Source: an optimization exercise on an open RTL-to-GDS flow (aim: small area, a short achievable clock period and few clock cycles per item). Production flows keep margins and buffers that such runs may drop.
RTL that was checked went through simulation tests only; none was proved equivalent to the original.
Some runs may be left out. An edit can pass the tests and still lose a function that they never use.
Only the layout flow was run in runs 1, 2 and 17; the RTL was not checked for function there.

==> design/flow/design.v <==
`timescale 1ns/1ps
module pyjamask96(
    input clk,
    input reset_n,
    input load,
    input start,
    input [7:0] byte_in,
    input [7:0] byte_key_in,
    output reg valid,
    output reg [7:0] byte_out
    );
    reg         ph_ld, ks1, ph_run, ph_rot;
    reg         sel_run, sel_rot, sel_ld;
    reg [7:0]   in_x;
    reg         loading;
    reg         started;
    reg [3:0]   cnt;
    reg [95:0]  state;
    reg [127:0] key;     
    wire [95:0] sl = {state[31:24], state[23:16], state[15:8], state[7:0], state[95:88], state[87:80], state[79:72], state[71:64], state[63:56], state[55:48], state[47:40], state[39:32]};    
    wire [31:0] x0 = sl[95:64], x1 = sl[63:32], x2 = sl[31:0];
    wire [31:0] k0 = key[127:96], k1 = key[95:64], k2 = key[63:32], k3 = key[31:0];
    wire [31:0] sb0 = x1 ^ (x0 & x2);
    wire [31:0] sb1 = x2 ^ (x0 | x1);
    wire [31:0] sb2 = x0 ^ (x1 & ~x2);
    wire [31:0] mr0, mr1, mr2;
    wire [95:0] mr = {mr0, mr1, mr2};
    wire [95:0] rk = {k0, k1, ~k2};
    wire [31:0] ka = k0 ^ k1, kb = k2 ^ k3;
    wire [31:0] kx0 = k1 ^ kb;
    wire [31:0] kmk;
    wire [31:0] kx1 = k0 ^ kb, kx2 = k3 ^ ka, kx3 = k2 ^ ka;
    wire [31:0] nk0 = kmk ^ {24'h0, 4'h8, cnt};
    wire [31:0] nk1 = {kx1[7:0],  kx1[31:8]}  ^ 32'h00006a00;
    wire [31:0] nk2 = {kx2[14:0], kx2[31:15]} ^ 32'h003f0000;
    wire [31:0] nk3 = {kx3[17:0], kx3[31:18]} ^ 32'h24000000;
    wire [31:0] m0_f1;
    assign m0_f1[0] = sb0[0] ^ sb0[5];
    assign m0_f1[1] = sb0[1] ^ sb0[6];
    assign m0_f1[2] = sb0[2] ^ sb0[7];
    assign m0_f1[3] = sb0[3] ^ sb0[8];
    assign m0_f1[4] = sb0[4] ^ sb0[9];
    assign m0_f1[5] = sb0[5] ^ sb0[10];
    assign m0_f1[6] = sb0[6] ^ sb0[11];
    assign m0_f1[7] = sb0[7] ^ sb0[12];
    assign m0_f1[8] = sb0[8] ^ sb0[13];
    assign m0_f1[9] = sb0[9] ^ sb0[14];
    assign m0_f1[10] = sb0[10] ^ sb0[15];
    assign m0_f1[11] = sb0[11] ^ sb0[16];
    assign m0_f1[12] = sb0[12] ^ sb0[17];
    assign m0_f1[13] = sb0[13] ^ sb0[18];
    assign m0_f1[14] = sb0[14] ^ sb0[19];
    assign m0_f1[15] = sb0[15] ^ sb0[20];
    assign m0_f1[16] = sb0[16] ^ sb0[21];
    assign m0_f1[17] = sb0[17] ^ sb0[22];
    assign m0_f1[18] = sb0[18] ^ sb0[23];
    assign m0_f1[19] = sb0[19] ^ sb0[24];
    assign m0_f1[20] = sb0[20] ^ sb0[25];
    assign m0_f1[21] = sb0[21] ^ sb0[26];
    assign m0_f1[22] = sb0[22] ^ sb0[27];
    assign m0_f1[23] = sb0[23] ^ sb0[28];
    assign m0_f1[24] = sb0[24] ^ sb0[29];
    assign m0_f1[25] = sb0[25] ^ sb0[30];
    assign m0_f1[26] = sb0[26] ^ sb0[31];
    assign m0_f1[27] = sb0[27] ^ sb0[0];
    assign m0_f1[28] = sb0[28] ^ sb0[1];
    assign m0_f1[29] = sb0[29] ^ sb0[2];
    assign m0_f1[30] = sb0[30] ^ sb0[3];
    assign m0_f1[31] = sb0[31] ^ sb0[4];
    wire [31:0] m0_f2;
    assign m0_f2[0] = sb0[0] ^ m0_f1[8];
    assign m0_f2[1] = sb0[1] ^ m0_f1[9];
    assign m0_f2[2] = sb0[2] ^ m0_f1[10];
    assign m0_f2[3] = sb0[3] ^ m0_f1[11];
    assign m0_f2[4] = sb0[4] ^ m0_f1[12];
    assign m0_f2[5] = sb0[5] ^ m0_f1[13];
    assign m0_f2[6] = sb0[6] ^ m0_f1[14];
    assign m0_f2[7] = sb0[7] ^ m0_f1[15];
    assign m0_f2[8] = sb0[8] ^ m0_f1[16];
    assign m0_f2[9] = sb0[9] ^ m0_f1[17];
    assign m0_f2[10] = sb0[10] ^ m0_f1[18];
    assign m0_f2[11] = sb0[11] ^ m0_f1[19];
    assign m0_f2[12] = sb0[12] ^ m0_f1[20];
    assign m0_f2[13] = sb0[13] ^ m0_f1[21];
    assign m0_f2[14] = sb0[14] ^ m0_f1[22];
    assign m0_f2[15] = sb0[15] ^ m0_f1[23];
    assign m0_f2[16] = sb0[16] ^ m0_f1[24];
    assign m0_f2[17] = sb0[17] ^ m0_f1[25];
    assign m0_f2[18] = sb0[18] ^ m0_f1[26];
    assign m0_f2[19] = sb0[19] ^ m0_f1[27];
    assign m0_f2[20] = sb0[20] ^ m0_f1[28];
    assign m0_f2[21] = sb0[21] ^ m0_f1[29];
    assign m0_f2[22] = sb0[22] ^ m0_f1[30];
    assign m0_f2[23] = sb0[23] ^ m0_f1[31];
    assign m0_f2[24] = sb0[24] ^ m0_f1[0];
    assign m0_f2[25] = sb0[25] ^ m0_f1[1];
    assign m0_f2[26] = sb0[26] ^ m0_f1[2];
    assign m0_f2[27] = sb0[27] ^ m0_f1[3];
    assign m0_f2[28] = sb0[28] ^ m0_f1[4];
    assign m0_f2[29] = sb0[29] ^ m0_f1[5];
    assign m0_f2[30] = sb0[30] ^ m0_f1[6];
    assign m0_f2[31] = sb0[31] ^ m0_f1[7];
    assign mr0[0] = m0_f1[2] ^ m0_f1[24] ^ sb0[31] ^ m0_f2[0] ^ m0_f2[6];
    assign mr0[1] = m0_f1[3] ^ m0_f1[25] ^ sb0[0] ^ m0_f2[1] ^ m0_f2[7];
    assign mr0[2] = m0_f1[4] ^ m0_f1[26] ^ sb0[1] ^ m0_f2[2] ^ m0_f2[8];
    assign mr0[3] = m0_f1[5] ^ m0_f1[27] ^ sb0[2] ^ m0_f2[3] ^ m0_f2[9];
    assign mr0[4] = m0_f1[6] ^ m0_f1[28] ^ sb0[3] ^ m0_f2[4] ^ m0_f2[10];
    assign mr0[5] = m0_f1[7] ^ m0_f1[29] ^ sb0[4] ^ m0_f2[5] ^ m0_f2[11];
    assign mr0[6] = m0_f1[8] ^ m0_f1[30] ^ sb0[5] ^ m0_f2[6] ^ m0_f2[12];
    assign mr0[7] = m0_f1[9] ^ m0_f1[31] ^ sb0[6] ^ m0_f2[7] ^ m0_f2[13];
    assign mr0[8] = m0_f1[10] ^ m0_f1[0] ^ sb0[7] ^ m0_f2[8] ^ m0_f2[14];
    assign mr0[9] = m0_f1[11] ^ m0_f1[1] ^ sb0[8] ^ m0_f2[9] ^ m0_f2[15];
    assign mr0[10] = m0_f1[12] ^ m0_f1[2] ^ sb0[9] ^ m0_f2[10] ^ m0_f2[16];
    assign mr0[11] = m0_f1[13] ^ m0_f1[3] ^ sb0[10] ^ m0_f2[11] ^ m0_f2[17];
    assign mr0[12] = m0_f1[14] ^ m0_f1[4] ^ sb0[11] ^ m0_f2[12] ^ m0_f2[18];
    assign mr0[13] = m0_f1[15] ^ m0_f1[5] ^ sb0[12] ^ m0_f2[13] ^ m0_f2[19];
    assign mr0[14] = m0_f1[16] ^ m0_f1[6] ^ sb0[13] ^ m0_f2[14] ^ m0_f2[20];
    assign mr0[15] = m0_f1[17] ^ m0_f1[7] ^ sb0[14] ^ m0_f2[15] ^ m0_f2[21];
    assign mr0[16] = m0_f1[18] ^ m0_f1[8] ^ sb0[15] ^ m0_f2[16] ^ m0_f2[22];
    assign mr0[17] = m0_f1[19] ^ m0_f1[9] ^ sb0[16] ^ m0_f2[17] ^ m0_f2[23];
    assign mr0[18] = m0_f1[20] ^ m0_f1[10] ^ sb0[17] ^ m0_f2[18] ^ m0_f2[24];
    assign mr0[19] = m0_f1[21] ^ m0_f1[11] ^ sb0[18] ^ m0_f2[19] ^ m0_f2[25];
    assign mr0[20] = m0_f1[22] ^ m0_f1[12] ^ sb0[19] ^ m0_f2[20] ^ m0_f2[26];
    assign mr0[21] = m0_f1[23] ^ m0_f1[13] ^ sb0[20] ^ m0_f2[21] ^ m0_f2[27];
    assign mr0[22] = m0_f1[24] ^ m0_f1[14] ^ sb0[21] ^ m0_f2[22] ^ m0_f2[28];
    assign mr0[23] = m0_f1[25] ^ m0_f1[15] ^ sb0[22] ^ m0_f2[23] ^ m0_f2[29];
    assign mr0[24] = m0_f1[26] ^ m0_f1[16] ^ sb0[23] ^ m0_f2[24] ^ m0_f2[30];
    assign mr0[25] = m0_f1[27] ^ m0_f1[17] ^ sb0[24] ^ m0_f2[25] ^ m0_f2[31];
    assign mr0[26] = m0_f1[28] ^ m0_f1[18] ^ sb0[25] ^ m0_f2[26] ^ m0_f2[0];
    assign mr0[27] = m0_f1[29] ^ m0_f1[19] ^ sb0[26] ^ m0_f2[27] ^ m0_f2[1];
    assign mr0[28] = m0_f1[30] ^ m0_f1[20] ^ sb0[27] ^ m0_f2[28] ^ m0_f2[2];
    assign mr0[29] = m0_f1[31] ^ m0_f1[21] ^ sb0[28] ^ m0_f2[29] ^ m0_f2[3];
    assign mr0[30] = m0_f1[0] ^ m0_f1[22] ^ sb0[29] ^ m0_f2[30] ^ m0_f2[4];
    assign mr0[31] = m0_f1[1] ^ m0_f1[23] ^ sb0[30] ^ m0_f2[31] ^ m0_f2[5];
    wire [31:0] m1_f1;
    assign m1_f1[0] = sb1[0] ^ sb1[13];
    assign m1_f1[1] = sb1[1] ^ sb1[14];
    assign m1_f1[2] = sb1[2] ^ sb1[15];
    assign m1_f1[3] = sb1[3] ^ sb1[16];
    assign m1_f1[4] = sb1[4] ^ sb1[17];
    assign m1_f1[5] = sb1[5] ^ sb1[18];
    assign m1_f1[6] = sb1[6] ^ sb1[19];
    assign m1_f1[7] = sb1[7] ^ sb1[20];
    assign m1_f1[8] = sb1[8] ^ sb1[21];
    assign m1_f1[9] = sb1[9] ^ sb1[22];
    assign m1_f1[10] = sb1[10] ^ sb1[23];
    assign m1_f1[11] = sb1[11] ^ sb1[24];
    assign m1_f1[12] = sb1[12] ^ sb1[25];
    assign m1_f1[13] = sb1[13] ^ sb1[26];
    assign m1_f1[14] = sb1[14] ^ sb1[27];
    assign m1_f1[15] = sb1[15] ^ sb1[28];
    assign m1_f1[16] = sb1[16] ^ sb1[29];
    assign m1_f1[17] = sb1[17] ^ sb1[30];
    assign m1_f1[18] = sb1[18] ^ sb1[31];
    assign m1_f1[19] = sb1[19] ^ sb1[0];
    assign m1_f1[20] = sb1[20] ^ sb1[1];
    assign m1_f1[21] = sb1[21] ^ sb1[2];
    assign m1_f1[22] = sb1[22] ^ sb1[3];
    assign m1_f1[23] = sb1[23] ^ sb1[4];
    assign m1_f1[24] = sb1[24] ^ sb1[5];
    assign m1_f1[25] = sb1[25] ^ sb1[6];
    assign m1_f1[26] = sb1[26] ^ sb1[7];
    assign m1_f1[27] = sb1[27] ^ sb1[8];
    assign m1_f1[28] = sb1[28] ^ sb1[9];
    assign m1_f1[29] = sb1[29] ^ sb1[10];
    assign m1_f1[30] = sb1[30] ^ sb1[11];
    assign m1_f1[31] = sb1[31] ^ sb1[12];
    wire [31:0] m1_f2;
    assign m1_f2[0] = sb1[0] ^ m1_f1[17];
    assign m1_f2[1] = sb1[1] ^ m1_f1[18];
    assign m1_f2[2] = sb1[2] ^ m1_f1[19];
    assign m1_f2[3] = sb1[3] ^ m1_f1[20];
    assign m1_f2[4] = sb1[4] ^ m1_f1[21];
    assign m1_f2[5] = sb1[5] ^ m1_f1[22];
    assign m1_f2[6] = sb1[6] ^ m1_f1[23];
    assign m1_f2[7] = sb1[7] ^ m1_f1[24];
    assign m1_f2[8] = sb1[8] ^ m1_f1[25];
    assign m1_f2[9] = sb1[9] ^ m1_f1[26];
    assign m1_f2[10] = sb1[10] ^ m1_f1[27];
    assign m1_f2[11] = sb1[11] ^ m1_f1[28];
    assign m1_f2[12] = sb1[12] ^ m1_f1[29];
    assign m1_f2[13] = sb1[13] ^ m1_f1[30];
    assign m1_f2[14] = sb1[14] ^ m1_f1[31];
    assign m1_f2[15] = sb1[15] ^ m1_f1[0];
    assign m1_f2[16] = sb1[16] ^ m1_f1[1];
    assign m1_f2[17] = sb1[17] ^ m1_f1[2];
    assign m1_f2[18] = sb1[18] ^ m1_f1[3];
    assign m1_f2[19] = sb1[19] ^ m1_f1[4];
    assign m1_f2[20] = sb1[20] ^ m1_f1[5];
    assign m1_f2[21] = sb1[21] ^ m1_f1[6];
    assign m1_f2[22] = sb1[22] ^ m1_f1[7];
    assign m1_f2[23] = sb1[23] ^ m1_f1[8];
    assign m1_f2[24] = sb1[24] ^ m1_f1[9];
    assign m1_f2[25] = sb1[25] ^ m1_f1[10];
    assign m1_f2[26] = sb1[26] ^ m1_f1[11];
    assign m1_f2[27] = sb1[27] ^ m1_f1[12];
    assign m1_f2[28] = sb1[28] ^ m1_f1[13];
    assign m1_f2[29] = sb1[29] ^ m1_f1[14];
    assign m1_f2[30] = sb1[30] ^ m1_f1[15];
    assign m1_f2[31] = sb1[31] ^ m1_f1[16];
    wire [31:0] m1_f3;
    assign m1_f3[0] = m1_f2[0] ^ m1_f2[8];
    assign m1_f3[1] = m1_f2[1] ^ m1_f2[9];
    assign m1_f3[2] = m1_f2[2] ^ m1_f2[10];
    assign m1_f3[3] = m1_f2[3] ^ m1_f2[11];
    assign m1_f3[4] = m1_f2[4] ^ m1_f2[12];
    assign m1_f3[5] = m1_f2[5] ^ m1_f2[13];
    assign m1_f3[6] = m1_f2[6] ^ m1_f2[14];
    assign m1_f3[7] = m1_f2[7] ^ m1_f2[15];
    assign m1_f3[8] = m1_f2[8] ^ m1_f2[16];
    assign m1_f3[9] = m1_f2[9] ^ m1_f2[17];
    assign m1_f3[10] = m1_f2[10] ^ m1_f2[18];
    assign m1_f3[11] = m1_f2[11] ^ m1_f2[19];
    assign m1_f3[12] = m1_f2[12] ^ m1_f2[20];
    assign m1_f3[13] = m1_f2[13] ^ m1_f2[21];
    assign m1_f3[14] = m1_f2[14] ^ m1_f2[22];
    assign m1_f3[15] = m1_f2[15] ^ m1_f2[23];
    assign m1_f3[16] = m1_f2[16] ^ m1_f2[24];
    assign m1_f3[17] = m1_f2[17] ^ m1_f2[25];
    assign m1_f3[18] = m1_f2[18] ^ m1_f2[26];
    assign m1_f3[19] = m1_f2[19] ^ m1_f2[27];
    assign m1_f3[20] = m1_f2[20] ^ m1_f2[28];
    assign m1_f3[21] = m1_f2[21] ^ m1_f2[29];
    assign m1_f3[22] = m1_f2[22] ^ m1_f2[30];
    assign m1_f3[23] = m1_f2[23] ^ m1_f2[31];
    assign m1_f3[24] = m1_f2[24] ^ m1_f2[0];
    assign m1_f3[25] = m1_f2[25] ^ m1_f2[1];
    assign m1_f3[26] = m1_f2[26] ^ m1_f2[2];
    assign m1_f3[27] = m1_f2[27] ^ m1_f2[3];
    assign m1_f3[28] = m1_f2[28] ^ m1_f2[4];
    assign m1_f3[29] = m1_f2[29] ^ m1_f2[5];
    assign m1_f3[30] = m1_f2[30] ^ m1_f2[6];
    assign m1_f3[31] = m1_f2[31] ^ m1_f2[7];
    assign mr1[0] = m1_f1[6] ^ m1_f2[1] ^ m1_f3[9];
    assign mr1[1] = m1_f1[7] ^ m1_f2[2] ^ m1_f3[10];
    assign mr1[2] = m1_f1[8] ^ m1_f2[3] ^ m1_f3[11];
    assign mr1[3] = m1_f1[9] ^ m1_f2[4] ^ m1_f3[12];
    assign mr1[4] = m1_f1[10] ^ m1_f2[5] ^ m1_f3[13];
    assign mr1[5] = m1_f1[11] ^ m1_f2[6] ^ m1_f3[14];
    assign mr1[6] = m1_f1[12] ^ m1_f2[7] ^ m1_f3[15];
    assign mr1[7] = m1_f1[13] ^ m1_f2[8] ^ m1_f3[16];
    assign mr1[8] = m1_f1[14] ^ m1_f2[9] ^ m1_f3[17];
    assign mr1[9] = m1_f1[15] ^ m1_f2[10] ^ m1_f3[18];
    assign mr1[10] = m1_f1[16] ^ m1_f2[11] ^ m1_f3[19];
    assign mr1[11] = m1_f1[17] ^ m1_f2[12] ^ m1_f3[20];
    assign mr1[12] = m1_f1[18] ^ m1_f2[13] ^ m1_f3[21];
    assign mr1[13] = m1_f1[19] ^ m1_f2[14] ^ m1_f3[22];
    assign mr1[14] = m1_f1[20] ^ m1_f2[15] ^ m1_f3[23];
    assign mr1[15] = m1_f1[21] ^ m1_f2[16] ^ m1_f3[24];
    assign mr1[16] = m1_f1[22] ^ m1_f2[17] ^ m1_f3[25];
    assign mr1[17] = m1_f1[23] ^ m1_f2[18] ^ m1_f3[26];
    assign mr1[18] = m1_f1[24] ^ m1_f2[19] ^ m1_f3[27];
    assign mr1[19] = m1_f1[25] ^ m1_f2[20] ^ m1_f3[28];
    assign mr1[20] = m1_f1[26] ^ m1_f2[21] ^ m1_f3[29];
    assign mr1[21] = m1_f1[27] ^ m1_f2[22] ^ m1_f3[30];
    assign mr1[22] = m1_f1[28] ^ m1_f2[23] ^ m1_f3[31];
    assign mr1[23] = m1_f1[29] ^ m1_f2[24] ^ m1_f3[0];
    assign mr1[24] = m1_f1[30] ^ m1_f2[25] ^ m1_f3[1];
    assign mr1[25] = m1_f1[31] ^ m1_f2[26] ^ m1_f3[2];
    assign mr1[26] = m1_f1[0] ^ m1_f2[27] ^ m1_f3[3];
    assign mr1[27] = m1_f1[1] ^ m1_f2[28] ^ m1_f3[4];
    assign mr1[28] = m1_f1[2] ^ m1_f2[29] ^ m1_f3[5];
    assign mr1[29] = m1_f1[3] ^ m1_f2[30] ^ m1_f3[6];
    assign mr1[30] = m1_f1[4] ^ m1_f2[31] ^ m1_f3[7];
    assign mr1[31] = m1_f1[5] ^ m1_f2[0] ^ m1_f3[8];
    wire [31:0] m2_f1;
    assign m2_f1[0] = sb2[0] ^ sb2[2];
    assign m2_f1[1] = sb2[1] ^ sb2[3];
    assign m2_f1[2] = sb2[2] ^ sb2[4];
    assign m2_f1[3] = sb2[3] ^ sb2[5];
    assign m2_f1[4] = sb2[4] ^ sb2[6];
    assign m2_f1[5] = sb2[5] ^ sb2[7];
    assign m2_f1[6] = sb2[6] ^ sb2[8];
    assign m2_f1[7] = sb2[7] ^ sb2[9];
    assign m2_f1[8] = sb2[8] ^ sb2[10];
    assign m2_f1[9] = sb2[9] ^ sb2[11];
    assign m2_f1[10] = sb2[10] ^ sb2[12];
    assign m2_f1[11] = sb2[11] ^ sb2[13];
    assign m2_f1[12] = sb2[12] ^ sb2[14];
    assign m2_f1[13] = sb2[13] ^ sb2[15];
    assign m2_f1[14] = sb2[14] ^ sb2[16];
    assign m2_f1[15] = sb2[15] ^ sb2[17];
    assign m2_f1[16] = sb2[16] ^ sb2[18];
    assign m2_f1[17] = sb2[17] ^ sb2[19];
    assign m2_f1[18] = sb2[18] ^ sb2[20];
    assign m2_f1[19] = sb2[19] ^ sb2[21];
    assign m2_f1[20] = sb2[20] ^ sb2[22];
    assign m2_f1[21] = sb2[21] ^ sb2[23];
    assign m2_f1[22] = sb2[22] ^ sb2[24];
    assign m2_f1[23] = sb2[23] ^ sb2[25];
    assign m2_f1[24] = sb2[24] ^ sb2[26];
    assign m2_f1[25] = sb2[25] ^ sb2[27];
    assign m2_f1[26] = sb2[26] ^ sb2[28];
    assign m2_f1[27] = sb2[27] ^ sb2[29];
    assign m2_f1[28] = sb2[28] ^ sb2[30];
    assign m2_f1[29] = sb2[29] ^ sb2[31];
    assign m2_f1[30] = sb2[30] ^ sb2[0];
    assign m2_f1[31] = sb2[31] ^ sb2[1];
    wire [31:0] m2_f2;
    assign m2_f2[0] = sb2[0] ^ m2_f1[9];
    assign m2_f2[1] = sb2[1] ^ m2_f1[10];
    assign m2_f2[2] = sb2[2] ^ m2_f1[11];
    assign m2_f2[3] = sb2[3] ^ m2_f1[12];
    assign m2_f2[4] = sb2[4] ^ m2_f1[13];
    assign m2_f2[5] = sb2[5] ^ m2_f1[14];
    assign m2_f2[6] = sb2[6] ^ m2_f1[15];
    assign m2_f2[7] = sb2[7] ^ m2_f1[16];
    assign m2_f2[8] = sb2[8] ^ m2_f1[17];
    assign m2_f2[9] = sb2[9] ^ m2_f1[18];
    assign m2_f2[10] = sb2[10] ^ m2_f1[19];
    assign m2_f2[11] = sb2[11] ^ m2_f1[20];
    assign m2_f2[12] = sb2[12] ^ m2_f1[21];
    assign m2_f2[13] = sb2[13] ^ m2_f1[22];
    assign m2_f2[14] = sb2[14] ^ m2_f1[23];
    assign m2_f2[15] = sb2[15] ^ m2_f1[24];
    assign m2_f2[16] = sb2[16] ^ m2_f1[25];
    assign m2_f2[17] = sb2[17] ^ m2_f1[26];
    assign m2_f2[18] = sb2[18] ^ m2_f1[27];
    assign m2_f2[19] = sb2[19] ^ m2_f1[28];
    assign m2_f2[20] = sb2[20] ^ m2_f1[29];
    assign m2_f2[21] = sb2[21] ^ m2_f1[30];
    assign m2_f2[22] = sb2[22] ^ m2_f1[31];
    assign m2_f2[23] = sb2[23] ^ m2_f1[0];
    assign m2_f2[24] = sb2[24] ^ m2_f1[1];
    assign m2_f2[25] = sb2[25] ^ m2_f1[2];
    assign m2_f2[26] = sb2[26] ^ m2_f1[3];
    assign m2_f2[27] = sb2[27] ^ m2_f1[4];
    assign m2_f2[28] = sb2[28] ^ m2_f1[5];
    assign m2_f2[29] = sb2[29] ^ m2_f1[6];
    assign m2_f2[30] = sb2[30] ^ m2_f1[7];
    assign m2_f2[31] = sb2[31] ^ m2_f1[8];
    wire [31:0] m2_f3;
    assign m2_f3[0] = m2_f2[0] ^ m2_f2[6];
    assign m2_f3[1] = m2_f2[1] ^ m2_f2[7];
    assign m2_f3[2] = m2_f2[2] ^ m2_f2[8];
    assign m2_f3[3] = m2_f2[3] ^ m2_f2[9];
    assign m2_f3[4] = m2_f2[4] ^ m2_f2[10];
    assign m2_f3[5] = m2_f2[5] ^ m2_f2[11];
    assign m2_f3[6] = m2_f2[6] ^ m2_f2[12];
    assign m2_f3[7] = m2_f2[7] ^ m2_f2[13];
    assign m2_f3[8] = m2_f2[8] ^ m2_f2[14];
    assign m2_f3[9] = m2_f2[9] ^ m2_f2[15];
    assign m2_f3[10] = m2_f2[10] ^ m2_f2[16];
    assign m2_f3[11] = m2_f2[11] ^ m2_f2[17];
    assign m2_f3[12] = m2_f2[12] ^ m2_f2[18];
    assign m2_f3[13] = m2_f2[13] ^ m2_f2[19];
    assign m2_f3[14] = m2_f2[14] ^ m2_f2[20];
    assign m2_f3[15] = m2_f2[15] ^ m2_f2[21];
    assign m2_f3[16] = m2_f2[16] ^ m2_f2[22];
    assign m2_f3[17] = m2_f2[17] ^ m2_f2[23];
    assign m2_f3[18] = m2_f2[18] ^ m2_f2[24];
    assign m2_f3[19] = m2_f2[19] ^ m2_f2[25];
    assign m2_f3[20] = m2_f2[20] ^ m2_f2[26];
    assign m2_f3[21] = m2_f2[21] ^ m2_f2[27];
    assign m2_f3[22] = m2_f2[22] ^ m2_f2[28];
    assign m2_f3[23] = m2_f2[23] ^ m2_f2[29];
    assign m2_f3[24] = m2_f2[24] ^ m2_f2[30];
    assign m2_f3[25] = m2_f2[25] ^ m2_f2[31];
    assign m2_f3[26] = m2_f2[26] ^ m2_f2[0];
    assign m2_f3[27] = m2_f2[27] ^ m2_f2[1];
    assign m2_f3[28] = m2_f2[28] ^ m2_f2[2];
    assign m2_f3[29] = m2_f2[29] ^ m2_f2[3];
    assign m2_f3[30] = m2_f2[30] ^ m2_f2[4];
    assign m2_f3[31] = m2_f2[31] ^ m2_f2[5];
    assign mr2[0] = m2_f1[17] ^ m2_f1[2] ^ m2_f2[1] ^ m2_f3[7];
    assign mr2[1] = m2_f1[18] ^ m2_f1[3] ^ m2_f2[2] ^ m2_f3[8];
    assign mr2[2] = m2_f1[19] ^ m2_f1[4] ^ m2_f2[3] ^ m2_f3[9];
    assign mr2[3] = m2_f1[20] ^ m2_f1[5] ^ m2_f2[4] ^ m2_f3[10];
    assign mr2[4] = m2_f1[21] ^ m2_f1[6] ^ m2_f2[5] ^ m2_f3[11];
    assign mr2[5] = m2_f1[22] ^ m2_f1[7] ^ m2_f2[6] ^ m2_f3[12];
    assign mr2[6] = m2_f1[23] ^ m2_f1[8] ^ m2_f2[7] ^ m2_f3[13];
    assign mr2[7] = m2_f1[24] ^ m2_f1[9] ^ m2_f2[8] ^ m2_f3[14];
    assign mr2[8] = m2_f1[25] ^ m2_f1[10] ^ m2_f2[9] ^ m2_f3[15];
    assign mr2[9] = m2_f1[26] ^ m2_f1[11] ^ m2_f2[10] ^ m2_f3[16];
    assign mr2[10] = m2_f1[27] ^ m2_f1[12] ^ m2_f2[11] ^ m2_f3[17];
    assign mr2[11] = m2_f1[28] ^ m2_f1[13] ^ m2_f2[12] ^ m2_f3[18];
    assign mr2[12] = m2_f1[29] ^ m2_f1[14] ^ m2_f2[13] ^ m2_f3[19];
    assign mr2[13] = m2_f1[30] ^ m2_f1[15] ^ m2_f2[14] ^ m2_f3[20];
    assign mr2[14] = m2_f1[31] ^ m2_f1[16] ^ m2_f2[15] ^ m2_f3[21];
    assign mr2[15] = m2_f1[0] ^ m2_f1[17] ^ m2_f2[16] ^ m2_f3[22];
    assign mr2[16] = m2_f1[1] ^ m2_f1[18] ^ m2_f2[17] ^ m2_f3[23];
    assign mr2[17] = m2_f1[2] ^ m2_f1[19] ^ m2_f2[18] ^ m2_f3[24];
    assign mr2[18] = m2_f1[3] ^ m2_f1[20] ^ m2_f2[19] ^ m2_f3[25];
    assign mr2[19] = m2_f1[4] ^ m2_f1[21] ^ m2_f2[20] ^ m2_f3[26];
    assign mr2[20] = m2_f1[5] ^ m2_f1[22] ^ m2_f2[21] ^ m2_f3[27];
    assign mr2[21] = m2_f1[6] ^ m2_f1[23] ^ m2_f2[22] ^ m2_f3[28];
    assign mr2[22] = m2_f1[7] ^ m2_f1[24] ^ m2_f2[23] ^ m2_f3[29];
    assign mr2[23] = m2_f1[8] ^ m2_f1[25] ^ m2_f2[24] ^ m2_f3[30];
    assign mr2[24] = m2_f1[9] ^ m2_f1[26] ^ m2_f2[25] ^ m2_f3[31];
    assign mr2[25] = m2_f1[10] ^ m2_f1[27] ^ m2_f2[26] ^ m2_f3[0];
    assign mr2[26] = m2_f1[11] ^ m2_f1[28] ^ m2_f2[27] ^ m2_f3[1];
    assign mr2[27] = m2_f1[12] ^ m2_f1[29] ^ m2_f2[28] ^ m2_f3[2];
    assign mr2[28] = m2_f1[13] ^ m2_f1[30] ^ m2_f2[29] ^ m2_f3[3];
    assign mr2[29] = m2_f1[14] ^ m2_f1[31] ^ m2_f2[30] ^ m2_f3[4];
    assign mr2[30] = m2_f1[15] ^ m2_f1[0] ^ m2_f2[31] ^ m2_f3[5];
    assign mr2[31] = m2_f1[16] ^ m2_f1[1] ^ m2_f2[0] ^ m2_f3[6];
    wire [31:0] mk_f1;
    assign mk_f1[0] = kx0[0] ^ kx0[2];
    assign mk_f1[1] = kx0[1] ^ kx0[3];
    assign mk_f1[2] = kx0[2] ^ kx0[4];
    assign mk_f1[3] = kx0[3] ^ kx0[5];
    assign mk_f1[4] = kx0[4] ^ kx0[6];
    assign mk_f1[5] = kx0[5] ^ kx0[7];
    assign mk_f1[6] = kx0[6] ^ kx0[8];
    assign mk_f1[7] = kx0[7] ^ kx0[9];
    assign mk_f1[8] = kx0[8] ^ kx0[10];
    assign mk_f1[9] = kx0[9] ^ kx0[11];
    assign mk_f1[10] = kx0[10] ^ kx0[12];
    assign mk_f1[11] = kx0[11] ^ kx0[13];
    assign mk_f1[12] = kx0[12] ^ kx0[14];
    assign mk_f1[13] = kx0[13] ^ kx0[15];
    assign mk_f1[14] = kx0[14] ^ kx0[16];
    assign mk_f1[15] = kx0[15] ^ kx0[17];
    assign mk_f1[16] = kx0[16] ^ kx0[18];
    assign mk_f1[17] = kx0[17] ^ kx0[19];
    assign mk_f1[18] = kx0[18] ^ kx0[20];
    assign mk_f1[19] = kx0[19] ^ kx0[21];
    assign mk_f1[20] = kx0[20] ^ kx0[22];
    assign mk_f1[21] = kx0[21] ^ kx0[23];
    assign mk_f1[22] = kx0[22] ^ kx0[24];
    assign mk_f1[23] = kx0[23] ^ kx0[25];
    assign mk_f1[24] = kx0[24] ^ kx0[26];
    assign mk_f1[25] = kx0[25] ^ kx0[27];
    assign mk_f1[26] = kx0[26] ^ kx0[28];
    assign mk_f1[27] = kx0[27] ^ kx0[29];
    assign mk_f1[28] = kx0[28] ^ kx0[30];
    assign mk_f1[29] = kx0[29] ^ kx0[31];
    assign mk_f1[30] = kx0[30] ^ kx0[0];
    assign mk_f1[31] = kx0[31] ^ kx0[1];
    wire [31:0] mk_f2;
    assign mk_f2[0] = kx0[0] ^ kx0[11];
    assign mk_f2[1] = kx0[1] ^ kx0[12];
    assign mk_f2[2] = kx0[2] ^ kx0[13];
    assign mk_f2[3] = kx0[3] ^ kx0[14];
    assign mk_f2[4] = kx0[4] ^ kx0[15];
    assign mk_f2[5] = kx0[5] ^ kx0[16];
    assign mk_f2[6] = kx0[6] ^ kx0[17];
    assign mk_f2[7] = kx0[7] ^ kx0[18];
    assign mk_f2[8] = kx0[8] ^ kx0[19];
    assign mk_f2[9] = kx0[9] ^ kx0[20];
    assign mk_f2[10] = kx0[10] ^ kx0[21];
    assign mk_f2[11] = kx0[11] ^ kx0[22];
    assign mk_f2[12] = kx0[12] ^ kx0[23];
    assign mk_f2[13] = kx0[13] ^ kx0[24];
    assign mk_f2[14] = kx0[14] ^ kx0[25];
    assign mk_f2[15] = kx0[15] ^ kx0[26];
    assign mk_f2[16] = kx0[16] ^ kx0[27];
    assign mk_f2[17] = kx0[17] ^ kx0[28];
    assign mk_f2[18] = kx0[18] ^ kx0[29];
    assign mk_f2[19] = kx0[19] ^ kx0[30];
    assign mk_f2[20] = kx0[20] ^ kx0[31];
    assign mk_f2[21] = kx0[21] ^ kx0[0];
    assign mk_f2[22] = kx0[22] ^ kx0[1];
    assign mk_f2[23] = kx0[23] ^ kx0[2];
    assign mk_f2[24] = kx0[24] ^ kx0[3];
    assign mk_f2[25] = kx0[25] ^ kx0[4];
    assign mk_f2[26] = kx0[26] ^ kx0[5];
    assign mk_f2[27] = kx0[27] ^ kx0[6];
    assign mk_f2[28] = kx0[28] ^ kx0[7];
    assign mk_f2[29] = kx0[29] ^ kx0[8];
    assign mk_f2[30] = kx0[30] ^ kx0[9];
    assign mk_f2[31] = kx0[31] ^ kx0[10];
    wire [31:0] mk_f3;
    assign mk_f3[0] = mk_f1[0] ^ mk_f2[8];
    assign mk_f3[1] = mk_f1[1] ^ mk_f2[9];
    assign mk_f3[2] = mk_f1[2] ^ mk_f2[10];
    assign mk_f3[3] = mk_f1[3] ^ mk_f2[11];
    assign mk_f3[4] = mk_f1[4] ^ mk_f2[12];
    assign mk_f3[5] = mk_f1[5] ^ mk_f2[13];
    assign mk_f3[6] = mk_f1[6] ^ mk_f2[14];
    assign mk_f3[7] = mk_f1[7] ^ mk_f2[15];
    assign mk_f3[8] = mk_f1[8] ^ mk_f2[16];
    assign mk_f3[9] = mk_f1[9] ^ mk_f2[17];
    assign mk_f3[10] = mk_f1[10] ^ mk_f2[18];
    assign mk_f3[11] = mk_f1[11] ^ mk_f2[19];
    assign mk_f3[12] = mk_f1[12] ^ mk_f2[20];
    assign mk_f3[13] = mk_f1[13] ^ mk_f2[21];
    assign mk_f3[14] = mk_f1[14] ^ mk_f2[22];
    assign mk_f3[15] = mk_f1[15] ^ mk_f2[23];
    assign mk_f3[16] = mk_f1[16] ^ mk_f2[24];
    assign mk_f3[17] = mk_f1[17] ^ mk_f2[25];
    assign mk_f3[18] = mk_f1[18] ^ mk_f2[26];
    assign mk_f3[19] = mk_f1[19] ^ mk_f2[27];
    assign mk_f3[20] = mk_f1[20] ^ mk_f2[28];
    assign mk_f3[21] = mk_f1[21] ^ mk_f2[29];
    assign mk_f3[22] = mk_f1[22] ^ mk_f2[30];
    assign mk_f3[23] = mk_f1[23] ^ mk_f2[31];
    assign mk_f3[24] = mk_f1[24] ^ mk_f2[0];
    assign mk_f3[25] = mk_f1[25] ^ mk_f2[1];
    assign mk_f3[26] = mk_f1[26] ^ mk_f2[2];
    assign mk_f3[27] = mk_f1[27] ^ mk_f2[3];
    assign mk_f3[28] = mk_f1[28] ^ mk_f2[4];
    assign mk_f3[29] = mk_f1[29] ^ mk_f2[5];
    assign mk_f3[30] = mk_f1[30] ^ mk_f2[6];
    assign mk_f3[31] = mk_f1[31] ^ mk_f2[7];
    assign kmk[0] = kx0[20] ^ mk_f1[23] ^ mk_f3[0] ^ mk_f3[16] ^ mk_f3[28];
    assign kmk[1] = kx0[21] ^ mk_f1[24] ^ mk_f3[1] ^ mk_f3[17] ^ mk_f3[29];
    assign kmk[2] = kx0[22] ^ mk_f1[25] ^ mk_f3[2] ^ mk_f3[18] ^ mk_f3[30];
    assign kmk[3] = kx0[23] ^ mk_f1[26] ^ mk_f3[3] ^ mk_f3[19] ^ mk_f3[31];
    assign kmk[4] = kx0[24] ^ mk_f1[27] ^ mk_f3[4] ^ mk_f3[20] ^ mk_f3[0];
    assign kmk[5] = kx0[25] ^ mk_f1[28] ^ mk_f3[5] ^ mk_f3[21] ^ mk_f3[1];
    assign kmk[6] = kx0[26] ^ mk_f1[29] ^ mk_f3[6] ^ mk_f3[22] ^ mk_f3[2];
    assign kmk[7] = kx0[27] ^ mk_f1[30] ^ mk_f3[7] ^ mk_f3[23] ^ mk_f3[3];
    assign kmk[8] = kx0[28] ^ mk_f1[31] ^ mk_f3[8] ^ mk_f3[24] ^ mk_f3[4];
    assign kmk[9] = kx0[29] ^ mk_f1[0] ^ mk_f3[9] ^ mk_f3[25] ^ mk_f3[5];
    assign kmk[10] = kx0[30] ^ mk_f1[1] ^ mk_f3[10] ^ mk_f3[26] ^ mk_f3[6];
    assign kmk[11] = kx0[31] ^ mk_f1[2] ^ mk_f3[11] ^ mk_f3[27] ^ mk_f3[7];
    assign kmk[12] = kx0[0] ^ mk_f1[3] ^ mk_f3[12] ^ mk_f3[28] ^ mk_f3[8];
    assign kmk[13] = kx0[1] ^ mk_f1[4] ^ mk_f3[13] ^ mk_f3[29] ^ mk_f3[9];
    assign kmk[14] = kx0[2] ^ mk_f1[5] ^ mk_f3[14] ^ mk_f3[30] ^ mk_f3[10];
    assign kmk[15] = kx0[3] ^ mk_f1[6] ^ mk_f3[15] ^ mk_f3[31] ^ mk_f3[11];
    assign kmk[16] = kx0[4] ^ mk_f1[7] ^ mk_f3[16] ^ mk_f3[0] ^ mk_f3[12];
    assign kmk[17] = kx0[5] ^ mk_f1[8] ^ mk_f3[17] ^ mk_f3[1] ^ mk_f3[13];
    assign kmk[18] = kx0[6] ^ mk_f1[9] ^ mk_f3[18] ^ mk_f3[2] ^ mk_f3[14];
    assign kmk[19] = kx0[7] ^ mk_f1[10] ^ mk_f3[19] ^ mk_f3[3] ^ mk_f3[15];
    assign kmk[20] = kx0[8] ^ mk_f1[11] ^ mk_f3[20] ^ mk_f3[4] ^ mk_f3[16];
    assign kmk[21] = kx0[9] ^ mk_f1[12] ^ mk_f3[21] ^ mk_f3[5] ^ mk_f3[17];
    assign kmk[22] = kx0[10] ^ mk_f1[13] ^ mk_f3[22] ^ mk_f3[6] ^ mk_f3[18];
    assign kmk[23] = kx0[11] ^ mk_f1[14] ^ mk_f3[23] ^ mk_f3[7] ^ mk_f3[19];
    assign kmk[24] = kx0[12] ^ mk_f1[15] ^ mk_f3[24] ^ mk_f3[8] ^ mk_f3[20];
    assign kmk[25] = kx0[13] ^ mk_f1[16] ^ mk_f3[25] ^ mk_f3[9] ^ mk_f3[21];
    assign kmk[26] = kx0[14] ^ mk_f1[17] ^ mk_f3[26] ^ mk_f3[10] ^ mk_f3[22];
    assign kmk[27] = kx0[15] ^ mk_f1[18] ^ mk_f3[27] ^ mk_f3[11] ^ mk_f3[23];
    assign kmk[28] = kx0[16] ^ mk_f1[19] ^ mk_f3[28] ^ mk_f3[12] ^ mk_f3[24];
    assign kmk[29] = kx0[17] ^ mk_f1[20] ^ mk_f3[29] ^ mk_f3[13] ^ mk_f3[25];
    assign kmk[30] = kx0[18] ^ mk_f1[21] ^ mk_f3[30] ^ mk_f3[14] ^ mk_f3[26];
    assign kmk[31] = kx0[19] ^ mk_f1[22] ^ mk_f3[31] ^ mk_f3[15] ^ mk_f3[27];
    wire last_load  = ph_ld & loading & (cnt == 4'd15);
    wire last_round = ph_run & (cnt == 4'd14);
    wire last_out   = ph_rot & valid & (cnt == 4'd11);
    always @(posedge clk) begin
        sel_ld  <= (ph_ld & ~last_load) | last_out;
        sel_run <= ks1 | (ph_run & ~last_round);
        sel_rot <= (ph_rot & ~last_out) | last_round;
        in_x    <= byte_in ^ byte_key_in;
    end
    always @(posedge clk or negedge reset_n) begin
        if (!reset_n) begin
            ph_ld   <= 1'b1;
            ks1     <= 1'b0;
            ph_run  <= 1'b0;
            ph_rot  <= 1'b0;
            loading <= 1'b0;
            started <= 1'b0;
            valid   <= 1'b0;
            cnt     <= 4'd0;
        end else begin
            if (ph_ld) begin
                if (!loading) begin
                    started <= 1'b0;
                    if (load) begin
                        loading <= 1'b1;
                        cnt     <= 4'd1;
                    end
                end else begin
                    cnt <= cnt + 4'd1;
                    if (cnt == 4'd15) begin
                        loading <= 1'b0;
                        ph_ld   <= 1'b0;
                        ks1     <= 1'b1;
                    end
                end
            end
            if (ks1) begin
                cnt    <= 4'd1;
                ks1    <= 1'b0;
                ph_run <= 1'b1;
                if (start) started <= 1'b1;
            end
            if (ph_run) begin
                cnt <= cnt + 4'd1;
                if (start) started <= 1'b1;
                if (cnt == 4'd14) begin
                    cnt    <= 4'd0;
                    ph_run <= 1'b0;
                    ph_rot <= 1'b1;
                    if (start | started) valid <= 1'b1;
                end
            end
            if (ph_rot) begin
                cnt <= (cnt == 4'd11) ? 4'd0 : cnt + 4'd1;
                if (start) started <= 1'b1;
                if (cnt == 4'd11) begin
                    if (valid) begin
                        valid  <= 1'b0;
                        ph_rot <= 1'b0;
                        ph_ld  <= 1'b1;
                    end else if (start | started) begin
                        valid  <= 1'b1;
                    end
                end
            end
        end
    end
    wire       rot_in = ks1 | (loading & cnt[3] & cnt[2] & (cnt[1] | cnt[0]));
    wire [7:0] low_in = rot_in ? state[95:88] : in_x;
    always @(posedge clk) begin
        if (sel_run)
            state <= {mr[63:56], mr[55:48], mr[47:40], mr[39:32], mr[31:24], mr[23:16], mr[15:8], mr[7:0], mr[95:88], mr[87:80], mr[79:72], mr[71:64]} ^ {rk[63:56], rk[55:48], rk[47:40], rk[39:32], rk[31:24], rk[23:16], rk[15:8], rk[7:0], rk[95:88], rk[87:80], rk[79:72], rk[71:64]};
        else if (sel_rot)
            state <= {state[7:0], state[95:8]};
        else
            state <= {state[87:0], low_in};
    end
    always @(posedge clk) begin
        if (sel_ld)
            key <= {key[119:0], byte_key_in};
        else
            key <= {nk0, nk1, nk2, nk3};
    end
    always @(*) byte_out = state[39:32];
endmodule
==> design/flow/flow/run.sh <==
#!/bin/bash
set -euo pipefail
MARGIN=5.4
NOX3=1
PLATFORM_DONT_USE=$(sed -n '/^export DONT_USE_CELLS += \\/,/[^\\]$/p' "$FLOW_HOME/platforms/sky130hd/config.mk" | grep -o 'sky130_fd_sc_hd__[a-z0-9_]*' | tr '\n' ' ')
EXTRA=()
if [[ $NOX3 == 1 ]]; then
  EXTRA+=("DONT_USE_CELLS=$PLATFORM_DONT_USE sky130_fd_sc_hd__xor3_1 sky130_fd_sc_hd__xor3_2 sky130_fd_sc_hd__xor3_4 sky130_fd_sc_hd__xnor3_1 sky130_fd_sc_hd__xnor3_2 sky130_fd_sc_hd__xnor3_4")
fi
bash standard.sh "${EXTRA[@]}" SETUP_SLACK_MARGIN=$MARGIN finish > orfs_make.log 2>&1
==> design/flow/standard.sh <==
#!/bin/bash
# synth_recipe.tcl (not shown) runs the flow's synth.tcl, then flattens the netlist and writes it again
# the make line also repeats each setting of config.mk as NAME=value (left out here)
make -C /OpenROAD-flow-scripts/flow DESIGN_CONFIG=/design/flow/config.mk WORK_HOME=/design/flow/orfs CLKGATE_MAP_FILE= SYNTH_SCRIPT=/design/flow/synth_recipe.tcl "${@:-finish}"
==> design/flow/config.mk <==
export PLATFORM = sky130hd
export DESIGN_NAME = pyjamask96
export DESIGN_NICKNAME = pyjamask96
export VERILOG_FILES = /design/flow/design.v
export SDC_FILE = /design/flow/constraint.sdc
export NUM_CORES = 4
export LEC_CHECK = 0
export CAP_MARGIN = 20
export CORE_MARGIN = 2
export CORE_UTILIZATION = 40
export PLACE_DENSITY = 0.6
export SETUP_SLACK_MARGIN = 5
export SLEW_MARGIN = 20
==> design/flow/constraint.sdc <==
create_clock -name core_clock -period 8.0 [get_ports {clk}]
set_input_delay 1.6000 -clock core_clock [delete_from_list [all_inputs] [get_ports {clk}]]
set_output_delay 1.6000 -clock core_clock [all_outputs]
set_load 0.01 [all_outputs]
==> flow_summary.yaml, run 1 <==
status:
  status: "finished clean"
clock_network:
  cts-htree-levels: 1
  clk_latency_ns: 0.61
  hold_buffers: 0
  cts.sinks: 246
  cts_buffers: 30
yosys:
  synth_area_um2: 19800
  synth_area_leaders: "xnor2_1, dfxtp_1, xor2_1, xnor2_2, nand2_1"
  synth_most_common_cell: "xnor2_1"
  synth_top_area_share: 0.4190
drt:
  firstDrtPassIters: 5
  detail_route.wl_per_cell_um: 24.89
  antenna_left: 0
  via_per_inst: 5.091
  drc_errors: 0
worst_setup_path:
  crit_type: "flop to output pin"
  critPathMaxStageDelay_ns: 0.40
  cp_slowest_cell: "dfrtp_1"
  endpoint_kind: "output pin"
  cp.arrival_ns: 1.15
  path_buf_inv: 1
  worst-path-stages: 1
  worst_r2r_path_depth: 9
  critPathMaxFanout: 2
timing:
  clock_skew_ns: 0.02254
  min_period_ns: 2.754
  setup_viol: 0
global_routing:
  grt_max_degree: 103
  grt_pass1_wl_mm: 103.3
die:
  dieArea_um2: 51280
  fp.dieW_um: 226.5
cells_and_area:
  layout_common_cells: "xnor2_1, dfxtp_1, nand2_1"
  fillers: 4622
  syn2layout_area_growth_pct: 21.59
  seq_area_um2: 5052
  fin_nets: 2271
placement:
  dp_hpwl_mm: 58.91
-- run 1: what timing repair did --
item	4_1_cts	5_1_grt
pin swaps	14	18
buffers inserted	34	51
gates resized for setup	174	111
setup endpoints to repair	117	102
-- run 1: path summary, 6_finish.rpt --
check | start | endpoint | slack (ns)
max | valid$_DFF_PN0_ | valid | 5.25
min | ph_ld$_DFF_PN1_ | ph_ld$_DFF_PN1_ | 0.53
max reg2reg | state[90]$_DFF_P_ | state[40]$_DFF_P_ | 5.37
min reg2reg | ph_ld$_DFF_PN1_ | ph_ld$_DFF_PN1_ | 0.53
max in group asynchronous | reset_n | ph_ld$_DFF_PN1_ | 6.30
min in group asynchronous | reset_n | loading$_DFFE_PN0P_ | 1.34
-- run 1: cell type report --
type / count / share of cell area
inverters: 7 / 0.001092
clock buffers: 44 / 0.03587
clock inverters: 11 / 0.005407
multi-input cells: 1832 / 0.6675
repair buffers: 131 / 0.04570
well taps: 664 / 0.03452
flip-flops and latches: 246 / 0.2099
-- run 1: per-layer routing --
layer | share of wire | wire [um] | track usage | vias to the layer above
li1 | - | - | - | 7050
met1 | 0.42 | 30490 | 0.3636 | 7254
met2 | 0.47 | 34630 | 0.4841 | 476
met3 | 0.058 | 4245 | 0.03628 | 163
met4 | 0.050 | 3668 | 0.1191 | 0
met5 | 0 | 0 | 0 | -
-- run 1: kinds of logic after synthesis --
family	after synthesis	share of synthesized area
adder cells (fa/ha/maj)	3	0.001896
AND/OR/NAND/NOR	324	0.07123
AO/OA/AOI/OAI	256	0.07111
buffers and inverters	80	0.01713
XOR/XNOR	1160	0.5400
multiplexers	89	0.04703
flip-flops	246	0.2516
-- run 1: sequential cells by signal, indices dropped and copies added, names as in the netlist, 4 cells and up --
name   cells
key      128
cnt        4
state     96
in_x       8
-- run 1: stage by stage --
step,hold slack [ns],utilization,instances
after floorplan,0.4708,-,2158
after global placement,0.4913,0.4247,2795
after detailed placement,0.5160,0.4249,2795
after CTS,0.5283,0.4682,2884
after global routing,0.5470,0.4927,2935
final,0.5253,0.4927,2935
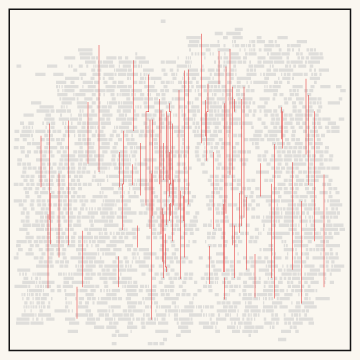
run_1/m4.png
(1.5 px per um)
wire length on this layer = 3670 um
longest straight run = 124 um
DR vias: 14940
final wirelength: 73.04 mm

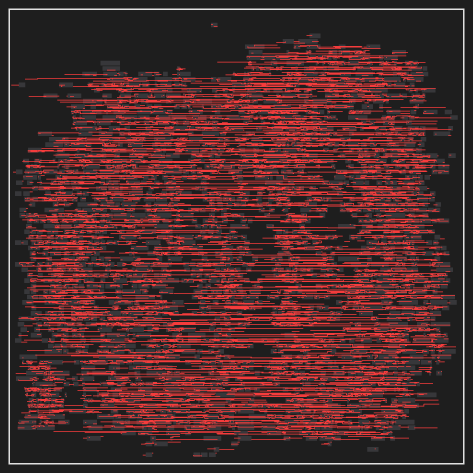
run_1/m1.png
(2 px per um)
wire length on this layer = 30.5 mm
main direction = horizontal
routing usage on met1: 0.3636

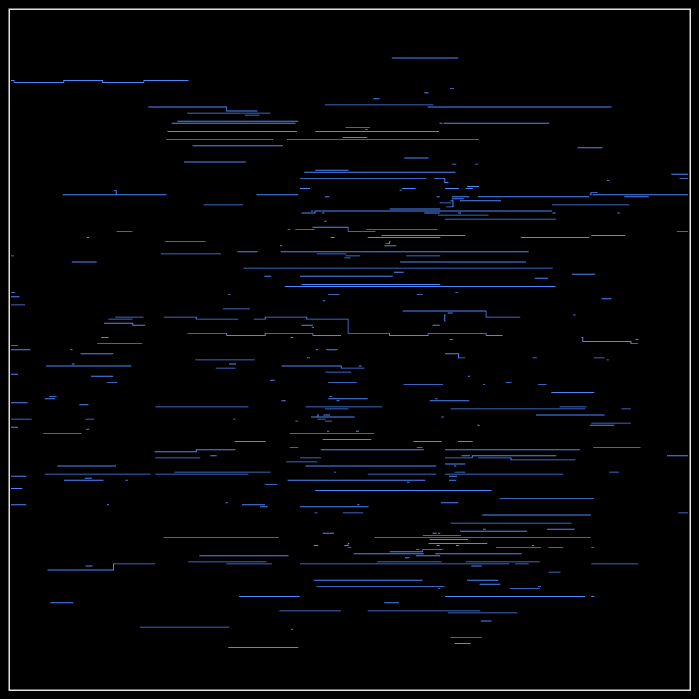
run_1/m3.png
(3 px per um)
nets with wire on the layer = 192
longest straight run = 103 um
wire length on this layer = 4250 um
met3 Use GR: 0.03628

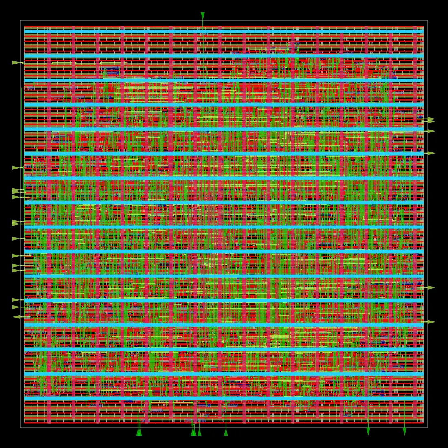
run_1/top_view.png
post-layout util: 0.4927
Ports: 29

run_1/m2.png
(1.5 px per um)
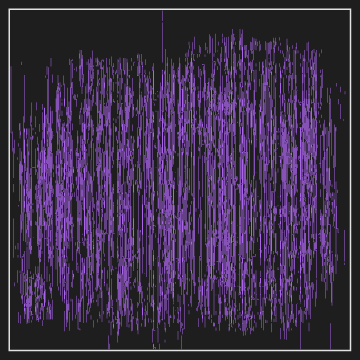

==> run 2, diff against run 1 <==
--- a/design/flow/flow/run.sh
+++ b/design/flow/flow/run.sh
@@ -1,7 +1,7 @@
 #!/bin/bash
 set -euo pipefail
 MARGIN=5.4
-NOX3=1
+NOX3=0
 PLATFORM_DONT_USE=$(sed -n '/^export DONT_USE_CELLS += \\/,/[^\\]$/p' "$FLOW_HOME/platforms/sky130hd/config.mk" | grep -o 'sky130_fd_sc_hd__[a-z0-9_]*' | tr '\n' ' ')
 EXTRA=()
 if [[ $NOX3 == 1 ]]; then
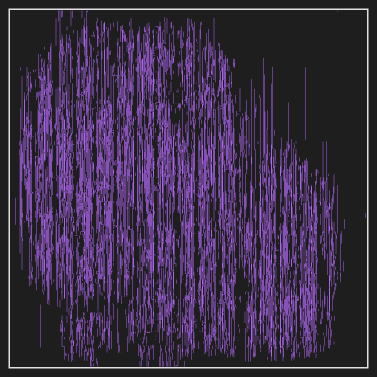
run_2/m2.png
(1.5 px per um)
wire length on this layer = 36.7 mm
longest straight run = 99.6 um
main direction = vertical
global routing usage on met2: 0.4478
DR vias: 15360
final wirelength: 81.63 mm

==> run 2 against run 1 <==
  * Hold slack lost 0.023 ns
  * Worst setup slack gained 0.046 ns
  * Via count grew 2.8%
  * Still clean
  * Critical endpoint unchanged
==> flow_summary.yaml, run 2 <==
clock_network:
  cts.sinks: 246
  cts_buffers: 30
  cts-htree-levels: 1
  clk_latency_ns: 0.59
worst_setup_path:
  cp_slowest_cell: "dfrtp_1"
  crit_type: "flop to output pin"
  endpoint_kind: "output pin"
  cp.arrival_ns: 1.11
  worst_r2r_path_depth: 7
drt:
  detail_route.wl_per_cell_um: 29.24
  via_per_inst: 5.501
  firstDrtPassIters: 5
  drc_errors: 0
yosys:
  synth_top_family_by_area: "XOR/XNOR gates"
  synth_top_area_share: 0.2160
  synth_area_leaders: "xnor3_1, dfxtp_1, xnor2_1, xor2_1, xnor2_2"
  muxShareOfSynthArea: 0.01394
  synth_area_um2: 21900
  synth-xor-area-share: 0.5753
  synth_most_common_cell: "xnor2_1"
  yosys.area_share.simple: 0.07291
  synth_compound_area_frac: 0.08336
timing:
  clock_skew_ns: 0.02268
  min_period_ns: 2.708
  setup_viol: 0
cells_and_area:
  fillers: 4936
  layout_common_cells: "xnor2_1, xnor3_1, nand2_1"
  seq_area_um2: 5116
  syn2layout_area_growth_pct: 17.68
  fin_nets: 2095
status:
  status: "finished clean"
global_routing:
  grt_pass1_wl_mm: 113.1
  grt_max_degree: 132
placement:
  dp_cells: 2662
  dp_hpwl_mm: 63.75
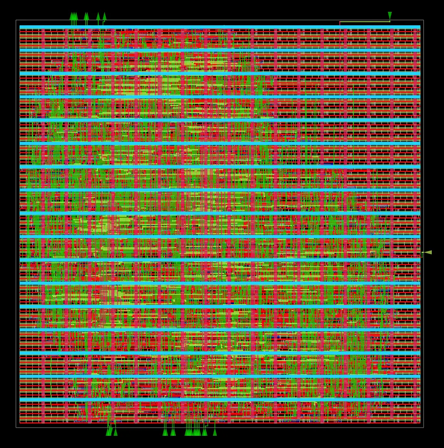
run_2/top_view.png
Die W: 238.0 um
FP Rows: 85
post-layout util: 0.4770
non-filler instance count after layout: 2792

==> run 2: per-layer routing <==
| layer | routed length, um | up-vias | GRT usage |
|---|---|---|---|
| met5 | 0 | - | 0 |
| met4 | 4078 | 0 | 0.1212 |
| met3 | 6664 | 178 | 0.04257 |
| met2 | 36700 | 765 | 0.4478 |
| met1 | 34190 | 7603 | 0.3889 |
| li1 | - | 6813 | - |
==> run 2: cells by family after synthesis <==
| group | count (synthesis) |
|---|---|
| flops | 246 |
| xor+xnor | 982 |
| simple gates | 345 |
| compound gates | 315 |
| fa+ha+maj | 3 |
| mux | 30 |
| buf+inv | 134 |
==> run 2: final cells by class <==
| cell class | instances | area share |
|---|---|---|
| sequential | 246 | 0.1985 |
| inverter | 9 | 0.001311 |
| clock buffer | 44 | 0.03433 |
| timing repair buffer | 110 | 0.03913 |
| tap | 696 | 0.03379 |
| multi-input combinational | 1675 | 0.6887 |
| clock inverter | 12 | 0.004175 |
==> run 2: tightest hold or removal path, delay by kind of cell, from the launching register on <==
kind | cells | cell delay, ns
flip-flops | 1 | 0.33
AO/OA/AOI/OAI | 1 | 0.07
AND/OR/NAND/NOR | 1 | 0.06
==> run 2: path summary, 6_finish.rpt <==
kind                                   start            endpoint  slack (ns)
max                          valid$_DFF_PN0_               valid        5.29
min                          key[14]$_DFF_P_     key[22]$_DFF_P_        0.50
max reg2reg                state[26]$_DFF_P_   state[72]$_DFF_P_        5.36
min reg2reg                  key[14]$_DFF_P_     key[22]$_DFF_P_        0.50
max in group asynchronous            reset_n     ph_ld$_DFF_PN1_        6.29
min in group asynchronous            reset_n  cnt[3]$_DFFE_PN0P_        1.35
==> run 2: what timing repair did <==
| item | 4_1_cts | 5_1_grt |
|---|---|---|
| pin swaps | 24 | 32 |
| setup buffers | 28 | 46 |
| resized for setup | 217 | 113 |
| setup endpoints to repair | 118 | 106 |
| endpoints found under the hold margin | 0 | 0 |
run_2/m4.png
(1.5 px per um)
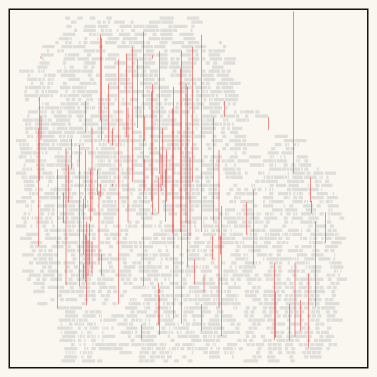

==> run 3, diff against run 2 <==
--- a/design/flow/design.v
+++ b/design/flow/design.v
@@ -11,6 +11,7 @@
     );
     reg         ph_ld, ks1, ph_run, ph_rot;
     reg         sel_run, sel_rot, sel_ld;
+    reg         vld;
     reg [7:0]   in_x;
     reg         loading;
     reg         started;
@@ -20,9 +21,10 @@
     wire [95:0] sl = {state[31:24], state[23:16], state[15:8], state[7:0], state[95:88], state[87:80], state[79:72], state[71:64], state[63:56], state[55:48], state[47:40], state[39:32]};    
     wire [31:0] x0 = sl[95:64], x1 = sl[63:32], x2 = sl[31:0];
     wire [31:0] k0 = key[127:96], k1 = key[95:64], k2 = key[63:32], k3 = key[31:0];
-    wire [31:0] sb0 = x1 ^ (x0 & x2);
-    wire [31:0] sb1 = x2 ^ (x0 | x1);
-    wire [31:0] sb2 = x0 ^ (x1 & ~x2);
+    wire g = sel_run;
+    wire [31:0] sb0 = ({32{g}} & x1) ^ ({32{g}} & x0 & x2);
+    wire [31:0] sb1 = ({32{g}} & x2) ^ ({32{g}} & (x0 | x1));
+    wire [31:0] sb2 = ({32{g}} & x0) ^ ({32{g}} & x1 & ~x2);
     wire [31:0] mr0, mr1, mr2;
     wire [95:0] mr = {mr0, mr1, mr2};
     wire [95:0] rk = {k0, k1, ~k2};
@@ -527,11 +529,13 @@
     assign kmk[31] = kx0[19] ^ mk_f1[22] ^ mk_f3[31] ^ mk_f3[15] ^ mk_f3[27];
     wire last_load  = ph_ld & loading & (cnt == 4'd15);
     wire last_round = ph_run & (cnt == 4'd14);
-    wire last_out   = ph_rot & valid & (cnt == 4'd11);
+    wire last_out   = ph_rot & vld & (cnt == 4'd11);
+    wire out_go     = (last_round | (ph_rot & ~vld & (cnt == 4'd11))) & (start | started);
     always @(posedge clk) begin
         sel_ld  <= (ph_ld & ~last_load) | last_out;
         sel_run <= ks1 | (ph_run & ~last_round);
         sel_rot <= (ph_rot & ~last_out) | last_round;
+        valid   <= (vld & ~last_out) | out_go;
         in_x    <= byte_in ^ byte_key_in;
     end
     always @(posedge clk or negedge reset_n) begin
@@ -542,7 +546,7 @@
             ph_rot  <= 1'b0;
             loading <= 1'b0;
             started <= 1'b0;
-            valid   <= 1'b0;
+            vld     <= 1'b0;
             cnt     <= 4'd0;
         end else begin
             if (ph_ld) begin
@@ -574,19 +578,19 @@
                     cnt    <= 4'd0;
                     ph_run <= 1'b0;
                     ph_rot <= 1'b1;
-                    if (start | started) valid <= 1'b1;
+                    if (start | started) vld <= 1'b1;
                 end
             end
             if (ph_rot) begin
                 cnt <= (cnt == 4'd11) ? 4'd0 : cnt + 4'd1;
                 if (start) started <= 1'b1;
                 if (cnt == 4'd11) begin
-                    if (valid) begin
-                        valid  <= 1'b0;
+                    if (vld) begin
+                        vld    <= 1'b0;
                         ph_rot <= 1'b0;
                         ph_ld  <= 1'b1;
                     end else if (start | started) begin
-                        valid  <= 1'b1;
+                        vld    <= 1'b1;
                     end
                 end
             end
@@ -594,14 +598,11 @@
     end
     wire       rot_in = ks1 | (loading & cnt[3] & cnt[2] & (cnt[1] | cnt[0]));
     wire [7:0] low_in = rot_in ? state[95:88] : in_x;
-    always @(posedge clk) begin
-        if (sel_run)
-            state <= {mr[63:56], mr[55:48], mr[47:40], mr[39:32], mr[31:24], mr[23:16], mr[15:8], mr[7:0], mr[95:88], mr[87:80], mr[79:72], mr[71:64]} ^ {rk[63:56], rk[55:48], rk[47:40], rk[39:32], rk[31:24], rk[23:16], rk[15:8], rk[7:0], rk[95:88], rk[87:80], rk[79:72], rk[71:64]};
-        else if (sel_rot)
-            state <= {state[7:0], state[95:8]};
-        else
-            state <= {state[87:0], low_in};
-    end
+    wire [95:0] b = sel_run ? {rk[63:56], rk[55:48], rk[47:40], rk[39:32], rk[31:24], rk[23:16], rk[15:8], rk[7:0], rk[95:88], rk[87:80], rk[79:72], rk[71:64]} :
+                    sel_rot ? {state[7:0], state[95:8]} :
+                             {state[87:0], low_in};
+    always @(posedge clk)
+        state <= {mr[63:56], mr[55:48], mr[47:40], mr[39:32], mr[31:24], mr[23:16], mr[15:8], mr[7:0], mr[95:88], mr[87:80], mr[79:72], mr[71:64]} ^ b;
     always @(posedge clk) begin
         if (sel_ld)
             key <= {key[119:0], byte_key_in};
--- a/design/flow/flow/run.sh
+++ b/design/flow/flow/run.sh
@@ -1,7 +1,7 @@
 #!/bin/bash
 set -euo pipefail
 MARGIN=5.4
-NOX3=0
+NOX3=1
 PLATFORM_DONT_USE=$(sed -n '/^export DONT_USE_CELLS += \\/,/[^\\]$/p' "$FLOW_HOME/platforms/sky130hd/config.mk" | grep -o 'sky130_fd_sc_hd__[a-z0-9_]*' | tr '\n' ' ')
 EXTRA=()
 if [[ $NOX3 == 1 ]]; then
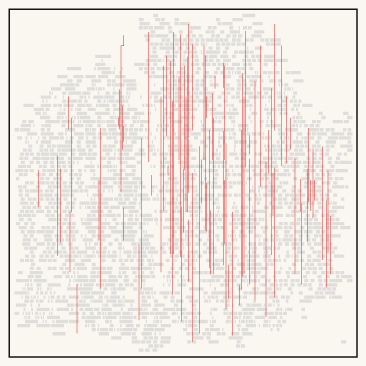
run_3/m4.png
(1.5 px per um)
main direction = vertical
nets with wire on the layer = 70
final wirelength: 80.75 mm
DR vias: 15850

==> run 3 against run 2 <==
  * Die area down 5.9%
  * Routed wire length down 1.1%
  * Global-route usage up 1.7 points
  * Area after synthesis down 6.0%
  * Critical endpoint is now byte_out[5]
  * Largest cell class unchanged
==> flow_summary.yaml, run 3 <==
die:
  fp.dieW_um: 230.8
  rows: 83
  io_pins: 29
worst_setup_path:
  reg2reg_from: "state[27]$_DFF_P_"
  rr_endpoint: "state[73]$_DFF_P_"
  worst_r2r_path_depth: 8
  r2r_setup_slack_ns: 5.36
  startpoint: "state[37]$_DFF_P_"
  path_buf_inv: 1
  critPathMaxFanout: 2
  endpoint_kind: "output pin"
  cp.arrival_ns: 1.08
  crit_type: "flop to output pin"
clock_network:
  cts-htree-levels: 1
  clk_latency_ns: 0.62
  cts.sinks: 247
timing:
  clock_skew_ns: 0.01890
  min_period_ns: 2.684
  setup_viol: 0
placement:
  dp_cells: 2918
  dp_hpwl_mm: 63.43
yosys:
  muxShareOfSynthArea: 0.04968
  synth_compound_area_frac: 0.06963
  yosys.area_share.adder: 0.001824
  yosys.area_share.simple: 0.08818
  synth_top_family_by_area: "XOR/XNOR gates"
  synth_most_common_cell: "xnor2_1"
  synth-xor-area-share: 0.5261
  synth_top_area_share: 0.3733
  synth_area_um2: 20570
drt:
  drc_errors: 0
  detail_route.wl_per_cell_um: 26.81
  antenna_left: 0
  via_per_inst: 5.263
  firstDrtPassIters: 6
global_routing:
  grtUsageMet2: 0.4848
  grt_pass1_wl_mm: 115.3
cells_and_area:
  largest_reg_flops: 128
  fillers: 4951
  fin_nets: 2332
  layout_common_cells: "xnor2_1, nand2_1, dfxtp_1"
status:
  status: "finished clean"
Testbench counts for the RTL of run 3, summed over its fixed seeds: cycles 8,256, blocks 192.
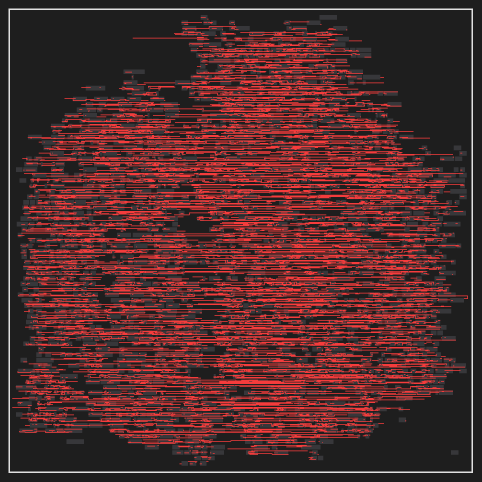
run_3/m1.png
(2 px per um)
wire length on this layer = 33.1 mm
longest straight run = 86.5 um
nets with wire on the layer = 2194
share of all routed wire = 41%
routing usage on met1: 0.3845

## run 3: cell types whose count changed in the layout (fill, tap and decap cells not counted), moves of 33 or more
cell      delta
dfxtp_1     +60
dfxtp_2     -57
xnor3_1    -186
xnor3_2     -42
xnor2_1    +401
nor2b_1     -33
mux2_2      +37
buf_4       -34
nand2_1     +47
xnor2_2     +47
a211oi_1    -50
## run 3: worst max-delay path by stage
stage | cells after the start | end | slack [ns]
finish | 1 | byte_out[5] | 5.32
global route | 1 | byte_out[5] | 5.29
CTS | 1 | byte_out[5] | 5.27
detailed placement | 7 | state[18]$_DFF_P_ | 4.53
global placement | 7 | state[18]$_DFF_P_ | 4.48
floorplan | 5 | cnt[3]$_DFFE_PN0P_ | 5.63
## run 3: through the flow
step           hold WS (ns)  setup WS (ns)    util
2_1_floorplan        0.4641          5.635       -
3_3_place_gp         0.4910          4.483  0.4194
3_5_place_dp         0.5044          4.532  0.4194
4_1_cts              0.5148          5.268  0.4564
5_1_grt              0.5472          5.293  0.4686
6_report             0.5121          5.316  0.4686
## run 3: final cells by class
class / count / share of cell area
clock buffer: 43 / 0.03721
multi-input combinational: 1937 / 0.6728
sequential: 247 / 0.2112
clock inverter: 13 / 0.006899
inverter: 14 / 0.002195
timing repair buffer: 78 / 0.03408
tap: 680 / 0.03554
## run 3: per-layer routing
layer | vias up | routed length, um
li1 | 7322 | -
met1 | 7704 | 33150
met2 | 637 | 36940
met3 | 189 | 5162
met4 | 0 | 5497
met5 | - | 0
## run 3: repair_timing
item / 4_1_cts / 5_1_grt
hold buffers: 0 / 0
buffers inserted: 17 / 19
cloned: 2 / 0
resized for setup: 156 / 78
pin swaps: 3 / 11
setup endpoints to repair: 122 / 108
hold endpoints to repair: 0 / 0
run_3/m3.png
(3 px per um)
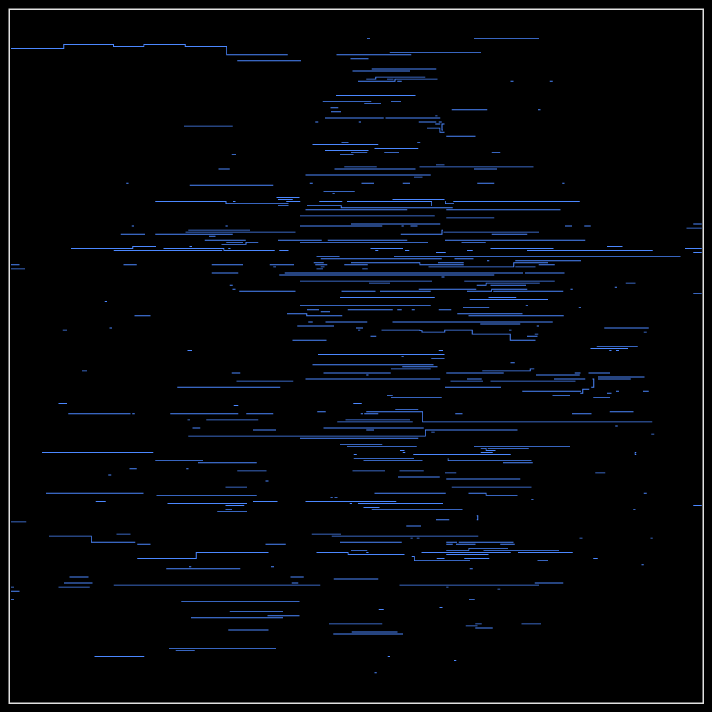

==> run 4, diff against run 3 <==
--- a/design/flow/flow/run.sh
+++ b/design/flow/flow/run.sh
@@ -1,6 +1,6 @@
 #!/bin/bash
 set -euo pipefail
-MARGIN=5.4
+MARGIN=5.5
 NOX3=1
 PLATFORM_DONT_USE=$(sed -n '/^export DONT_USE_CELLS += \\/,/[^\\]$/p' "$FLOW_HOME/platforms/sky130hd/config.mk" | grep -o 'sky130_fd_sc_hd__[a-z0-9_]*' | tr '\n' ' ')
 EXTRA=()
--- a/design/flow/config.mk
+++ b/design/flow/config.mk
@@ -8,6 +8,8 @@
 export CAP_MARGIN = 20
 export CORE_MARGIN = 2
 export CORE_UTILIZATION = 40
+export CTS_CLUSTER_DIAMETER = 100
+export CTS_CLUSTER_SIZE = 30
 export PLACE_DENSITY = 0.6
 export SETUP_SLACK_MARGIN = 5
 export SLEW_MARGIN = 20
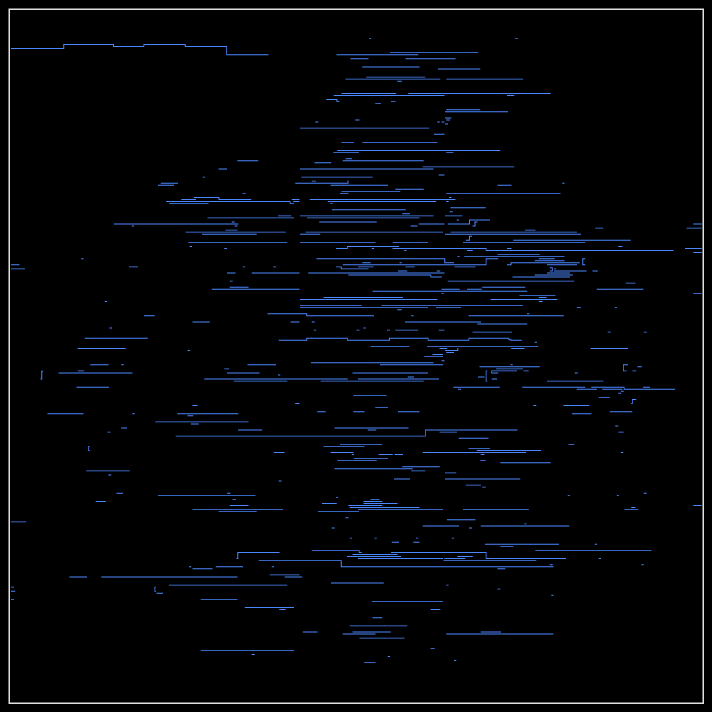
run_4/m3.png
(3 px per um)
share of all routed wire = 6.0%
wire length on this layer = 4860 um
nets with wire on the layer = 249
longest straight run = 83.0 um
main direction = horizontal
DR vias: 15900
final wirelength: 80.86 mm
met3 Use GR: 0.03384

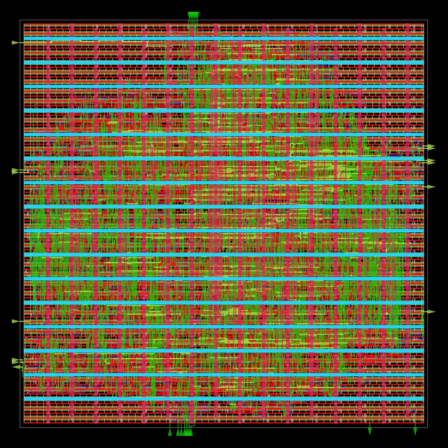
run_4/top_view.png
Die H: 230.8 um
non-filler instance count after layout: 3000
Die Area: 53270 um2

==> run 4 against run 3 <==
  * Via count rose by 0.31%
  * Worst setup slack gained 0.085 ns
  * Register-to-register slack improved by 0.13 ns
  * First-iteration DRC count shrank 3.0%
  * Still clean
  * Highest routed layer unchanged
  * Synthesized cell count unchanged
  * Non-clock buffer count increased by 16
==> flow_summary.yaml, run 4 <==
status:
  status: "finished clean"
global_routing:
  grt_pass1_wl_mm: 115.3
  grt_max_degree: 112
cells_and_area:
  layout_common_cells: "xnor2_1, nand2_1, dfxtp_1"
  largest_reg_flops: 128
  fin_nets: 2333
  top_register: "key"
  post-route-util: 0.4717
  syn2layout_area_growth_pct: 17.14
timing:
  clock_skew_ns: 0.03598
  setup_viol: 0
worst_setup_path:
  path_buf_inv: 1
  cp.arrival_ns: 1.00
  r2r_setup_slack_ns: 5.49
  cp-endpoint: "byte_out[5]"
  crit_type: "flop to output pin"
  startpoint: "state[37]$_DFF_P_"
  worst_r2r_path_depth: 7
  reg2reg_from: "state[25]$_DFF_P_"
clock_network:
  hold_buffers: 0
  clk_latency_ns: 0.54
  cts.sinks: 247
  cts-htree-levels: 1
yosys:
  yosys.area_share.adder: 0.001824
  muxShareOfSynthArea: 0.04968
  synth_compound_area_frac: 0.06963
  synth-xor-area-share: 0.5261
  synth_area_um2: 20570
  synth_area_leaders: "xnor2_1, dfxtp_1, xor2_1, xnor2_2, nand2_1"
die:
  io_pins: 29
  fp.dieW_um: 230.8
placement:
  dp_cells: 2918
drt:
  detail_route.wl_per_cell_um: 26.95
  antenna_left: 0
  drc_errors: 0
  firstDrtPassIters: 7
  via_per_inst: 5.300
hold_path:
  hold_path_end: "ph_ld$_DFF_PN1_"
run 4: changes by cell type in the layout (fill, tap and decap cells not counted), moves of 6 or more:
cell,before,now
xnor2_1,815,778
xnor2_2,116,148
clkbuf_16,31,17
buf_4,38,52
dfxtp_1,213,182
clkinv_2,6,0
dfxtp_2,12,42
run 4: final cells by class:
| class | instances | area (um2) |
|---|---|---|
| clock inverters | 7 | 76.32 |
| inverters | 14 | 52.55 |
| clock buffers | 21 | 460.4 |
| repair buffers | 94 | 985.9 |
| fillers | 4949 | 26990 |
| multi-input cells | 1937 | 16570 |
| flip-flops and latches | 247 | 5101 |
| well taps | 680 | 850.8 |
run 4: what timing repair did:
action                                 in CTS  in global routing
buffers inserted                           30                 22
resized for setup                         218                119
pin swaps                                   7                 10
cloned                                      2                  0
endpoints found under the hold margin       0                  0
setup endpoints to repair                 134                103
run 4: per-layer routing:
metal / vias up / routed length (um) / global-route usage / share of wire
met2: 643 / 37310 / 0.4926 / 0.46
met1: 7760 / 33040 / 0.3849 / 0.41
met4: 0 / 5654 / 0.1696 / 0.070
met5: - / 0 / 0 / 0
met3: 194 / 4858 / 0.03384 / 0.060
li1: 7304 / - / - / -
run 4: logic make-up (layout without fill, tap and decap cells):
family / count (synthesis) / count (layout)
buffers and inverters: 102 / 136
multiplexers: 97 / 97
XOR/XNOR: 1158 / 1158
AND/OR/NAND/NOR: 419 / 419
AO/OA/AOI/OAI: 260 / 260
flip-flops: 247 / 247
adder cells (fa/ha/maj): 3 / 3
run 4: per-stage QoR:
stage | cell area, um2 | setup WS (ns)
global placement | 21430 | 4.483
finish | 24100 | 5.401
CTS | 23240 | 5.358
floorplan | 20570 | 5.635
global route | 24100 | 5.380
detailed placement | 21430 | 4.532
run_4/m4.png
(1.5 px per um)
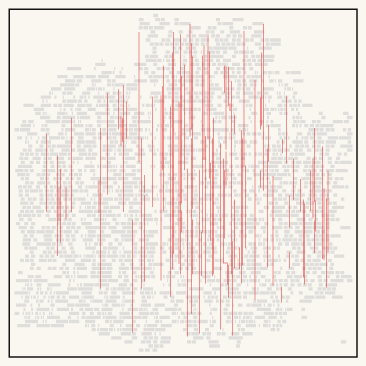

==> run 5, diff against run 4 <==
--- a/design/flow/flow/run.sh
+++ b/design/flow/flow/run.sh
@@ -1,6 +1,6 @@
 #!/bin/bash
 set -euo pipefail
-MARGIN=5.5
+MARGIN=5.6
 NOX3=1
 PLATFORM_DONT_USE=$(sed -n '/^export DONT_USE_CELLS += \\/,/[^\\]$/p' "$FLOW_HOME/platforms/sky130hd/config.mk" | grep -o 'sky130_fd_sc_hd__[a-z0-9_]*' | tr '\n' ' ')
 EXTRA=()
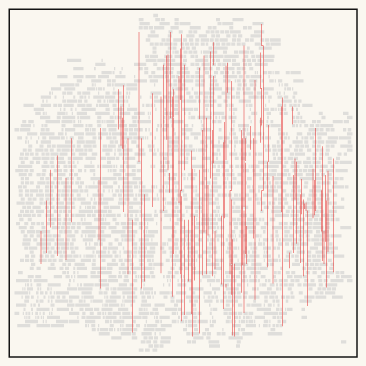
run_5/m4.png
(1.5 px per um)
share of all routed wire = 7.3%
wire length on this layer = 5990 um
main direction = vertical
DR vias: 16160
final wirelength: 81.77 mm

==> run 5 against run 4 <==
  * Global-route usage increased by 0.20 points
  * Via count increased by 1.6%
  * Clock skew decreased by 0.0017 ns
  * Critical path type unchanged
  * Core utilization increased by 1.7 points
  * Final area increased by 3.7%
==> flow_summary.yaml, run 5 <==
status:
  status: "finished clean"
worst_setup_path:
  path_buf_inv: 1
  worst_r2r_path_depth: 9
  critPathMaxFanout: 2
  worst-path-stages: 1
  r2r_setup_slack_ns: 5.52
  critPathMaxStageDelay_ns: 0.37
  cp.arrival_ns: 1.00
  endpoint_kind: "output pin"
  rr_endpoint: "state[52]$_DFF_P_"
  crit_type: "flop to output pin"
  reg2reg_from: "state[38]$_DFF_P_"
  cp_slowest_cell: "dfxtp_4"
cells_and_area:
  multi_input_area_um2: 17180
  fin_nets: 2361
  seq_area_um2: 5134
  layout_commonest_cell: "xnor2_1"
  top_regs: "key: 128 flops, state: 96 flops, in_x: 8 flops"
  fin_area_um2: 25000
  syn2layout_area_growth_pct: 21.48
  layout_common_cells: "xnor2_1, nand2_1, xnor2_2"
  fillers: 4837
timing:
  setup_viol: 0
  min_period_ns: 2.597
  clock_skew_ns: 0.03425
  slew_headroom: 0.3292
global_routing:
  grt_pass1_wl_mm: 115.9
  grt_max_degree: 112
run:
  max-cap-violations: 0
die:
  dieArea_um2: 53270
  die_h_um: 230.8
  fp.dieW_um: 230.8
  rows: 83
  io_pins: 29
drt:
  via_per_inst: 5.338
  detail_route.wl_per_cell_um: 27.00
  antenna_left: 0
yosys:
  synthFlopType: "dfxtp_1"
  synth_top_area_share: 0.3733
  synth_area_um2: 20570
  ys_top_cells_by_count: "xnor2_1, dfxtp_1, nand2_1, xor2_1, o21ai_0"
  synth.distinct_cells: 44
  synth_area_leaders: "xnor2_1, dfxtp_1, xor2_1, xnor2_2, nand2_1"
placement:
  dp_hpwl_mm: 63.43
  place_area_um2: 21430
clock_network:
  cts-htree-levels: 1
  cts_buffers: 16
  cts.sinks: 247
  clk_latency_ns: 0.54
hold_path:
  hold_path_end: "ph_ld$_DFF_PN1_"
  hp-start: "ph_ld$_DFF_PN1_"
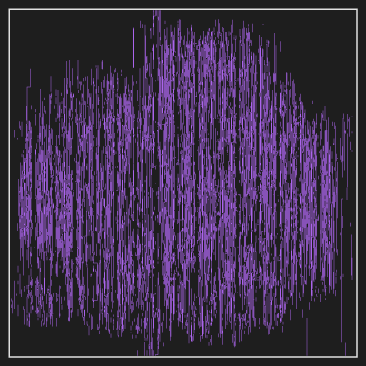
run_5/m2.png
(1.5 px per um)
wire length on this layer = 37.4 mm
share of all routed wire = 46%
nets with wire on the layer = 1933
main direction = vertical
global routing usage on met2: 0.4947

-- run 5: kinds of logic after synthesis --
family          count (synthesis)  share of synthesized area
simple gates                  419                    0.08818
fa+ha+maj                       3                   0.001825
buf+inv                       102                    0.02147
xor+xnor                     1158                     0.5261
compound gates                260                    0.06963
flops                         247                     0.2431
mux                            97                    0.04968
-- run 5: what timing repair did --
action                                  4_1_cts  5_1_grt
hold buffers                                  0        0
endpoints found under the setup margin      137      102
gates cloned                                  2        1
resized for setup                           315      130
pin swaps                                    19       24
buffers inserted                             43       36
-- run 5: worst max-delay path by stage --
stage	slack (ns)	endpoint	startpoint
after floorplan	5.63	cnt[3]$_DFFE_PN0P_	load
after global placement	4.48	state[18]$_DFF_P_	sel_run$_DFF_P_
after detailed placement	4.53	state[18]$_DFF_P_	sel_run$_DFF_P_
after CTS	5.38	byte_out[5]	state[37]$_DFF_P_
after global routing	5.38	byte_out[5]	state[37]$_DFF_P_
final	5.40	byte_out[5]	state[37]$_DFF_P_
-- run 5: stage by stage --
step	setup WS, ns	util	std cells	hold slack, ns
final	5.403	0.4892	3028	0.5190
after global routing	5.381	0.4892	3028	0.5557
after CTS	5.380	0.4673	2991	0.5222
after detailed placement	4.532	0.4194	2918	0.5044
after global placement	4.483	0.4194	2918	0.4910
after floorplan	5.635	-	2286	0.4641
-- run 5: final cells by class --
class / count / area share
timing repair buffer: 122 / 0.04986
inverter: 14 / 0.002102
clock buffer: 21 / 0.01842
multi-input combinational: 1937 / 0.6871
clock inverter: 7 / 0.003054
sequential: 247 / 0.2054
tap: 680 / 0.03404
-- run 5: routing by layer --
metal  share of wire  wire [um]  GRT usage
met1            0.40      32790     0.3876
met2            0.46      37400     0.4947
met3           0.068       5586    0.03261
met4           0.073       5992     0.1752
met5               0          0          0
run_5/m3.png
(3 px per um)
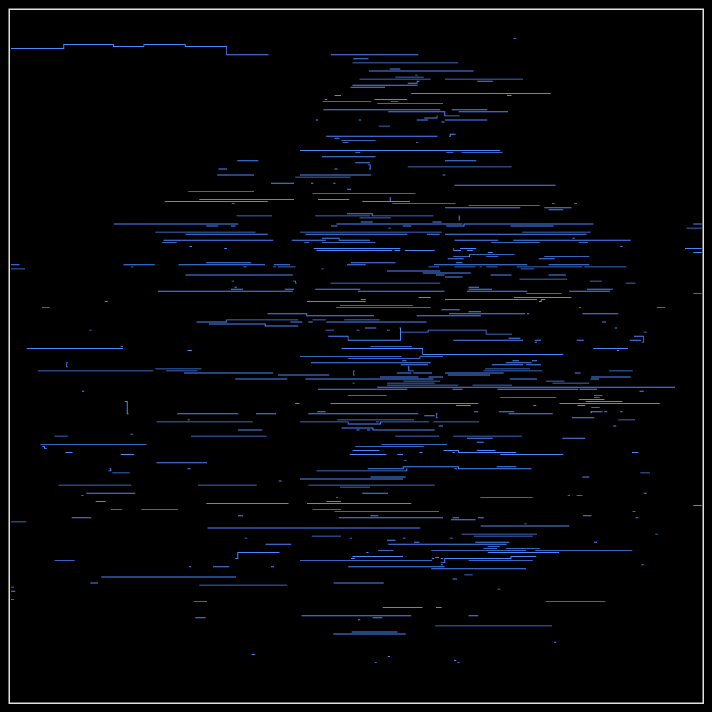

==> run 6, diff against run 5 <==
--- a/design/flow/flow/run.sh
+++ b/design/flow/flow/run.sh
@@ -1,6 +1,6 @@
 #!/bin/bash
 set -euo pipefail
-MARGIN=5.6
+MARGIN=5.4
 NOX3=1
 PLATFORM_DONT_USE=$(sed -n '/^export DONT_USE_CELLS += \\/,/[^\\]$/p' "$FLOW_HOME/platforms/sky130hd/config.mk" | grep -o 'sky130_fd_sc_hd__[a-z0-9_]*' | tr '\n' ' ')
 EXTRA=()
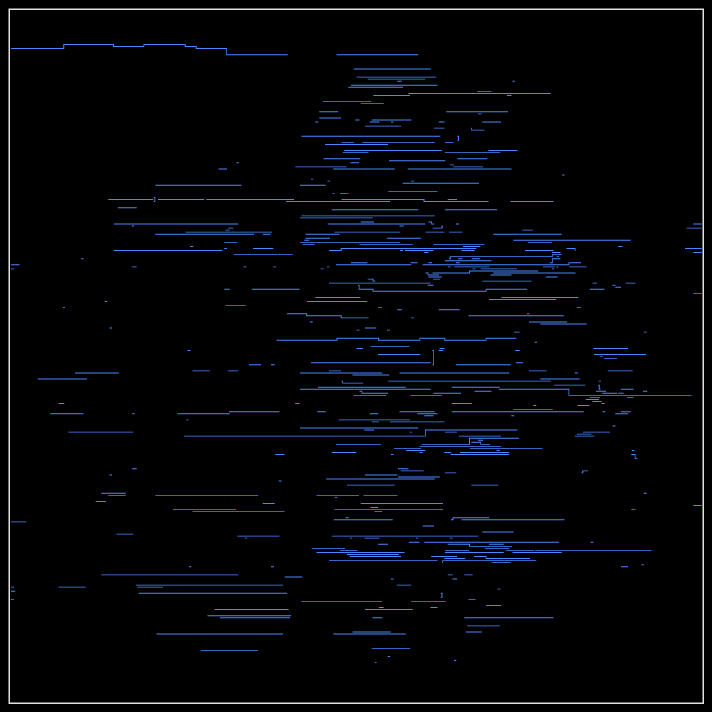
run_6/m3.png
(3 px per um)
main direction = horizontal
nets with wire on the layer = 249
DR vias: 15780
final wirelength: 80.45 mm
met3 Use GR: 0.03113

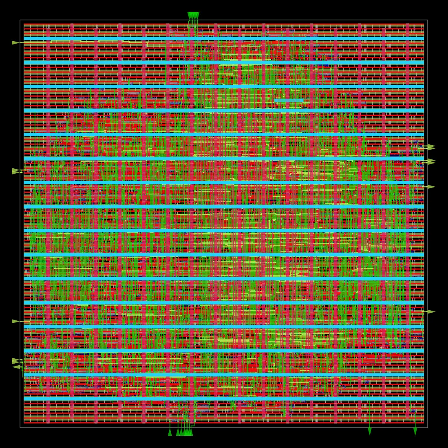
run_6/top_view.png
post-layout util: 0.4590
fin area: 23450 um2

==> run 6 against run 5 <==
  * Area after synthesis is the same
  * Non-clock buffer count down 38
  * First-iteration DRC count is 9.8% lower
  * Count of clock-buffer cells in the layout unchanged
  * Highest routed layer is now met5
  * Critical endpoint is now state[71]$_DFF_P_
  * Die area is the same
  * Worst setup slack lost 0.022 ns
  * Register-to-register slack got worse by 0.14 ns
==> flow_summary.yaml, run 6 <==
status:
  status: "finished clean"
run:
  max-cap-violations: 0
worst_setup_path:
  cp_slowest_cell: "xnor2_2"
  crit_type: "flop to flop"
  endpoint_kind: "flop"
  cp.arrival_ns: 3.02
  critPathMaxFanout: 6
yosys:
  synth-xor-area-share: 0.5261
  synth_area_leaders: "xnor2_1, dfxtp_1, xor2_1, xnor2_2, nand2_1"
  yosys.area_share.simple: 0.08818
  synth.distinct_cells: 44
  synth_compound_area_frac: 0.06963
  ys_top_cells_by_count: "xnor2_1, dfxtp_1, nand2_1, xor2_1, o21ai_0"
  synth_area_um2: 20570
  synthFlopType: "dfxtp_1"
global_routing:
  grtUsageMet2: 0.4905
  met1_usage: 0.3834
  grt_pass1_wl_mm: 114.3
  grt_busiest_layer: "met2"
die:
  io_pins: 29
  dieArea_um2: 53270
  rows: 83
  die_h_um: 230.8
  fp.dieW_um: 230.8
cells_and_area:
  largest_reg_flops: 128
  top_register: "key"
  syn2layout_area_growth_pct: 13.97
  stdcell_count: 2990
  layout_commonest_cell: "xnor2_1"
  top_regs: "key: 128 flops, state: 96 flops, in_x: 8 flops"
drt:
  firstDrtPassIters: 5
  met1_length_mm: 33.35
  wl_met2_mm: 36.90
  via_per_inst: 5.278
  detail_route.wl_per_cell_um: 26.91
  antenna_left: 0
timing:
  timing.final.ws_setup_ns: 5.380
  setup_viol: 0
  slew_headroom: 0.3289
clock_network:
  clk_latency_ns: 0.54
  hold_buffers: 0
  cts.sinks: 247
  cts_buffers: 16
placement:
  dp_hpwl_mm: 63.43
  place_ws_ns: 4.532
-- run 6: cell types whose count changed in the layout (fill, tap and decap cells not counted), sizes merged --
| cell | change |
|---|---|
| clkbuf | -1 |
| buf | -37 |
-- run 6: logic make-up (layout without fill, tap and decap cells) --
kind of cell,count (synthesis),in the layout
AND/OR/NAND/NOR,419,419
AO/OA/AOI/OAI,260,260
multiplexers,97,97
buffers and inverters,102,126
adder cells (fa/ha/maj),3,3
XOR/XNOR,1158,1158
flip-flops,247,247
-- run 6: cell type report --
type	count	area, um2
Timing Repair Buffer	84	848.3
Clock buffer	21	460.4
Multi-Input combinational cell	1937	16100
Fill cell	5017	27640
Clock inverter	7	76.32
Tap cell	680	850.8
Sequential cell	247	5066
Inverter	14	52.55
-- run 6: path summary, 6_finish.rpt --
kind	from	endpoint	slack, ns	cells past startpoint
max in group asynchronous	reset_n	ph_ld$_DFF_PN1_	6.24	1
min in group asynchronous	reset_n	ph_run$_DFF_PN0_	1.39	1
worst max register to register	state[90]$_DFF_P_	state[71]$_DFF_P_	5.38	7
worst min register to register	ph_ld$_DFF_PN1_	ph_ld$_DFF_PN1_	0.52	2
worst max-delay path	state[90]$_DFF_P_	state[71]$_DFF_P_	5.38	7
worst min-delay path	ph_ld$_DFF_PN1_	ph_ld$_DFF_PN1_	0.52	2
-- run 6: critical path, delay by kind of cell (launching register included) --
kind	cells	cell delay (ns)
AND/OR/NAND/NOR	1	0.12
XOR/XNOR	5	1.69
flip-flops	1	0.52
AO/OA/AOI/OAI	1	0.16
-- run 6: metrics by stage --
step,hold slack (ns),cell area (um2)
after floorplan,0.4641,20570
after global placement,0.4910,21430
after detailed placement,0.5044,21430
after CTS,0.5216,22780
after global routing,0.5548,23450
final,0.5190,23450
-- run 6: repair_timing --
action	4_1_cts	5_1_grt
buffers inserted	15	27
hold endpoints to repair	0	0
gates resized for setup	157	82
pin swaps	2	9
cloned	2	0
endpoints found under the setup margin	123	102
run_6/m4.png
(1.5 px per um)
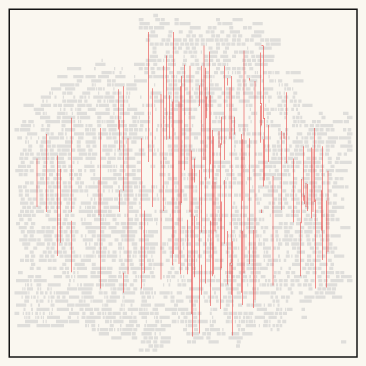

==> run 7, diff against run 6 <==
--- a/design/flow/config.mk
+++ b/design/flow/config.mk
@@ -8,8 +8,8 @@
 export CAP_MARGIN = 20
 export CORE_MARGIN = 2
 export CORE_UTILIZATION = 40
-export CTS_CLUSTER_DIAMETER = 100
-export CTS_CLUSTER_SIZE = 30
+export CTS_CLUSTER_DIAMETER = 80
+export CTS_CLUSTER_SIZE = 25
 export PLACE_DENSITY = 0.6
 export SETUP_SLACK_MARGIN = 5
 export SLEW_MARGIN = 20
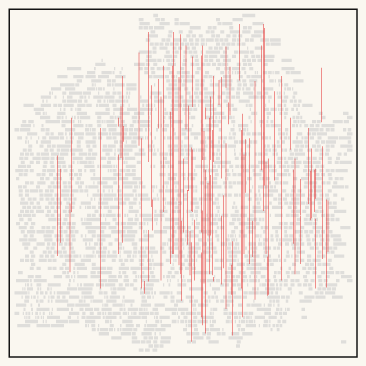
run_7/m4.png
(1.5 px per um)
wire length on this layer = 5660 um
nets with wire on the layer = 77
final wirelength: 80.29 mm
DR vias: 15880

==> run 7 against run 6 <==
  * Still clean
  * Routed wire length decreased by 0.19%
  * Area after synthesis stayed put
  * Clock skew decreased by 0.0037 ns
  * Core utilization increased by 0.51 points
  * Cell count increased by 0.33%
  * Hold slack worse by 0.0015 ns
  * Via count increased by 0.62%
  * Worst setup slack got worse by 0.040 ns
  * Highest routed layer unchanged
==> flow_summary.yaml, run 7 <==
status:
  status: "finished clean"
drt:
  via_per_inst: 5.293
  detail_route.wl_per_cell_um: 26.76
  antenna_left: 0
placement:
  dp_cells: 2918
  dp_hpwl_mm: 63.43
  place_ws_ns: 4.532
yosys:
  synth_top_area_share: 0.3733
  synth_area_leaders: "xnor2_1, dfxtp_1, xor2_1, xnor2_2, nand2_1"
timing:
  setup_viol: 0
  min_period_ns: 2.660
  clock_skew_ns: 0.03251
worst_setup_path:
  critPathMaxFanout: 39
  cp.arrival_ns: 3.15
  endpoint_kind: "flop"
  cp-endpoint: "state[52]$_DFF_P_"
die:
  die_h_um: 230.8
cells_and_area:
  layout_common_cells: "xnor2_1, nand2_1, dfxtp_1"
  top_register: "key"
hold_path:
  hold_path_end: "ph_ld$_DFF_PN1_"
global_routing:
  grt_max_degree: 112
clock_network:
  cts-htree-levels: 1
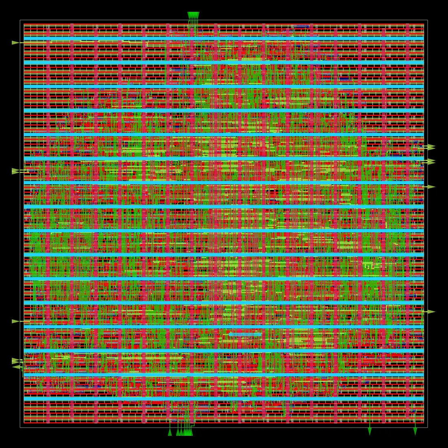
run_7/top_view.png
fin area: 23710 um2
FP Rows: 83
post-layout util: 0.4640

-- run 7: cell counts after synthesis --
Identical to the previous run, type by type.
-- run 7: cell type report --
| type | instances | area, um2 |
|---|---|---|
| well taps | 680 | 850.8 |
| flip-flops and latches | 247 | 5065 |
| multi-input cells | 1937 | 16060 |
| fillers | 4989 | 27390 |
| clock buffers | 23 | 575.6 |
| repair buffers | 81 | 839.6 |
| clock inverters | 18 | 266.5 |
| inverters | 14 | 52.55 |
-- run 7: what timing repair did --
action,in CTS,in global routing
endpoints found under the setup margin,119,111
hold buffers,0,0
setup buffers,15,24
gates cloned,2,0
resized for setup,142,85
pin swaps,2,11
-- run 7: per-layer routing --
layer / wire length, um / GRT usage / up-vias / share of wire
met5: 16 / 0 / - / 0.00020
met4: 5659 / 0.1792 / 2 / 0.070
met3: 5150 / 0.03026 / 192 / 0.064
met2: 36480 / 0.4829 / 664 / 0.45
met1: 32980 / 0.3853 / 7702 / 0.41
li1: - / - / 7319 / -
-- run 7: critical path, cell delays in order, from the launching register on --
cell and delay (ns):
dfxtp_4 0.51, inv_2 0.05, clkbuf_8 0.31, nor2_1 0.48, xnor2_2 0.22, xnor2_1 0.34
xnor2_1 0.14, xnor2_1 0.30, xor2_1 0.19
-- run 7: kinds of logic after synthesis --
| family | after synthesis | synth area share |
|---|---|---|
| fa+ha+maj | 3 | 0.001825 |
| mux | 97 | 0.04968 |
| flops | 247 | 0.2431 |
| compound gates | 260 | 0.06963 |
| simple gates | 419 | 0.08818 |
| xor+xnor | 1158 | 0.5261 |
| buf+inv | 102 | 0.02147 |
-- run 7: per-stage QoR --
stage                 util  cell area, um2  hold slack [ns]
floorplan                -           20570           0.4641
finish              0.4640           23710           0.5174
CTS                 0.4506           23020           0.5212
global placement    0.4194           21430           0.4910
global route        0.4640           23710           0.5540
detailed placement  0.4194           21430           0.5044
run_7/m2.png
(1.5 px per um)
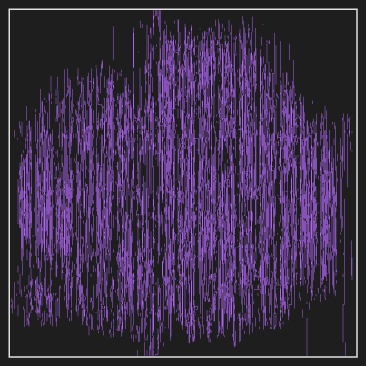

==> run 8, diff against run 7 <==
--- a/design/flow/config.mk
+++ b/design/flow/config.mk
@@ -7,9 +7,9 @@
 export LEC_CHECK = 0
 export CAP_MARGIN = 20
 export CORE_MARGIN = 2
-export CORE_UTILIZATION = 40
-export CTS_CLUSTER_DIAMETER = 80
-export CTS_CLUSTER_SIZE = 25
-export PLACE_DENSITY = 0.6
+export CORE_UTILIZATION = 60
+export CTS_CLUSTER_DIAMETER = 100
+export CTS_CLUSTER_SIZE = 30
+export PLACE_DENSITY = 0.75
 export SETUP_SLACK_MARGIN = 5
 export SLEW_MARGIN = 20
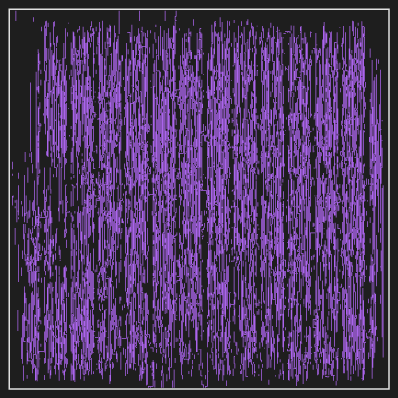
run_8/m2.png
(2 px per um)
wire length on this layer = 32.7 mm
share of all routed wire = 42%
longest straight run = 86.0 um
main direction = vertical
nets with wire on the layer = 1932
global routing usage on met2: 0.6143
DR vias: 16570
final wirelength: 77.68 mm

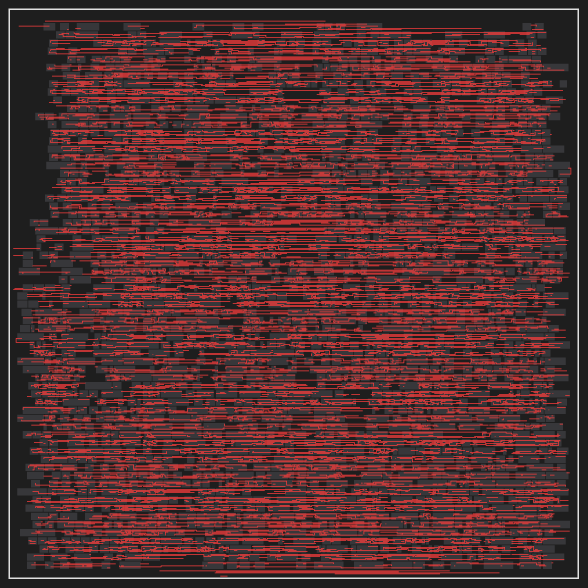
run_8/m1.png
(3 px per um)
wire length on this layer = 31.3 mm
main direction = horizontal
routing usage on met1: 0.5853

==> run 8 against run 7 <==
  * Clock skew down 0.012 ns
  * Critical endpoint is now state[40]$_DFF_P_
==> flow_summary.yaml, run 8 <==
global_routing:
  grt_pass1_wl_mm: 107.8
  grt_max_degree: 126
die:
  die_h_um: 189.2
  rows: 67
  fp.dieW_um: 189.2
clock_network:
  cts_buffers: 14
  cts-htree-levels: 1
cells_and_area:
  layout_common_cells: "xnor2_1, nand2_1, dfxtp_1"
  stdcell_count: 2759
  syn2layout_area_growth_pct: 13.21
timing:
  timing.final.ws_setup_ns: 5.319
  slew_headroom: 0.3381
yosys:
  synth_most_common_cell: "xnor2_1"
  synth_top_area_share: 0.3733
  synthFlopType: "dfxtp_1"
  yosys.area_share.adder: 0.001824
drt:
  via_per_inst: 6.007
  drc_errors: 0
  antenna_left: 0
placement:
  place_ws_ns: 4.306
  dp_cells: 2681
  dp_hpwl_mm: 58.91
worst_setup_path:
  worst_r2r_path_depth: 8
  critPathMaxFanout: 5
run:
  max-cap-violations: 0
status:
  status: "finished clean"
[run 8: changes by cell type in the layout (fill, tap and decap cells not counted), moves of 5 or more]
cell       change
buf_12         +6
clkbuf_16      -6
nor2_4         +8
xnor2_2        -6
xnor2_4        +9
xor2_1         +5
[run 8: metrics by stage]
stage          cell area, um2
2_1_floorplan           20570
3_3_place_gp            21090
3_5_place_dp            21090
4_1_cts                 22330
5_1_grt                 23290
6_report                23290
[run 8: layout make-up]
type / instances / area (um2) / share of cell area
tap: 448 / 560.5 / 0.02406
timing repair buffer: 90 / 973.4 / 0.04179
multi-input combinational: 1937 / 16170 / 0.6940
inverter: 14 / 52.55 / 0.002256
clock buffer: 15 / 375.4 / 0.01611
clock inverter: 8 / 97.59 / 0.004190
sequential: 247 / 5069 / 0.2176
[run 8: logic make-up after synthesis]
group | Yosys count
buffers and inverters | 102
xor gates and xnor gates | 1158
DFF | 247
and+or+nand+nor | 419
muxes | 97
AOI/OAI and AO/OA | 260
adders and majority gates | 3
[run 8: timing repair]
item / 4_1_cts / 5_1_grt
gates cloned: 0 / 2
hold endpoints to repair: 0 / 0
gates resized for setup: 138 / 114
setup endpoints to repair: 116 / 104
setup buffers: 23 / 30
pin swaps: 3 / 13
[run 8: worst min path at each step]
stage | from | endpoint | slack [ns] | cells past startpoint
after floorplan | started$_DFF_PN0_ | started$_DFF_PN0_ | 0.46 | 2
after global placement | started$_DFF_PN0_ | started$_DFF_PN0_ | 0.50 | 2
after detailed placement | started$_DFF_PN0_ | started$_DFF_PN0_ | 0.50 | 2
after CTS | started$_DFF_PN0_ | started$_DFF_PN0_ | 0.52 | 2
after global routing | started$_DFF_PN0_ | started$_DFF_PN0_ | 0.55 | 2
final | started$_DFF_PN0_ | started$_DFF_PN0_ | 0.52 | 2
[run 8: critical path: stages (launching register included)]
cell	delay (ns)
dfxtp_1	0.69
nor2b_1	0.12
xnor2_1	0.28
nor2_4	0.09
xnor2_2	0.34
xnor2_1	0.14
xnor2_1	0.31
xnor2_1	0.13
xnor2_1	0.43
[run 8: per-layer routing]
metal  vias to the layer above  track usage
met5                         -            0
met2                      1037       0.6143
li1                       7286            -
met1                      7991       0.5853
met3                       256      0.08823
met4                         2       0.2061
run_8/top_view.png
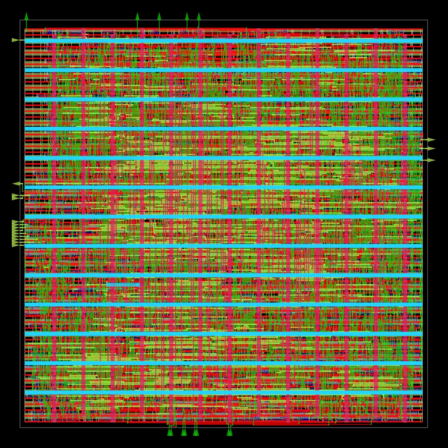

==> run 9, diff against run 8 <==
--- a/design/flow/config.mk
+++ b/design/flow/config.mk
@@ -7,9 +7,10 @@
 export LEC_CHECK = 0
 export CAP_MARGIN = 20
 export CORE_MARGIN = 2
-export CORE_UTILIZATION = 60
+export CORE_UTILIZATION = 40
 export CTS_CLUSTER_DIAMETER = 100
 export CTS_CLUSTER_SIZE = 30
+export GPL_ROUTABILITY_DRIVEN = 0
 export PLACE_DENSITY = 0.75
 export SETUP_SLACK_MARGIN = 5
 export SLEW_MARGIN = 20
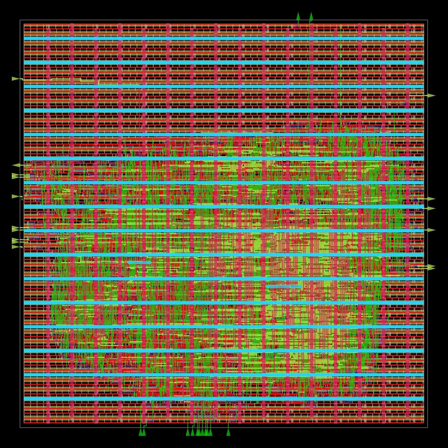
run_9/top_view.png
final wirelength: 71.03 mm
post-layout util: 0.4468
non-filler instance count after layout: 2966

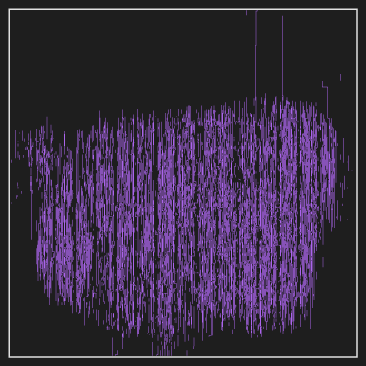
run_9/m2.png
(1.5 px per um)
main direction = vertical
longest straight run = 69.5 um
share of all routed wire = 42%
wire length on this layer = 29.9 mm
nets with wire on the layer = 1942
DR vias: 16560
global routing usage on met2: 0.3868

==> run 9 against run 8 <==
  * Critical path depth stayed put
  * Maximum frequency is 1.1% higher
  * Register-to-register slack better by 0.03 ns
  * Flip-flop and latch count stayed put
  * Routed wire length is 8.6% lower
  * Clock skew is 0.023 ns higher
  * Critical endpoint is now state[18]$_DFF_P_
==> flow_summary.yaml, run 9 <==
hold_path:
  hp-start: "key[115]$_DFF_P_"
worst_setup_path:
  worstPathCellList: "nand2_1 > xnor2_4 > nand2_1 > xor2_2 > xor2_1 > xor2_1 > xnor2_1 > xnor2_1"
  rr_endpoint: "state[18]$_DFF_P_"
  cp_slowest_cell: "dfxtp_2"
  crit_type: "flop to flop"
  critPathMaxStageDelay_ns: 0.51
  reg2reg_from: "state[15]$_DFF_P_"
  endpoint_kind: "flop"
cells_and_area:
  largest_reg_flops: 128
  top_regs: "key: 128 flops, state: 96 flops, in_x: 8 flops"
  layout_commonest_cell: "xnor2_1"
  fin_area_um2: 22830
  layout_common_cells: "xnor2_1, nand2_1, dfxtp_1"
  syn2layout_area_growth_pct: 10.95
yosys:
  synth_area_leaders: "xnor2_1, dfxtp_1, xor2_1, xnor2_2, nand2_1"
  synth_area_um2: 20570
  synth_top_area_share: 0.3733
  synth.distinct_cells: 44
drt:
  wl_met2_mm: 29.95
  wl_met3_mm: 8.842
  antenna_left: 0
  via_per_inst: 5.584
  detail_route.wl_per_cell_um: 23.95
  firstDrtPassIters: 6
timing:
  setup_viol: 0
  min_period_ns: 2.651
  clock_skew_ns: 0.04284
  hold_slack_ns: 0.4946
global_routing:
  grt_busiest_layer: "met2"
  met1_usage: 0.3238
clock_network:
  clk_latency_ns: 0.53
  cts.sinks: 247
  cts-htree-levels: 1
  cts_buffers: 13
die:
  io_pins: 29
  die_h_um: 230.8
  fp.dieW_um: 230.8
  dieArea_um2: 53270
status:
  status: "finished clean"
placement:
  dp_hpwl_mm: 54.56
[run 9: cell families (layout without fill, tap and decap cells)]
| group | count (synthesis) | after routing | synth area share |
|---|---|---|---|
| fa+ha+maj | 3 | 3 | 0.001825 |
| other cells | 0 | 1 | 0 |
| buf+inv | 102 | 101 | 0.02147 |
| simple gates | 419 | 419 | 0.08818 |
| mux | 97 | 97 | 0.04968 |
| flops | 247 | 247 | 0.2431 |
| xor+xnor | 1158 | 1158 | 0.5261 |
| compound gates | 260 | 260 | 0.06963 |
[run 9: layout make-up]
cell class,count,area (um2),share of cell area
Multi-Input combinational cell,1937,15740,0.6897
Sequential cell,247,5056,0.2215
Tap cell,680,850.8,0.03727
Timing Repair Buffer,67,713.2,0.03124
Clock buffer,15,332.8,0.01458
Clock inverter,5,71.32,0.003124
Inverter,14,57.56,0.002521
Antenna cell,1,2.502,0.0001096
[run 9: through the flow]
step                  util  worst slack (ns)
finish              0.4468             5.349
global route        0.4467             5.260
detailed placement  0.4183             4.643
CTS                 0.4355             5.338
global placement    0.4183             4.751
floorplan                -             5.635
[run 9: timing repair]
| item | in CTS | in global routing |
|---|---|---|
| gates cloned | 1 | 1 |
| setup endpoints to repair | 112 | 116 |
| setup buffers | 19 | 14 |
| hold endpoints to repair | 0 | 0 |
| pin swaps | 3 | 4 |
| resized for setup | 96 | 65 |
[run 9: tightest hold or removal path, delay by kind of cell, from the launching register on]
family,cells,cell delay (ns)
AND/OR/NAND/NOR,1,0.08
AO/OA/AOI/OAI,1,0.05
flip-flops,1,0.37
[run 9: worst max-delay path by stage]
stage | from | endpoint | cells past startpoint | slack [ns]
6_report | state[15]$_DFF_P_ | state[18]$_DFF_P_ | 8 | 5.35
4_1_cts | state[38]$_DFF_P_ | byte_out[6] | 1 | 5.34
3_5_place_dp | sel_run$_DFF_P_ | state[67]$_DFF_P_ | 6 | 4.64
3_3_place_gp | sel_run$_DFF_P_ | state[67]$_DFF_P_ | 6 | 4.75
5_1_grt | state[85]$_DFF_P_ | state[51]$_DFF_P_ | 8 | 5.26
2_1_floorplan | load | cnt[3]$_DFFE_PN0P_ | 5 | 5.63
run_9/m4.png
(1.5 px per um)
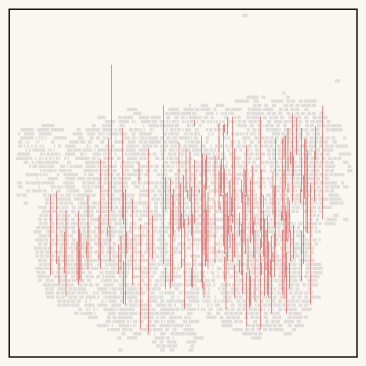

==> run 10, diff against run 9 <==
--- a/design/flow/flow/run.sh
+++ b/design/flow/flow/run.sh
@@ -1,6 +1,6 @@
 #!/bin/bash
 set -euo pipefail
-MARGIN=5.4
+MARGIN=5.45
 NOX3=1
 PLATFORM_DONT_USE=$(sed -n '/^export DONT_USE_CELLS += \\/,/[^\\]$/p' "$FLOW_HOME/platforms/sky130hd/config.mk" | grep -o 'sky130_fd_sc_hd__[a-z0-9_]*' | tr '\n' ' ')
 EXTRA=()
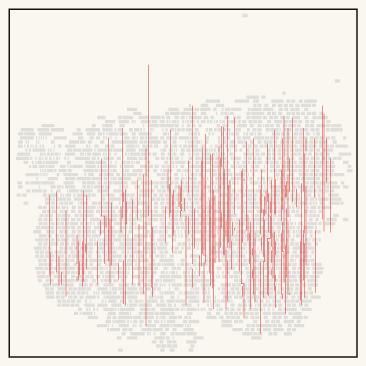
run_10/m4.png
(1.5 px per um)
nets with wire on the layer = 136
wire length on this layer = 5590 um
share of all routed wire = 7.8%
longest straight run = 118 um
DR vias: 16650
final wirelength: 72.01 mm

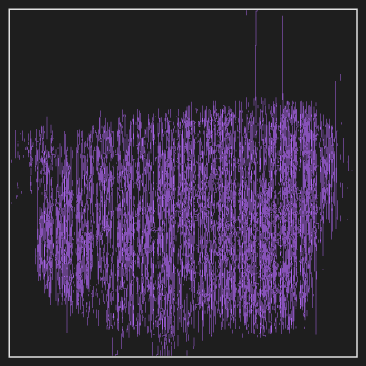
run_10/m2.png
(1.5 px per um)
share of all routed wire = 42%
longest straight run = 61.9 um
nets with wire on the layer = 1973
main direction = vertical
wire length on this layer = 30.2 mm
global routing usage on met2: 0.3885

==> run 10 against run 9 <==
  * Still clean on timing, DRC and antenna
  * Worst setup slack lost 0.059 ns
  * Routed wire length grew 1.4%
  * Critical path depth is the same
  * Count of clock-buffer cells in the layout is the same
==> flow_summary.yaml, run 10 <==
status:
  status: "finished clean"
worst_setup_path:
  critPathMaxFanout: 6
  crit_type: "flop to flop"
  rr_endpoint: "state[49]$_DFF_P_"
  cp.arrival_ns: 3.16
  endpoint_kind: "flop"
  reg2reg_from: "state[85]$_DFF_P_"
  startpoint: "state[85]$_DFF_P_"
  worst_r2r_path_depth: 8
  r2r_setup_slack_ns: 5.29
  crit_required_ns: 8.44
cells_and_area:
  layout_common_cells: "xnor2_1, nand2_1, dfxtp_1"
  layout_commonest_cell: "xnor2_1"
  fin_nets: 2311
  top_regs: "key: 128 flops, state: 96 flops, in_x: 8 flops"
  largest_reg_flops: 128
  syn2layout_area_growth_pct: 12.50
  top_register: "key"
clock_network:
  cts-htree-levels: 1
  hold_buffers: 0
  cts_buffers: 13
  clk_latency_ns: 0.53
  clockBufferDepth: 3
  cts.sinks: 247
timing:
  setup_viol: 0
  finalHoldViolCount: 0
  slew_headroom: 0.3128
  min_period_ns: 2.711
  clock_skew_ns: 0.04823
  rsz0062_at_grt: "true"
yosys:
  synth_area_leaders: "xnor2_1, dfxtp_1, xor2_1, xnor2_2, nand2_1"
  synth_most_common_cell: "xnor2_1"
  synth_top_area_share: 0.3733
  synthFlopType: "dfxtp_1"
  ys_top_cells_by_count: "xnor2_1, dfxtp_1, nand2_1, xor2_1, o21ai_0"
  synth_area_um2: 20570
  synth.distinct_cells: 44
  yosys_warnings: 1
global_routing:
  antenna_found_initial: 5
  grt_pass1_wl_mm: 103.6
  grt_max_degree: 115
hold_path:
  hold_path_end: "key[123]$_DFF_P_"
  hold-path-cell-count: 2
  hp-start: "key[115]$_DFF_P_"
drt:
  detail_route.wl_per_cell_um: 24.19
  antenna_left: 0
  firstDrtPassIters: 6
  drc_errors: 0
  via_per_inst: 5.594
placement:
  dp_hpwl_mm: 54.56
die:
  die_h_um: 230.8
  fp.dieW_um: 230.8
  dieArea_um2: 53270
  initial_core_util: 0.4027
  io_pins: 29
  rows: 83
run:
  max-cap-violations: 0
==> run 10: cell types whose count changed in the layout (fill, tap and decap cells not counted), sizes merged <==
| cell | change |
|---|---|
| buf | +7 |
| bufbuf | +1 |
| diode | +3 |
==> run 10: layer usage <==
metal,wire [um],global-route usage
met1,26940,0.3274
met2,30170,0.3885
met3,9283,0.08226
met4,5592,0.1645
met5,29,0
==> run 10: how the worst max path moves through the flow <==
stage | end | cells past startpoint
2_1_floorplan | cnt[3]$_DFFE_PN0P_ | 5
3_3_place_gp | state[67]$_DFF_P_ | 6
3_5_place_dp | state[67]$_DFF_P_ | 6
4_1_cts | byte_out[6] | 1
5_1_grt | state[49]$_DFF_P_ | 8
6_report | state[49]$_DFF_P_ | 8
==> run 10: critical path, cell delays in order, from the launching register on <==
cell and delay (ns):
dfxtp_1 0.42, nor2b_1 0.19, xnor2_1 0.45, nor2_1 0.27, xnor2_1 0.52, xnor2_1 0.17
xnor2_1 0.16, xnor2_1 0.18, xnor2_1 0.27
==> run 10: cells by family (layout without fill, tap and decap cells) <==
family,after synthesis,in the layout,share of synthesized area
xor+xnor,1158,1158,0.5261
mux,97,97,0.04968
fa+ha+maj,3,3,0.001825
buf+inv,102,109,0.02147
flops,247,247,0.2431
other cells,0,4,0
simple gates,419,419,0.08818
compound gates,260,260,0.06963
==> run 10: through the flow <==
stage	instances	utilization	hold WS (ns)	area, um2	setup slack [ns]
floorplan	2286	-	0.4641	20570	5.635
global placement	2910	0.4183	0.4888	21370	4.751
detailed placement	2910	0.4183	0.5061	21370	4.643
CTS	2953	0.4378	0.5029	22370	5.338
global route	2973	0.4528	0.5352	23140	5.237
finish	2977	0.4530	0.4900	23150	5.289
==> run 10: timing repair <==
action,4_1_cts,5_1_grt
gates resized for setup,106,88
pin swaps,4,4
endpoints found under the setup margin,122,102
cloned,2,1
setup buffers,21,19
==> run 10: cell type report <==
cell class | instances | area [um2]
well taps | 680 | 850.8
inverters | 14 | 57.56
clock buffers | 15 | 332.8
multi-input cells | 1937 | 15950
diodes | 4 | 10.01
repair buffers | 75 | 815.8
fillers | 4704 | 27950
flip-flops and latches | 247 | 5060
clock inverters | 5 | 71.32
run_10/m1.png
(2 px per um)
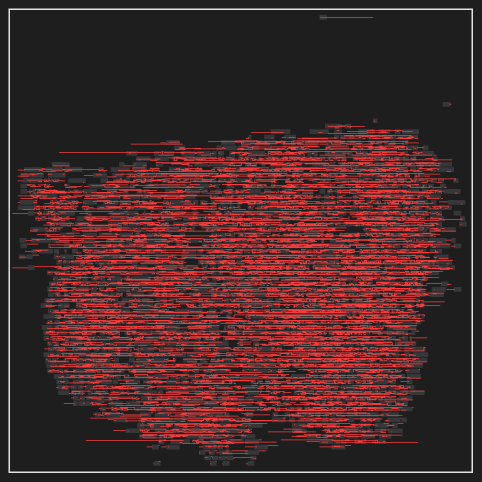

==> run 11, diff against run 10 <==
--- a/design/flow/flow/run.sh
+++ b/design/flow/flow/run.sh
@@ -1,6 +1,6 @@
 #!/bin/bash
 set -euo pipefail
-MARGIN=5.45
+MARGIN=5.4
 NOX3=1
 PLATFORM_DONT_USE=$(sed -n '/^export DONT_USE_CELLS += \\/,/[^\\]$/p' "$FLOW_HOME/platforms/sky130hd/config.mk" | grep -o 'sky130_fd_sc_hd__[a-z0-9_]*' | tr '\n' ' ')
 EXTRA=()
--- a/design/flow/config.mk
+++ b/design/flow/config.mk
@@ -10,7 +10,7 @@
 export CORE_UTILIZATION = 40
 export CTS_CLUSTER_DIAMETER = 100
 export CTS_CLUSTER_SIZE = 30
-export GPL_ROUTABILITY_DRIVEN = 0
 export PLACE_DENSITY = 0.75
 export SETUP_SLACK_MARGIN = 5
 export SLEW_MARGIN = 20
+export TNS_END_PERCENT = 5
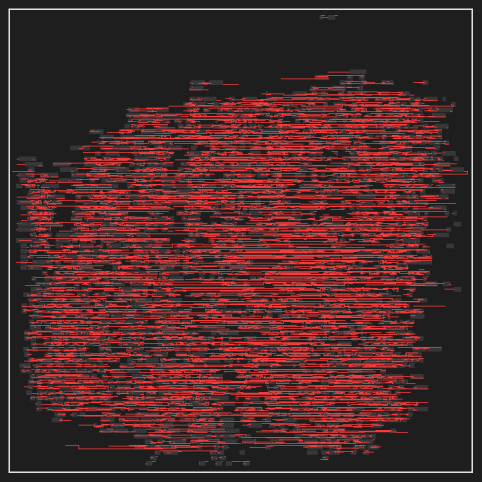
run_11/m1.png
(2 px per um)
longest straight run = 69.0 um
wire length on this layer = 30.8 mm
main direction = horizontal
routing usage on met1: 0.3685
DR vias: 15760
final wirelength: 76.01 mm

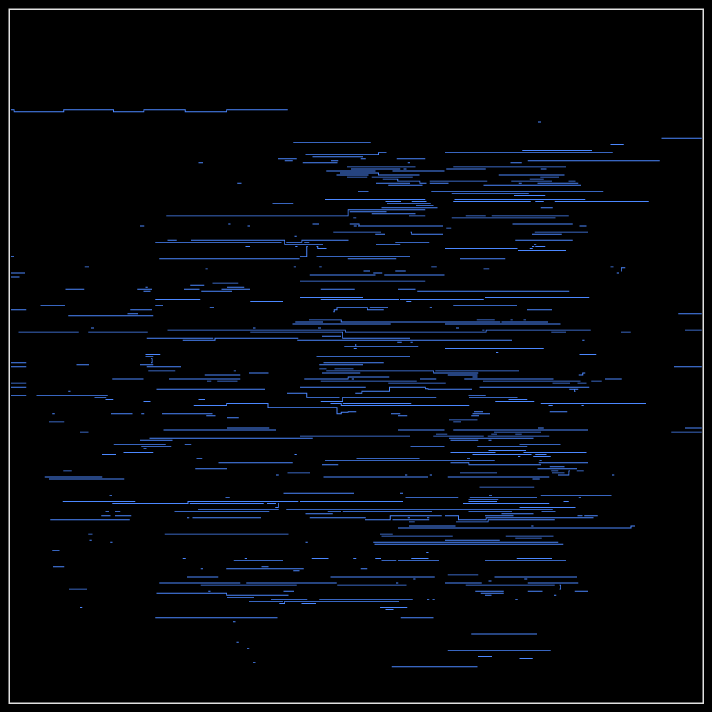
run_11/m3.png
(3 px per um)
wire length on this layer = 6290 um
share of all routed wire = 8.3%
longest straight run = 88.6 um
nets with wire on the layer = 283
main direction = horizontal
met3 Use GR: 0.04508

==> run 11 against run 10 <==
  * Still clean on timing, DRC and antenna
  * Maximum frequency decreased by 2.4%
  * Highest routed layer unchanged
==> flow_summary.yaml, run 11 <==
status:
  status: "finished clean"
cells_and_area:
  layout_common_cells: "xnor2_1, nand2_1, dfxtp_1"
  multi_input_area_um2: 15380
  largest_reg_flops: 128
  layout_commonest_cell: "xnor2_1"
  seq_area_um2: 5049
  top_regs: "key: 128 flops, state: 96 flops, in_x: 8 flops"
  syn2layout_area_growth_pct: 8.903
  fillers: 5039
  fin_nets: 2294
  stdcell_count: 2959
worst_setup_path:
  worstPathCellList: "nor2_1 > xnor2_2 > xnor2_1 > o21ai_0 > nor3b_1 > xnor2_1 > xnor2_1 > xnor2_1"
  crit_family: "XOR/XNOR gates"
  worst-path-stages: 8
  path_buf_inv: 0
  critPathMaxFanout: 5
  cp.arrival_ns: 3.19
  crit_required_ns: 8.41
  r2r_setup_slack_ns: 5.22
  endpoint_kind: "flop"
  reg2reg_from: "state[16]$_DFF_P_"
timing:
  finalHoldViolCount: 0
  slew_headroom: 0.3534
  min_period_ns: 2.778
  rsz0062_at_grt: "true"
  clock_skew_ns: 0.02304
  hold_slack_ns: 0.5059
die:
  dieArea_um2: 53270
  fp.dieW_um: 230.8
  io_pins: 29
  initial_core_util: 0.4027
yosys:
  synth_top_area_share: 0.3733
  synth_area_leaders: "xnor2_1, dfxtp_1, xor2_1, xnor2_2, nand2_1"
  synth_most_common_cell: "xnor2_1"
  synth.distinct_cells: 44
hold_path:
  hold-path-cell-count: 2
  hold_path_end: "key[32]$_DFF_P_"
  hp-start: "key[24]$_DFF_P_"
global_routing:
  antenna_found_initial: 2
drt:
  firstDrtPassIters: 5
  drc_errors: 0
  antenna_left: 0
placement:
  dp_hpwl_mm: 60.67
  dp_cells: 2911
clock_network:
  cts_buffers: 14
[run 11: kinds of logic after synthesis]
logic type               Yosys count  share of synthesized area
XOR/XNOR                        1158                     0.5261
flip-flops                       247                     0.2431
AO/OA/AOI/OAI                    260                    0.06963
multiplexers                      97                    0.04968
buffers and inverters            102                    0.02147
AND/OR/NAND/NOR                  419                    0.08818
adder cells (fa/ha/maj)            3                   0.001825
[run 11: area by class of cell]
class                      count  area share
inverter                      14    0.002569
clock inverter                 3    0.001452
clock buffer                  20     0.01848
sequential                   247      0.2253
tap                          680     0.03797
antenna                        1   0.0001117
multi-input combinational   1937      0.6866
timing repair buffer          57     0.02747
[run 11: worst reg2reg max path, cell delays in order, from the launching register on]
cell	delay, ns
dfxtp_1	0.65
nor2_1	0.16
xnor2_2	0.25
xnor2_1	0.55
o21ai_0	0.20
nor3b_1	0.20
xnor2_1	0.37
xnor2_1	0.15
xnor2_1	0.14
[run 11: per-layer routing]
metal | vias to the layer above | share of wire | track usage
met3 | 216 | 0.083 | 0.04508
met1 | 7570 | 0.41 | 0.3685
met5 | - | 0.00012 | 0
met2 | 757 | 0.45 | 0.4494
li1 | 7219 | - | -
met4 | 2 | 0.065 | 0.1492
[run 11: timing repair]
| item | 4_1_cts | 5_1_grt |
|---|---|---|
| setup endpoints to repair | 127 | 138 |
| setup buffers | 11 | 11 |
| gates resized for setup | 83 | 13 |
| gates cloned | 2 | 0 |
| pin swaps | 0 | 4 |
[run 11: stage by stage]
step | util | worst slack [ns] | cell area [um2]
6_report | 0.4385 | 5.222 | 22410
3_3_place_gp | 0.4184 | 4.499 | 21380
5_1_grt | 0.4385 | 5.189 | 22400
3_5_place_dp | 0.4184 | 4.480 | 21380
2_1_floorplan | - | 5.635 | 20570
4_1_cts | 0.4354 | 5.297 | 22250
[run 11: how the worst max path moves through the flow]
stage | start | slack (ns) | end
floorplan | load | 5.63 | cnt[3]$_DFFE_PN0P_
global placement | sel_run$_DFF_P_ | 4.50 | state[64]$_DFF_P_
detailed placement | sel_run$_DFF_P_ | 4.48 | state[64]$_DFF_P_
CTS | state[32]$_DFF_P_ | 5.30 | byte_out[0]
global route | state[10]$_DFF_P_ | 5.19 | state[67]$_DFF_P_
finish | state[16]$_DFF_P_ | 5.22 | state[78]$_DFF_P_
run_11/m4.png
(1.5 px per um)
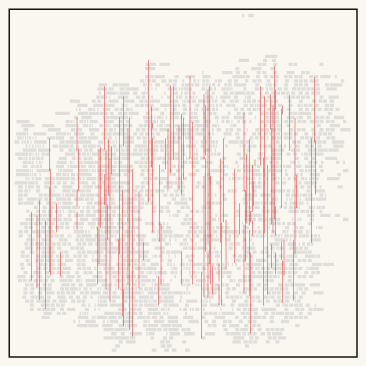

==> run 12, diff against run 11 <==
--- a/design/flow/config.mk
+++ b/design/flow/config.mk
@@ -13,4 +13,3 @@
 export PLACE_DENSITY = 0.75
 export SETUP_SLACK_MARGIN = 5
 export SLEW_MARGIN = 20
-export TNS_END_PERCENT = 5
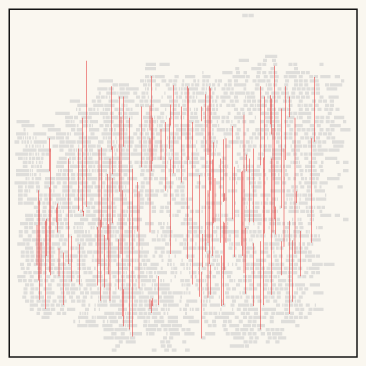
run_12/m4.png
(1.5 px per um)
share of all routed wire = 7.2%
main direction = vertical
wire length on this layer = 5520 um
longest straight run = 141 um
DR vias: 16010
final wirelength: 76.82 mm

==> run 12 against run 11 <==
  * Sequential share of layout area fell by 0.67 points
  * Maximum frequency rose by 5.0%
  * Non-clock buffer count rose by 22
  * Critical path type is now flop to output pin
  * Critical endpoint is now byte_out[5]
==> flow_summary.yaml, run 12 <==
yosys:
  ys_top_cells_by_count: "xnor2_1, dfxtp_1, nand2_1, xor2_1, o21ai_0"
  muxShareOfSynthArea: 0.04968
  yosys.area_share.simple: 0.08818
  synth-xor-area-share: 0.5261
  synth_compound_area_frac: 0.06963
  yosys_warnings: 1
global_routing:
  met1_usage: 0.3722
  grt_busiest_layer: "met2"
worst_setup_path:
  endpoint_kind: "output pin"
  crit_family: "flip-flops"
  worstPathCellList: "buf_6"
  crit_type: "flop to output pin"
  cp.arrival_ns: 1.05
drt:
  drc_errors: 0
  detail_route.wl_per_cell_um: 25.77
clock_network:
  cts.sinks: 247
  cts_buffers: 14
  hold_buffers: 0
  cts-htree-levels: 1
timing:
  finalHoldViolCount: 0
  hold_slack_ns: 0.5270
  min_period_ns: 2.645
  slew_headroom: 0.4728
placement:
  dp_hpwl_mm: 60.67
die:
  initial_core_util: 0.4027
  io_pins: 29
status:
  status: "finished clean"
cells_and_area:
  top_regs: "key: 128 flops, state: 96 flops, in_x: 8 flops"
  fin_nets: 2316
  layout_commonest_cell: "xnor2_1"
run:
  max-cap-violations: 0
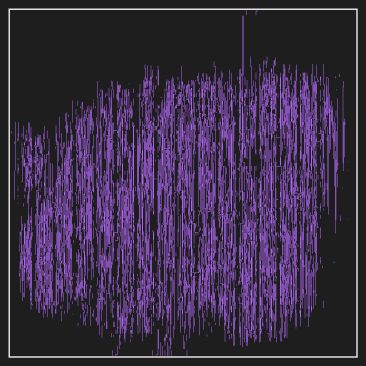
run_12/m2.png
(1.5 px per um)
nets with wire on the layer = 1903
share of all routed wire = 44%
global routing usage on met2: 0.4493

## run 12: layer usage
| layer | routed length, um | vias up |
|---|---|---|
| met3 | 6298 | 234 |
| met1 | 30990 | 7720 |
| li1 | - | 7260 |
| met2 | 34020 | 800 |
| met4 | 5522 | 0 |
| met5 | 0 | - |
## run 12: kinds of logic after synthesis
| kind of cell | count (synthesis) |
|---|---|
| flip-flops | 247 |
| adder cells (fa/ha/maj) | 3 |
| XOR/XNOR | 1158 |
| AND/OR/NAND/NOR | 419 |
| multiplexers | 97 |
| AO/OA/AOI/OAI | 260 |
| buffers and inverters | 102 |
## run 12: what timing repair did
action | in CTS | in global routing
pin swaps | 4 | 8
gates cloned | 2 | 0
buffers inserted | 18 | 26
setup endpoints to repair | 127 | 89
resized for setup | 123 | 81
## run 12: path summary, 6_finish.rpt
check | start | endpoint | slack (ns) | depth (start not counted)
worst max-delay path | state[37]$_DFF_P_ | byte_out[5] | 5.35 | 1
worst min-delay path | ph_ld$_DFF_PN1_ | ph_ld$_DFF_PN1_ | 0.53 | 2
worst max register to register | state[57]$_DFF_P_ | state[45]$_DFF_P_ | 5.40 | 7
worst min register to register | ph_ld$_DFF_PN1_ | ph_ld$_DFF_PN1_ | 0.53 | 2
max in group asynchronous | reset_n | ph_ld$_DFF_PN1_ | 6.25 | 1
min in group asynchronous | reset_n | cnt[1]$_DFFE_PN0P_ | 1.38 | 1
## run 12: through the flow
stage / worst slack (ns) / utilization / std cells
floorplan: 5.635 / - / 2286
global placement: 4.499 / 0.4184 / 2911
detailed placement: 4.480 / 0.4184 / 2911
CTS: 5.351 / 0.4407 / 2954
global route: 5.353 / 0.4538 / 2980
finish: 5.355 / 0.4538 / 2981
## run 12: final cells by class
cell class / count / area [um2]
tap: 680 / 850.8
clock inverter: 3 / 32.53
multi-input combinational: 1937 / 15940
clock buffer: 20 / 414.1
inverter: 14 / 57.56
sequential: 247 / 5070
fill: 4939 / 27910
timing repair buffer: 79 / 822.0
antenna: 1 / 2.502
run_12/m3.png
(3 px per um)
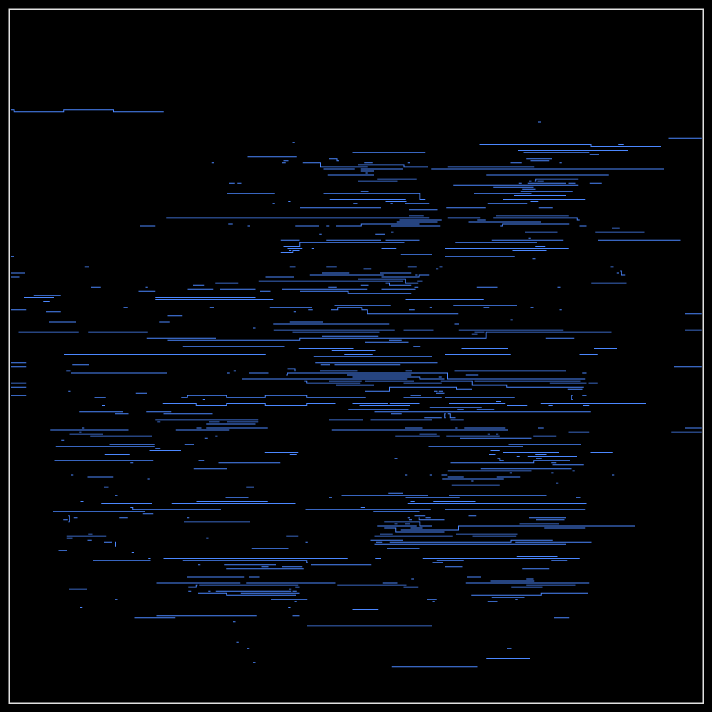

==> run 13, diff against run 12 <==
--- a/design/flow/config.mk
+++ b/design/flow/config.mk
@@ -13,3 +13,4 @@
 export PLACE_DENSITY = 0.75
 export SETUP_SLACK_MARGIN = 5
 export SLEW_MARGIN = 20
+export TNS_END_PERCENT = 0
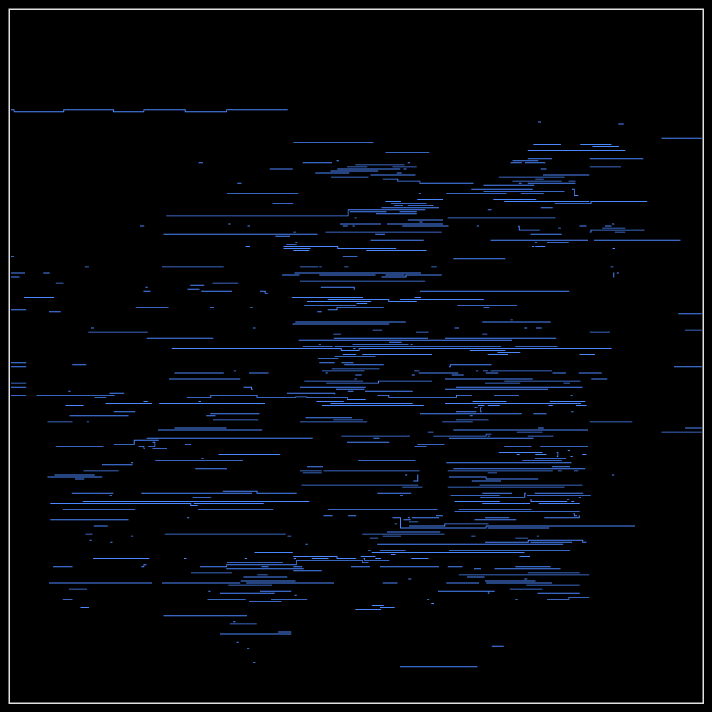
run_13/m3.png
(3 px per um)
share of all routed wire = 8.1%
longest straight run = 84.0 um
wire length on this layer = 6170 um
main direction = horizontal
final wirelength: 76.14 mm
DR vias: 15800

==> run 13 against run 12 <==
  * Core utilization shrank 1.5 points
  * Hold slack lost 0.018 ns
  * Routed wire length shrank 0.89%
  * Sequential share of layout area grew 0.64 points
  * Maximum frequency shrank 5.0%
  * Largest cell class unchanged
==> flow_summary.yaml, run 13 <==
die:
  die_h_um: 230.8
  dieArea_um2: 53270
  io_pins: 29
  fp.dieW_um: 230.8
placement:
  dp_cells: 2911
worst_setup_path:
  crit_required_ns: 8.41
  endpoint_kind: "flop"
  crit_type: "flop to flop"
yosys:
  yosys_warnings: 1
  synth_area_leaders: "xnor2_1, dfxtp_1, xor2_1, xnor2_2, nand2_1"
  synth_top_area_share: 0.3733
  ys_top_cells_by_count: "xnor2_1, dfxtp_1, nand2_1, xor2_1, o21ai_0"
  synthFlopType: "dfxtp_1"
clock_network:
  cts-htree-levels: 1
  cts.sinks: 247
  hold_buffers: 0
cells_and_area:
  fillers: 5038
  stdcell_count: 2954
  seq_area_um2: 5049
  syn2layout_area_growth_pct: 9.049
  multi_input_area_um2: 15460
  layout_common_cells: "xnor2_1, nand2_1, dfxtp_1"
  fin_nets: 2289
  layout_commonest_cell: "xnor2_1"
status:
  status: "finished clean"
global_routing:
  grt_pass1_wl_mm: 108.9
drt:
  via_per_inst: 5.348
  drc_errors: 0
  detail_route.wl_per_cell_um: 25.77
  antenna_left: 0
timing:
  slew_headroom: 0.3356
  rsz0062_at_grt: "true"
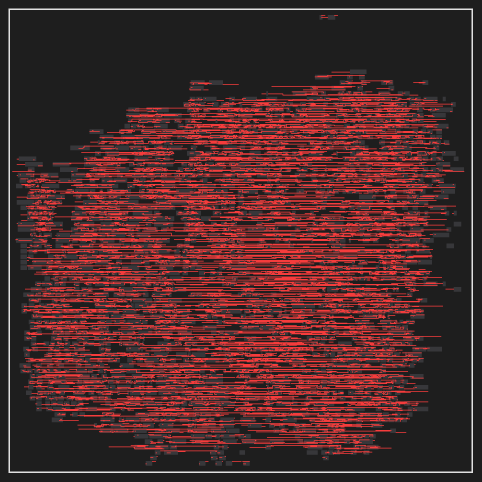
run_13/m1.png
(2 px per um)
nets with wire on the layer = 2153
main direction = horizontal
longest straight run = 85.1 um
share of all routed wire = 41%
wire length on this layer = 31.0 mm
routing usage on met1: 0.3714

## run 13: cell counts after synthesis
No cell type changed its count.
## run 13: final timing paths
check,from,slack [ns],to,cells after the start
min in group asynchronous,reset_n,1.38,cnt[0]$_DFFE_PN0P_,1
worst max register to register,state[16]$_DFF_P_,5.22,state[78]$_DFF_P_,8
worst max-delay path,state[16]$_DFF_P_,5.22,state[78]$_DFF_P_,8
worst min register to register,key[24]$_DFF_P_,0.51,key[32]$_DFF_P_,2
worst min-delay path,key[24]$_DFF_P_,0.51,key[32]$_DFF_P_,2
max in group asynchronous,reset_n,6.25,ph_ld$_DFF_PN1_,1
## run 13: layout make-up
class	instances	area share
antenna	1	0.0001115
clock buffer	20	0.01846
clock inverter	3	0.001450
inverter	14	0.002565
multi-input combinational	1937	0.6892
sequential	247	0.2250
tap	680	0.03792
timing repair buffer	52	0.02532
## run 13: cells by family after synthesis
logic type,share of synthesized area
buf+inv,0.02147
mux,0.04968
flops,0.2431
simple gates,0.08818
compound gates,0.06963
fa+ha+maj,0.001825
xor+xnor,0.5261
## run 13: per-layer routing
metal / up-vias / track usage / wire length, um
li1: 7212 / - / -
met1: 7564 / 0.3714 / 31020
met3: 213 / 0.03755 / 6165
met2: 809 / 0.4518 / 34200
met4: 0 / 0.1415 / 4751
met5: - / 0 / 0
## run 13: stage by stage
stage / instance area, um2 / setup WS [ns] / hold slack (ns)
after detailed placement: 21380 / 4.480 / 0.5087
after CTS: 22200 / 5.293 / 0.5242
final: 22440 / 5.216 / 0.5090
after global routing: 22430 / 5.210 / 0.5445
after floorplan: 20570 / 5.635 / 0.4641
after global placement: 21380 / 4.499 / 0.4902
## run 13: worst max-delay path: stages, from the launching register on
cell and delay, ns:
dfxtp_1 0.67, nor2_1 0.16, xnor2_2 0.25, xnor2_1 0.55, o21ai_0 0.19, nor3b_1 0.19
xnor2_1 0.37, xnor2_1 0.15, xnor2_1 0.14
## run 13: what timing repair did
action / in CTS / in global routing
hold endpoints to repair: 0 / 0
cloned: 1 / 1
resized for setup: 81 / 25
setup endpoints to repair: 127 / 142
pin swaps: 0 / 2
setup buffers: 11 / 6
run_13/top_view.png
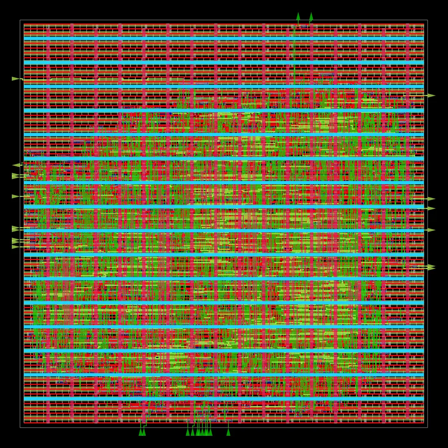

==> run 14, diff against run 13 <==
==> design/flow/config.mk (replaced) <==
export PLATFORM = sky130hd
export DESIGN_NAME = pyjamask96
export DESIGN_NICKNAME = pyjamask96
export VERILOG_FILES = /design/flow/design.v
export SDC_FILE = /design/flow/constraint.sdc
export NUM_CORES = 4
export LEC_CHECK = 0
export CAP_MARGIN = 0
export CORE_MARGIN = 2
export CORE_UTILIZATION = 40
export CTS_CLUSTER_DIAMETER = 100
export CTS_CLUSTER_SIZE = 30
export PLACE_DENSITY = 0.75
export SETUP_SLACK_MARGIN = 5
export SLEW_MARGIN = 0
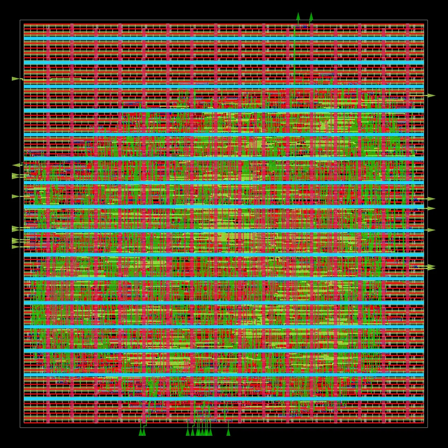
run_14/top_view.png
fin area: 23190 um2
post-layout util: 0.4538

==> run 14 against run 13 <==
  * Still clean
  * Maximum frequency grew 5.3%
  * Synthesized cell count is the same
  * Critical path depth shrank 7
  * Global-route usage grew 0.25 points
  * Core utilization grew 1.5 points
  * Via count grew 1.4%
  * Critical path type is now flop to output pin
  * Critical endpoint is now byte_out[5]
  * Largest cell class unchanged
==> flow_summary.yaml, run 14 <==
global_routing:
  grt_max_degree: 98
  grt_pass1_wl_mm: 110.0
cells_and_area:
  top_regs: "key: 128 flops, state: 96 flops, in_x: 8 flops"
  layout_common_cells: "xnor2_1, nand2_1, dfxtp_1"
  top_register: "key"
  fin_nets: 2316
drt:
  via_per_inst: 5.372
  drc_errors: 0
  detail_route.wl_per_cell_um: 25.77
worst_setup_path:
  worst_r2r_path_depth: 7
  endpoint_kind: "output pin"
  critPathMaxStageDelay_ns: 0.41
  worstPathCellList: "buf_6"
  cp.arrival_ns: 1.05
  worst-path-stages: 1
yosys:
  yosys.area_share.adder: 0.001824
  muxShareOfSynthArea: 0.04968
  yosys_warnings: 1
  synth_compound_area_frac: 0.06963
  synth_top_area_share: 0.3733
placement:
  dp_hpwl_mm: 60.67
  dp_cells: 2911
timing:
  clock_skew_ns: 0.02296
  min_period_ns: 2.645
clock_network:
  cts.sinks: 247
  cts-htree-levels: 1
  clk_latency_ns: 0.54
die:
  fp.dieW_um: 230.8
status:
  status: "finished clean"
run:
  max-cap-violations: 0
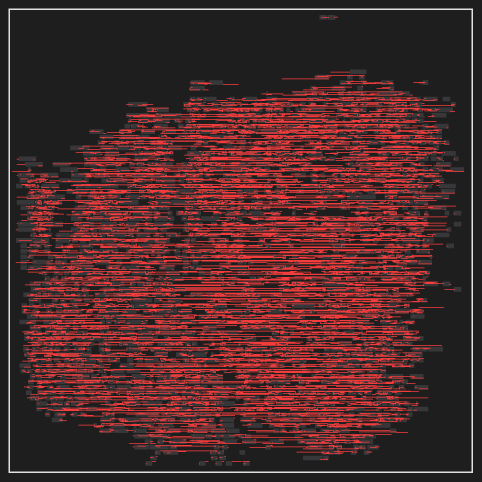
run_14/m1.png
(2 px per um)
wire length on this layer = 31.0 mm
nets with wire on the layer = 2171
longest straight run = 85.1 um
DR vias: 16010
final wirelength: 76.82 mm
routing usage on met1: 0.3722

run 14: how the worst max path moves through the flow:
stage / slack (ns) / start / endpoint
2_1_floorplan: 5.63 / load / cnt[3]$_DFFE_PN0P_
3_3_place_gp: 4.50 / sel_run$_DFF_P_ / state[64]$_DFF_P_
3_5_place_dp: 4.48 / sel_run$_DFF_P_ / state[64]$_DFF_P_
4_1_cts: 5.35 / state[37]$_DFF_P_ / byte_out[5]
5_1_grt: 5.35 / state[37]$_DFF_P_ / byte_out[5]
6_report: 5.35 / state[37]$_DFF_P_ / byte_out[5]
run 14: area by class of cell:
class                           instances  area [um2]  area share
Antenna cell                            1       2.502   0.0001079
Clock buffer                           20       414.1     0.01786
Clock inverter                          3       32.53    0.001403
Inverter                               14       57.56    0.002482
Multi-Input combinational cell       1937       15940      0.6874
Sequential cell                       247        5070      0.2186
Tap cell                              680       850.8     0.03669
Timing Repair Buffer                   79       822.0     0.03545
run 14: timing repair:
action | CTS | global route
pin swaps | 4 | 8
setup endpoints to repair | 127 | 89
buffers inserted | 18 | 26
gates cloned | 2 | 0
gates resized for setup | 123 | 81
hold buffers | 0 | 0
run 14: kinds of logic after synthesis:
family                     Yosys count
xor gates and xnor gates          1158
and+or+nand+nor                    419
AOI/OAI and AO/OA                  260
DFF                                247
buffers and inverters              102
muxes                               97
adders and majority gates            3
run 14: tightest hold or removal path: stages (launching register included):
cell,delay [ns]
dfstp_2,0.40
nand2_1,0.07
nand2_1,0.06
run 14: stage by stage:
step / hold slack, ns / area [um2]
2_1_floorplan: 0.4641 / 20570
3_3_place_gp: 0.4902 / 21380
3_5_place_dp: 0.5087 / 21380
4_1_cts: 0.5242 / 22520
5_1_grt: 0.5445 / 23190
6_report: 0.5270 / 23190
run 14: per-layer routing:
metal	global-route usage	routed length [um]
met4	0.1589	5522
met5	0	0
met2	0.4493	34020
met1	0.3722	30990
met3	0.04039	6298
==> run 15, diff against run 14 <==
--- a/design/flow/flow/run.sh
+++ b/design/flow/flow/run.sh
@@ -7,4 +7,4 @@
 if [[ $NOX3 == 1 ]]; then
   EXTRA+=("DONT_USE_CELLS=$PLATFORM_DONT_USE sky130_fd_sc_hd__xor3_1 sky130_fd_sc_hd__xor3_2 sky130_fd_sc_hd__xor3_4 sky130_fd_sc_hd__xnor3_1 sky130_fd_sc_hd__xnor3_2 sky130_fd_sc_hd__xnor3_4")
 fi
-bash standard.sh "${EXTRA[@]}" SETUP_SLACK_MARGIN=$MARGIN finish > orfs_make.log 2>&1
+bash standard.sh "${EXTRA[@]}" SETUP_SLACK_MARGIN=$MARGIN MATCH_CELL_FOOTPRINT=0 finish > orfs_make.log 2>&1
==> design/flow/config.mk (replaced) <==
export PLATFORM = sky130hd
export DESIGN_NAME = pyjamask96
export DESIGN_NICKNAME = pyjamask96
export VERILOG_FILES = /design/flow/design.v
export SDC_FILE = /design/flow/constraint.sdc
export NUM_CORES = 4
export LEC_CHECK = 0
export CAP_MARGIN = 20
export CORE_MARGIN = 2
export CORE_UTILIZATION = 40
export CTS_CLUSTER_DIAMETER = 100
export CTS_CLUSTER_SIZE = 30
export PLACE_DENSITY = 0.6
export SETUP_SLACK_MARGIN = 5
export SLEW_MARGIN = 20
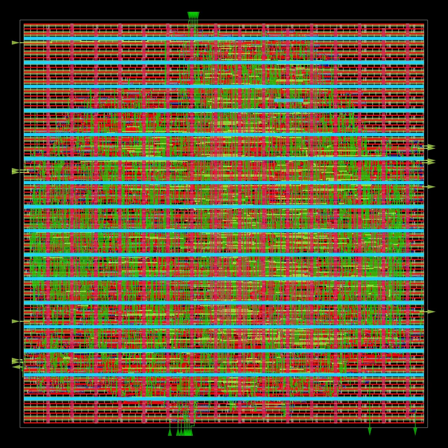
run_15/top_view.png
non-filler instance count after layout: 2995
post-layout util: 0.4578

==> run 15 against run 14 <==
  * First-iteration DRC count is 6.1% lower
  * Cell count is 0.47% higher
  * Final area is 0.86% higher
  * Synthesized cell count stayed put
  * Via count is 1.5% lower
  * Still clean
  * Non-clock buffer count is 10 higher
  * Critical endpoint is now state[23]$_DFF_P_
  * Sequential share of layout area is 0.20 points lower
  * Routed wire length is 4.6% higher
  * Core utilization is 0.39 points higher
  * Maximum frequency is 3.3% lower
==> flow_summary.yaml, run 15 <==
cells_and_area:
  top_register: "key"
  layout_common_cells: "xnor2_1, nand2_1, dfxtp_1"
  fillers: 5028
  layout_commonest_cell: "xnor2_1"
  diodes: 0
  largest_reg_flops: 128
worst_setup_path:
  worstPathCellList: "nand2_1 > xnor2_1 > nand2_1 > xor2_2 > xor2_1 > xor2_1 > xnor2_1"
  crit_type: "flop to flop"
  r2r_setup_slack_ns: 5.26
  rr_endpoint: "state[23]$_DFF_P_"
  cp_slowest_cell: "dfxtp_1"
  reg2reg_from: "state[20]$_DFF_P_"
  endpoint_kind: "flop"
  critPathMaxFanout: 5
  critPathMaxStageDelay_ns: 0.57
  cp.arrival_ns: 3.13
die:
  dieArea_um2: 53270
  die_h_um: 230.8
  rows: 83
  io_pins: 29
  initial_core_util: 0.4027
timing:
  setup_viol: 0
  timing.final.ws_setup_ns: 5.265
  min_period_ns: 2.736
  rsz0062_at_grt: "true"
  finalHoldViolCount: 0
  slew_headroom: 0.3224
  hold_slack_ns: 0.5184
hold_path:
  hp-start: "ph_ld$_DFF_PN1_"
  hold_path_end: "ph_ld$_DFF_PN1_"
  hold-path-cell-count: 2
yosys:
  synth_top_area_share: 0.3733
  synthFlopType: "dfxtp_1"
  synth_area_leaders: "xnor2_1, dfxtp_1, xor2_1, xnor2_2, nand2_1"
  synth_most_common_cell: "xnor2_1"
  yosys_warnings: 1
  synth.distinct_cells: 44
drt:
  drc_errors: 0
  firstDrtPassIters: 5
  detail_route.wl_per_cell_um: 26.84
  antenna_left: 0
global_routing:
  antenna_found_initial: 1
  grt_max_degree: 112
  grt_pass1_wl_mm: 114.3
status:
  status: "finished clean"
run:
  max-cap-violations: 0
clock_network:
  clockBufferDepth: 3
  clk_latency_ns: 0.54
  cts.sinks: 247
placement:
  dp_hpwl_mm: 63.43
  place_ws_ns: 4.532
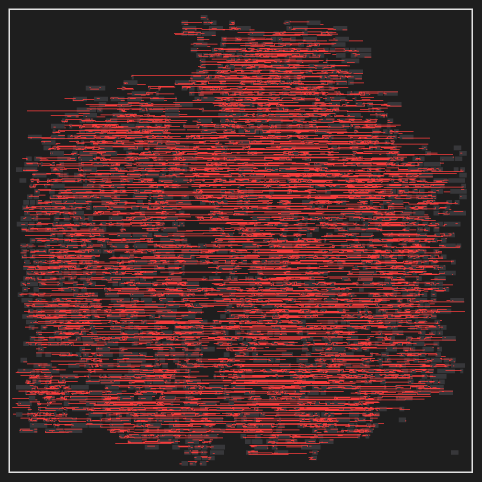
run_15/m1.png
(2 px per um)
share of all routed wire = 41%
main direction = horizontal
wire length on this layer = 33.3 mm
longest straight run = 69.9 um
nets with wire on the layer = 2195
final wirelength: 80.38 mm
DR vias: 15770

-- run 15: layout make-up --
type                            instances  area [um2]  area share
Tap cell                              680       850.8     0.03638
Clock inverter                          7       76.32    0.003263
Timing Repair Buffer                   89       862.1     0.03686
Multi-Input combinational cell       1937       16020      0.6850
Inverter                               14       52.55    0.002247
Sequential cell                       247        5066      0.2166
Clock buffer                           21       460.4     0.01969
-- run 15: how the worst max path moves through the flow --
stage	startpoint	endpoint	slack, ns
2_1_floorplan	load	cnt[3]$_DFFE_PN0P_	5.63
3_3_place_gp	sel_run$_DFF_P_	state[18]$_DFF_P_	4.48
3_5_place_dp	sel_run$_DFF_P_	state[18]$_DFF_P_	4.53
4_1_cts	state[37]$_DFF_P_	byte_out[5]	5.33
5_1_grt	sel_run$_DFF_P_	state[51]$_DFF_P_	5.31
6_report	state[20]$_DFF_P_	state[23]$_DFF_P_	5.26
-- run 15: critical path, delay by kind of cell, from the launching register on --
kind / cells / cell delay [ns]
xor gates and xnor gates: 5 / 1.50
DFF: 1 / 0.57
and+or+nand+nor: 2 / 0.52
-- run 15: metrics by stage --
| step | area, um2 | util | std cells |
|---|---|---|---|
| finish | 23390 | 0.4578 | 2995 |
| floorplan | 20570 | - | 2286 |
| global placement | 21430 | 0.4194 | 2918 |
| CTS | 22780 | 0.4459 | 2967 |
| detailed placement | 21430 | 0.4194 | 2918 |
| global route | 23390 | 0.4578 | 2995 |
-- run 15: repair_timing --
item,in CTS,in global routing
pin swaps,3,11
gates resized for setup,140,73
cloned,2,0
endpoints found under the setup margin,123,92
setup buffers,19,28
-- run 15: cells by family after synthesis --
logic type / synth area share
buffers and inverters: 0.02147
flip-flops: 0.2431
AND/OR/NAND/NOR: 0.08818
multiplexers: 0.04968
adder cells (fa/ha/maj): 0.001825
AO/OA/AOI/OAI: 0.06963
XOR/XNOR: 0.5261
-- run 15: layer usage --
layer  GRT usage  vias up  wire (um)
met4      0.1720        2       5721
li1            -     7309          -
met2      0.4864      611      36660
met5           0        -         14
met3     0.03335      191       4693
met1      0.3818     7659      33290
run_15/m3.png
(3 px per um)
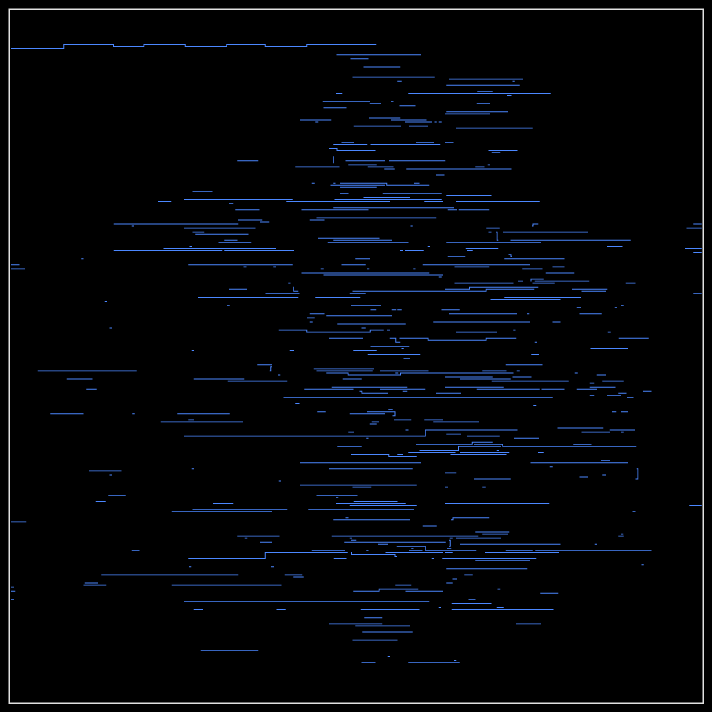

==> run 16, diff against run 15 <==
--- a/design/flow/flow/run.sh
+++ b/design/flow/flow/run.sh
@@ -7,4 +7,5 @@
 if [[ $NOX3 == 1 ]]; then
   EXTRA+=("DONT_USE_CELLS=$PLATFORM_DONT_USE sky130_fd_sc_hd__xor3_1 sky130_fd_sc_hd__xor3_2 sky130_fd_sc_hd__xor3_4 sky130_fd_sc_hd__xnor3_1 sky130_fd_sc_hd__xnor3_2 sky130_fd_sc_hd__xnor3_4")
 fi
-bash standard.sh "${EXTRA[@]}" SETUP_SLACK_MARGIN=$MARGIN MATCH_CELL_FOOTPRINT=0 finish > orfs_make.log 2>&1
+export POST_FLOORPLAN_TCL="$PWD/flow/upsize_ff.tcl"
+bash standard.sh "${EXTRA[@]}" SETUP_SLACK_MARGIN=$MARGIN finish > orfs_make.log 2>&1
==> design/flow/flow/upsize_ff.tcl (new file) <==
# Give every plain flip-flop the 2x drive strength: the state and key bits
# each drive five gates, and their clock-to-output delay starts every round path.
foreach inst [get_cells -filter "ref_name == sky130_fd_sc_hd__dfxtp_1"] {
  replace_cell $inst sky130_fd_sc_hd__dfxtp_2
}
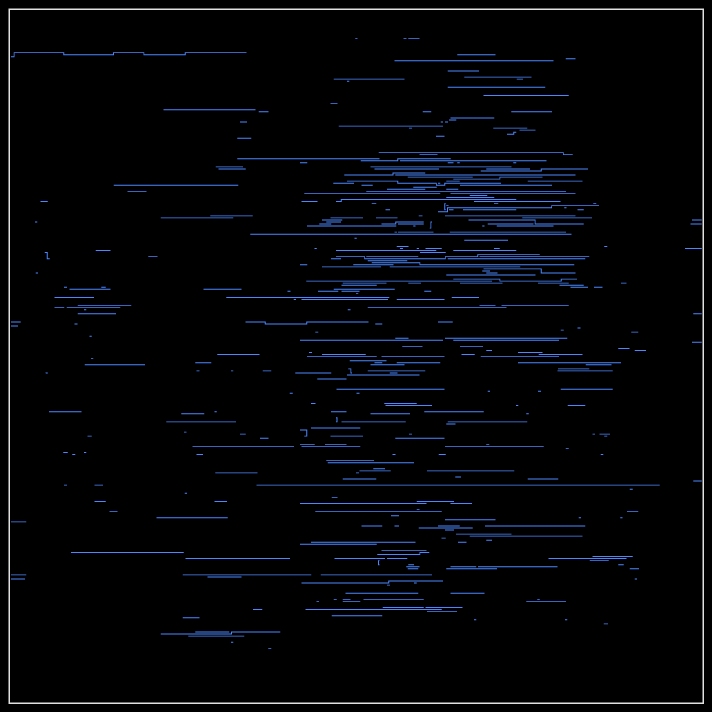
run_16/m3.png
(3 px per um)
wire length on this layer = 5020 um
nets with wire on the layer = 236
main direction = horizontal
final wirelength: 79.02 mm
met3 Use GR: 0.03187
DR vias: 15600

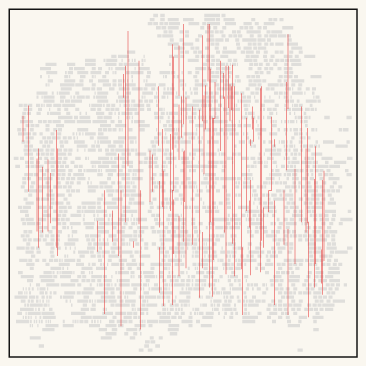
run_16/m4.png
(1.5 px per um)
main direction = vertical
share of all routed wire = 6.7%

==> run 16 against run 15 <==
  * Area after synthesis is the same
  * Highest routed layer unchanged
  * Cell count decreased by 0.57%
  * Routed wire length is 1.7% lower
  * Critical path type unchanged
  * First-iteration DRC count increased by 4.3%
  * Count of clock-buffer cells in the layout decreased by 2
  * Final area is 0.59% higher
  * Via count fell by 1.1%
==> flow_summary.yaml, run 16 <==
status:
  status: "finished clean"
placement:
  place_ws_ns: 4.372
  dp_hpwl_mm: 62.91
  place_area_um2: 21750
timing:
  min_period_ns: 2.676
  slew_headroom: 0.2940
  clock_skew_ns: 0.05361
  hold_slack_ns: 0.4990
  finalHoldViolCount: 0
yosys:
  synth_most_common_cell: "xnor2_1"
  ys_top_cells_by_count: "xnor2_1, dfxtp_1, nand2_1, xor2_1, o21ai_0"
  synth_area_um2: 20570
  yosys_warnings: 1
  synth_top_area_share: 0.3733
  synthFlopType: "dfxtp_1"
worst_setup_path:
  cp.arrival_ns: 3.09
  critPathMaxFanout: 5
  startpoint: "state[20]$_DFF_P_"
  worst_r2r_path_depth: 7
  crit_type: "flop to flop"
  crit_required_ns: 8.42
  reg2reg_from: "state[20]$_DFF_P_"
  rr_endpoint: "state[6]$_DFF_P_"
  cp-endpoint: "state[6]$_DFF_P_"
die:
  rows: 83
  fp.dieW_um: 230.8
  die_h_um: 230.8
  initial_core_util: 0.4027
  dieArea_um2: 53270
cells_and_area:
  fillers: 5001
  fin_nets: 2311
  layout_common_cells: "xnor2_1, dfxtp_2, nand2_1"
  fin_area_um2: 23530
  top_regs: "key: 128 flops, state: 96 flops, in_x: 8 flops"
  layout_commonest_cell: "xnor2_1"
  top_register: "key"
  largest_reg_flops: 128
  multi_input_area_um2: 15900
global_routing:
  antenna_found_initial: 1
  grt_pass1_wl_mm: 112.2
  grt_max_degree: 81
clock_network:
  cts_buffers: 16
  clockBufferDepth: 3
  cts-htree-levels: 1
drt:
  detail_route.wl_per_cell_um: 26.53
run:
  max-cap-violations: 0
==> run 16: changes by cell type in the layout (fill, tap and decap cells not counted), sizes merged <==
cell      delta
bufbuf       +2
clkbuf       -5
inv          +4
clkinvlp     -3
clkinv       +1
buf         -16
==> run 16: timing repair <==
item                                    4_1_cts  5_1_grt
gates resized for setup                     130       61
cloned                                        2        0
endpoints found under the setup margin      119      102
pin swaps                                     1        6
buffers inserted                             13       13
hold buffers                                  0        0
==> run 16: critical path, cell delays in order, from the launching register on <==
cell and delay (ns):
dfxtp_2 0.50, nand2_1 0.11, xnor2_1 0.31, nand2_1 0.37, xor2_2 0.30, xnor2_1 0.53, xnor2_2 0.25, xnor2_1 0.18
==> run 16: routing by layer <==
layer	part of all wire	global-route usage	wire [um]	vias up
li1	-	-	-	7271
met4	0.067	0.1746	5308	2
met2	0.46	0.4748	35980	613
met5	0.00019	0	15	-
met1	0.41	0.3793	32700	7530
met3	0.064	0.03187	5019	180
==> run 16: metrics by stage <==
stage | instances | utilization
6_report | 2978 | 0.4605
5_1_grt | 2978 | 0.4605
4_1_cts | 2965 | 0.4510
3_5_place_dp | 2922 | 0.4257
3_3_place_gp | 2922 | 0.4257
2_1_floorplan | 2286 | -
==> run 16: worst min-delay path by stage <==
stage,endpoint,cells past startpoint,slack (ns),start
after floorplan,started$_DFF_PN0_,2,0.46,started$_DFF_PN0_
final,key[32]$_DFF_P_,2,0.50,key[24]$_DFF_P_
after CTS,key[32]$_DFF_P_,2,0.50,key[24]$_DFF_P_
after global placement,key[9]$_DFF_P_,2,0.47,key[1]$_DFF_P_
after global routing,key[24]$_DFF_P_,2,0.52,key[16]$_DFF_P_
after detailed placement,key[32]$_DFF_P_,2,0.48,key[24]$_DFF_P_
==> run 16: layout make-up <==
cell class | instances | share of cell area
multi-input combinational | 1937 | 0.6758
sequential | 247 | 0.2263
tap | 680 | 0.03616
timing repair buffer | 72 | 0.03388
clock buffer | 19 | 0.01840
clock inverter | 9 | 0.007180
inverter | 14 | 0.002234
==> run 16: cells by family after synthesis <==
family	synth area share
XOR/XNOR	0.5261
AND/OR/NAND/NOR	0.08818
AO/OA/AOI/OAI	0.06963
flip-flops	0.2431
buffers and inverters	0.02147
multiplexers	0.04968
adder cells (fa/ha/maj)	0.001825
run_16/m1.png
(2 px per um)
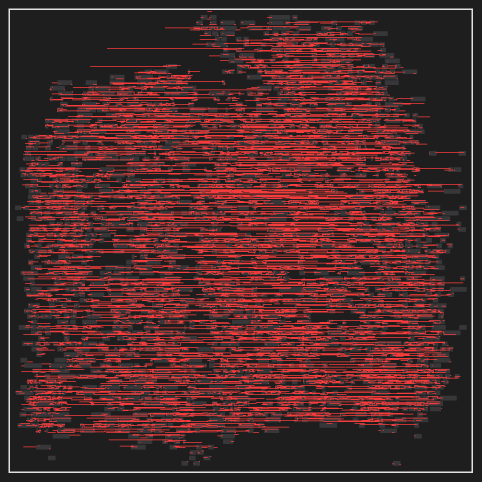

==> run 17, diff against run 16 <==
--- a/design/flow/design.v
+++ b/design/flow/design.v
@@ -12,13 +12,12 @@
     reg         ph_ld, ks1, ph_run, ph_rot;
     reg         sel_run, sel_rot, sel_ld;
     reg         vld;
-    reg [7:0]   in_x;
     reg         loading;
     reg         started;
     reg [3:0]   cnt;
     reg [95:0]  state;
     reg [127:0] key;     
-    wire [95:0] sl = {state[31:24], state[23:16], state[15:8], state[7:0], state[95:88], state[87:80], state[79:72], state[71:64], state[63:56], state[55:48], state[47:40], state[39:32]};    
+    wire [95:0] sl = {state[39:32], state[31:24], state[23:16], state[15:8], state[7:0], state[95:88], state[87:80], state[79:72], state[71:64], state[63:56], state[55:48], state[47:40]};    
     wire [31:0] x0 = sl[95:64], x1 = sl[63:32], x2 = sl[31:0];
     wire [31:0] k0 = key[127:96], k1 = key[95:64], k2 = key[63:32], k3 = key[31:0];
     wire g = sel_run;
@@ -536,7 +535,6 @@
         sel_run <= ks1 | (ph_run & ~last_round);
         sel_rot <= (ph_rot & ~last_out) | last_round;
         valid   <= (vld & ~last_out) | out_go;
-        in_x    <= byte_in ^ byte_key_in;
     end
     always @(posedge clk or negedge reset_n) begin
         if (!reset_n) begin
@@ -596,18 +594,18 @@
             end
         end
     end
-    wire       rot_in = ks1 | (loading & cnt[3] & cnt[2] & (cnt[1] | cnt[0]));
-    wire [7:0] low_in = rot_in ? state[95:88] : in_x;
-    wire [95:0] b = sel_run ? {rk[63:56], rk[55:48], rk[47:40], rk[39:32], rk[31:24], rk[23:16], rk[15:8], rk[7:0], rk[95:88], rk[87:80], rk[79:72], rk[71:64]} :
+    wire       rot_in = ks1 | (loading & cnt[3] & cnt[2]);
+    wire [7:0] low_in = rot_in ? state[95:88] : (byte_in ^ byte_key_in);
+    wire [95:0] b = sel_run ? {rk[55:48], rk[47:40], rk[39:32], rk[31:24], rk[23:16], rk[15:8], rk[7:0], rk[95:88], rk[87:80], rk[79:72], rk[71:64], rk[63:56]} :
                     sel_rot ? {state[7:0], state[95:8]} :
                              {state[87:0], low_in};
     always @(posedge clk)
-        state <= {mr[63:56], mr[55:48], mr[47:40], mr[39:32], mr[31:24], mr[23:16], mr[15:8], mr[7:0], mr[95:88], mr[87:80], mr[79:72], mr[71:64]} ^ b;
+        state <= {mr[55:48], mr[47:40], mr[39:32], mr[31:24], mr[23:16], mr[15:8], mr[7:0], mr[95:88], mr[87:80], mr[79:72], mr[71:64], mr[63:56]} ^ b;
     always @(posedge clk) begin
         if (sel_ld)
             key <= {key[119:0], byte_key_in};
         else
             key <= {nk0, nk1, nk2, nk3};
     end
-    always @(*) byte_out = state[39:32];
+    always @(*) byte_out = state[47:40];
 endmodule
--- a/design/flow/flow/run.sh
+++ b/design/flow/flow/run.sh
@@ -7,5 +7,4 @@
 if [[ $NOX3 == 1 ]]; then
   EXTRA+=("DONT_USE_CELLS=$PLATFORM_DONT_USE sky130_fd_sc_hd__xor3_1 sky130_fd_sc_hd__xor3_2 sky130_fd_sc_hd__xor3_4 sky130_fd_sc_hd__xnor3_1 sky130_fd_sc_hd__xnor3_2 sky130_fd_sc_hd__xnor3_4")
 fi
-export POST_FLOORPLAN_TCL="$PWD/flow/upsize_ff.tcl"
 bash standard.sh "${EXTRA[@]}" SETUP_SLACK_MARGIN=$MARGIN finish > orfs_make.log 2>&1
--- a/design/flow/config.mk
+++ b/design/flow/config.mk
@@ -10,6 +10,6 @@
 export CORE_UTILIZATION = 40
 export CTS_CLUSTER_DIAMETER = 100
 export CTS_CLUSTER_SIZE = 30
-export PLACE_DENSITY = 0.6
+export PLACE_DENSITY = 0.75
 export SETUP_SLACK_MARGIN = 5
 export SLEW_MARGIN = 20
removed: design/flow/flow/upsize_ff.tcl
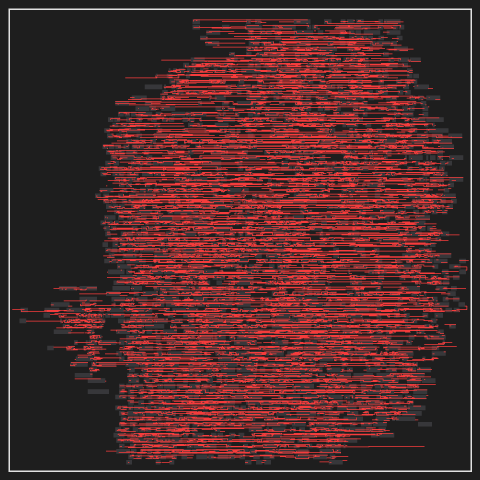
run_17/m1.png
(2 px per um)
main direction = horizontal
wire length on this layer = 32.5 mm
longest straight run = 84.2 um
DR vias: 16080
final wirelength: 78.08 mm
routing usage on met1: 0.3911

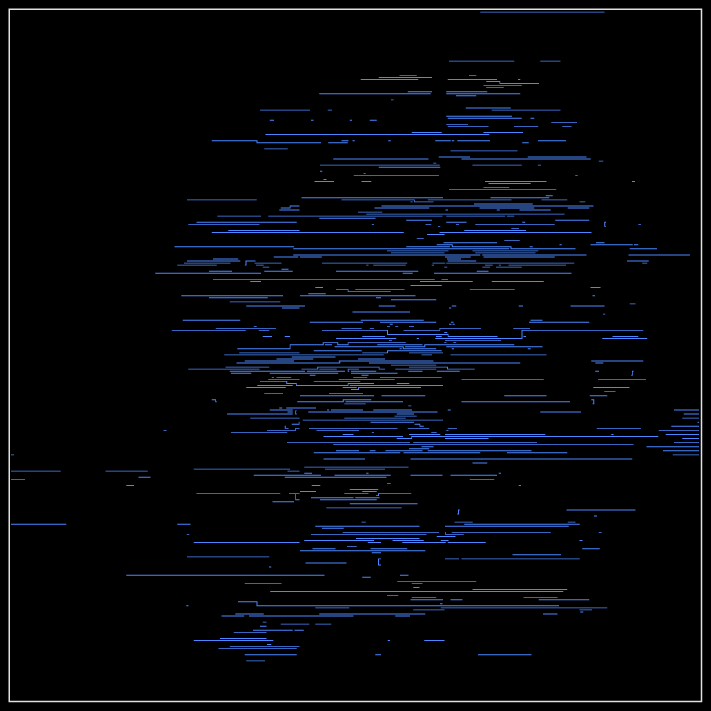
run_17/m3.png
(3 px per um)
longest straight run = 101 um
nets with wire on the layer = 308
share of all routed wire = 9.3%
wire length on this layer = 7240 um
met3 Use GR: 0.04625

==> run 17 against run 16 <==
  * Count of clock-buffer cells in the layout decreased by 2
  * Cell count about the same
  * Sequential share of layout area decreased by 1.6 points
  * Clock skew increased by 0.014 ns
  * Die area fell by 0.49%
  * Hold slack better by 0.023 ns
  * First-iteration DRC count rose by 22%
  * Core utilization increased by 0.28 points
  * Largest cell class unchanged
==> flow_summary.yaml, run 17 <==
worst_setup_path:
  crit_type: "flop to output pin"
  endpoint_kind: "output pin"
  cp_slowest_cell: "dfxtp_4"
  critPathMaxStageDelay_ns: 0.38
  cp.arrival_ns: 1.03
  path_buf_inv: 1
cells_and_area:
  top_regs: "key: 128 flops, state: 96 flops, cnt: 4 flops"
  inverters: 3
  largest_reg_flops: 128
  fillers: 4801
  multi_input_area_share: 0.6851
  top_register: "key"
die:
  dieArea_um2: 53000
  io_pins: 29
  fp.dieW_um: 230.2
  initial_core_util: 0.4064
  die_h_um: 230.2
  tap_cells: 672
  rows: 82
global_routing:
  grt_pass1_wl_mm: 111.0
  grt_max_degree: 98
  antenna_found_initial: 0
status:
  status: "finished clean"
yosys:
  yosys_warnings: 1
  synth.distinct_cells: 41
  synth_area_um2: 20470
  synthFlopType: "dfxtp_1"
  synth_top_area_share: 0.3859
  ys_top_cells_by_count: "xnor2_1, nand2_1, dfxtp_1, xor2_1, o21ai_0"
timing:
  slew_headroom: 0.4723
  finalHoldViolCount: 0
  clock_skew_ns: 0.06735
  min_period_ns: 2.629
drt:
  drc_errors: 0
  via_per_inst: 5.397
  antenna_left: 0
placement:
  place_ws_ns: 4.650
clock_network:
  cts_buffers: 16
==> run 17: changes by cell type after synthesis, sizes merged, moves of 9 or more <==
cell,before,now
a211oi,27,36
a21oi,80,69
and2,1,32
buf,47,57
clkbuf,41,50
inv,14,3
nand2,225,239
nand2b,0,32
nor2,106,62
nor2b,59,34
o21ai,134,147
xnor2,950,976
xor2,208,175
==> run 17: worst min-delay path, stage by stage (launching register included) <==
cell	delay [ns]
dfrtp_1	0.36
o21ai_0	0.07
o21ai_0	0.07
==> run 17: final timing paths <==
kind	start	end	slack [ns]	cells past startpoint
hold / removal	started$_DFF_PN0_	started$_DFF_PN0_	0.52	2
hold reg to reg	started$_DFF_PN0_	started$_DFF_PN0_	0.52	2
setup reg to reg	state[16]$_DFF_P_	state[8]$_DFF_P_	5.37	7
min in group asynchronous	reset_n	ks1$_DFF_PN0_	1.36	1
max in group asynchronous	reset_n	cnt[1]$_DFFE_PN0P_	6.25	1
setup / recovery	state[44]$_DFF_P_	byte_out[4]	5.37	1
==> run 17: stage by stage <==
step                      instance area (um2)  instances  hold WS [ns]    util
after floorplan                         20470       2289        0.4641       -
final                                   23340       2979        0.5217  0.4632
after global placement                  21200       2889        0.4876  0.4207
after global routing                    23340       2979        0.5577  0.4632
after detailed placement                21200       2889        0.4947  0.4207
after CTS                               22540       2943        0.5188  0.4475
==> run 17: timing repair <==
item,in CTS,in global routing
setup endpoints to repair,136,104
gates cloned,1,1
hold buffers,0,0
setup buffers,26,35
endpoints found under the hold margin,0,0
gates resized for setup,136,93
pin swaps,9,19
==> run 17: logic make-up after synthesis <==
kind of cell,after synthesis,synth area share
xor+xnor,1151,0.5255
buf+inv,110,0.02427
flops,239,0.2365
simple gates,430,0.09376
fa+ha+maj,2,0.001222
mux,97,0.04969
compound gates,260,0.06913
==> run 17: routing by layer <==
layer	global-route usage	routed length, um	vias up
li1	-	-	7287
met1	0.3911	32490	7720
met2	0.4364	33460	883
met3	0.04625	7242	188
met4	0.1494	4892	0
met5	0	0	-

==> notes/layouts.md <==
Pictures saved along the way, in no particular order.

Metal 1.
(2 px per um)
picture 1
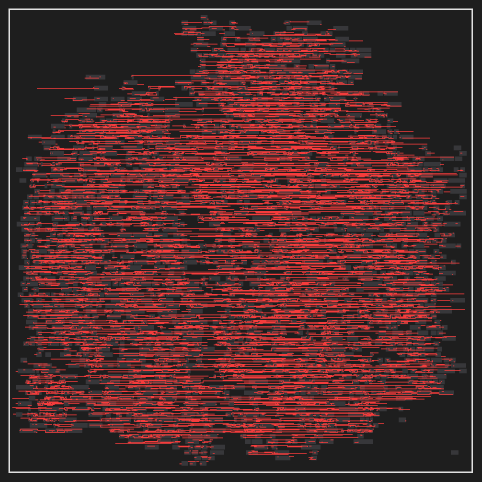
picture 2
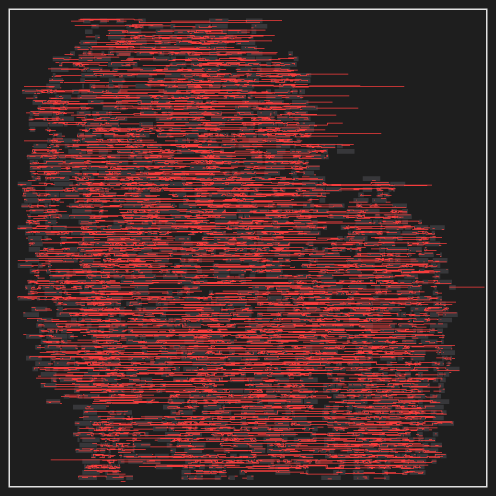
picture 3
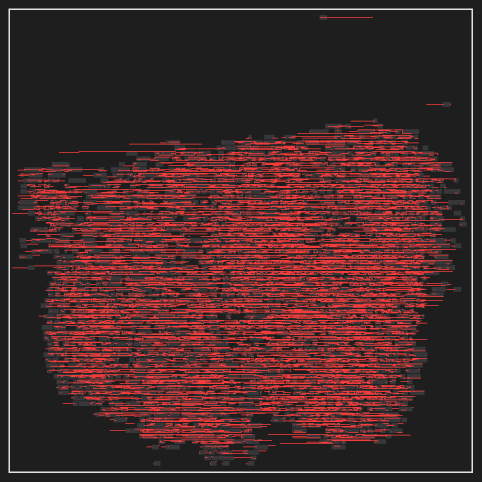
picture 2 -> run 2
picture 1 -> run 5
picture 3 -> run 9


==> gallery <==
Metal 4.
(a)
(1.5 px per um)
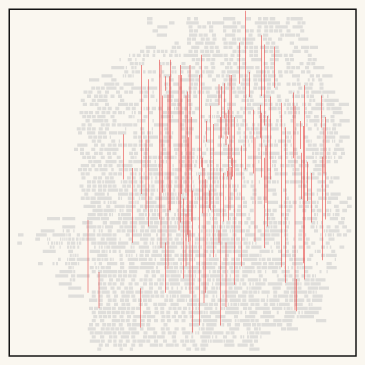
(b)
(2 px per um)
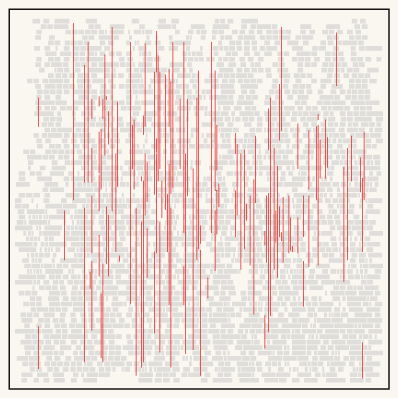
(c)
(1.5 px per um)
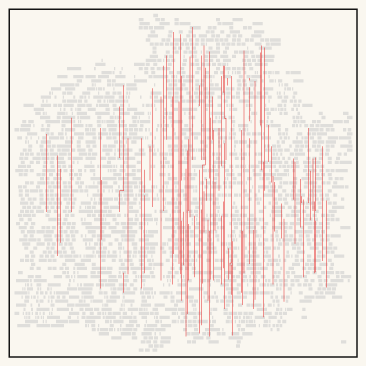
(d)
(1.5 px per um)
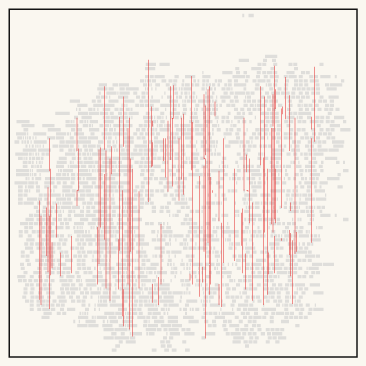
- smallest die: (b)
(b) -> run 8
(d) -> run 13
(a) -> run 17
(c) -> run 15

[port drivers added, routing unchanged]
The flow's constraints put no driver on any port. The routed layouts listed below were extracted and timed again, unchanged, in two steps. Step 1 sets driving cells, clkbuf_16 on the clock port and buf_2 on the other inputs (assumed; they add their load-dependent delay and slew). Step 2 also shifts input and output timing later by t, the mid clock arrival at the registers, as if the neighbouring blocks saw the same clock. a / b / c = no drivers / after step 1 / after step 2; a / b = the first two.
run	t, ns	slack for setup (ns)	worst setup path after step 2	worst data-port slew with drivers (ns)	pins driven straight from the clock port
run 1	0.655	5.246 / 5.190 / 5.052	input to register	0.05	1
run 2	0.639	5.292 / 5.236 / 5.062	input to register	0.04	1
run 3	0.663	5.316 / 5.260 / 5.053	input to register	0.04	1
run 4	0.583	5.401 / 5.344 / 5.138	input to register	0.04	1
run 5	0.581	5.403 / 5.346 / 5.157	input to register	0.04	1
run 6	0.584	5.380 / 5.340 / 5.077	input to register	0.04	1
run 7	0.616	5.340 / 5.287 / 5.051	input to register	0.04	1
run 8	0.586	5.319 / 5.307 / 5.055	input to register	0.04	1
run 9	0.568	5.349 / 5.298 / 5.108	input to register	0.03	1
run 10	0.570	5.289 / 5.289 / 5.101	input to register	0.03	1
run 11	0.583	5.222 / 5.222 / 5.032	input to register	0.04	1
run 12	0.583	5.355 / 5.297 / 5.032	input to register	0.04	1
run 13	0.580	5.216 / 5.216 / 5.029	input to register	0.04	1
run 14	0.583	5.355 / 5.297 / 5.032	input to register	0.04	1
run 15	0.583	5.265 / 5.265 / 5.028	input to register	0.04	1
run 16	0.590	5.324 / 5.302 / 5.077	input to register	0.03	1
run 17	0.597	5.371 / 5.317 / 4.890	input to register	0.04	1
After both steps every run listed still meets setup and hold. The setup slack of run 17, which loses most, moves by -0.054 ns with the drivers and by -0.481 ns with both steps.
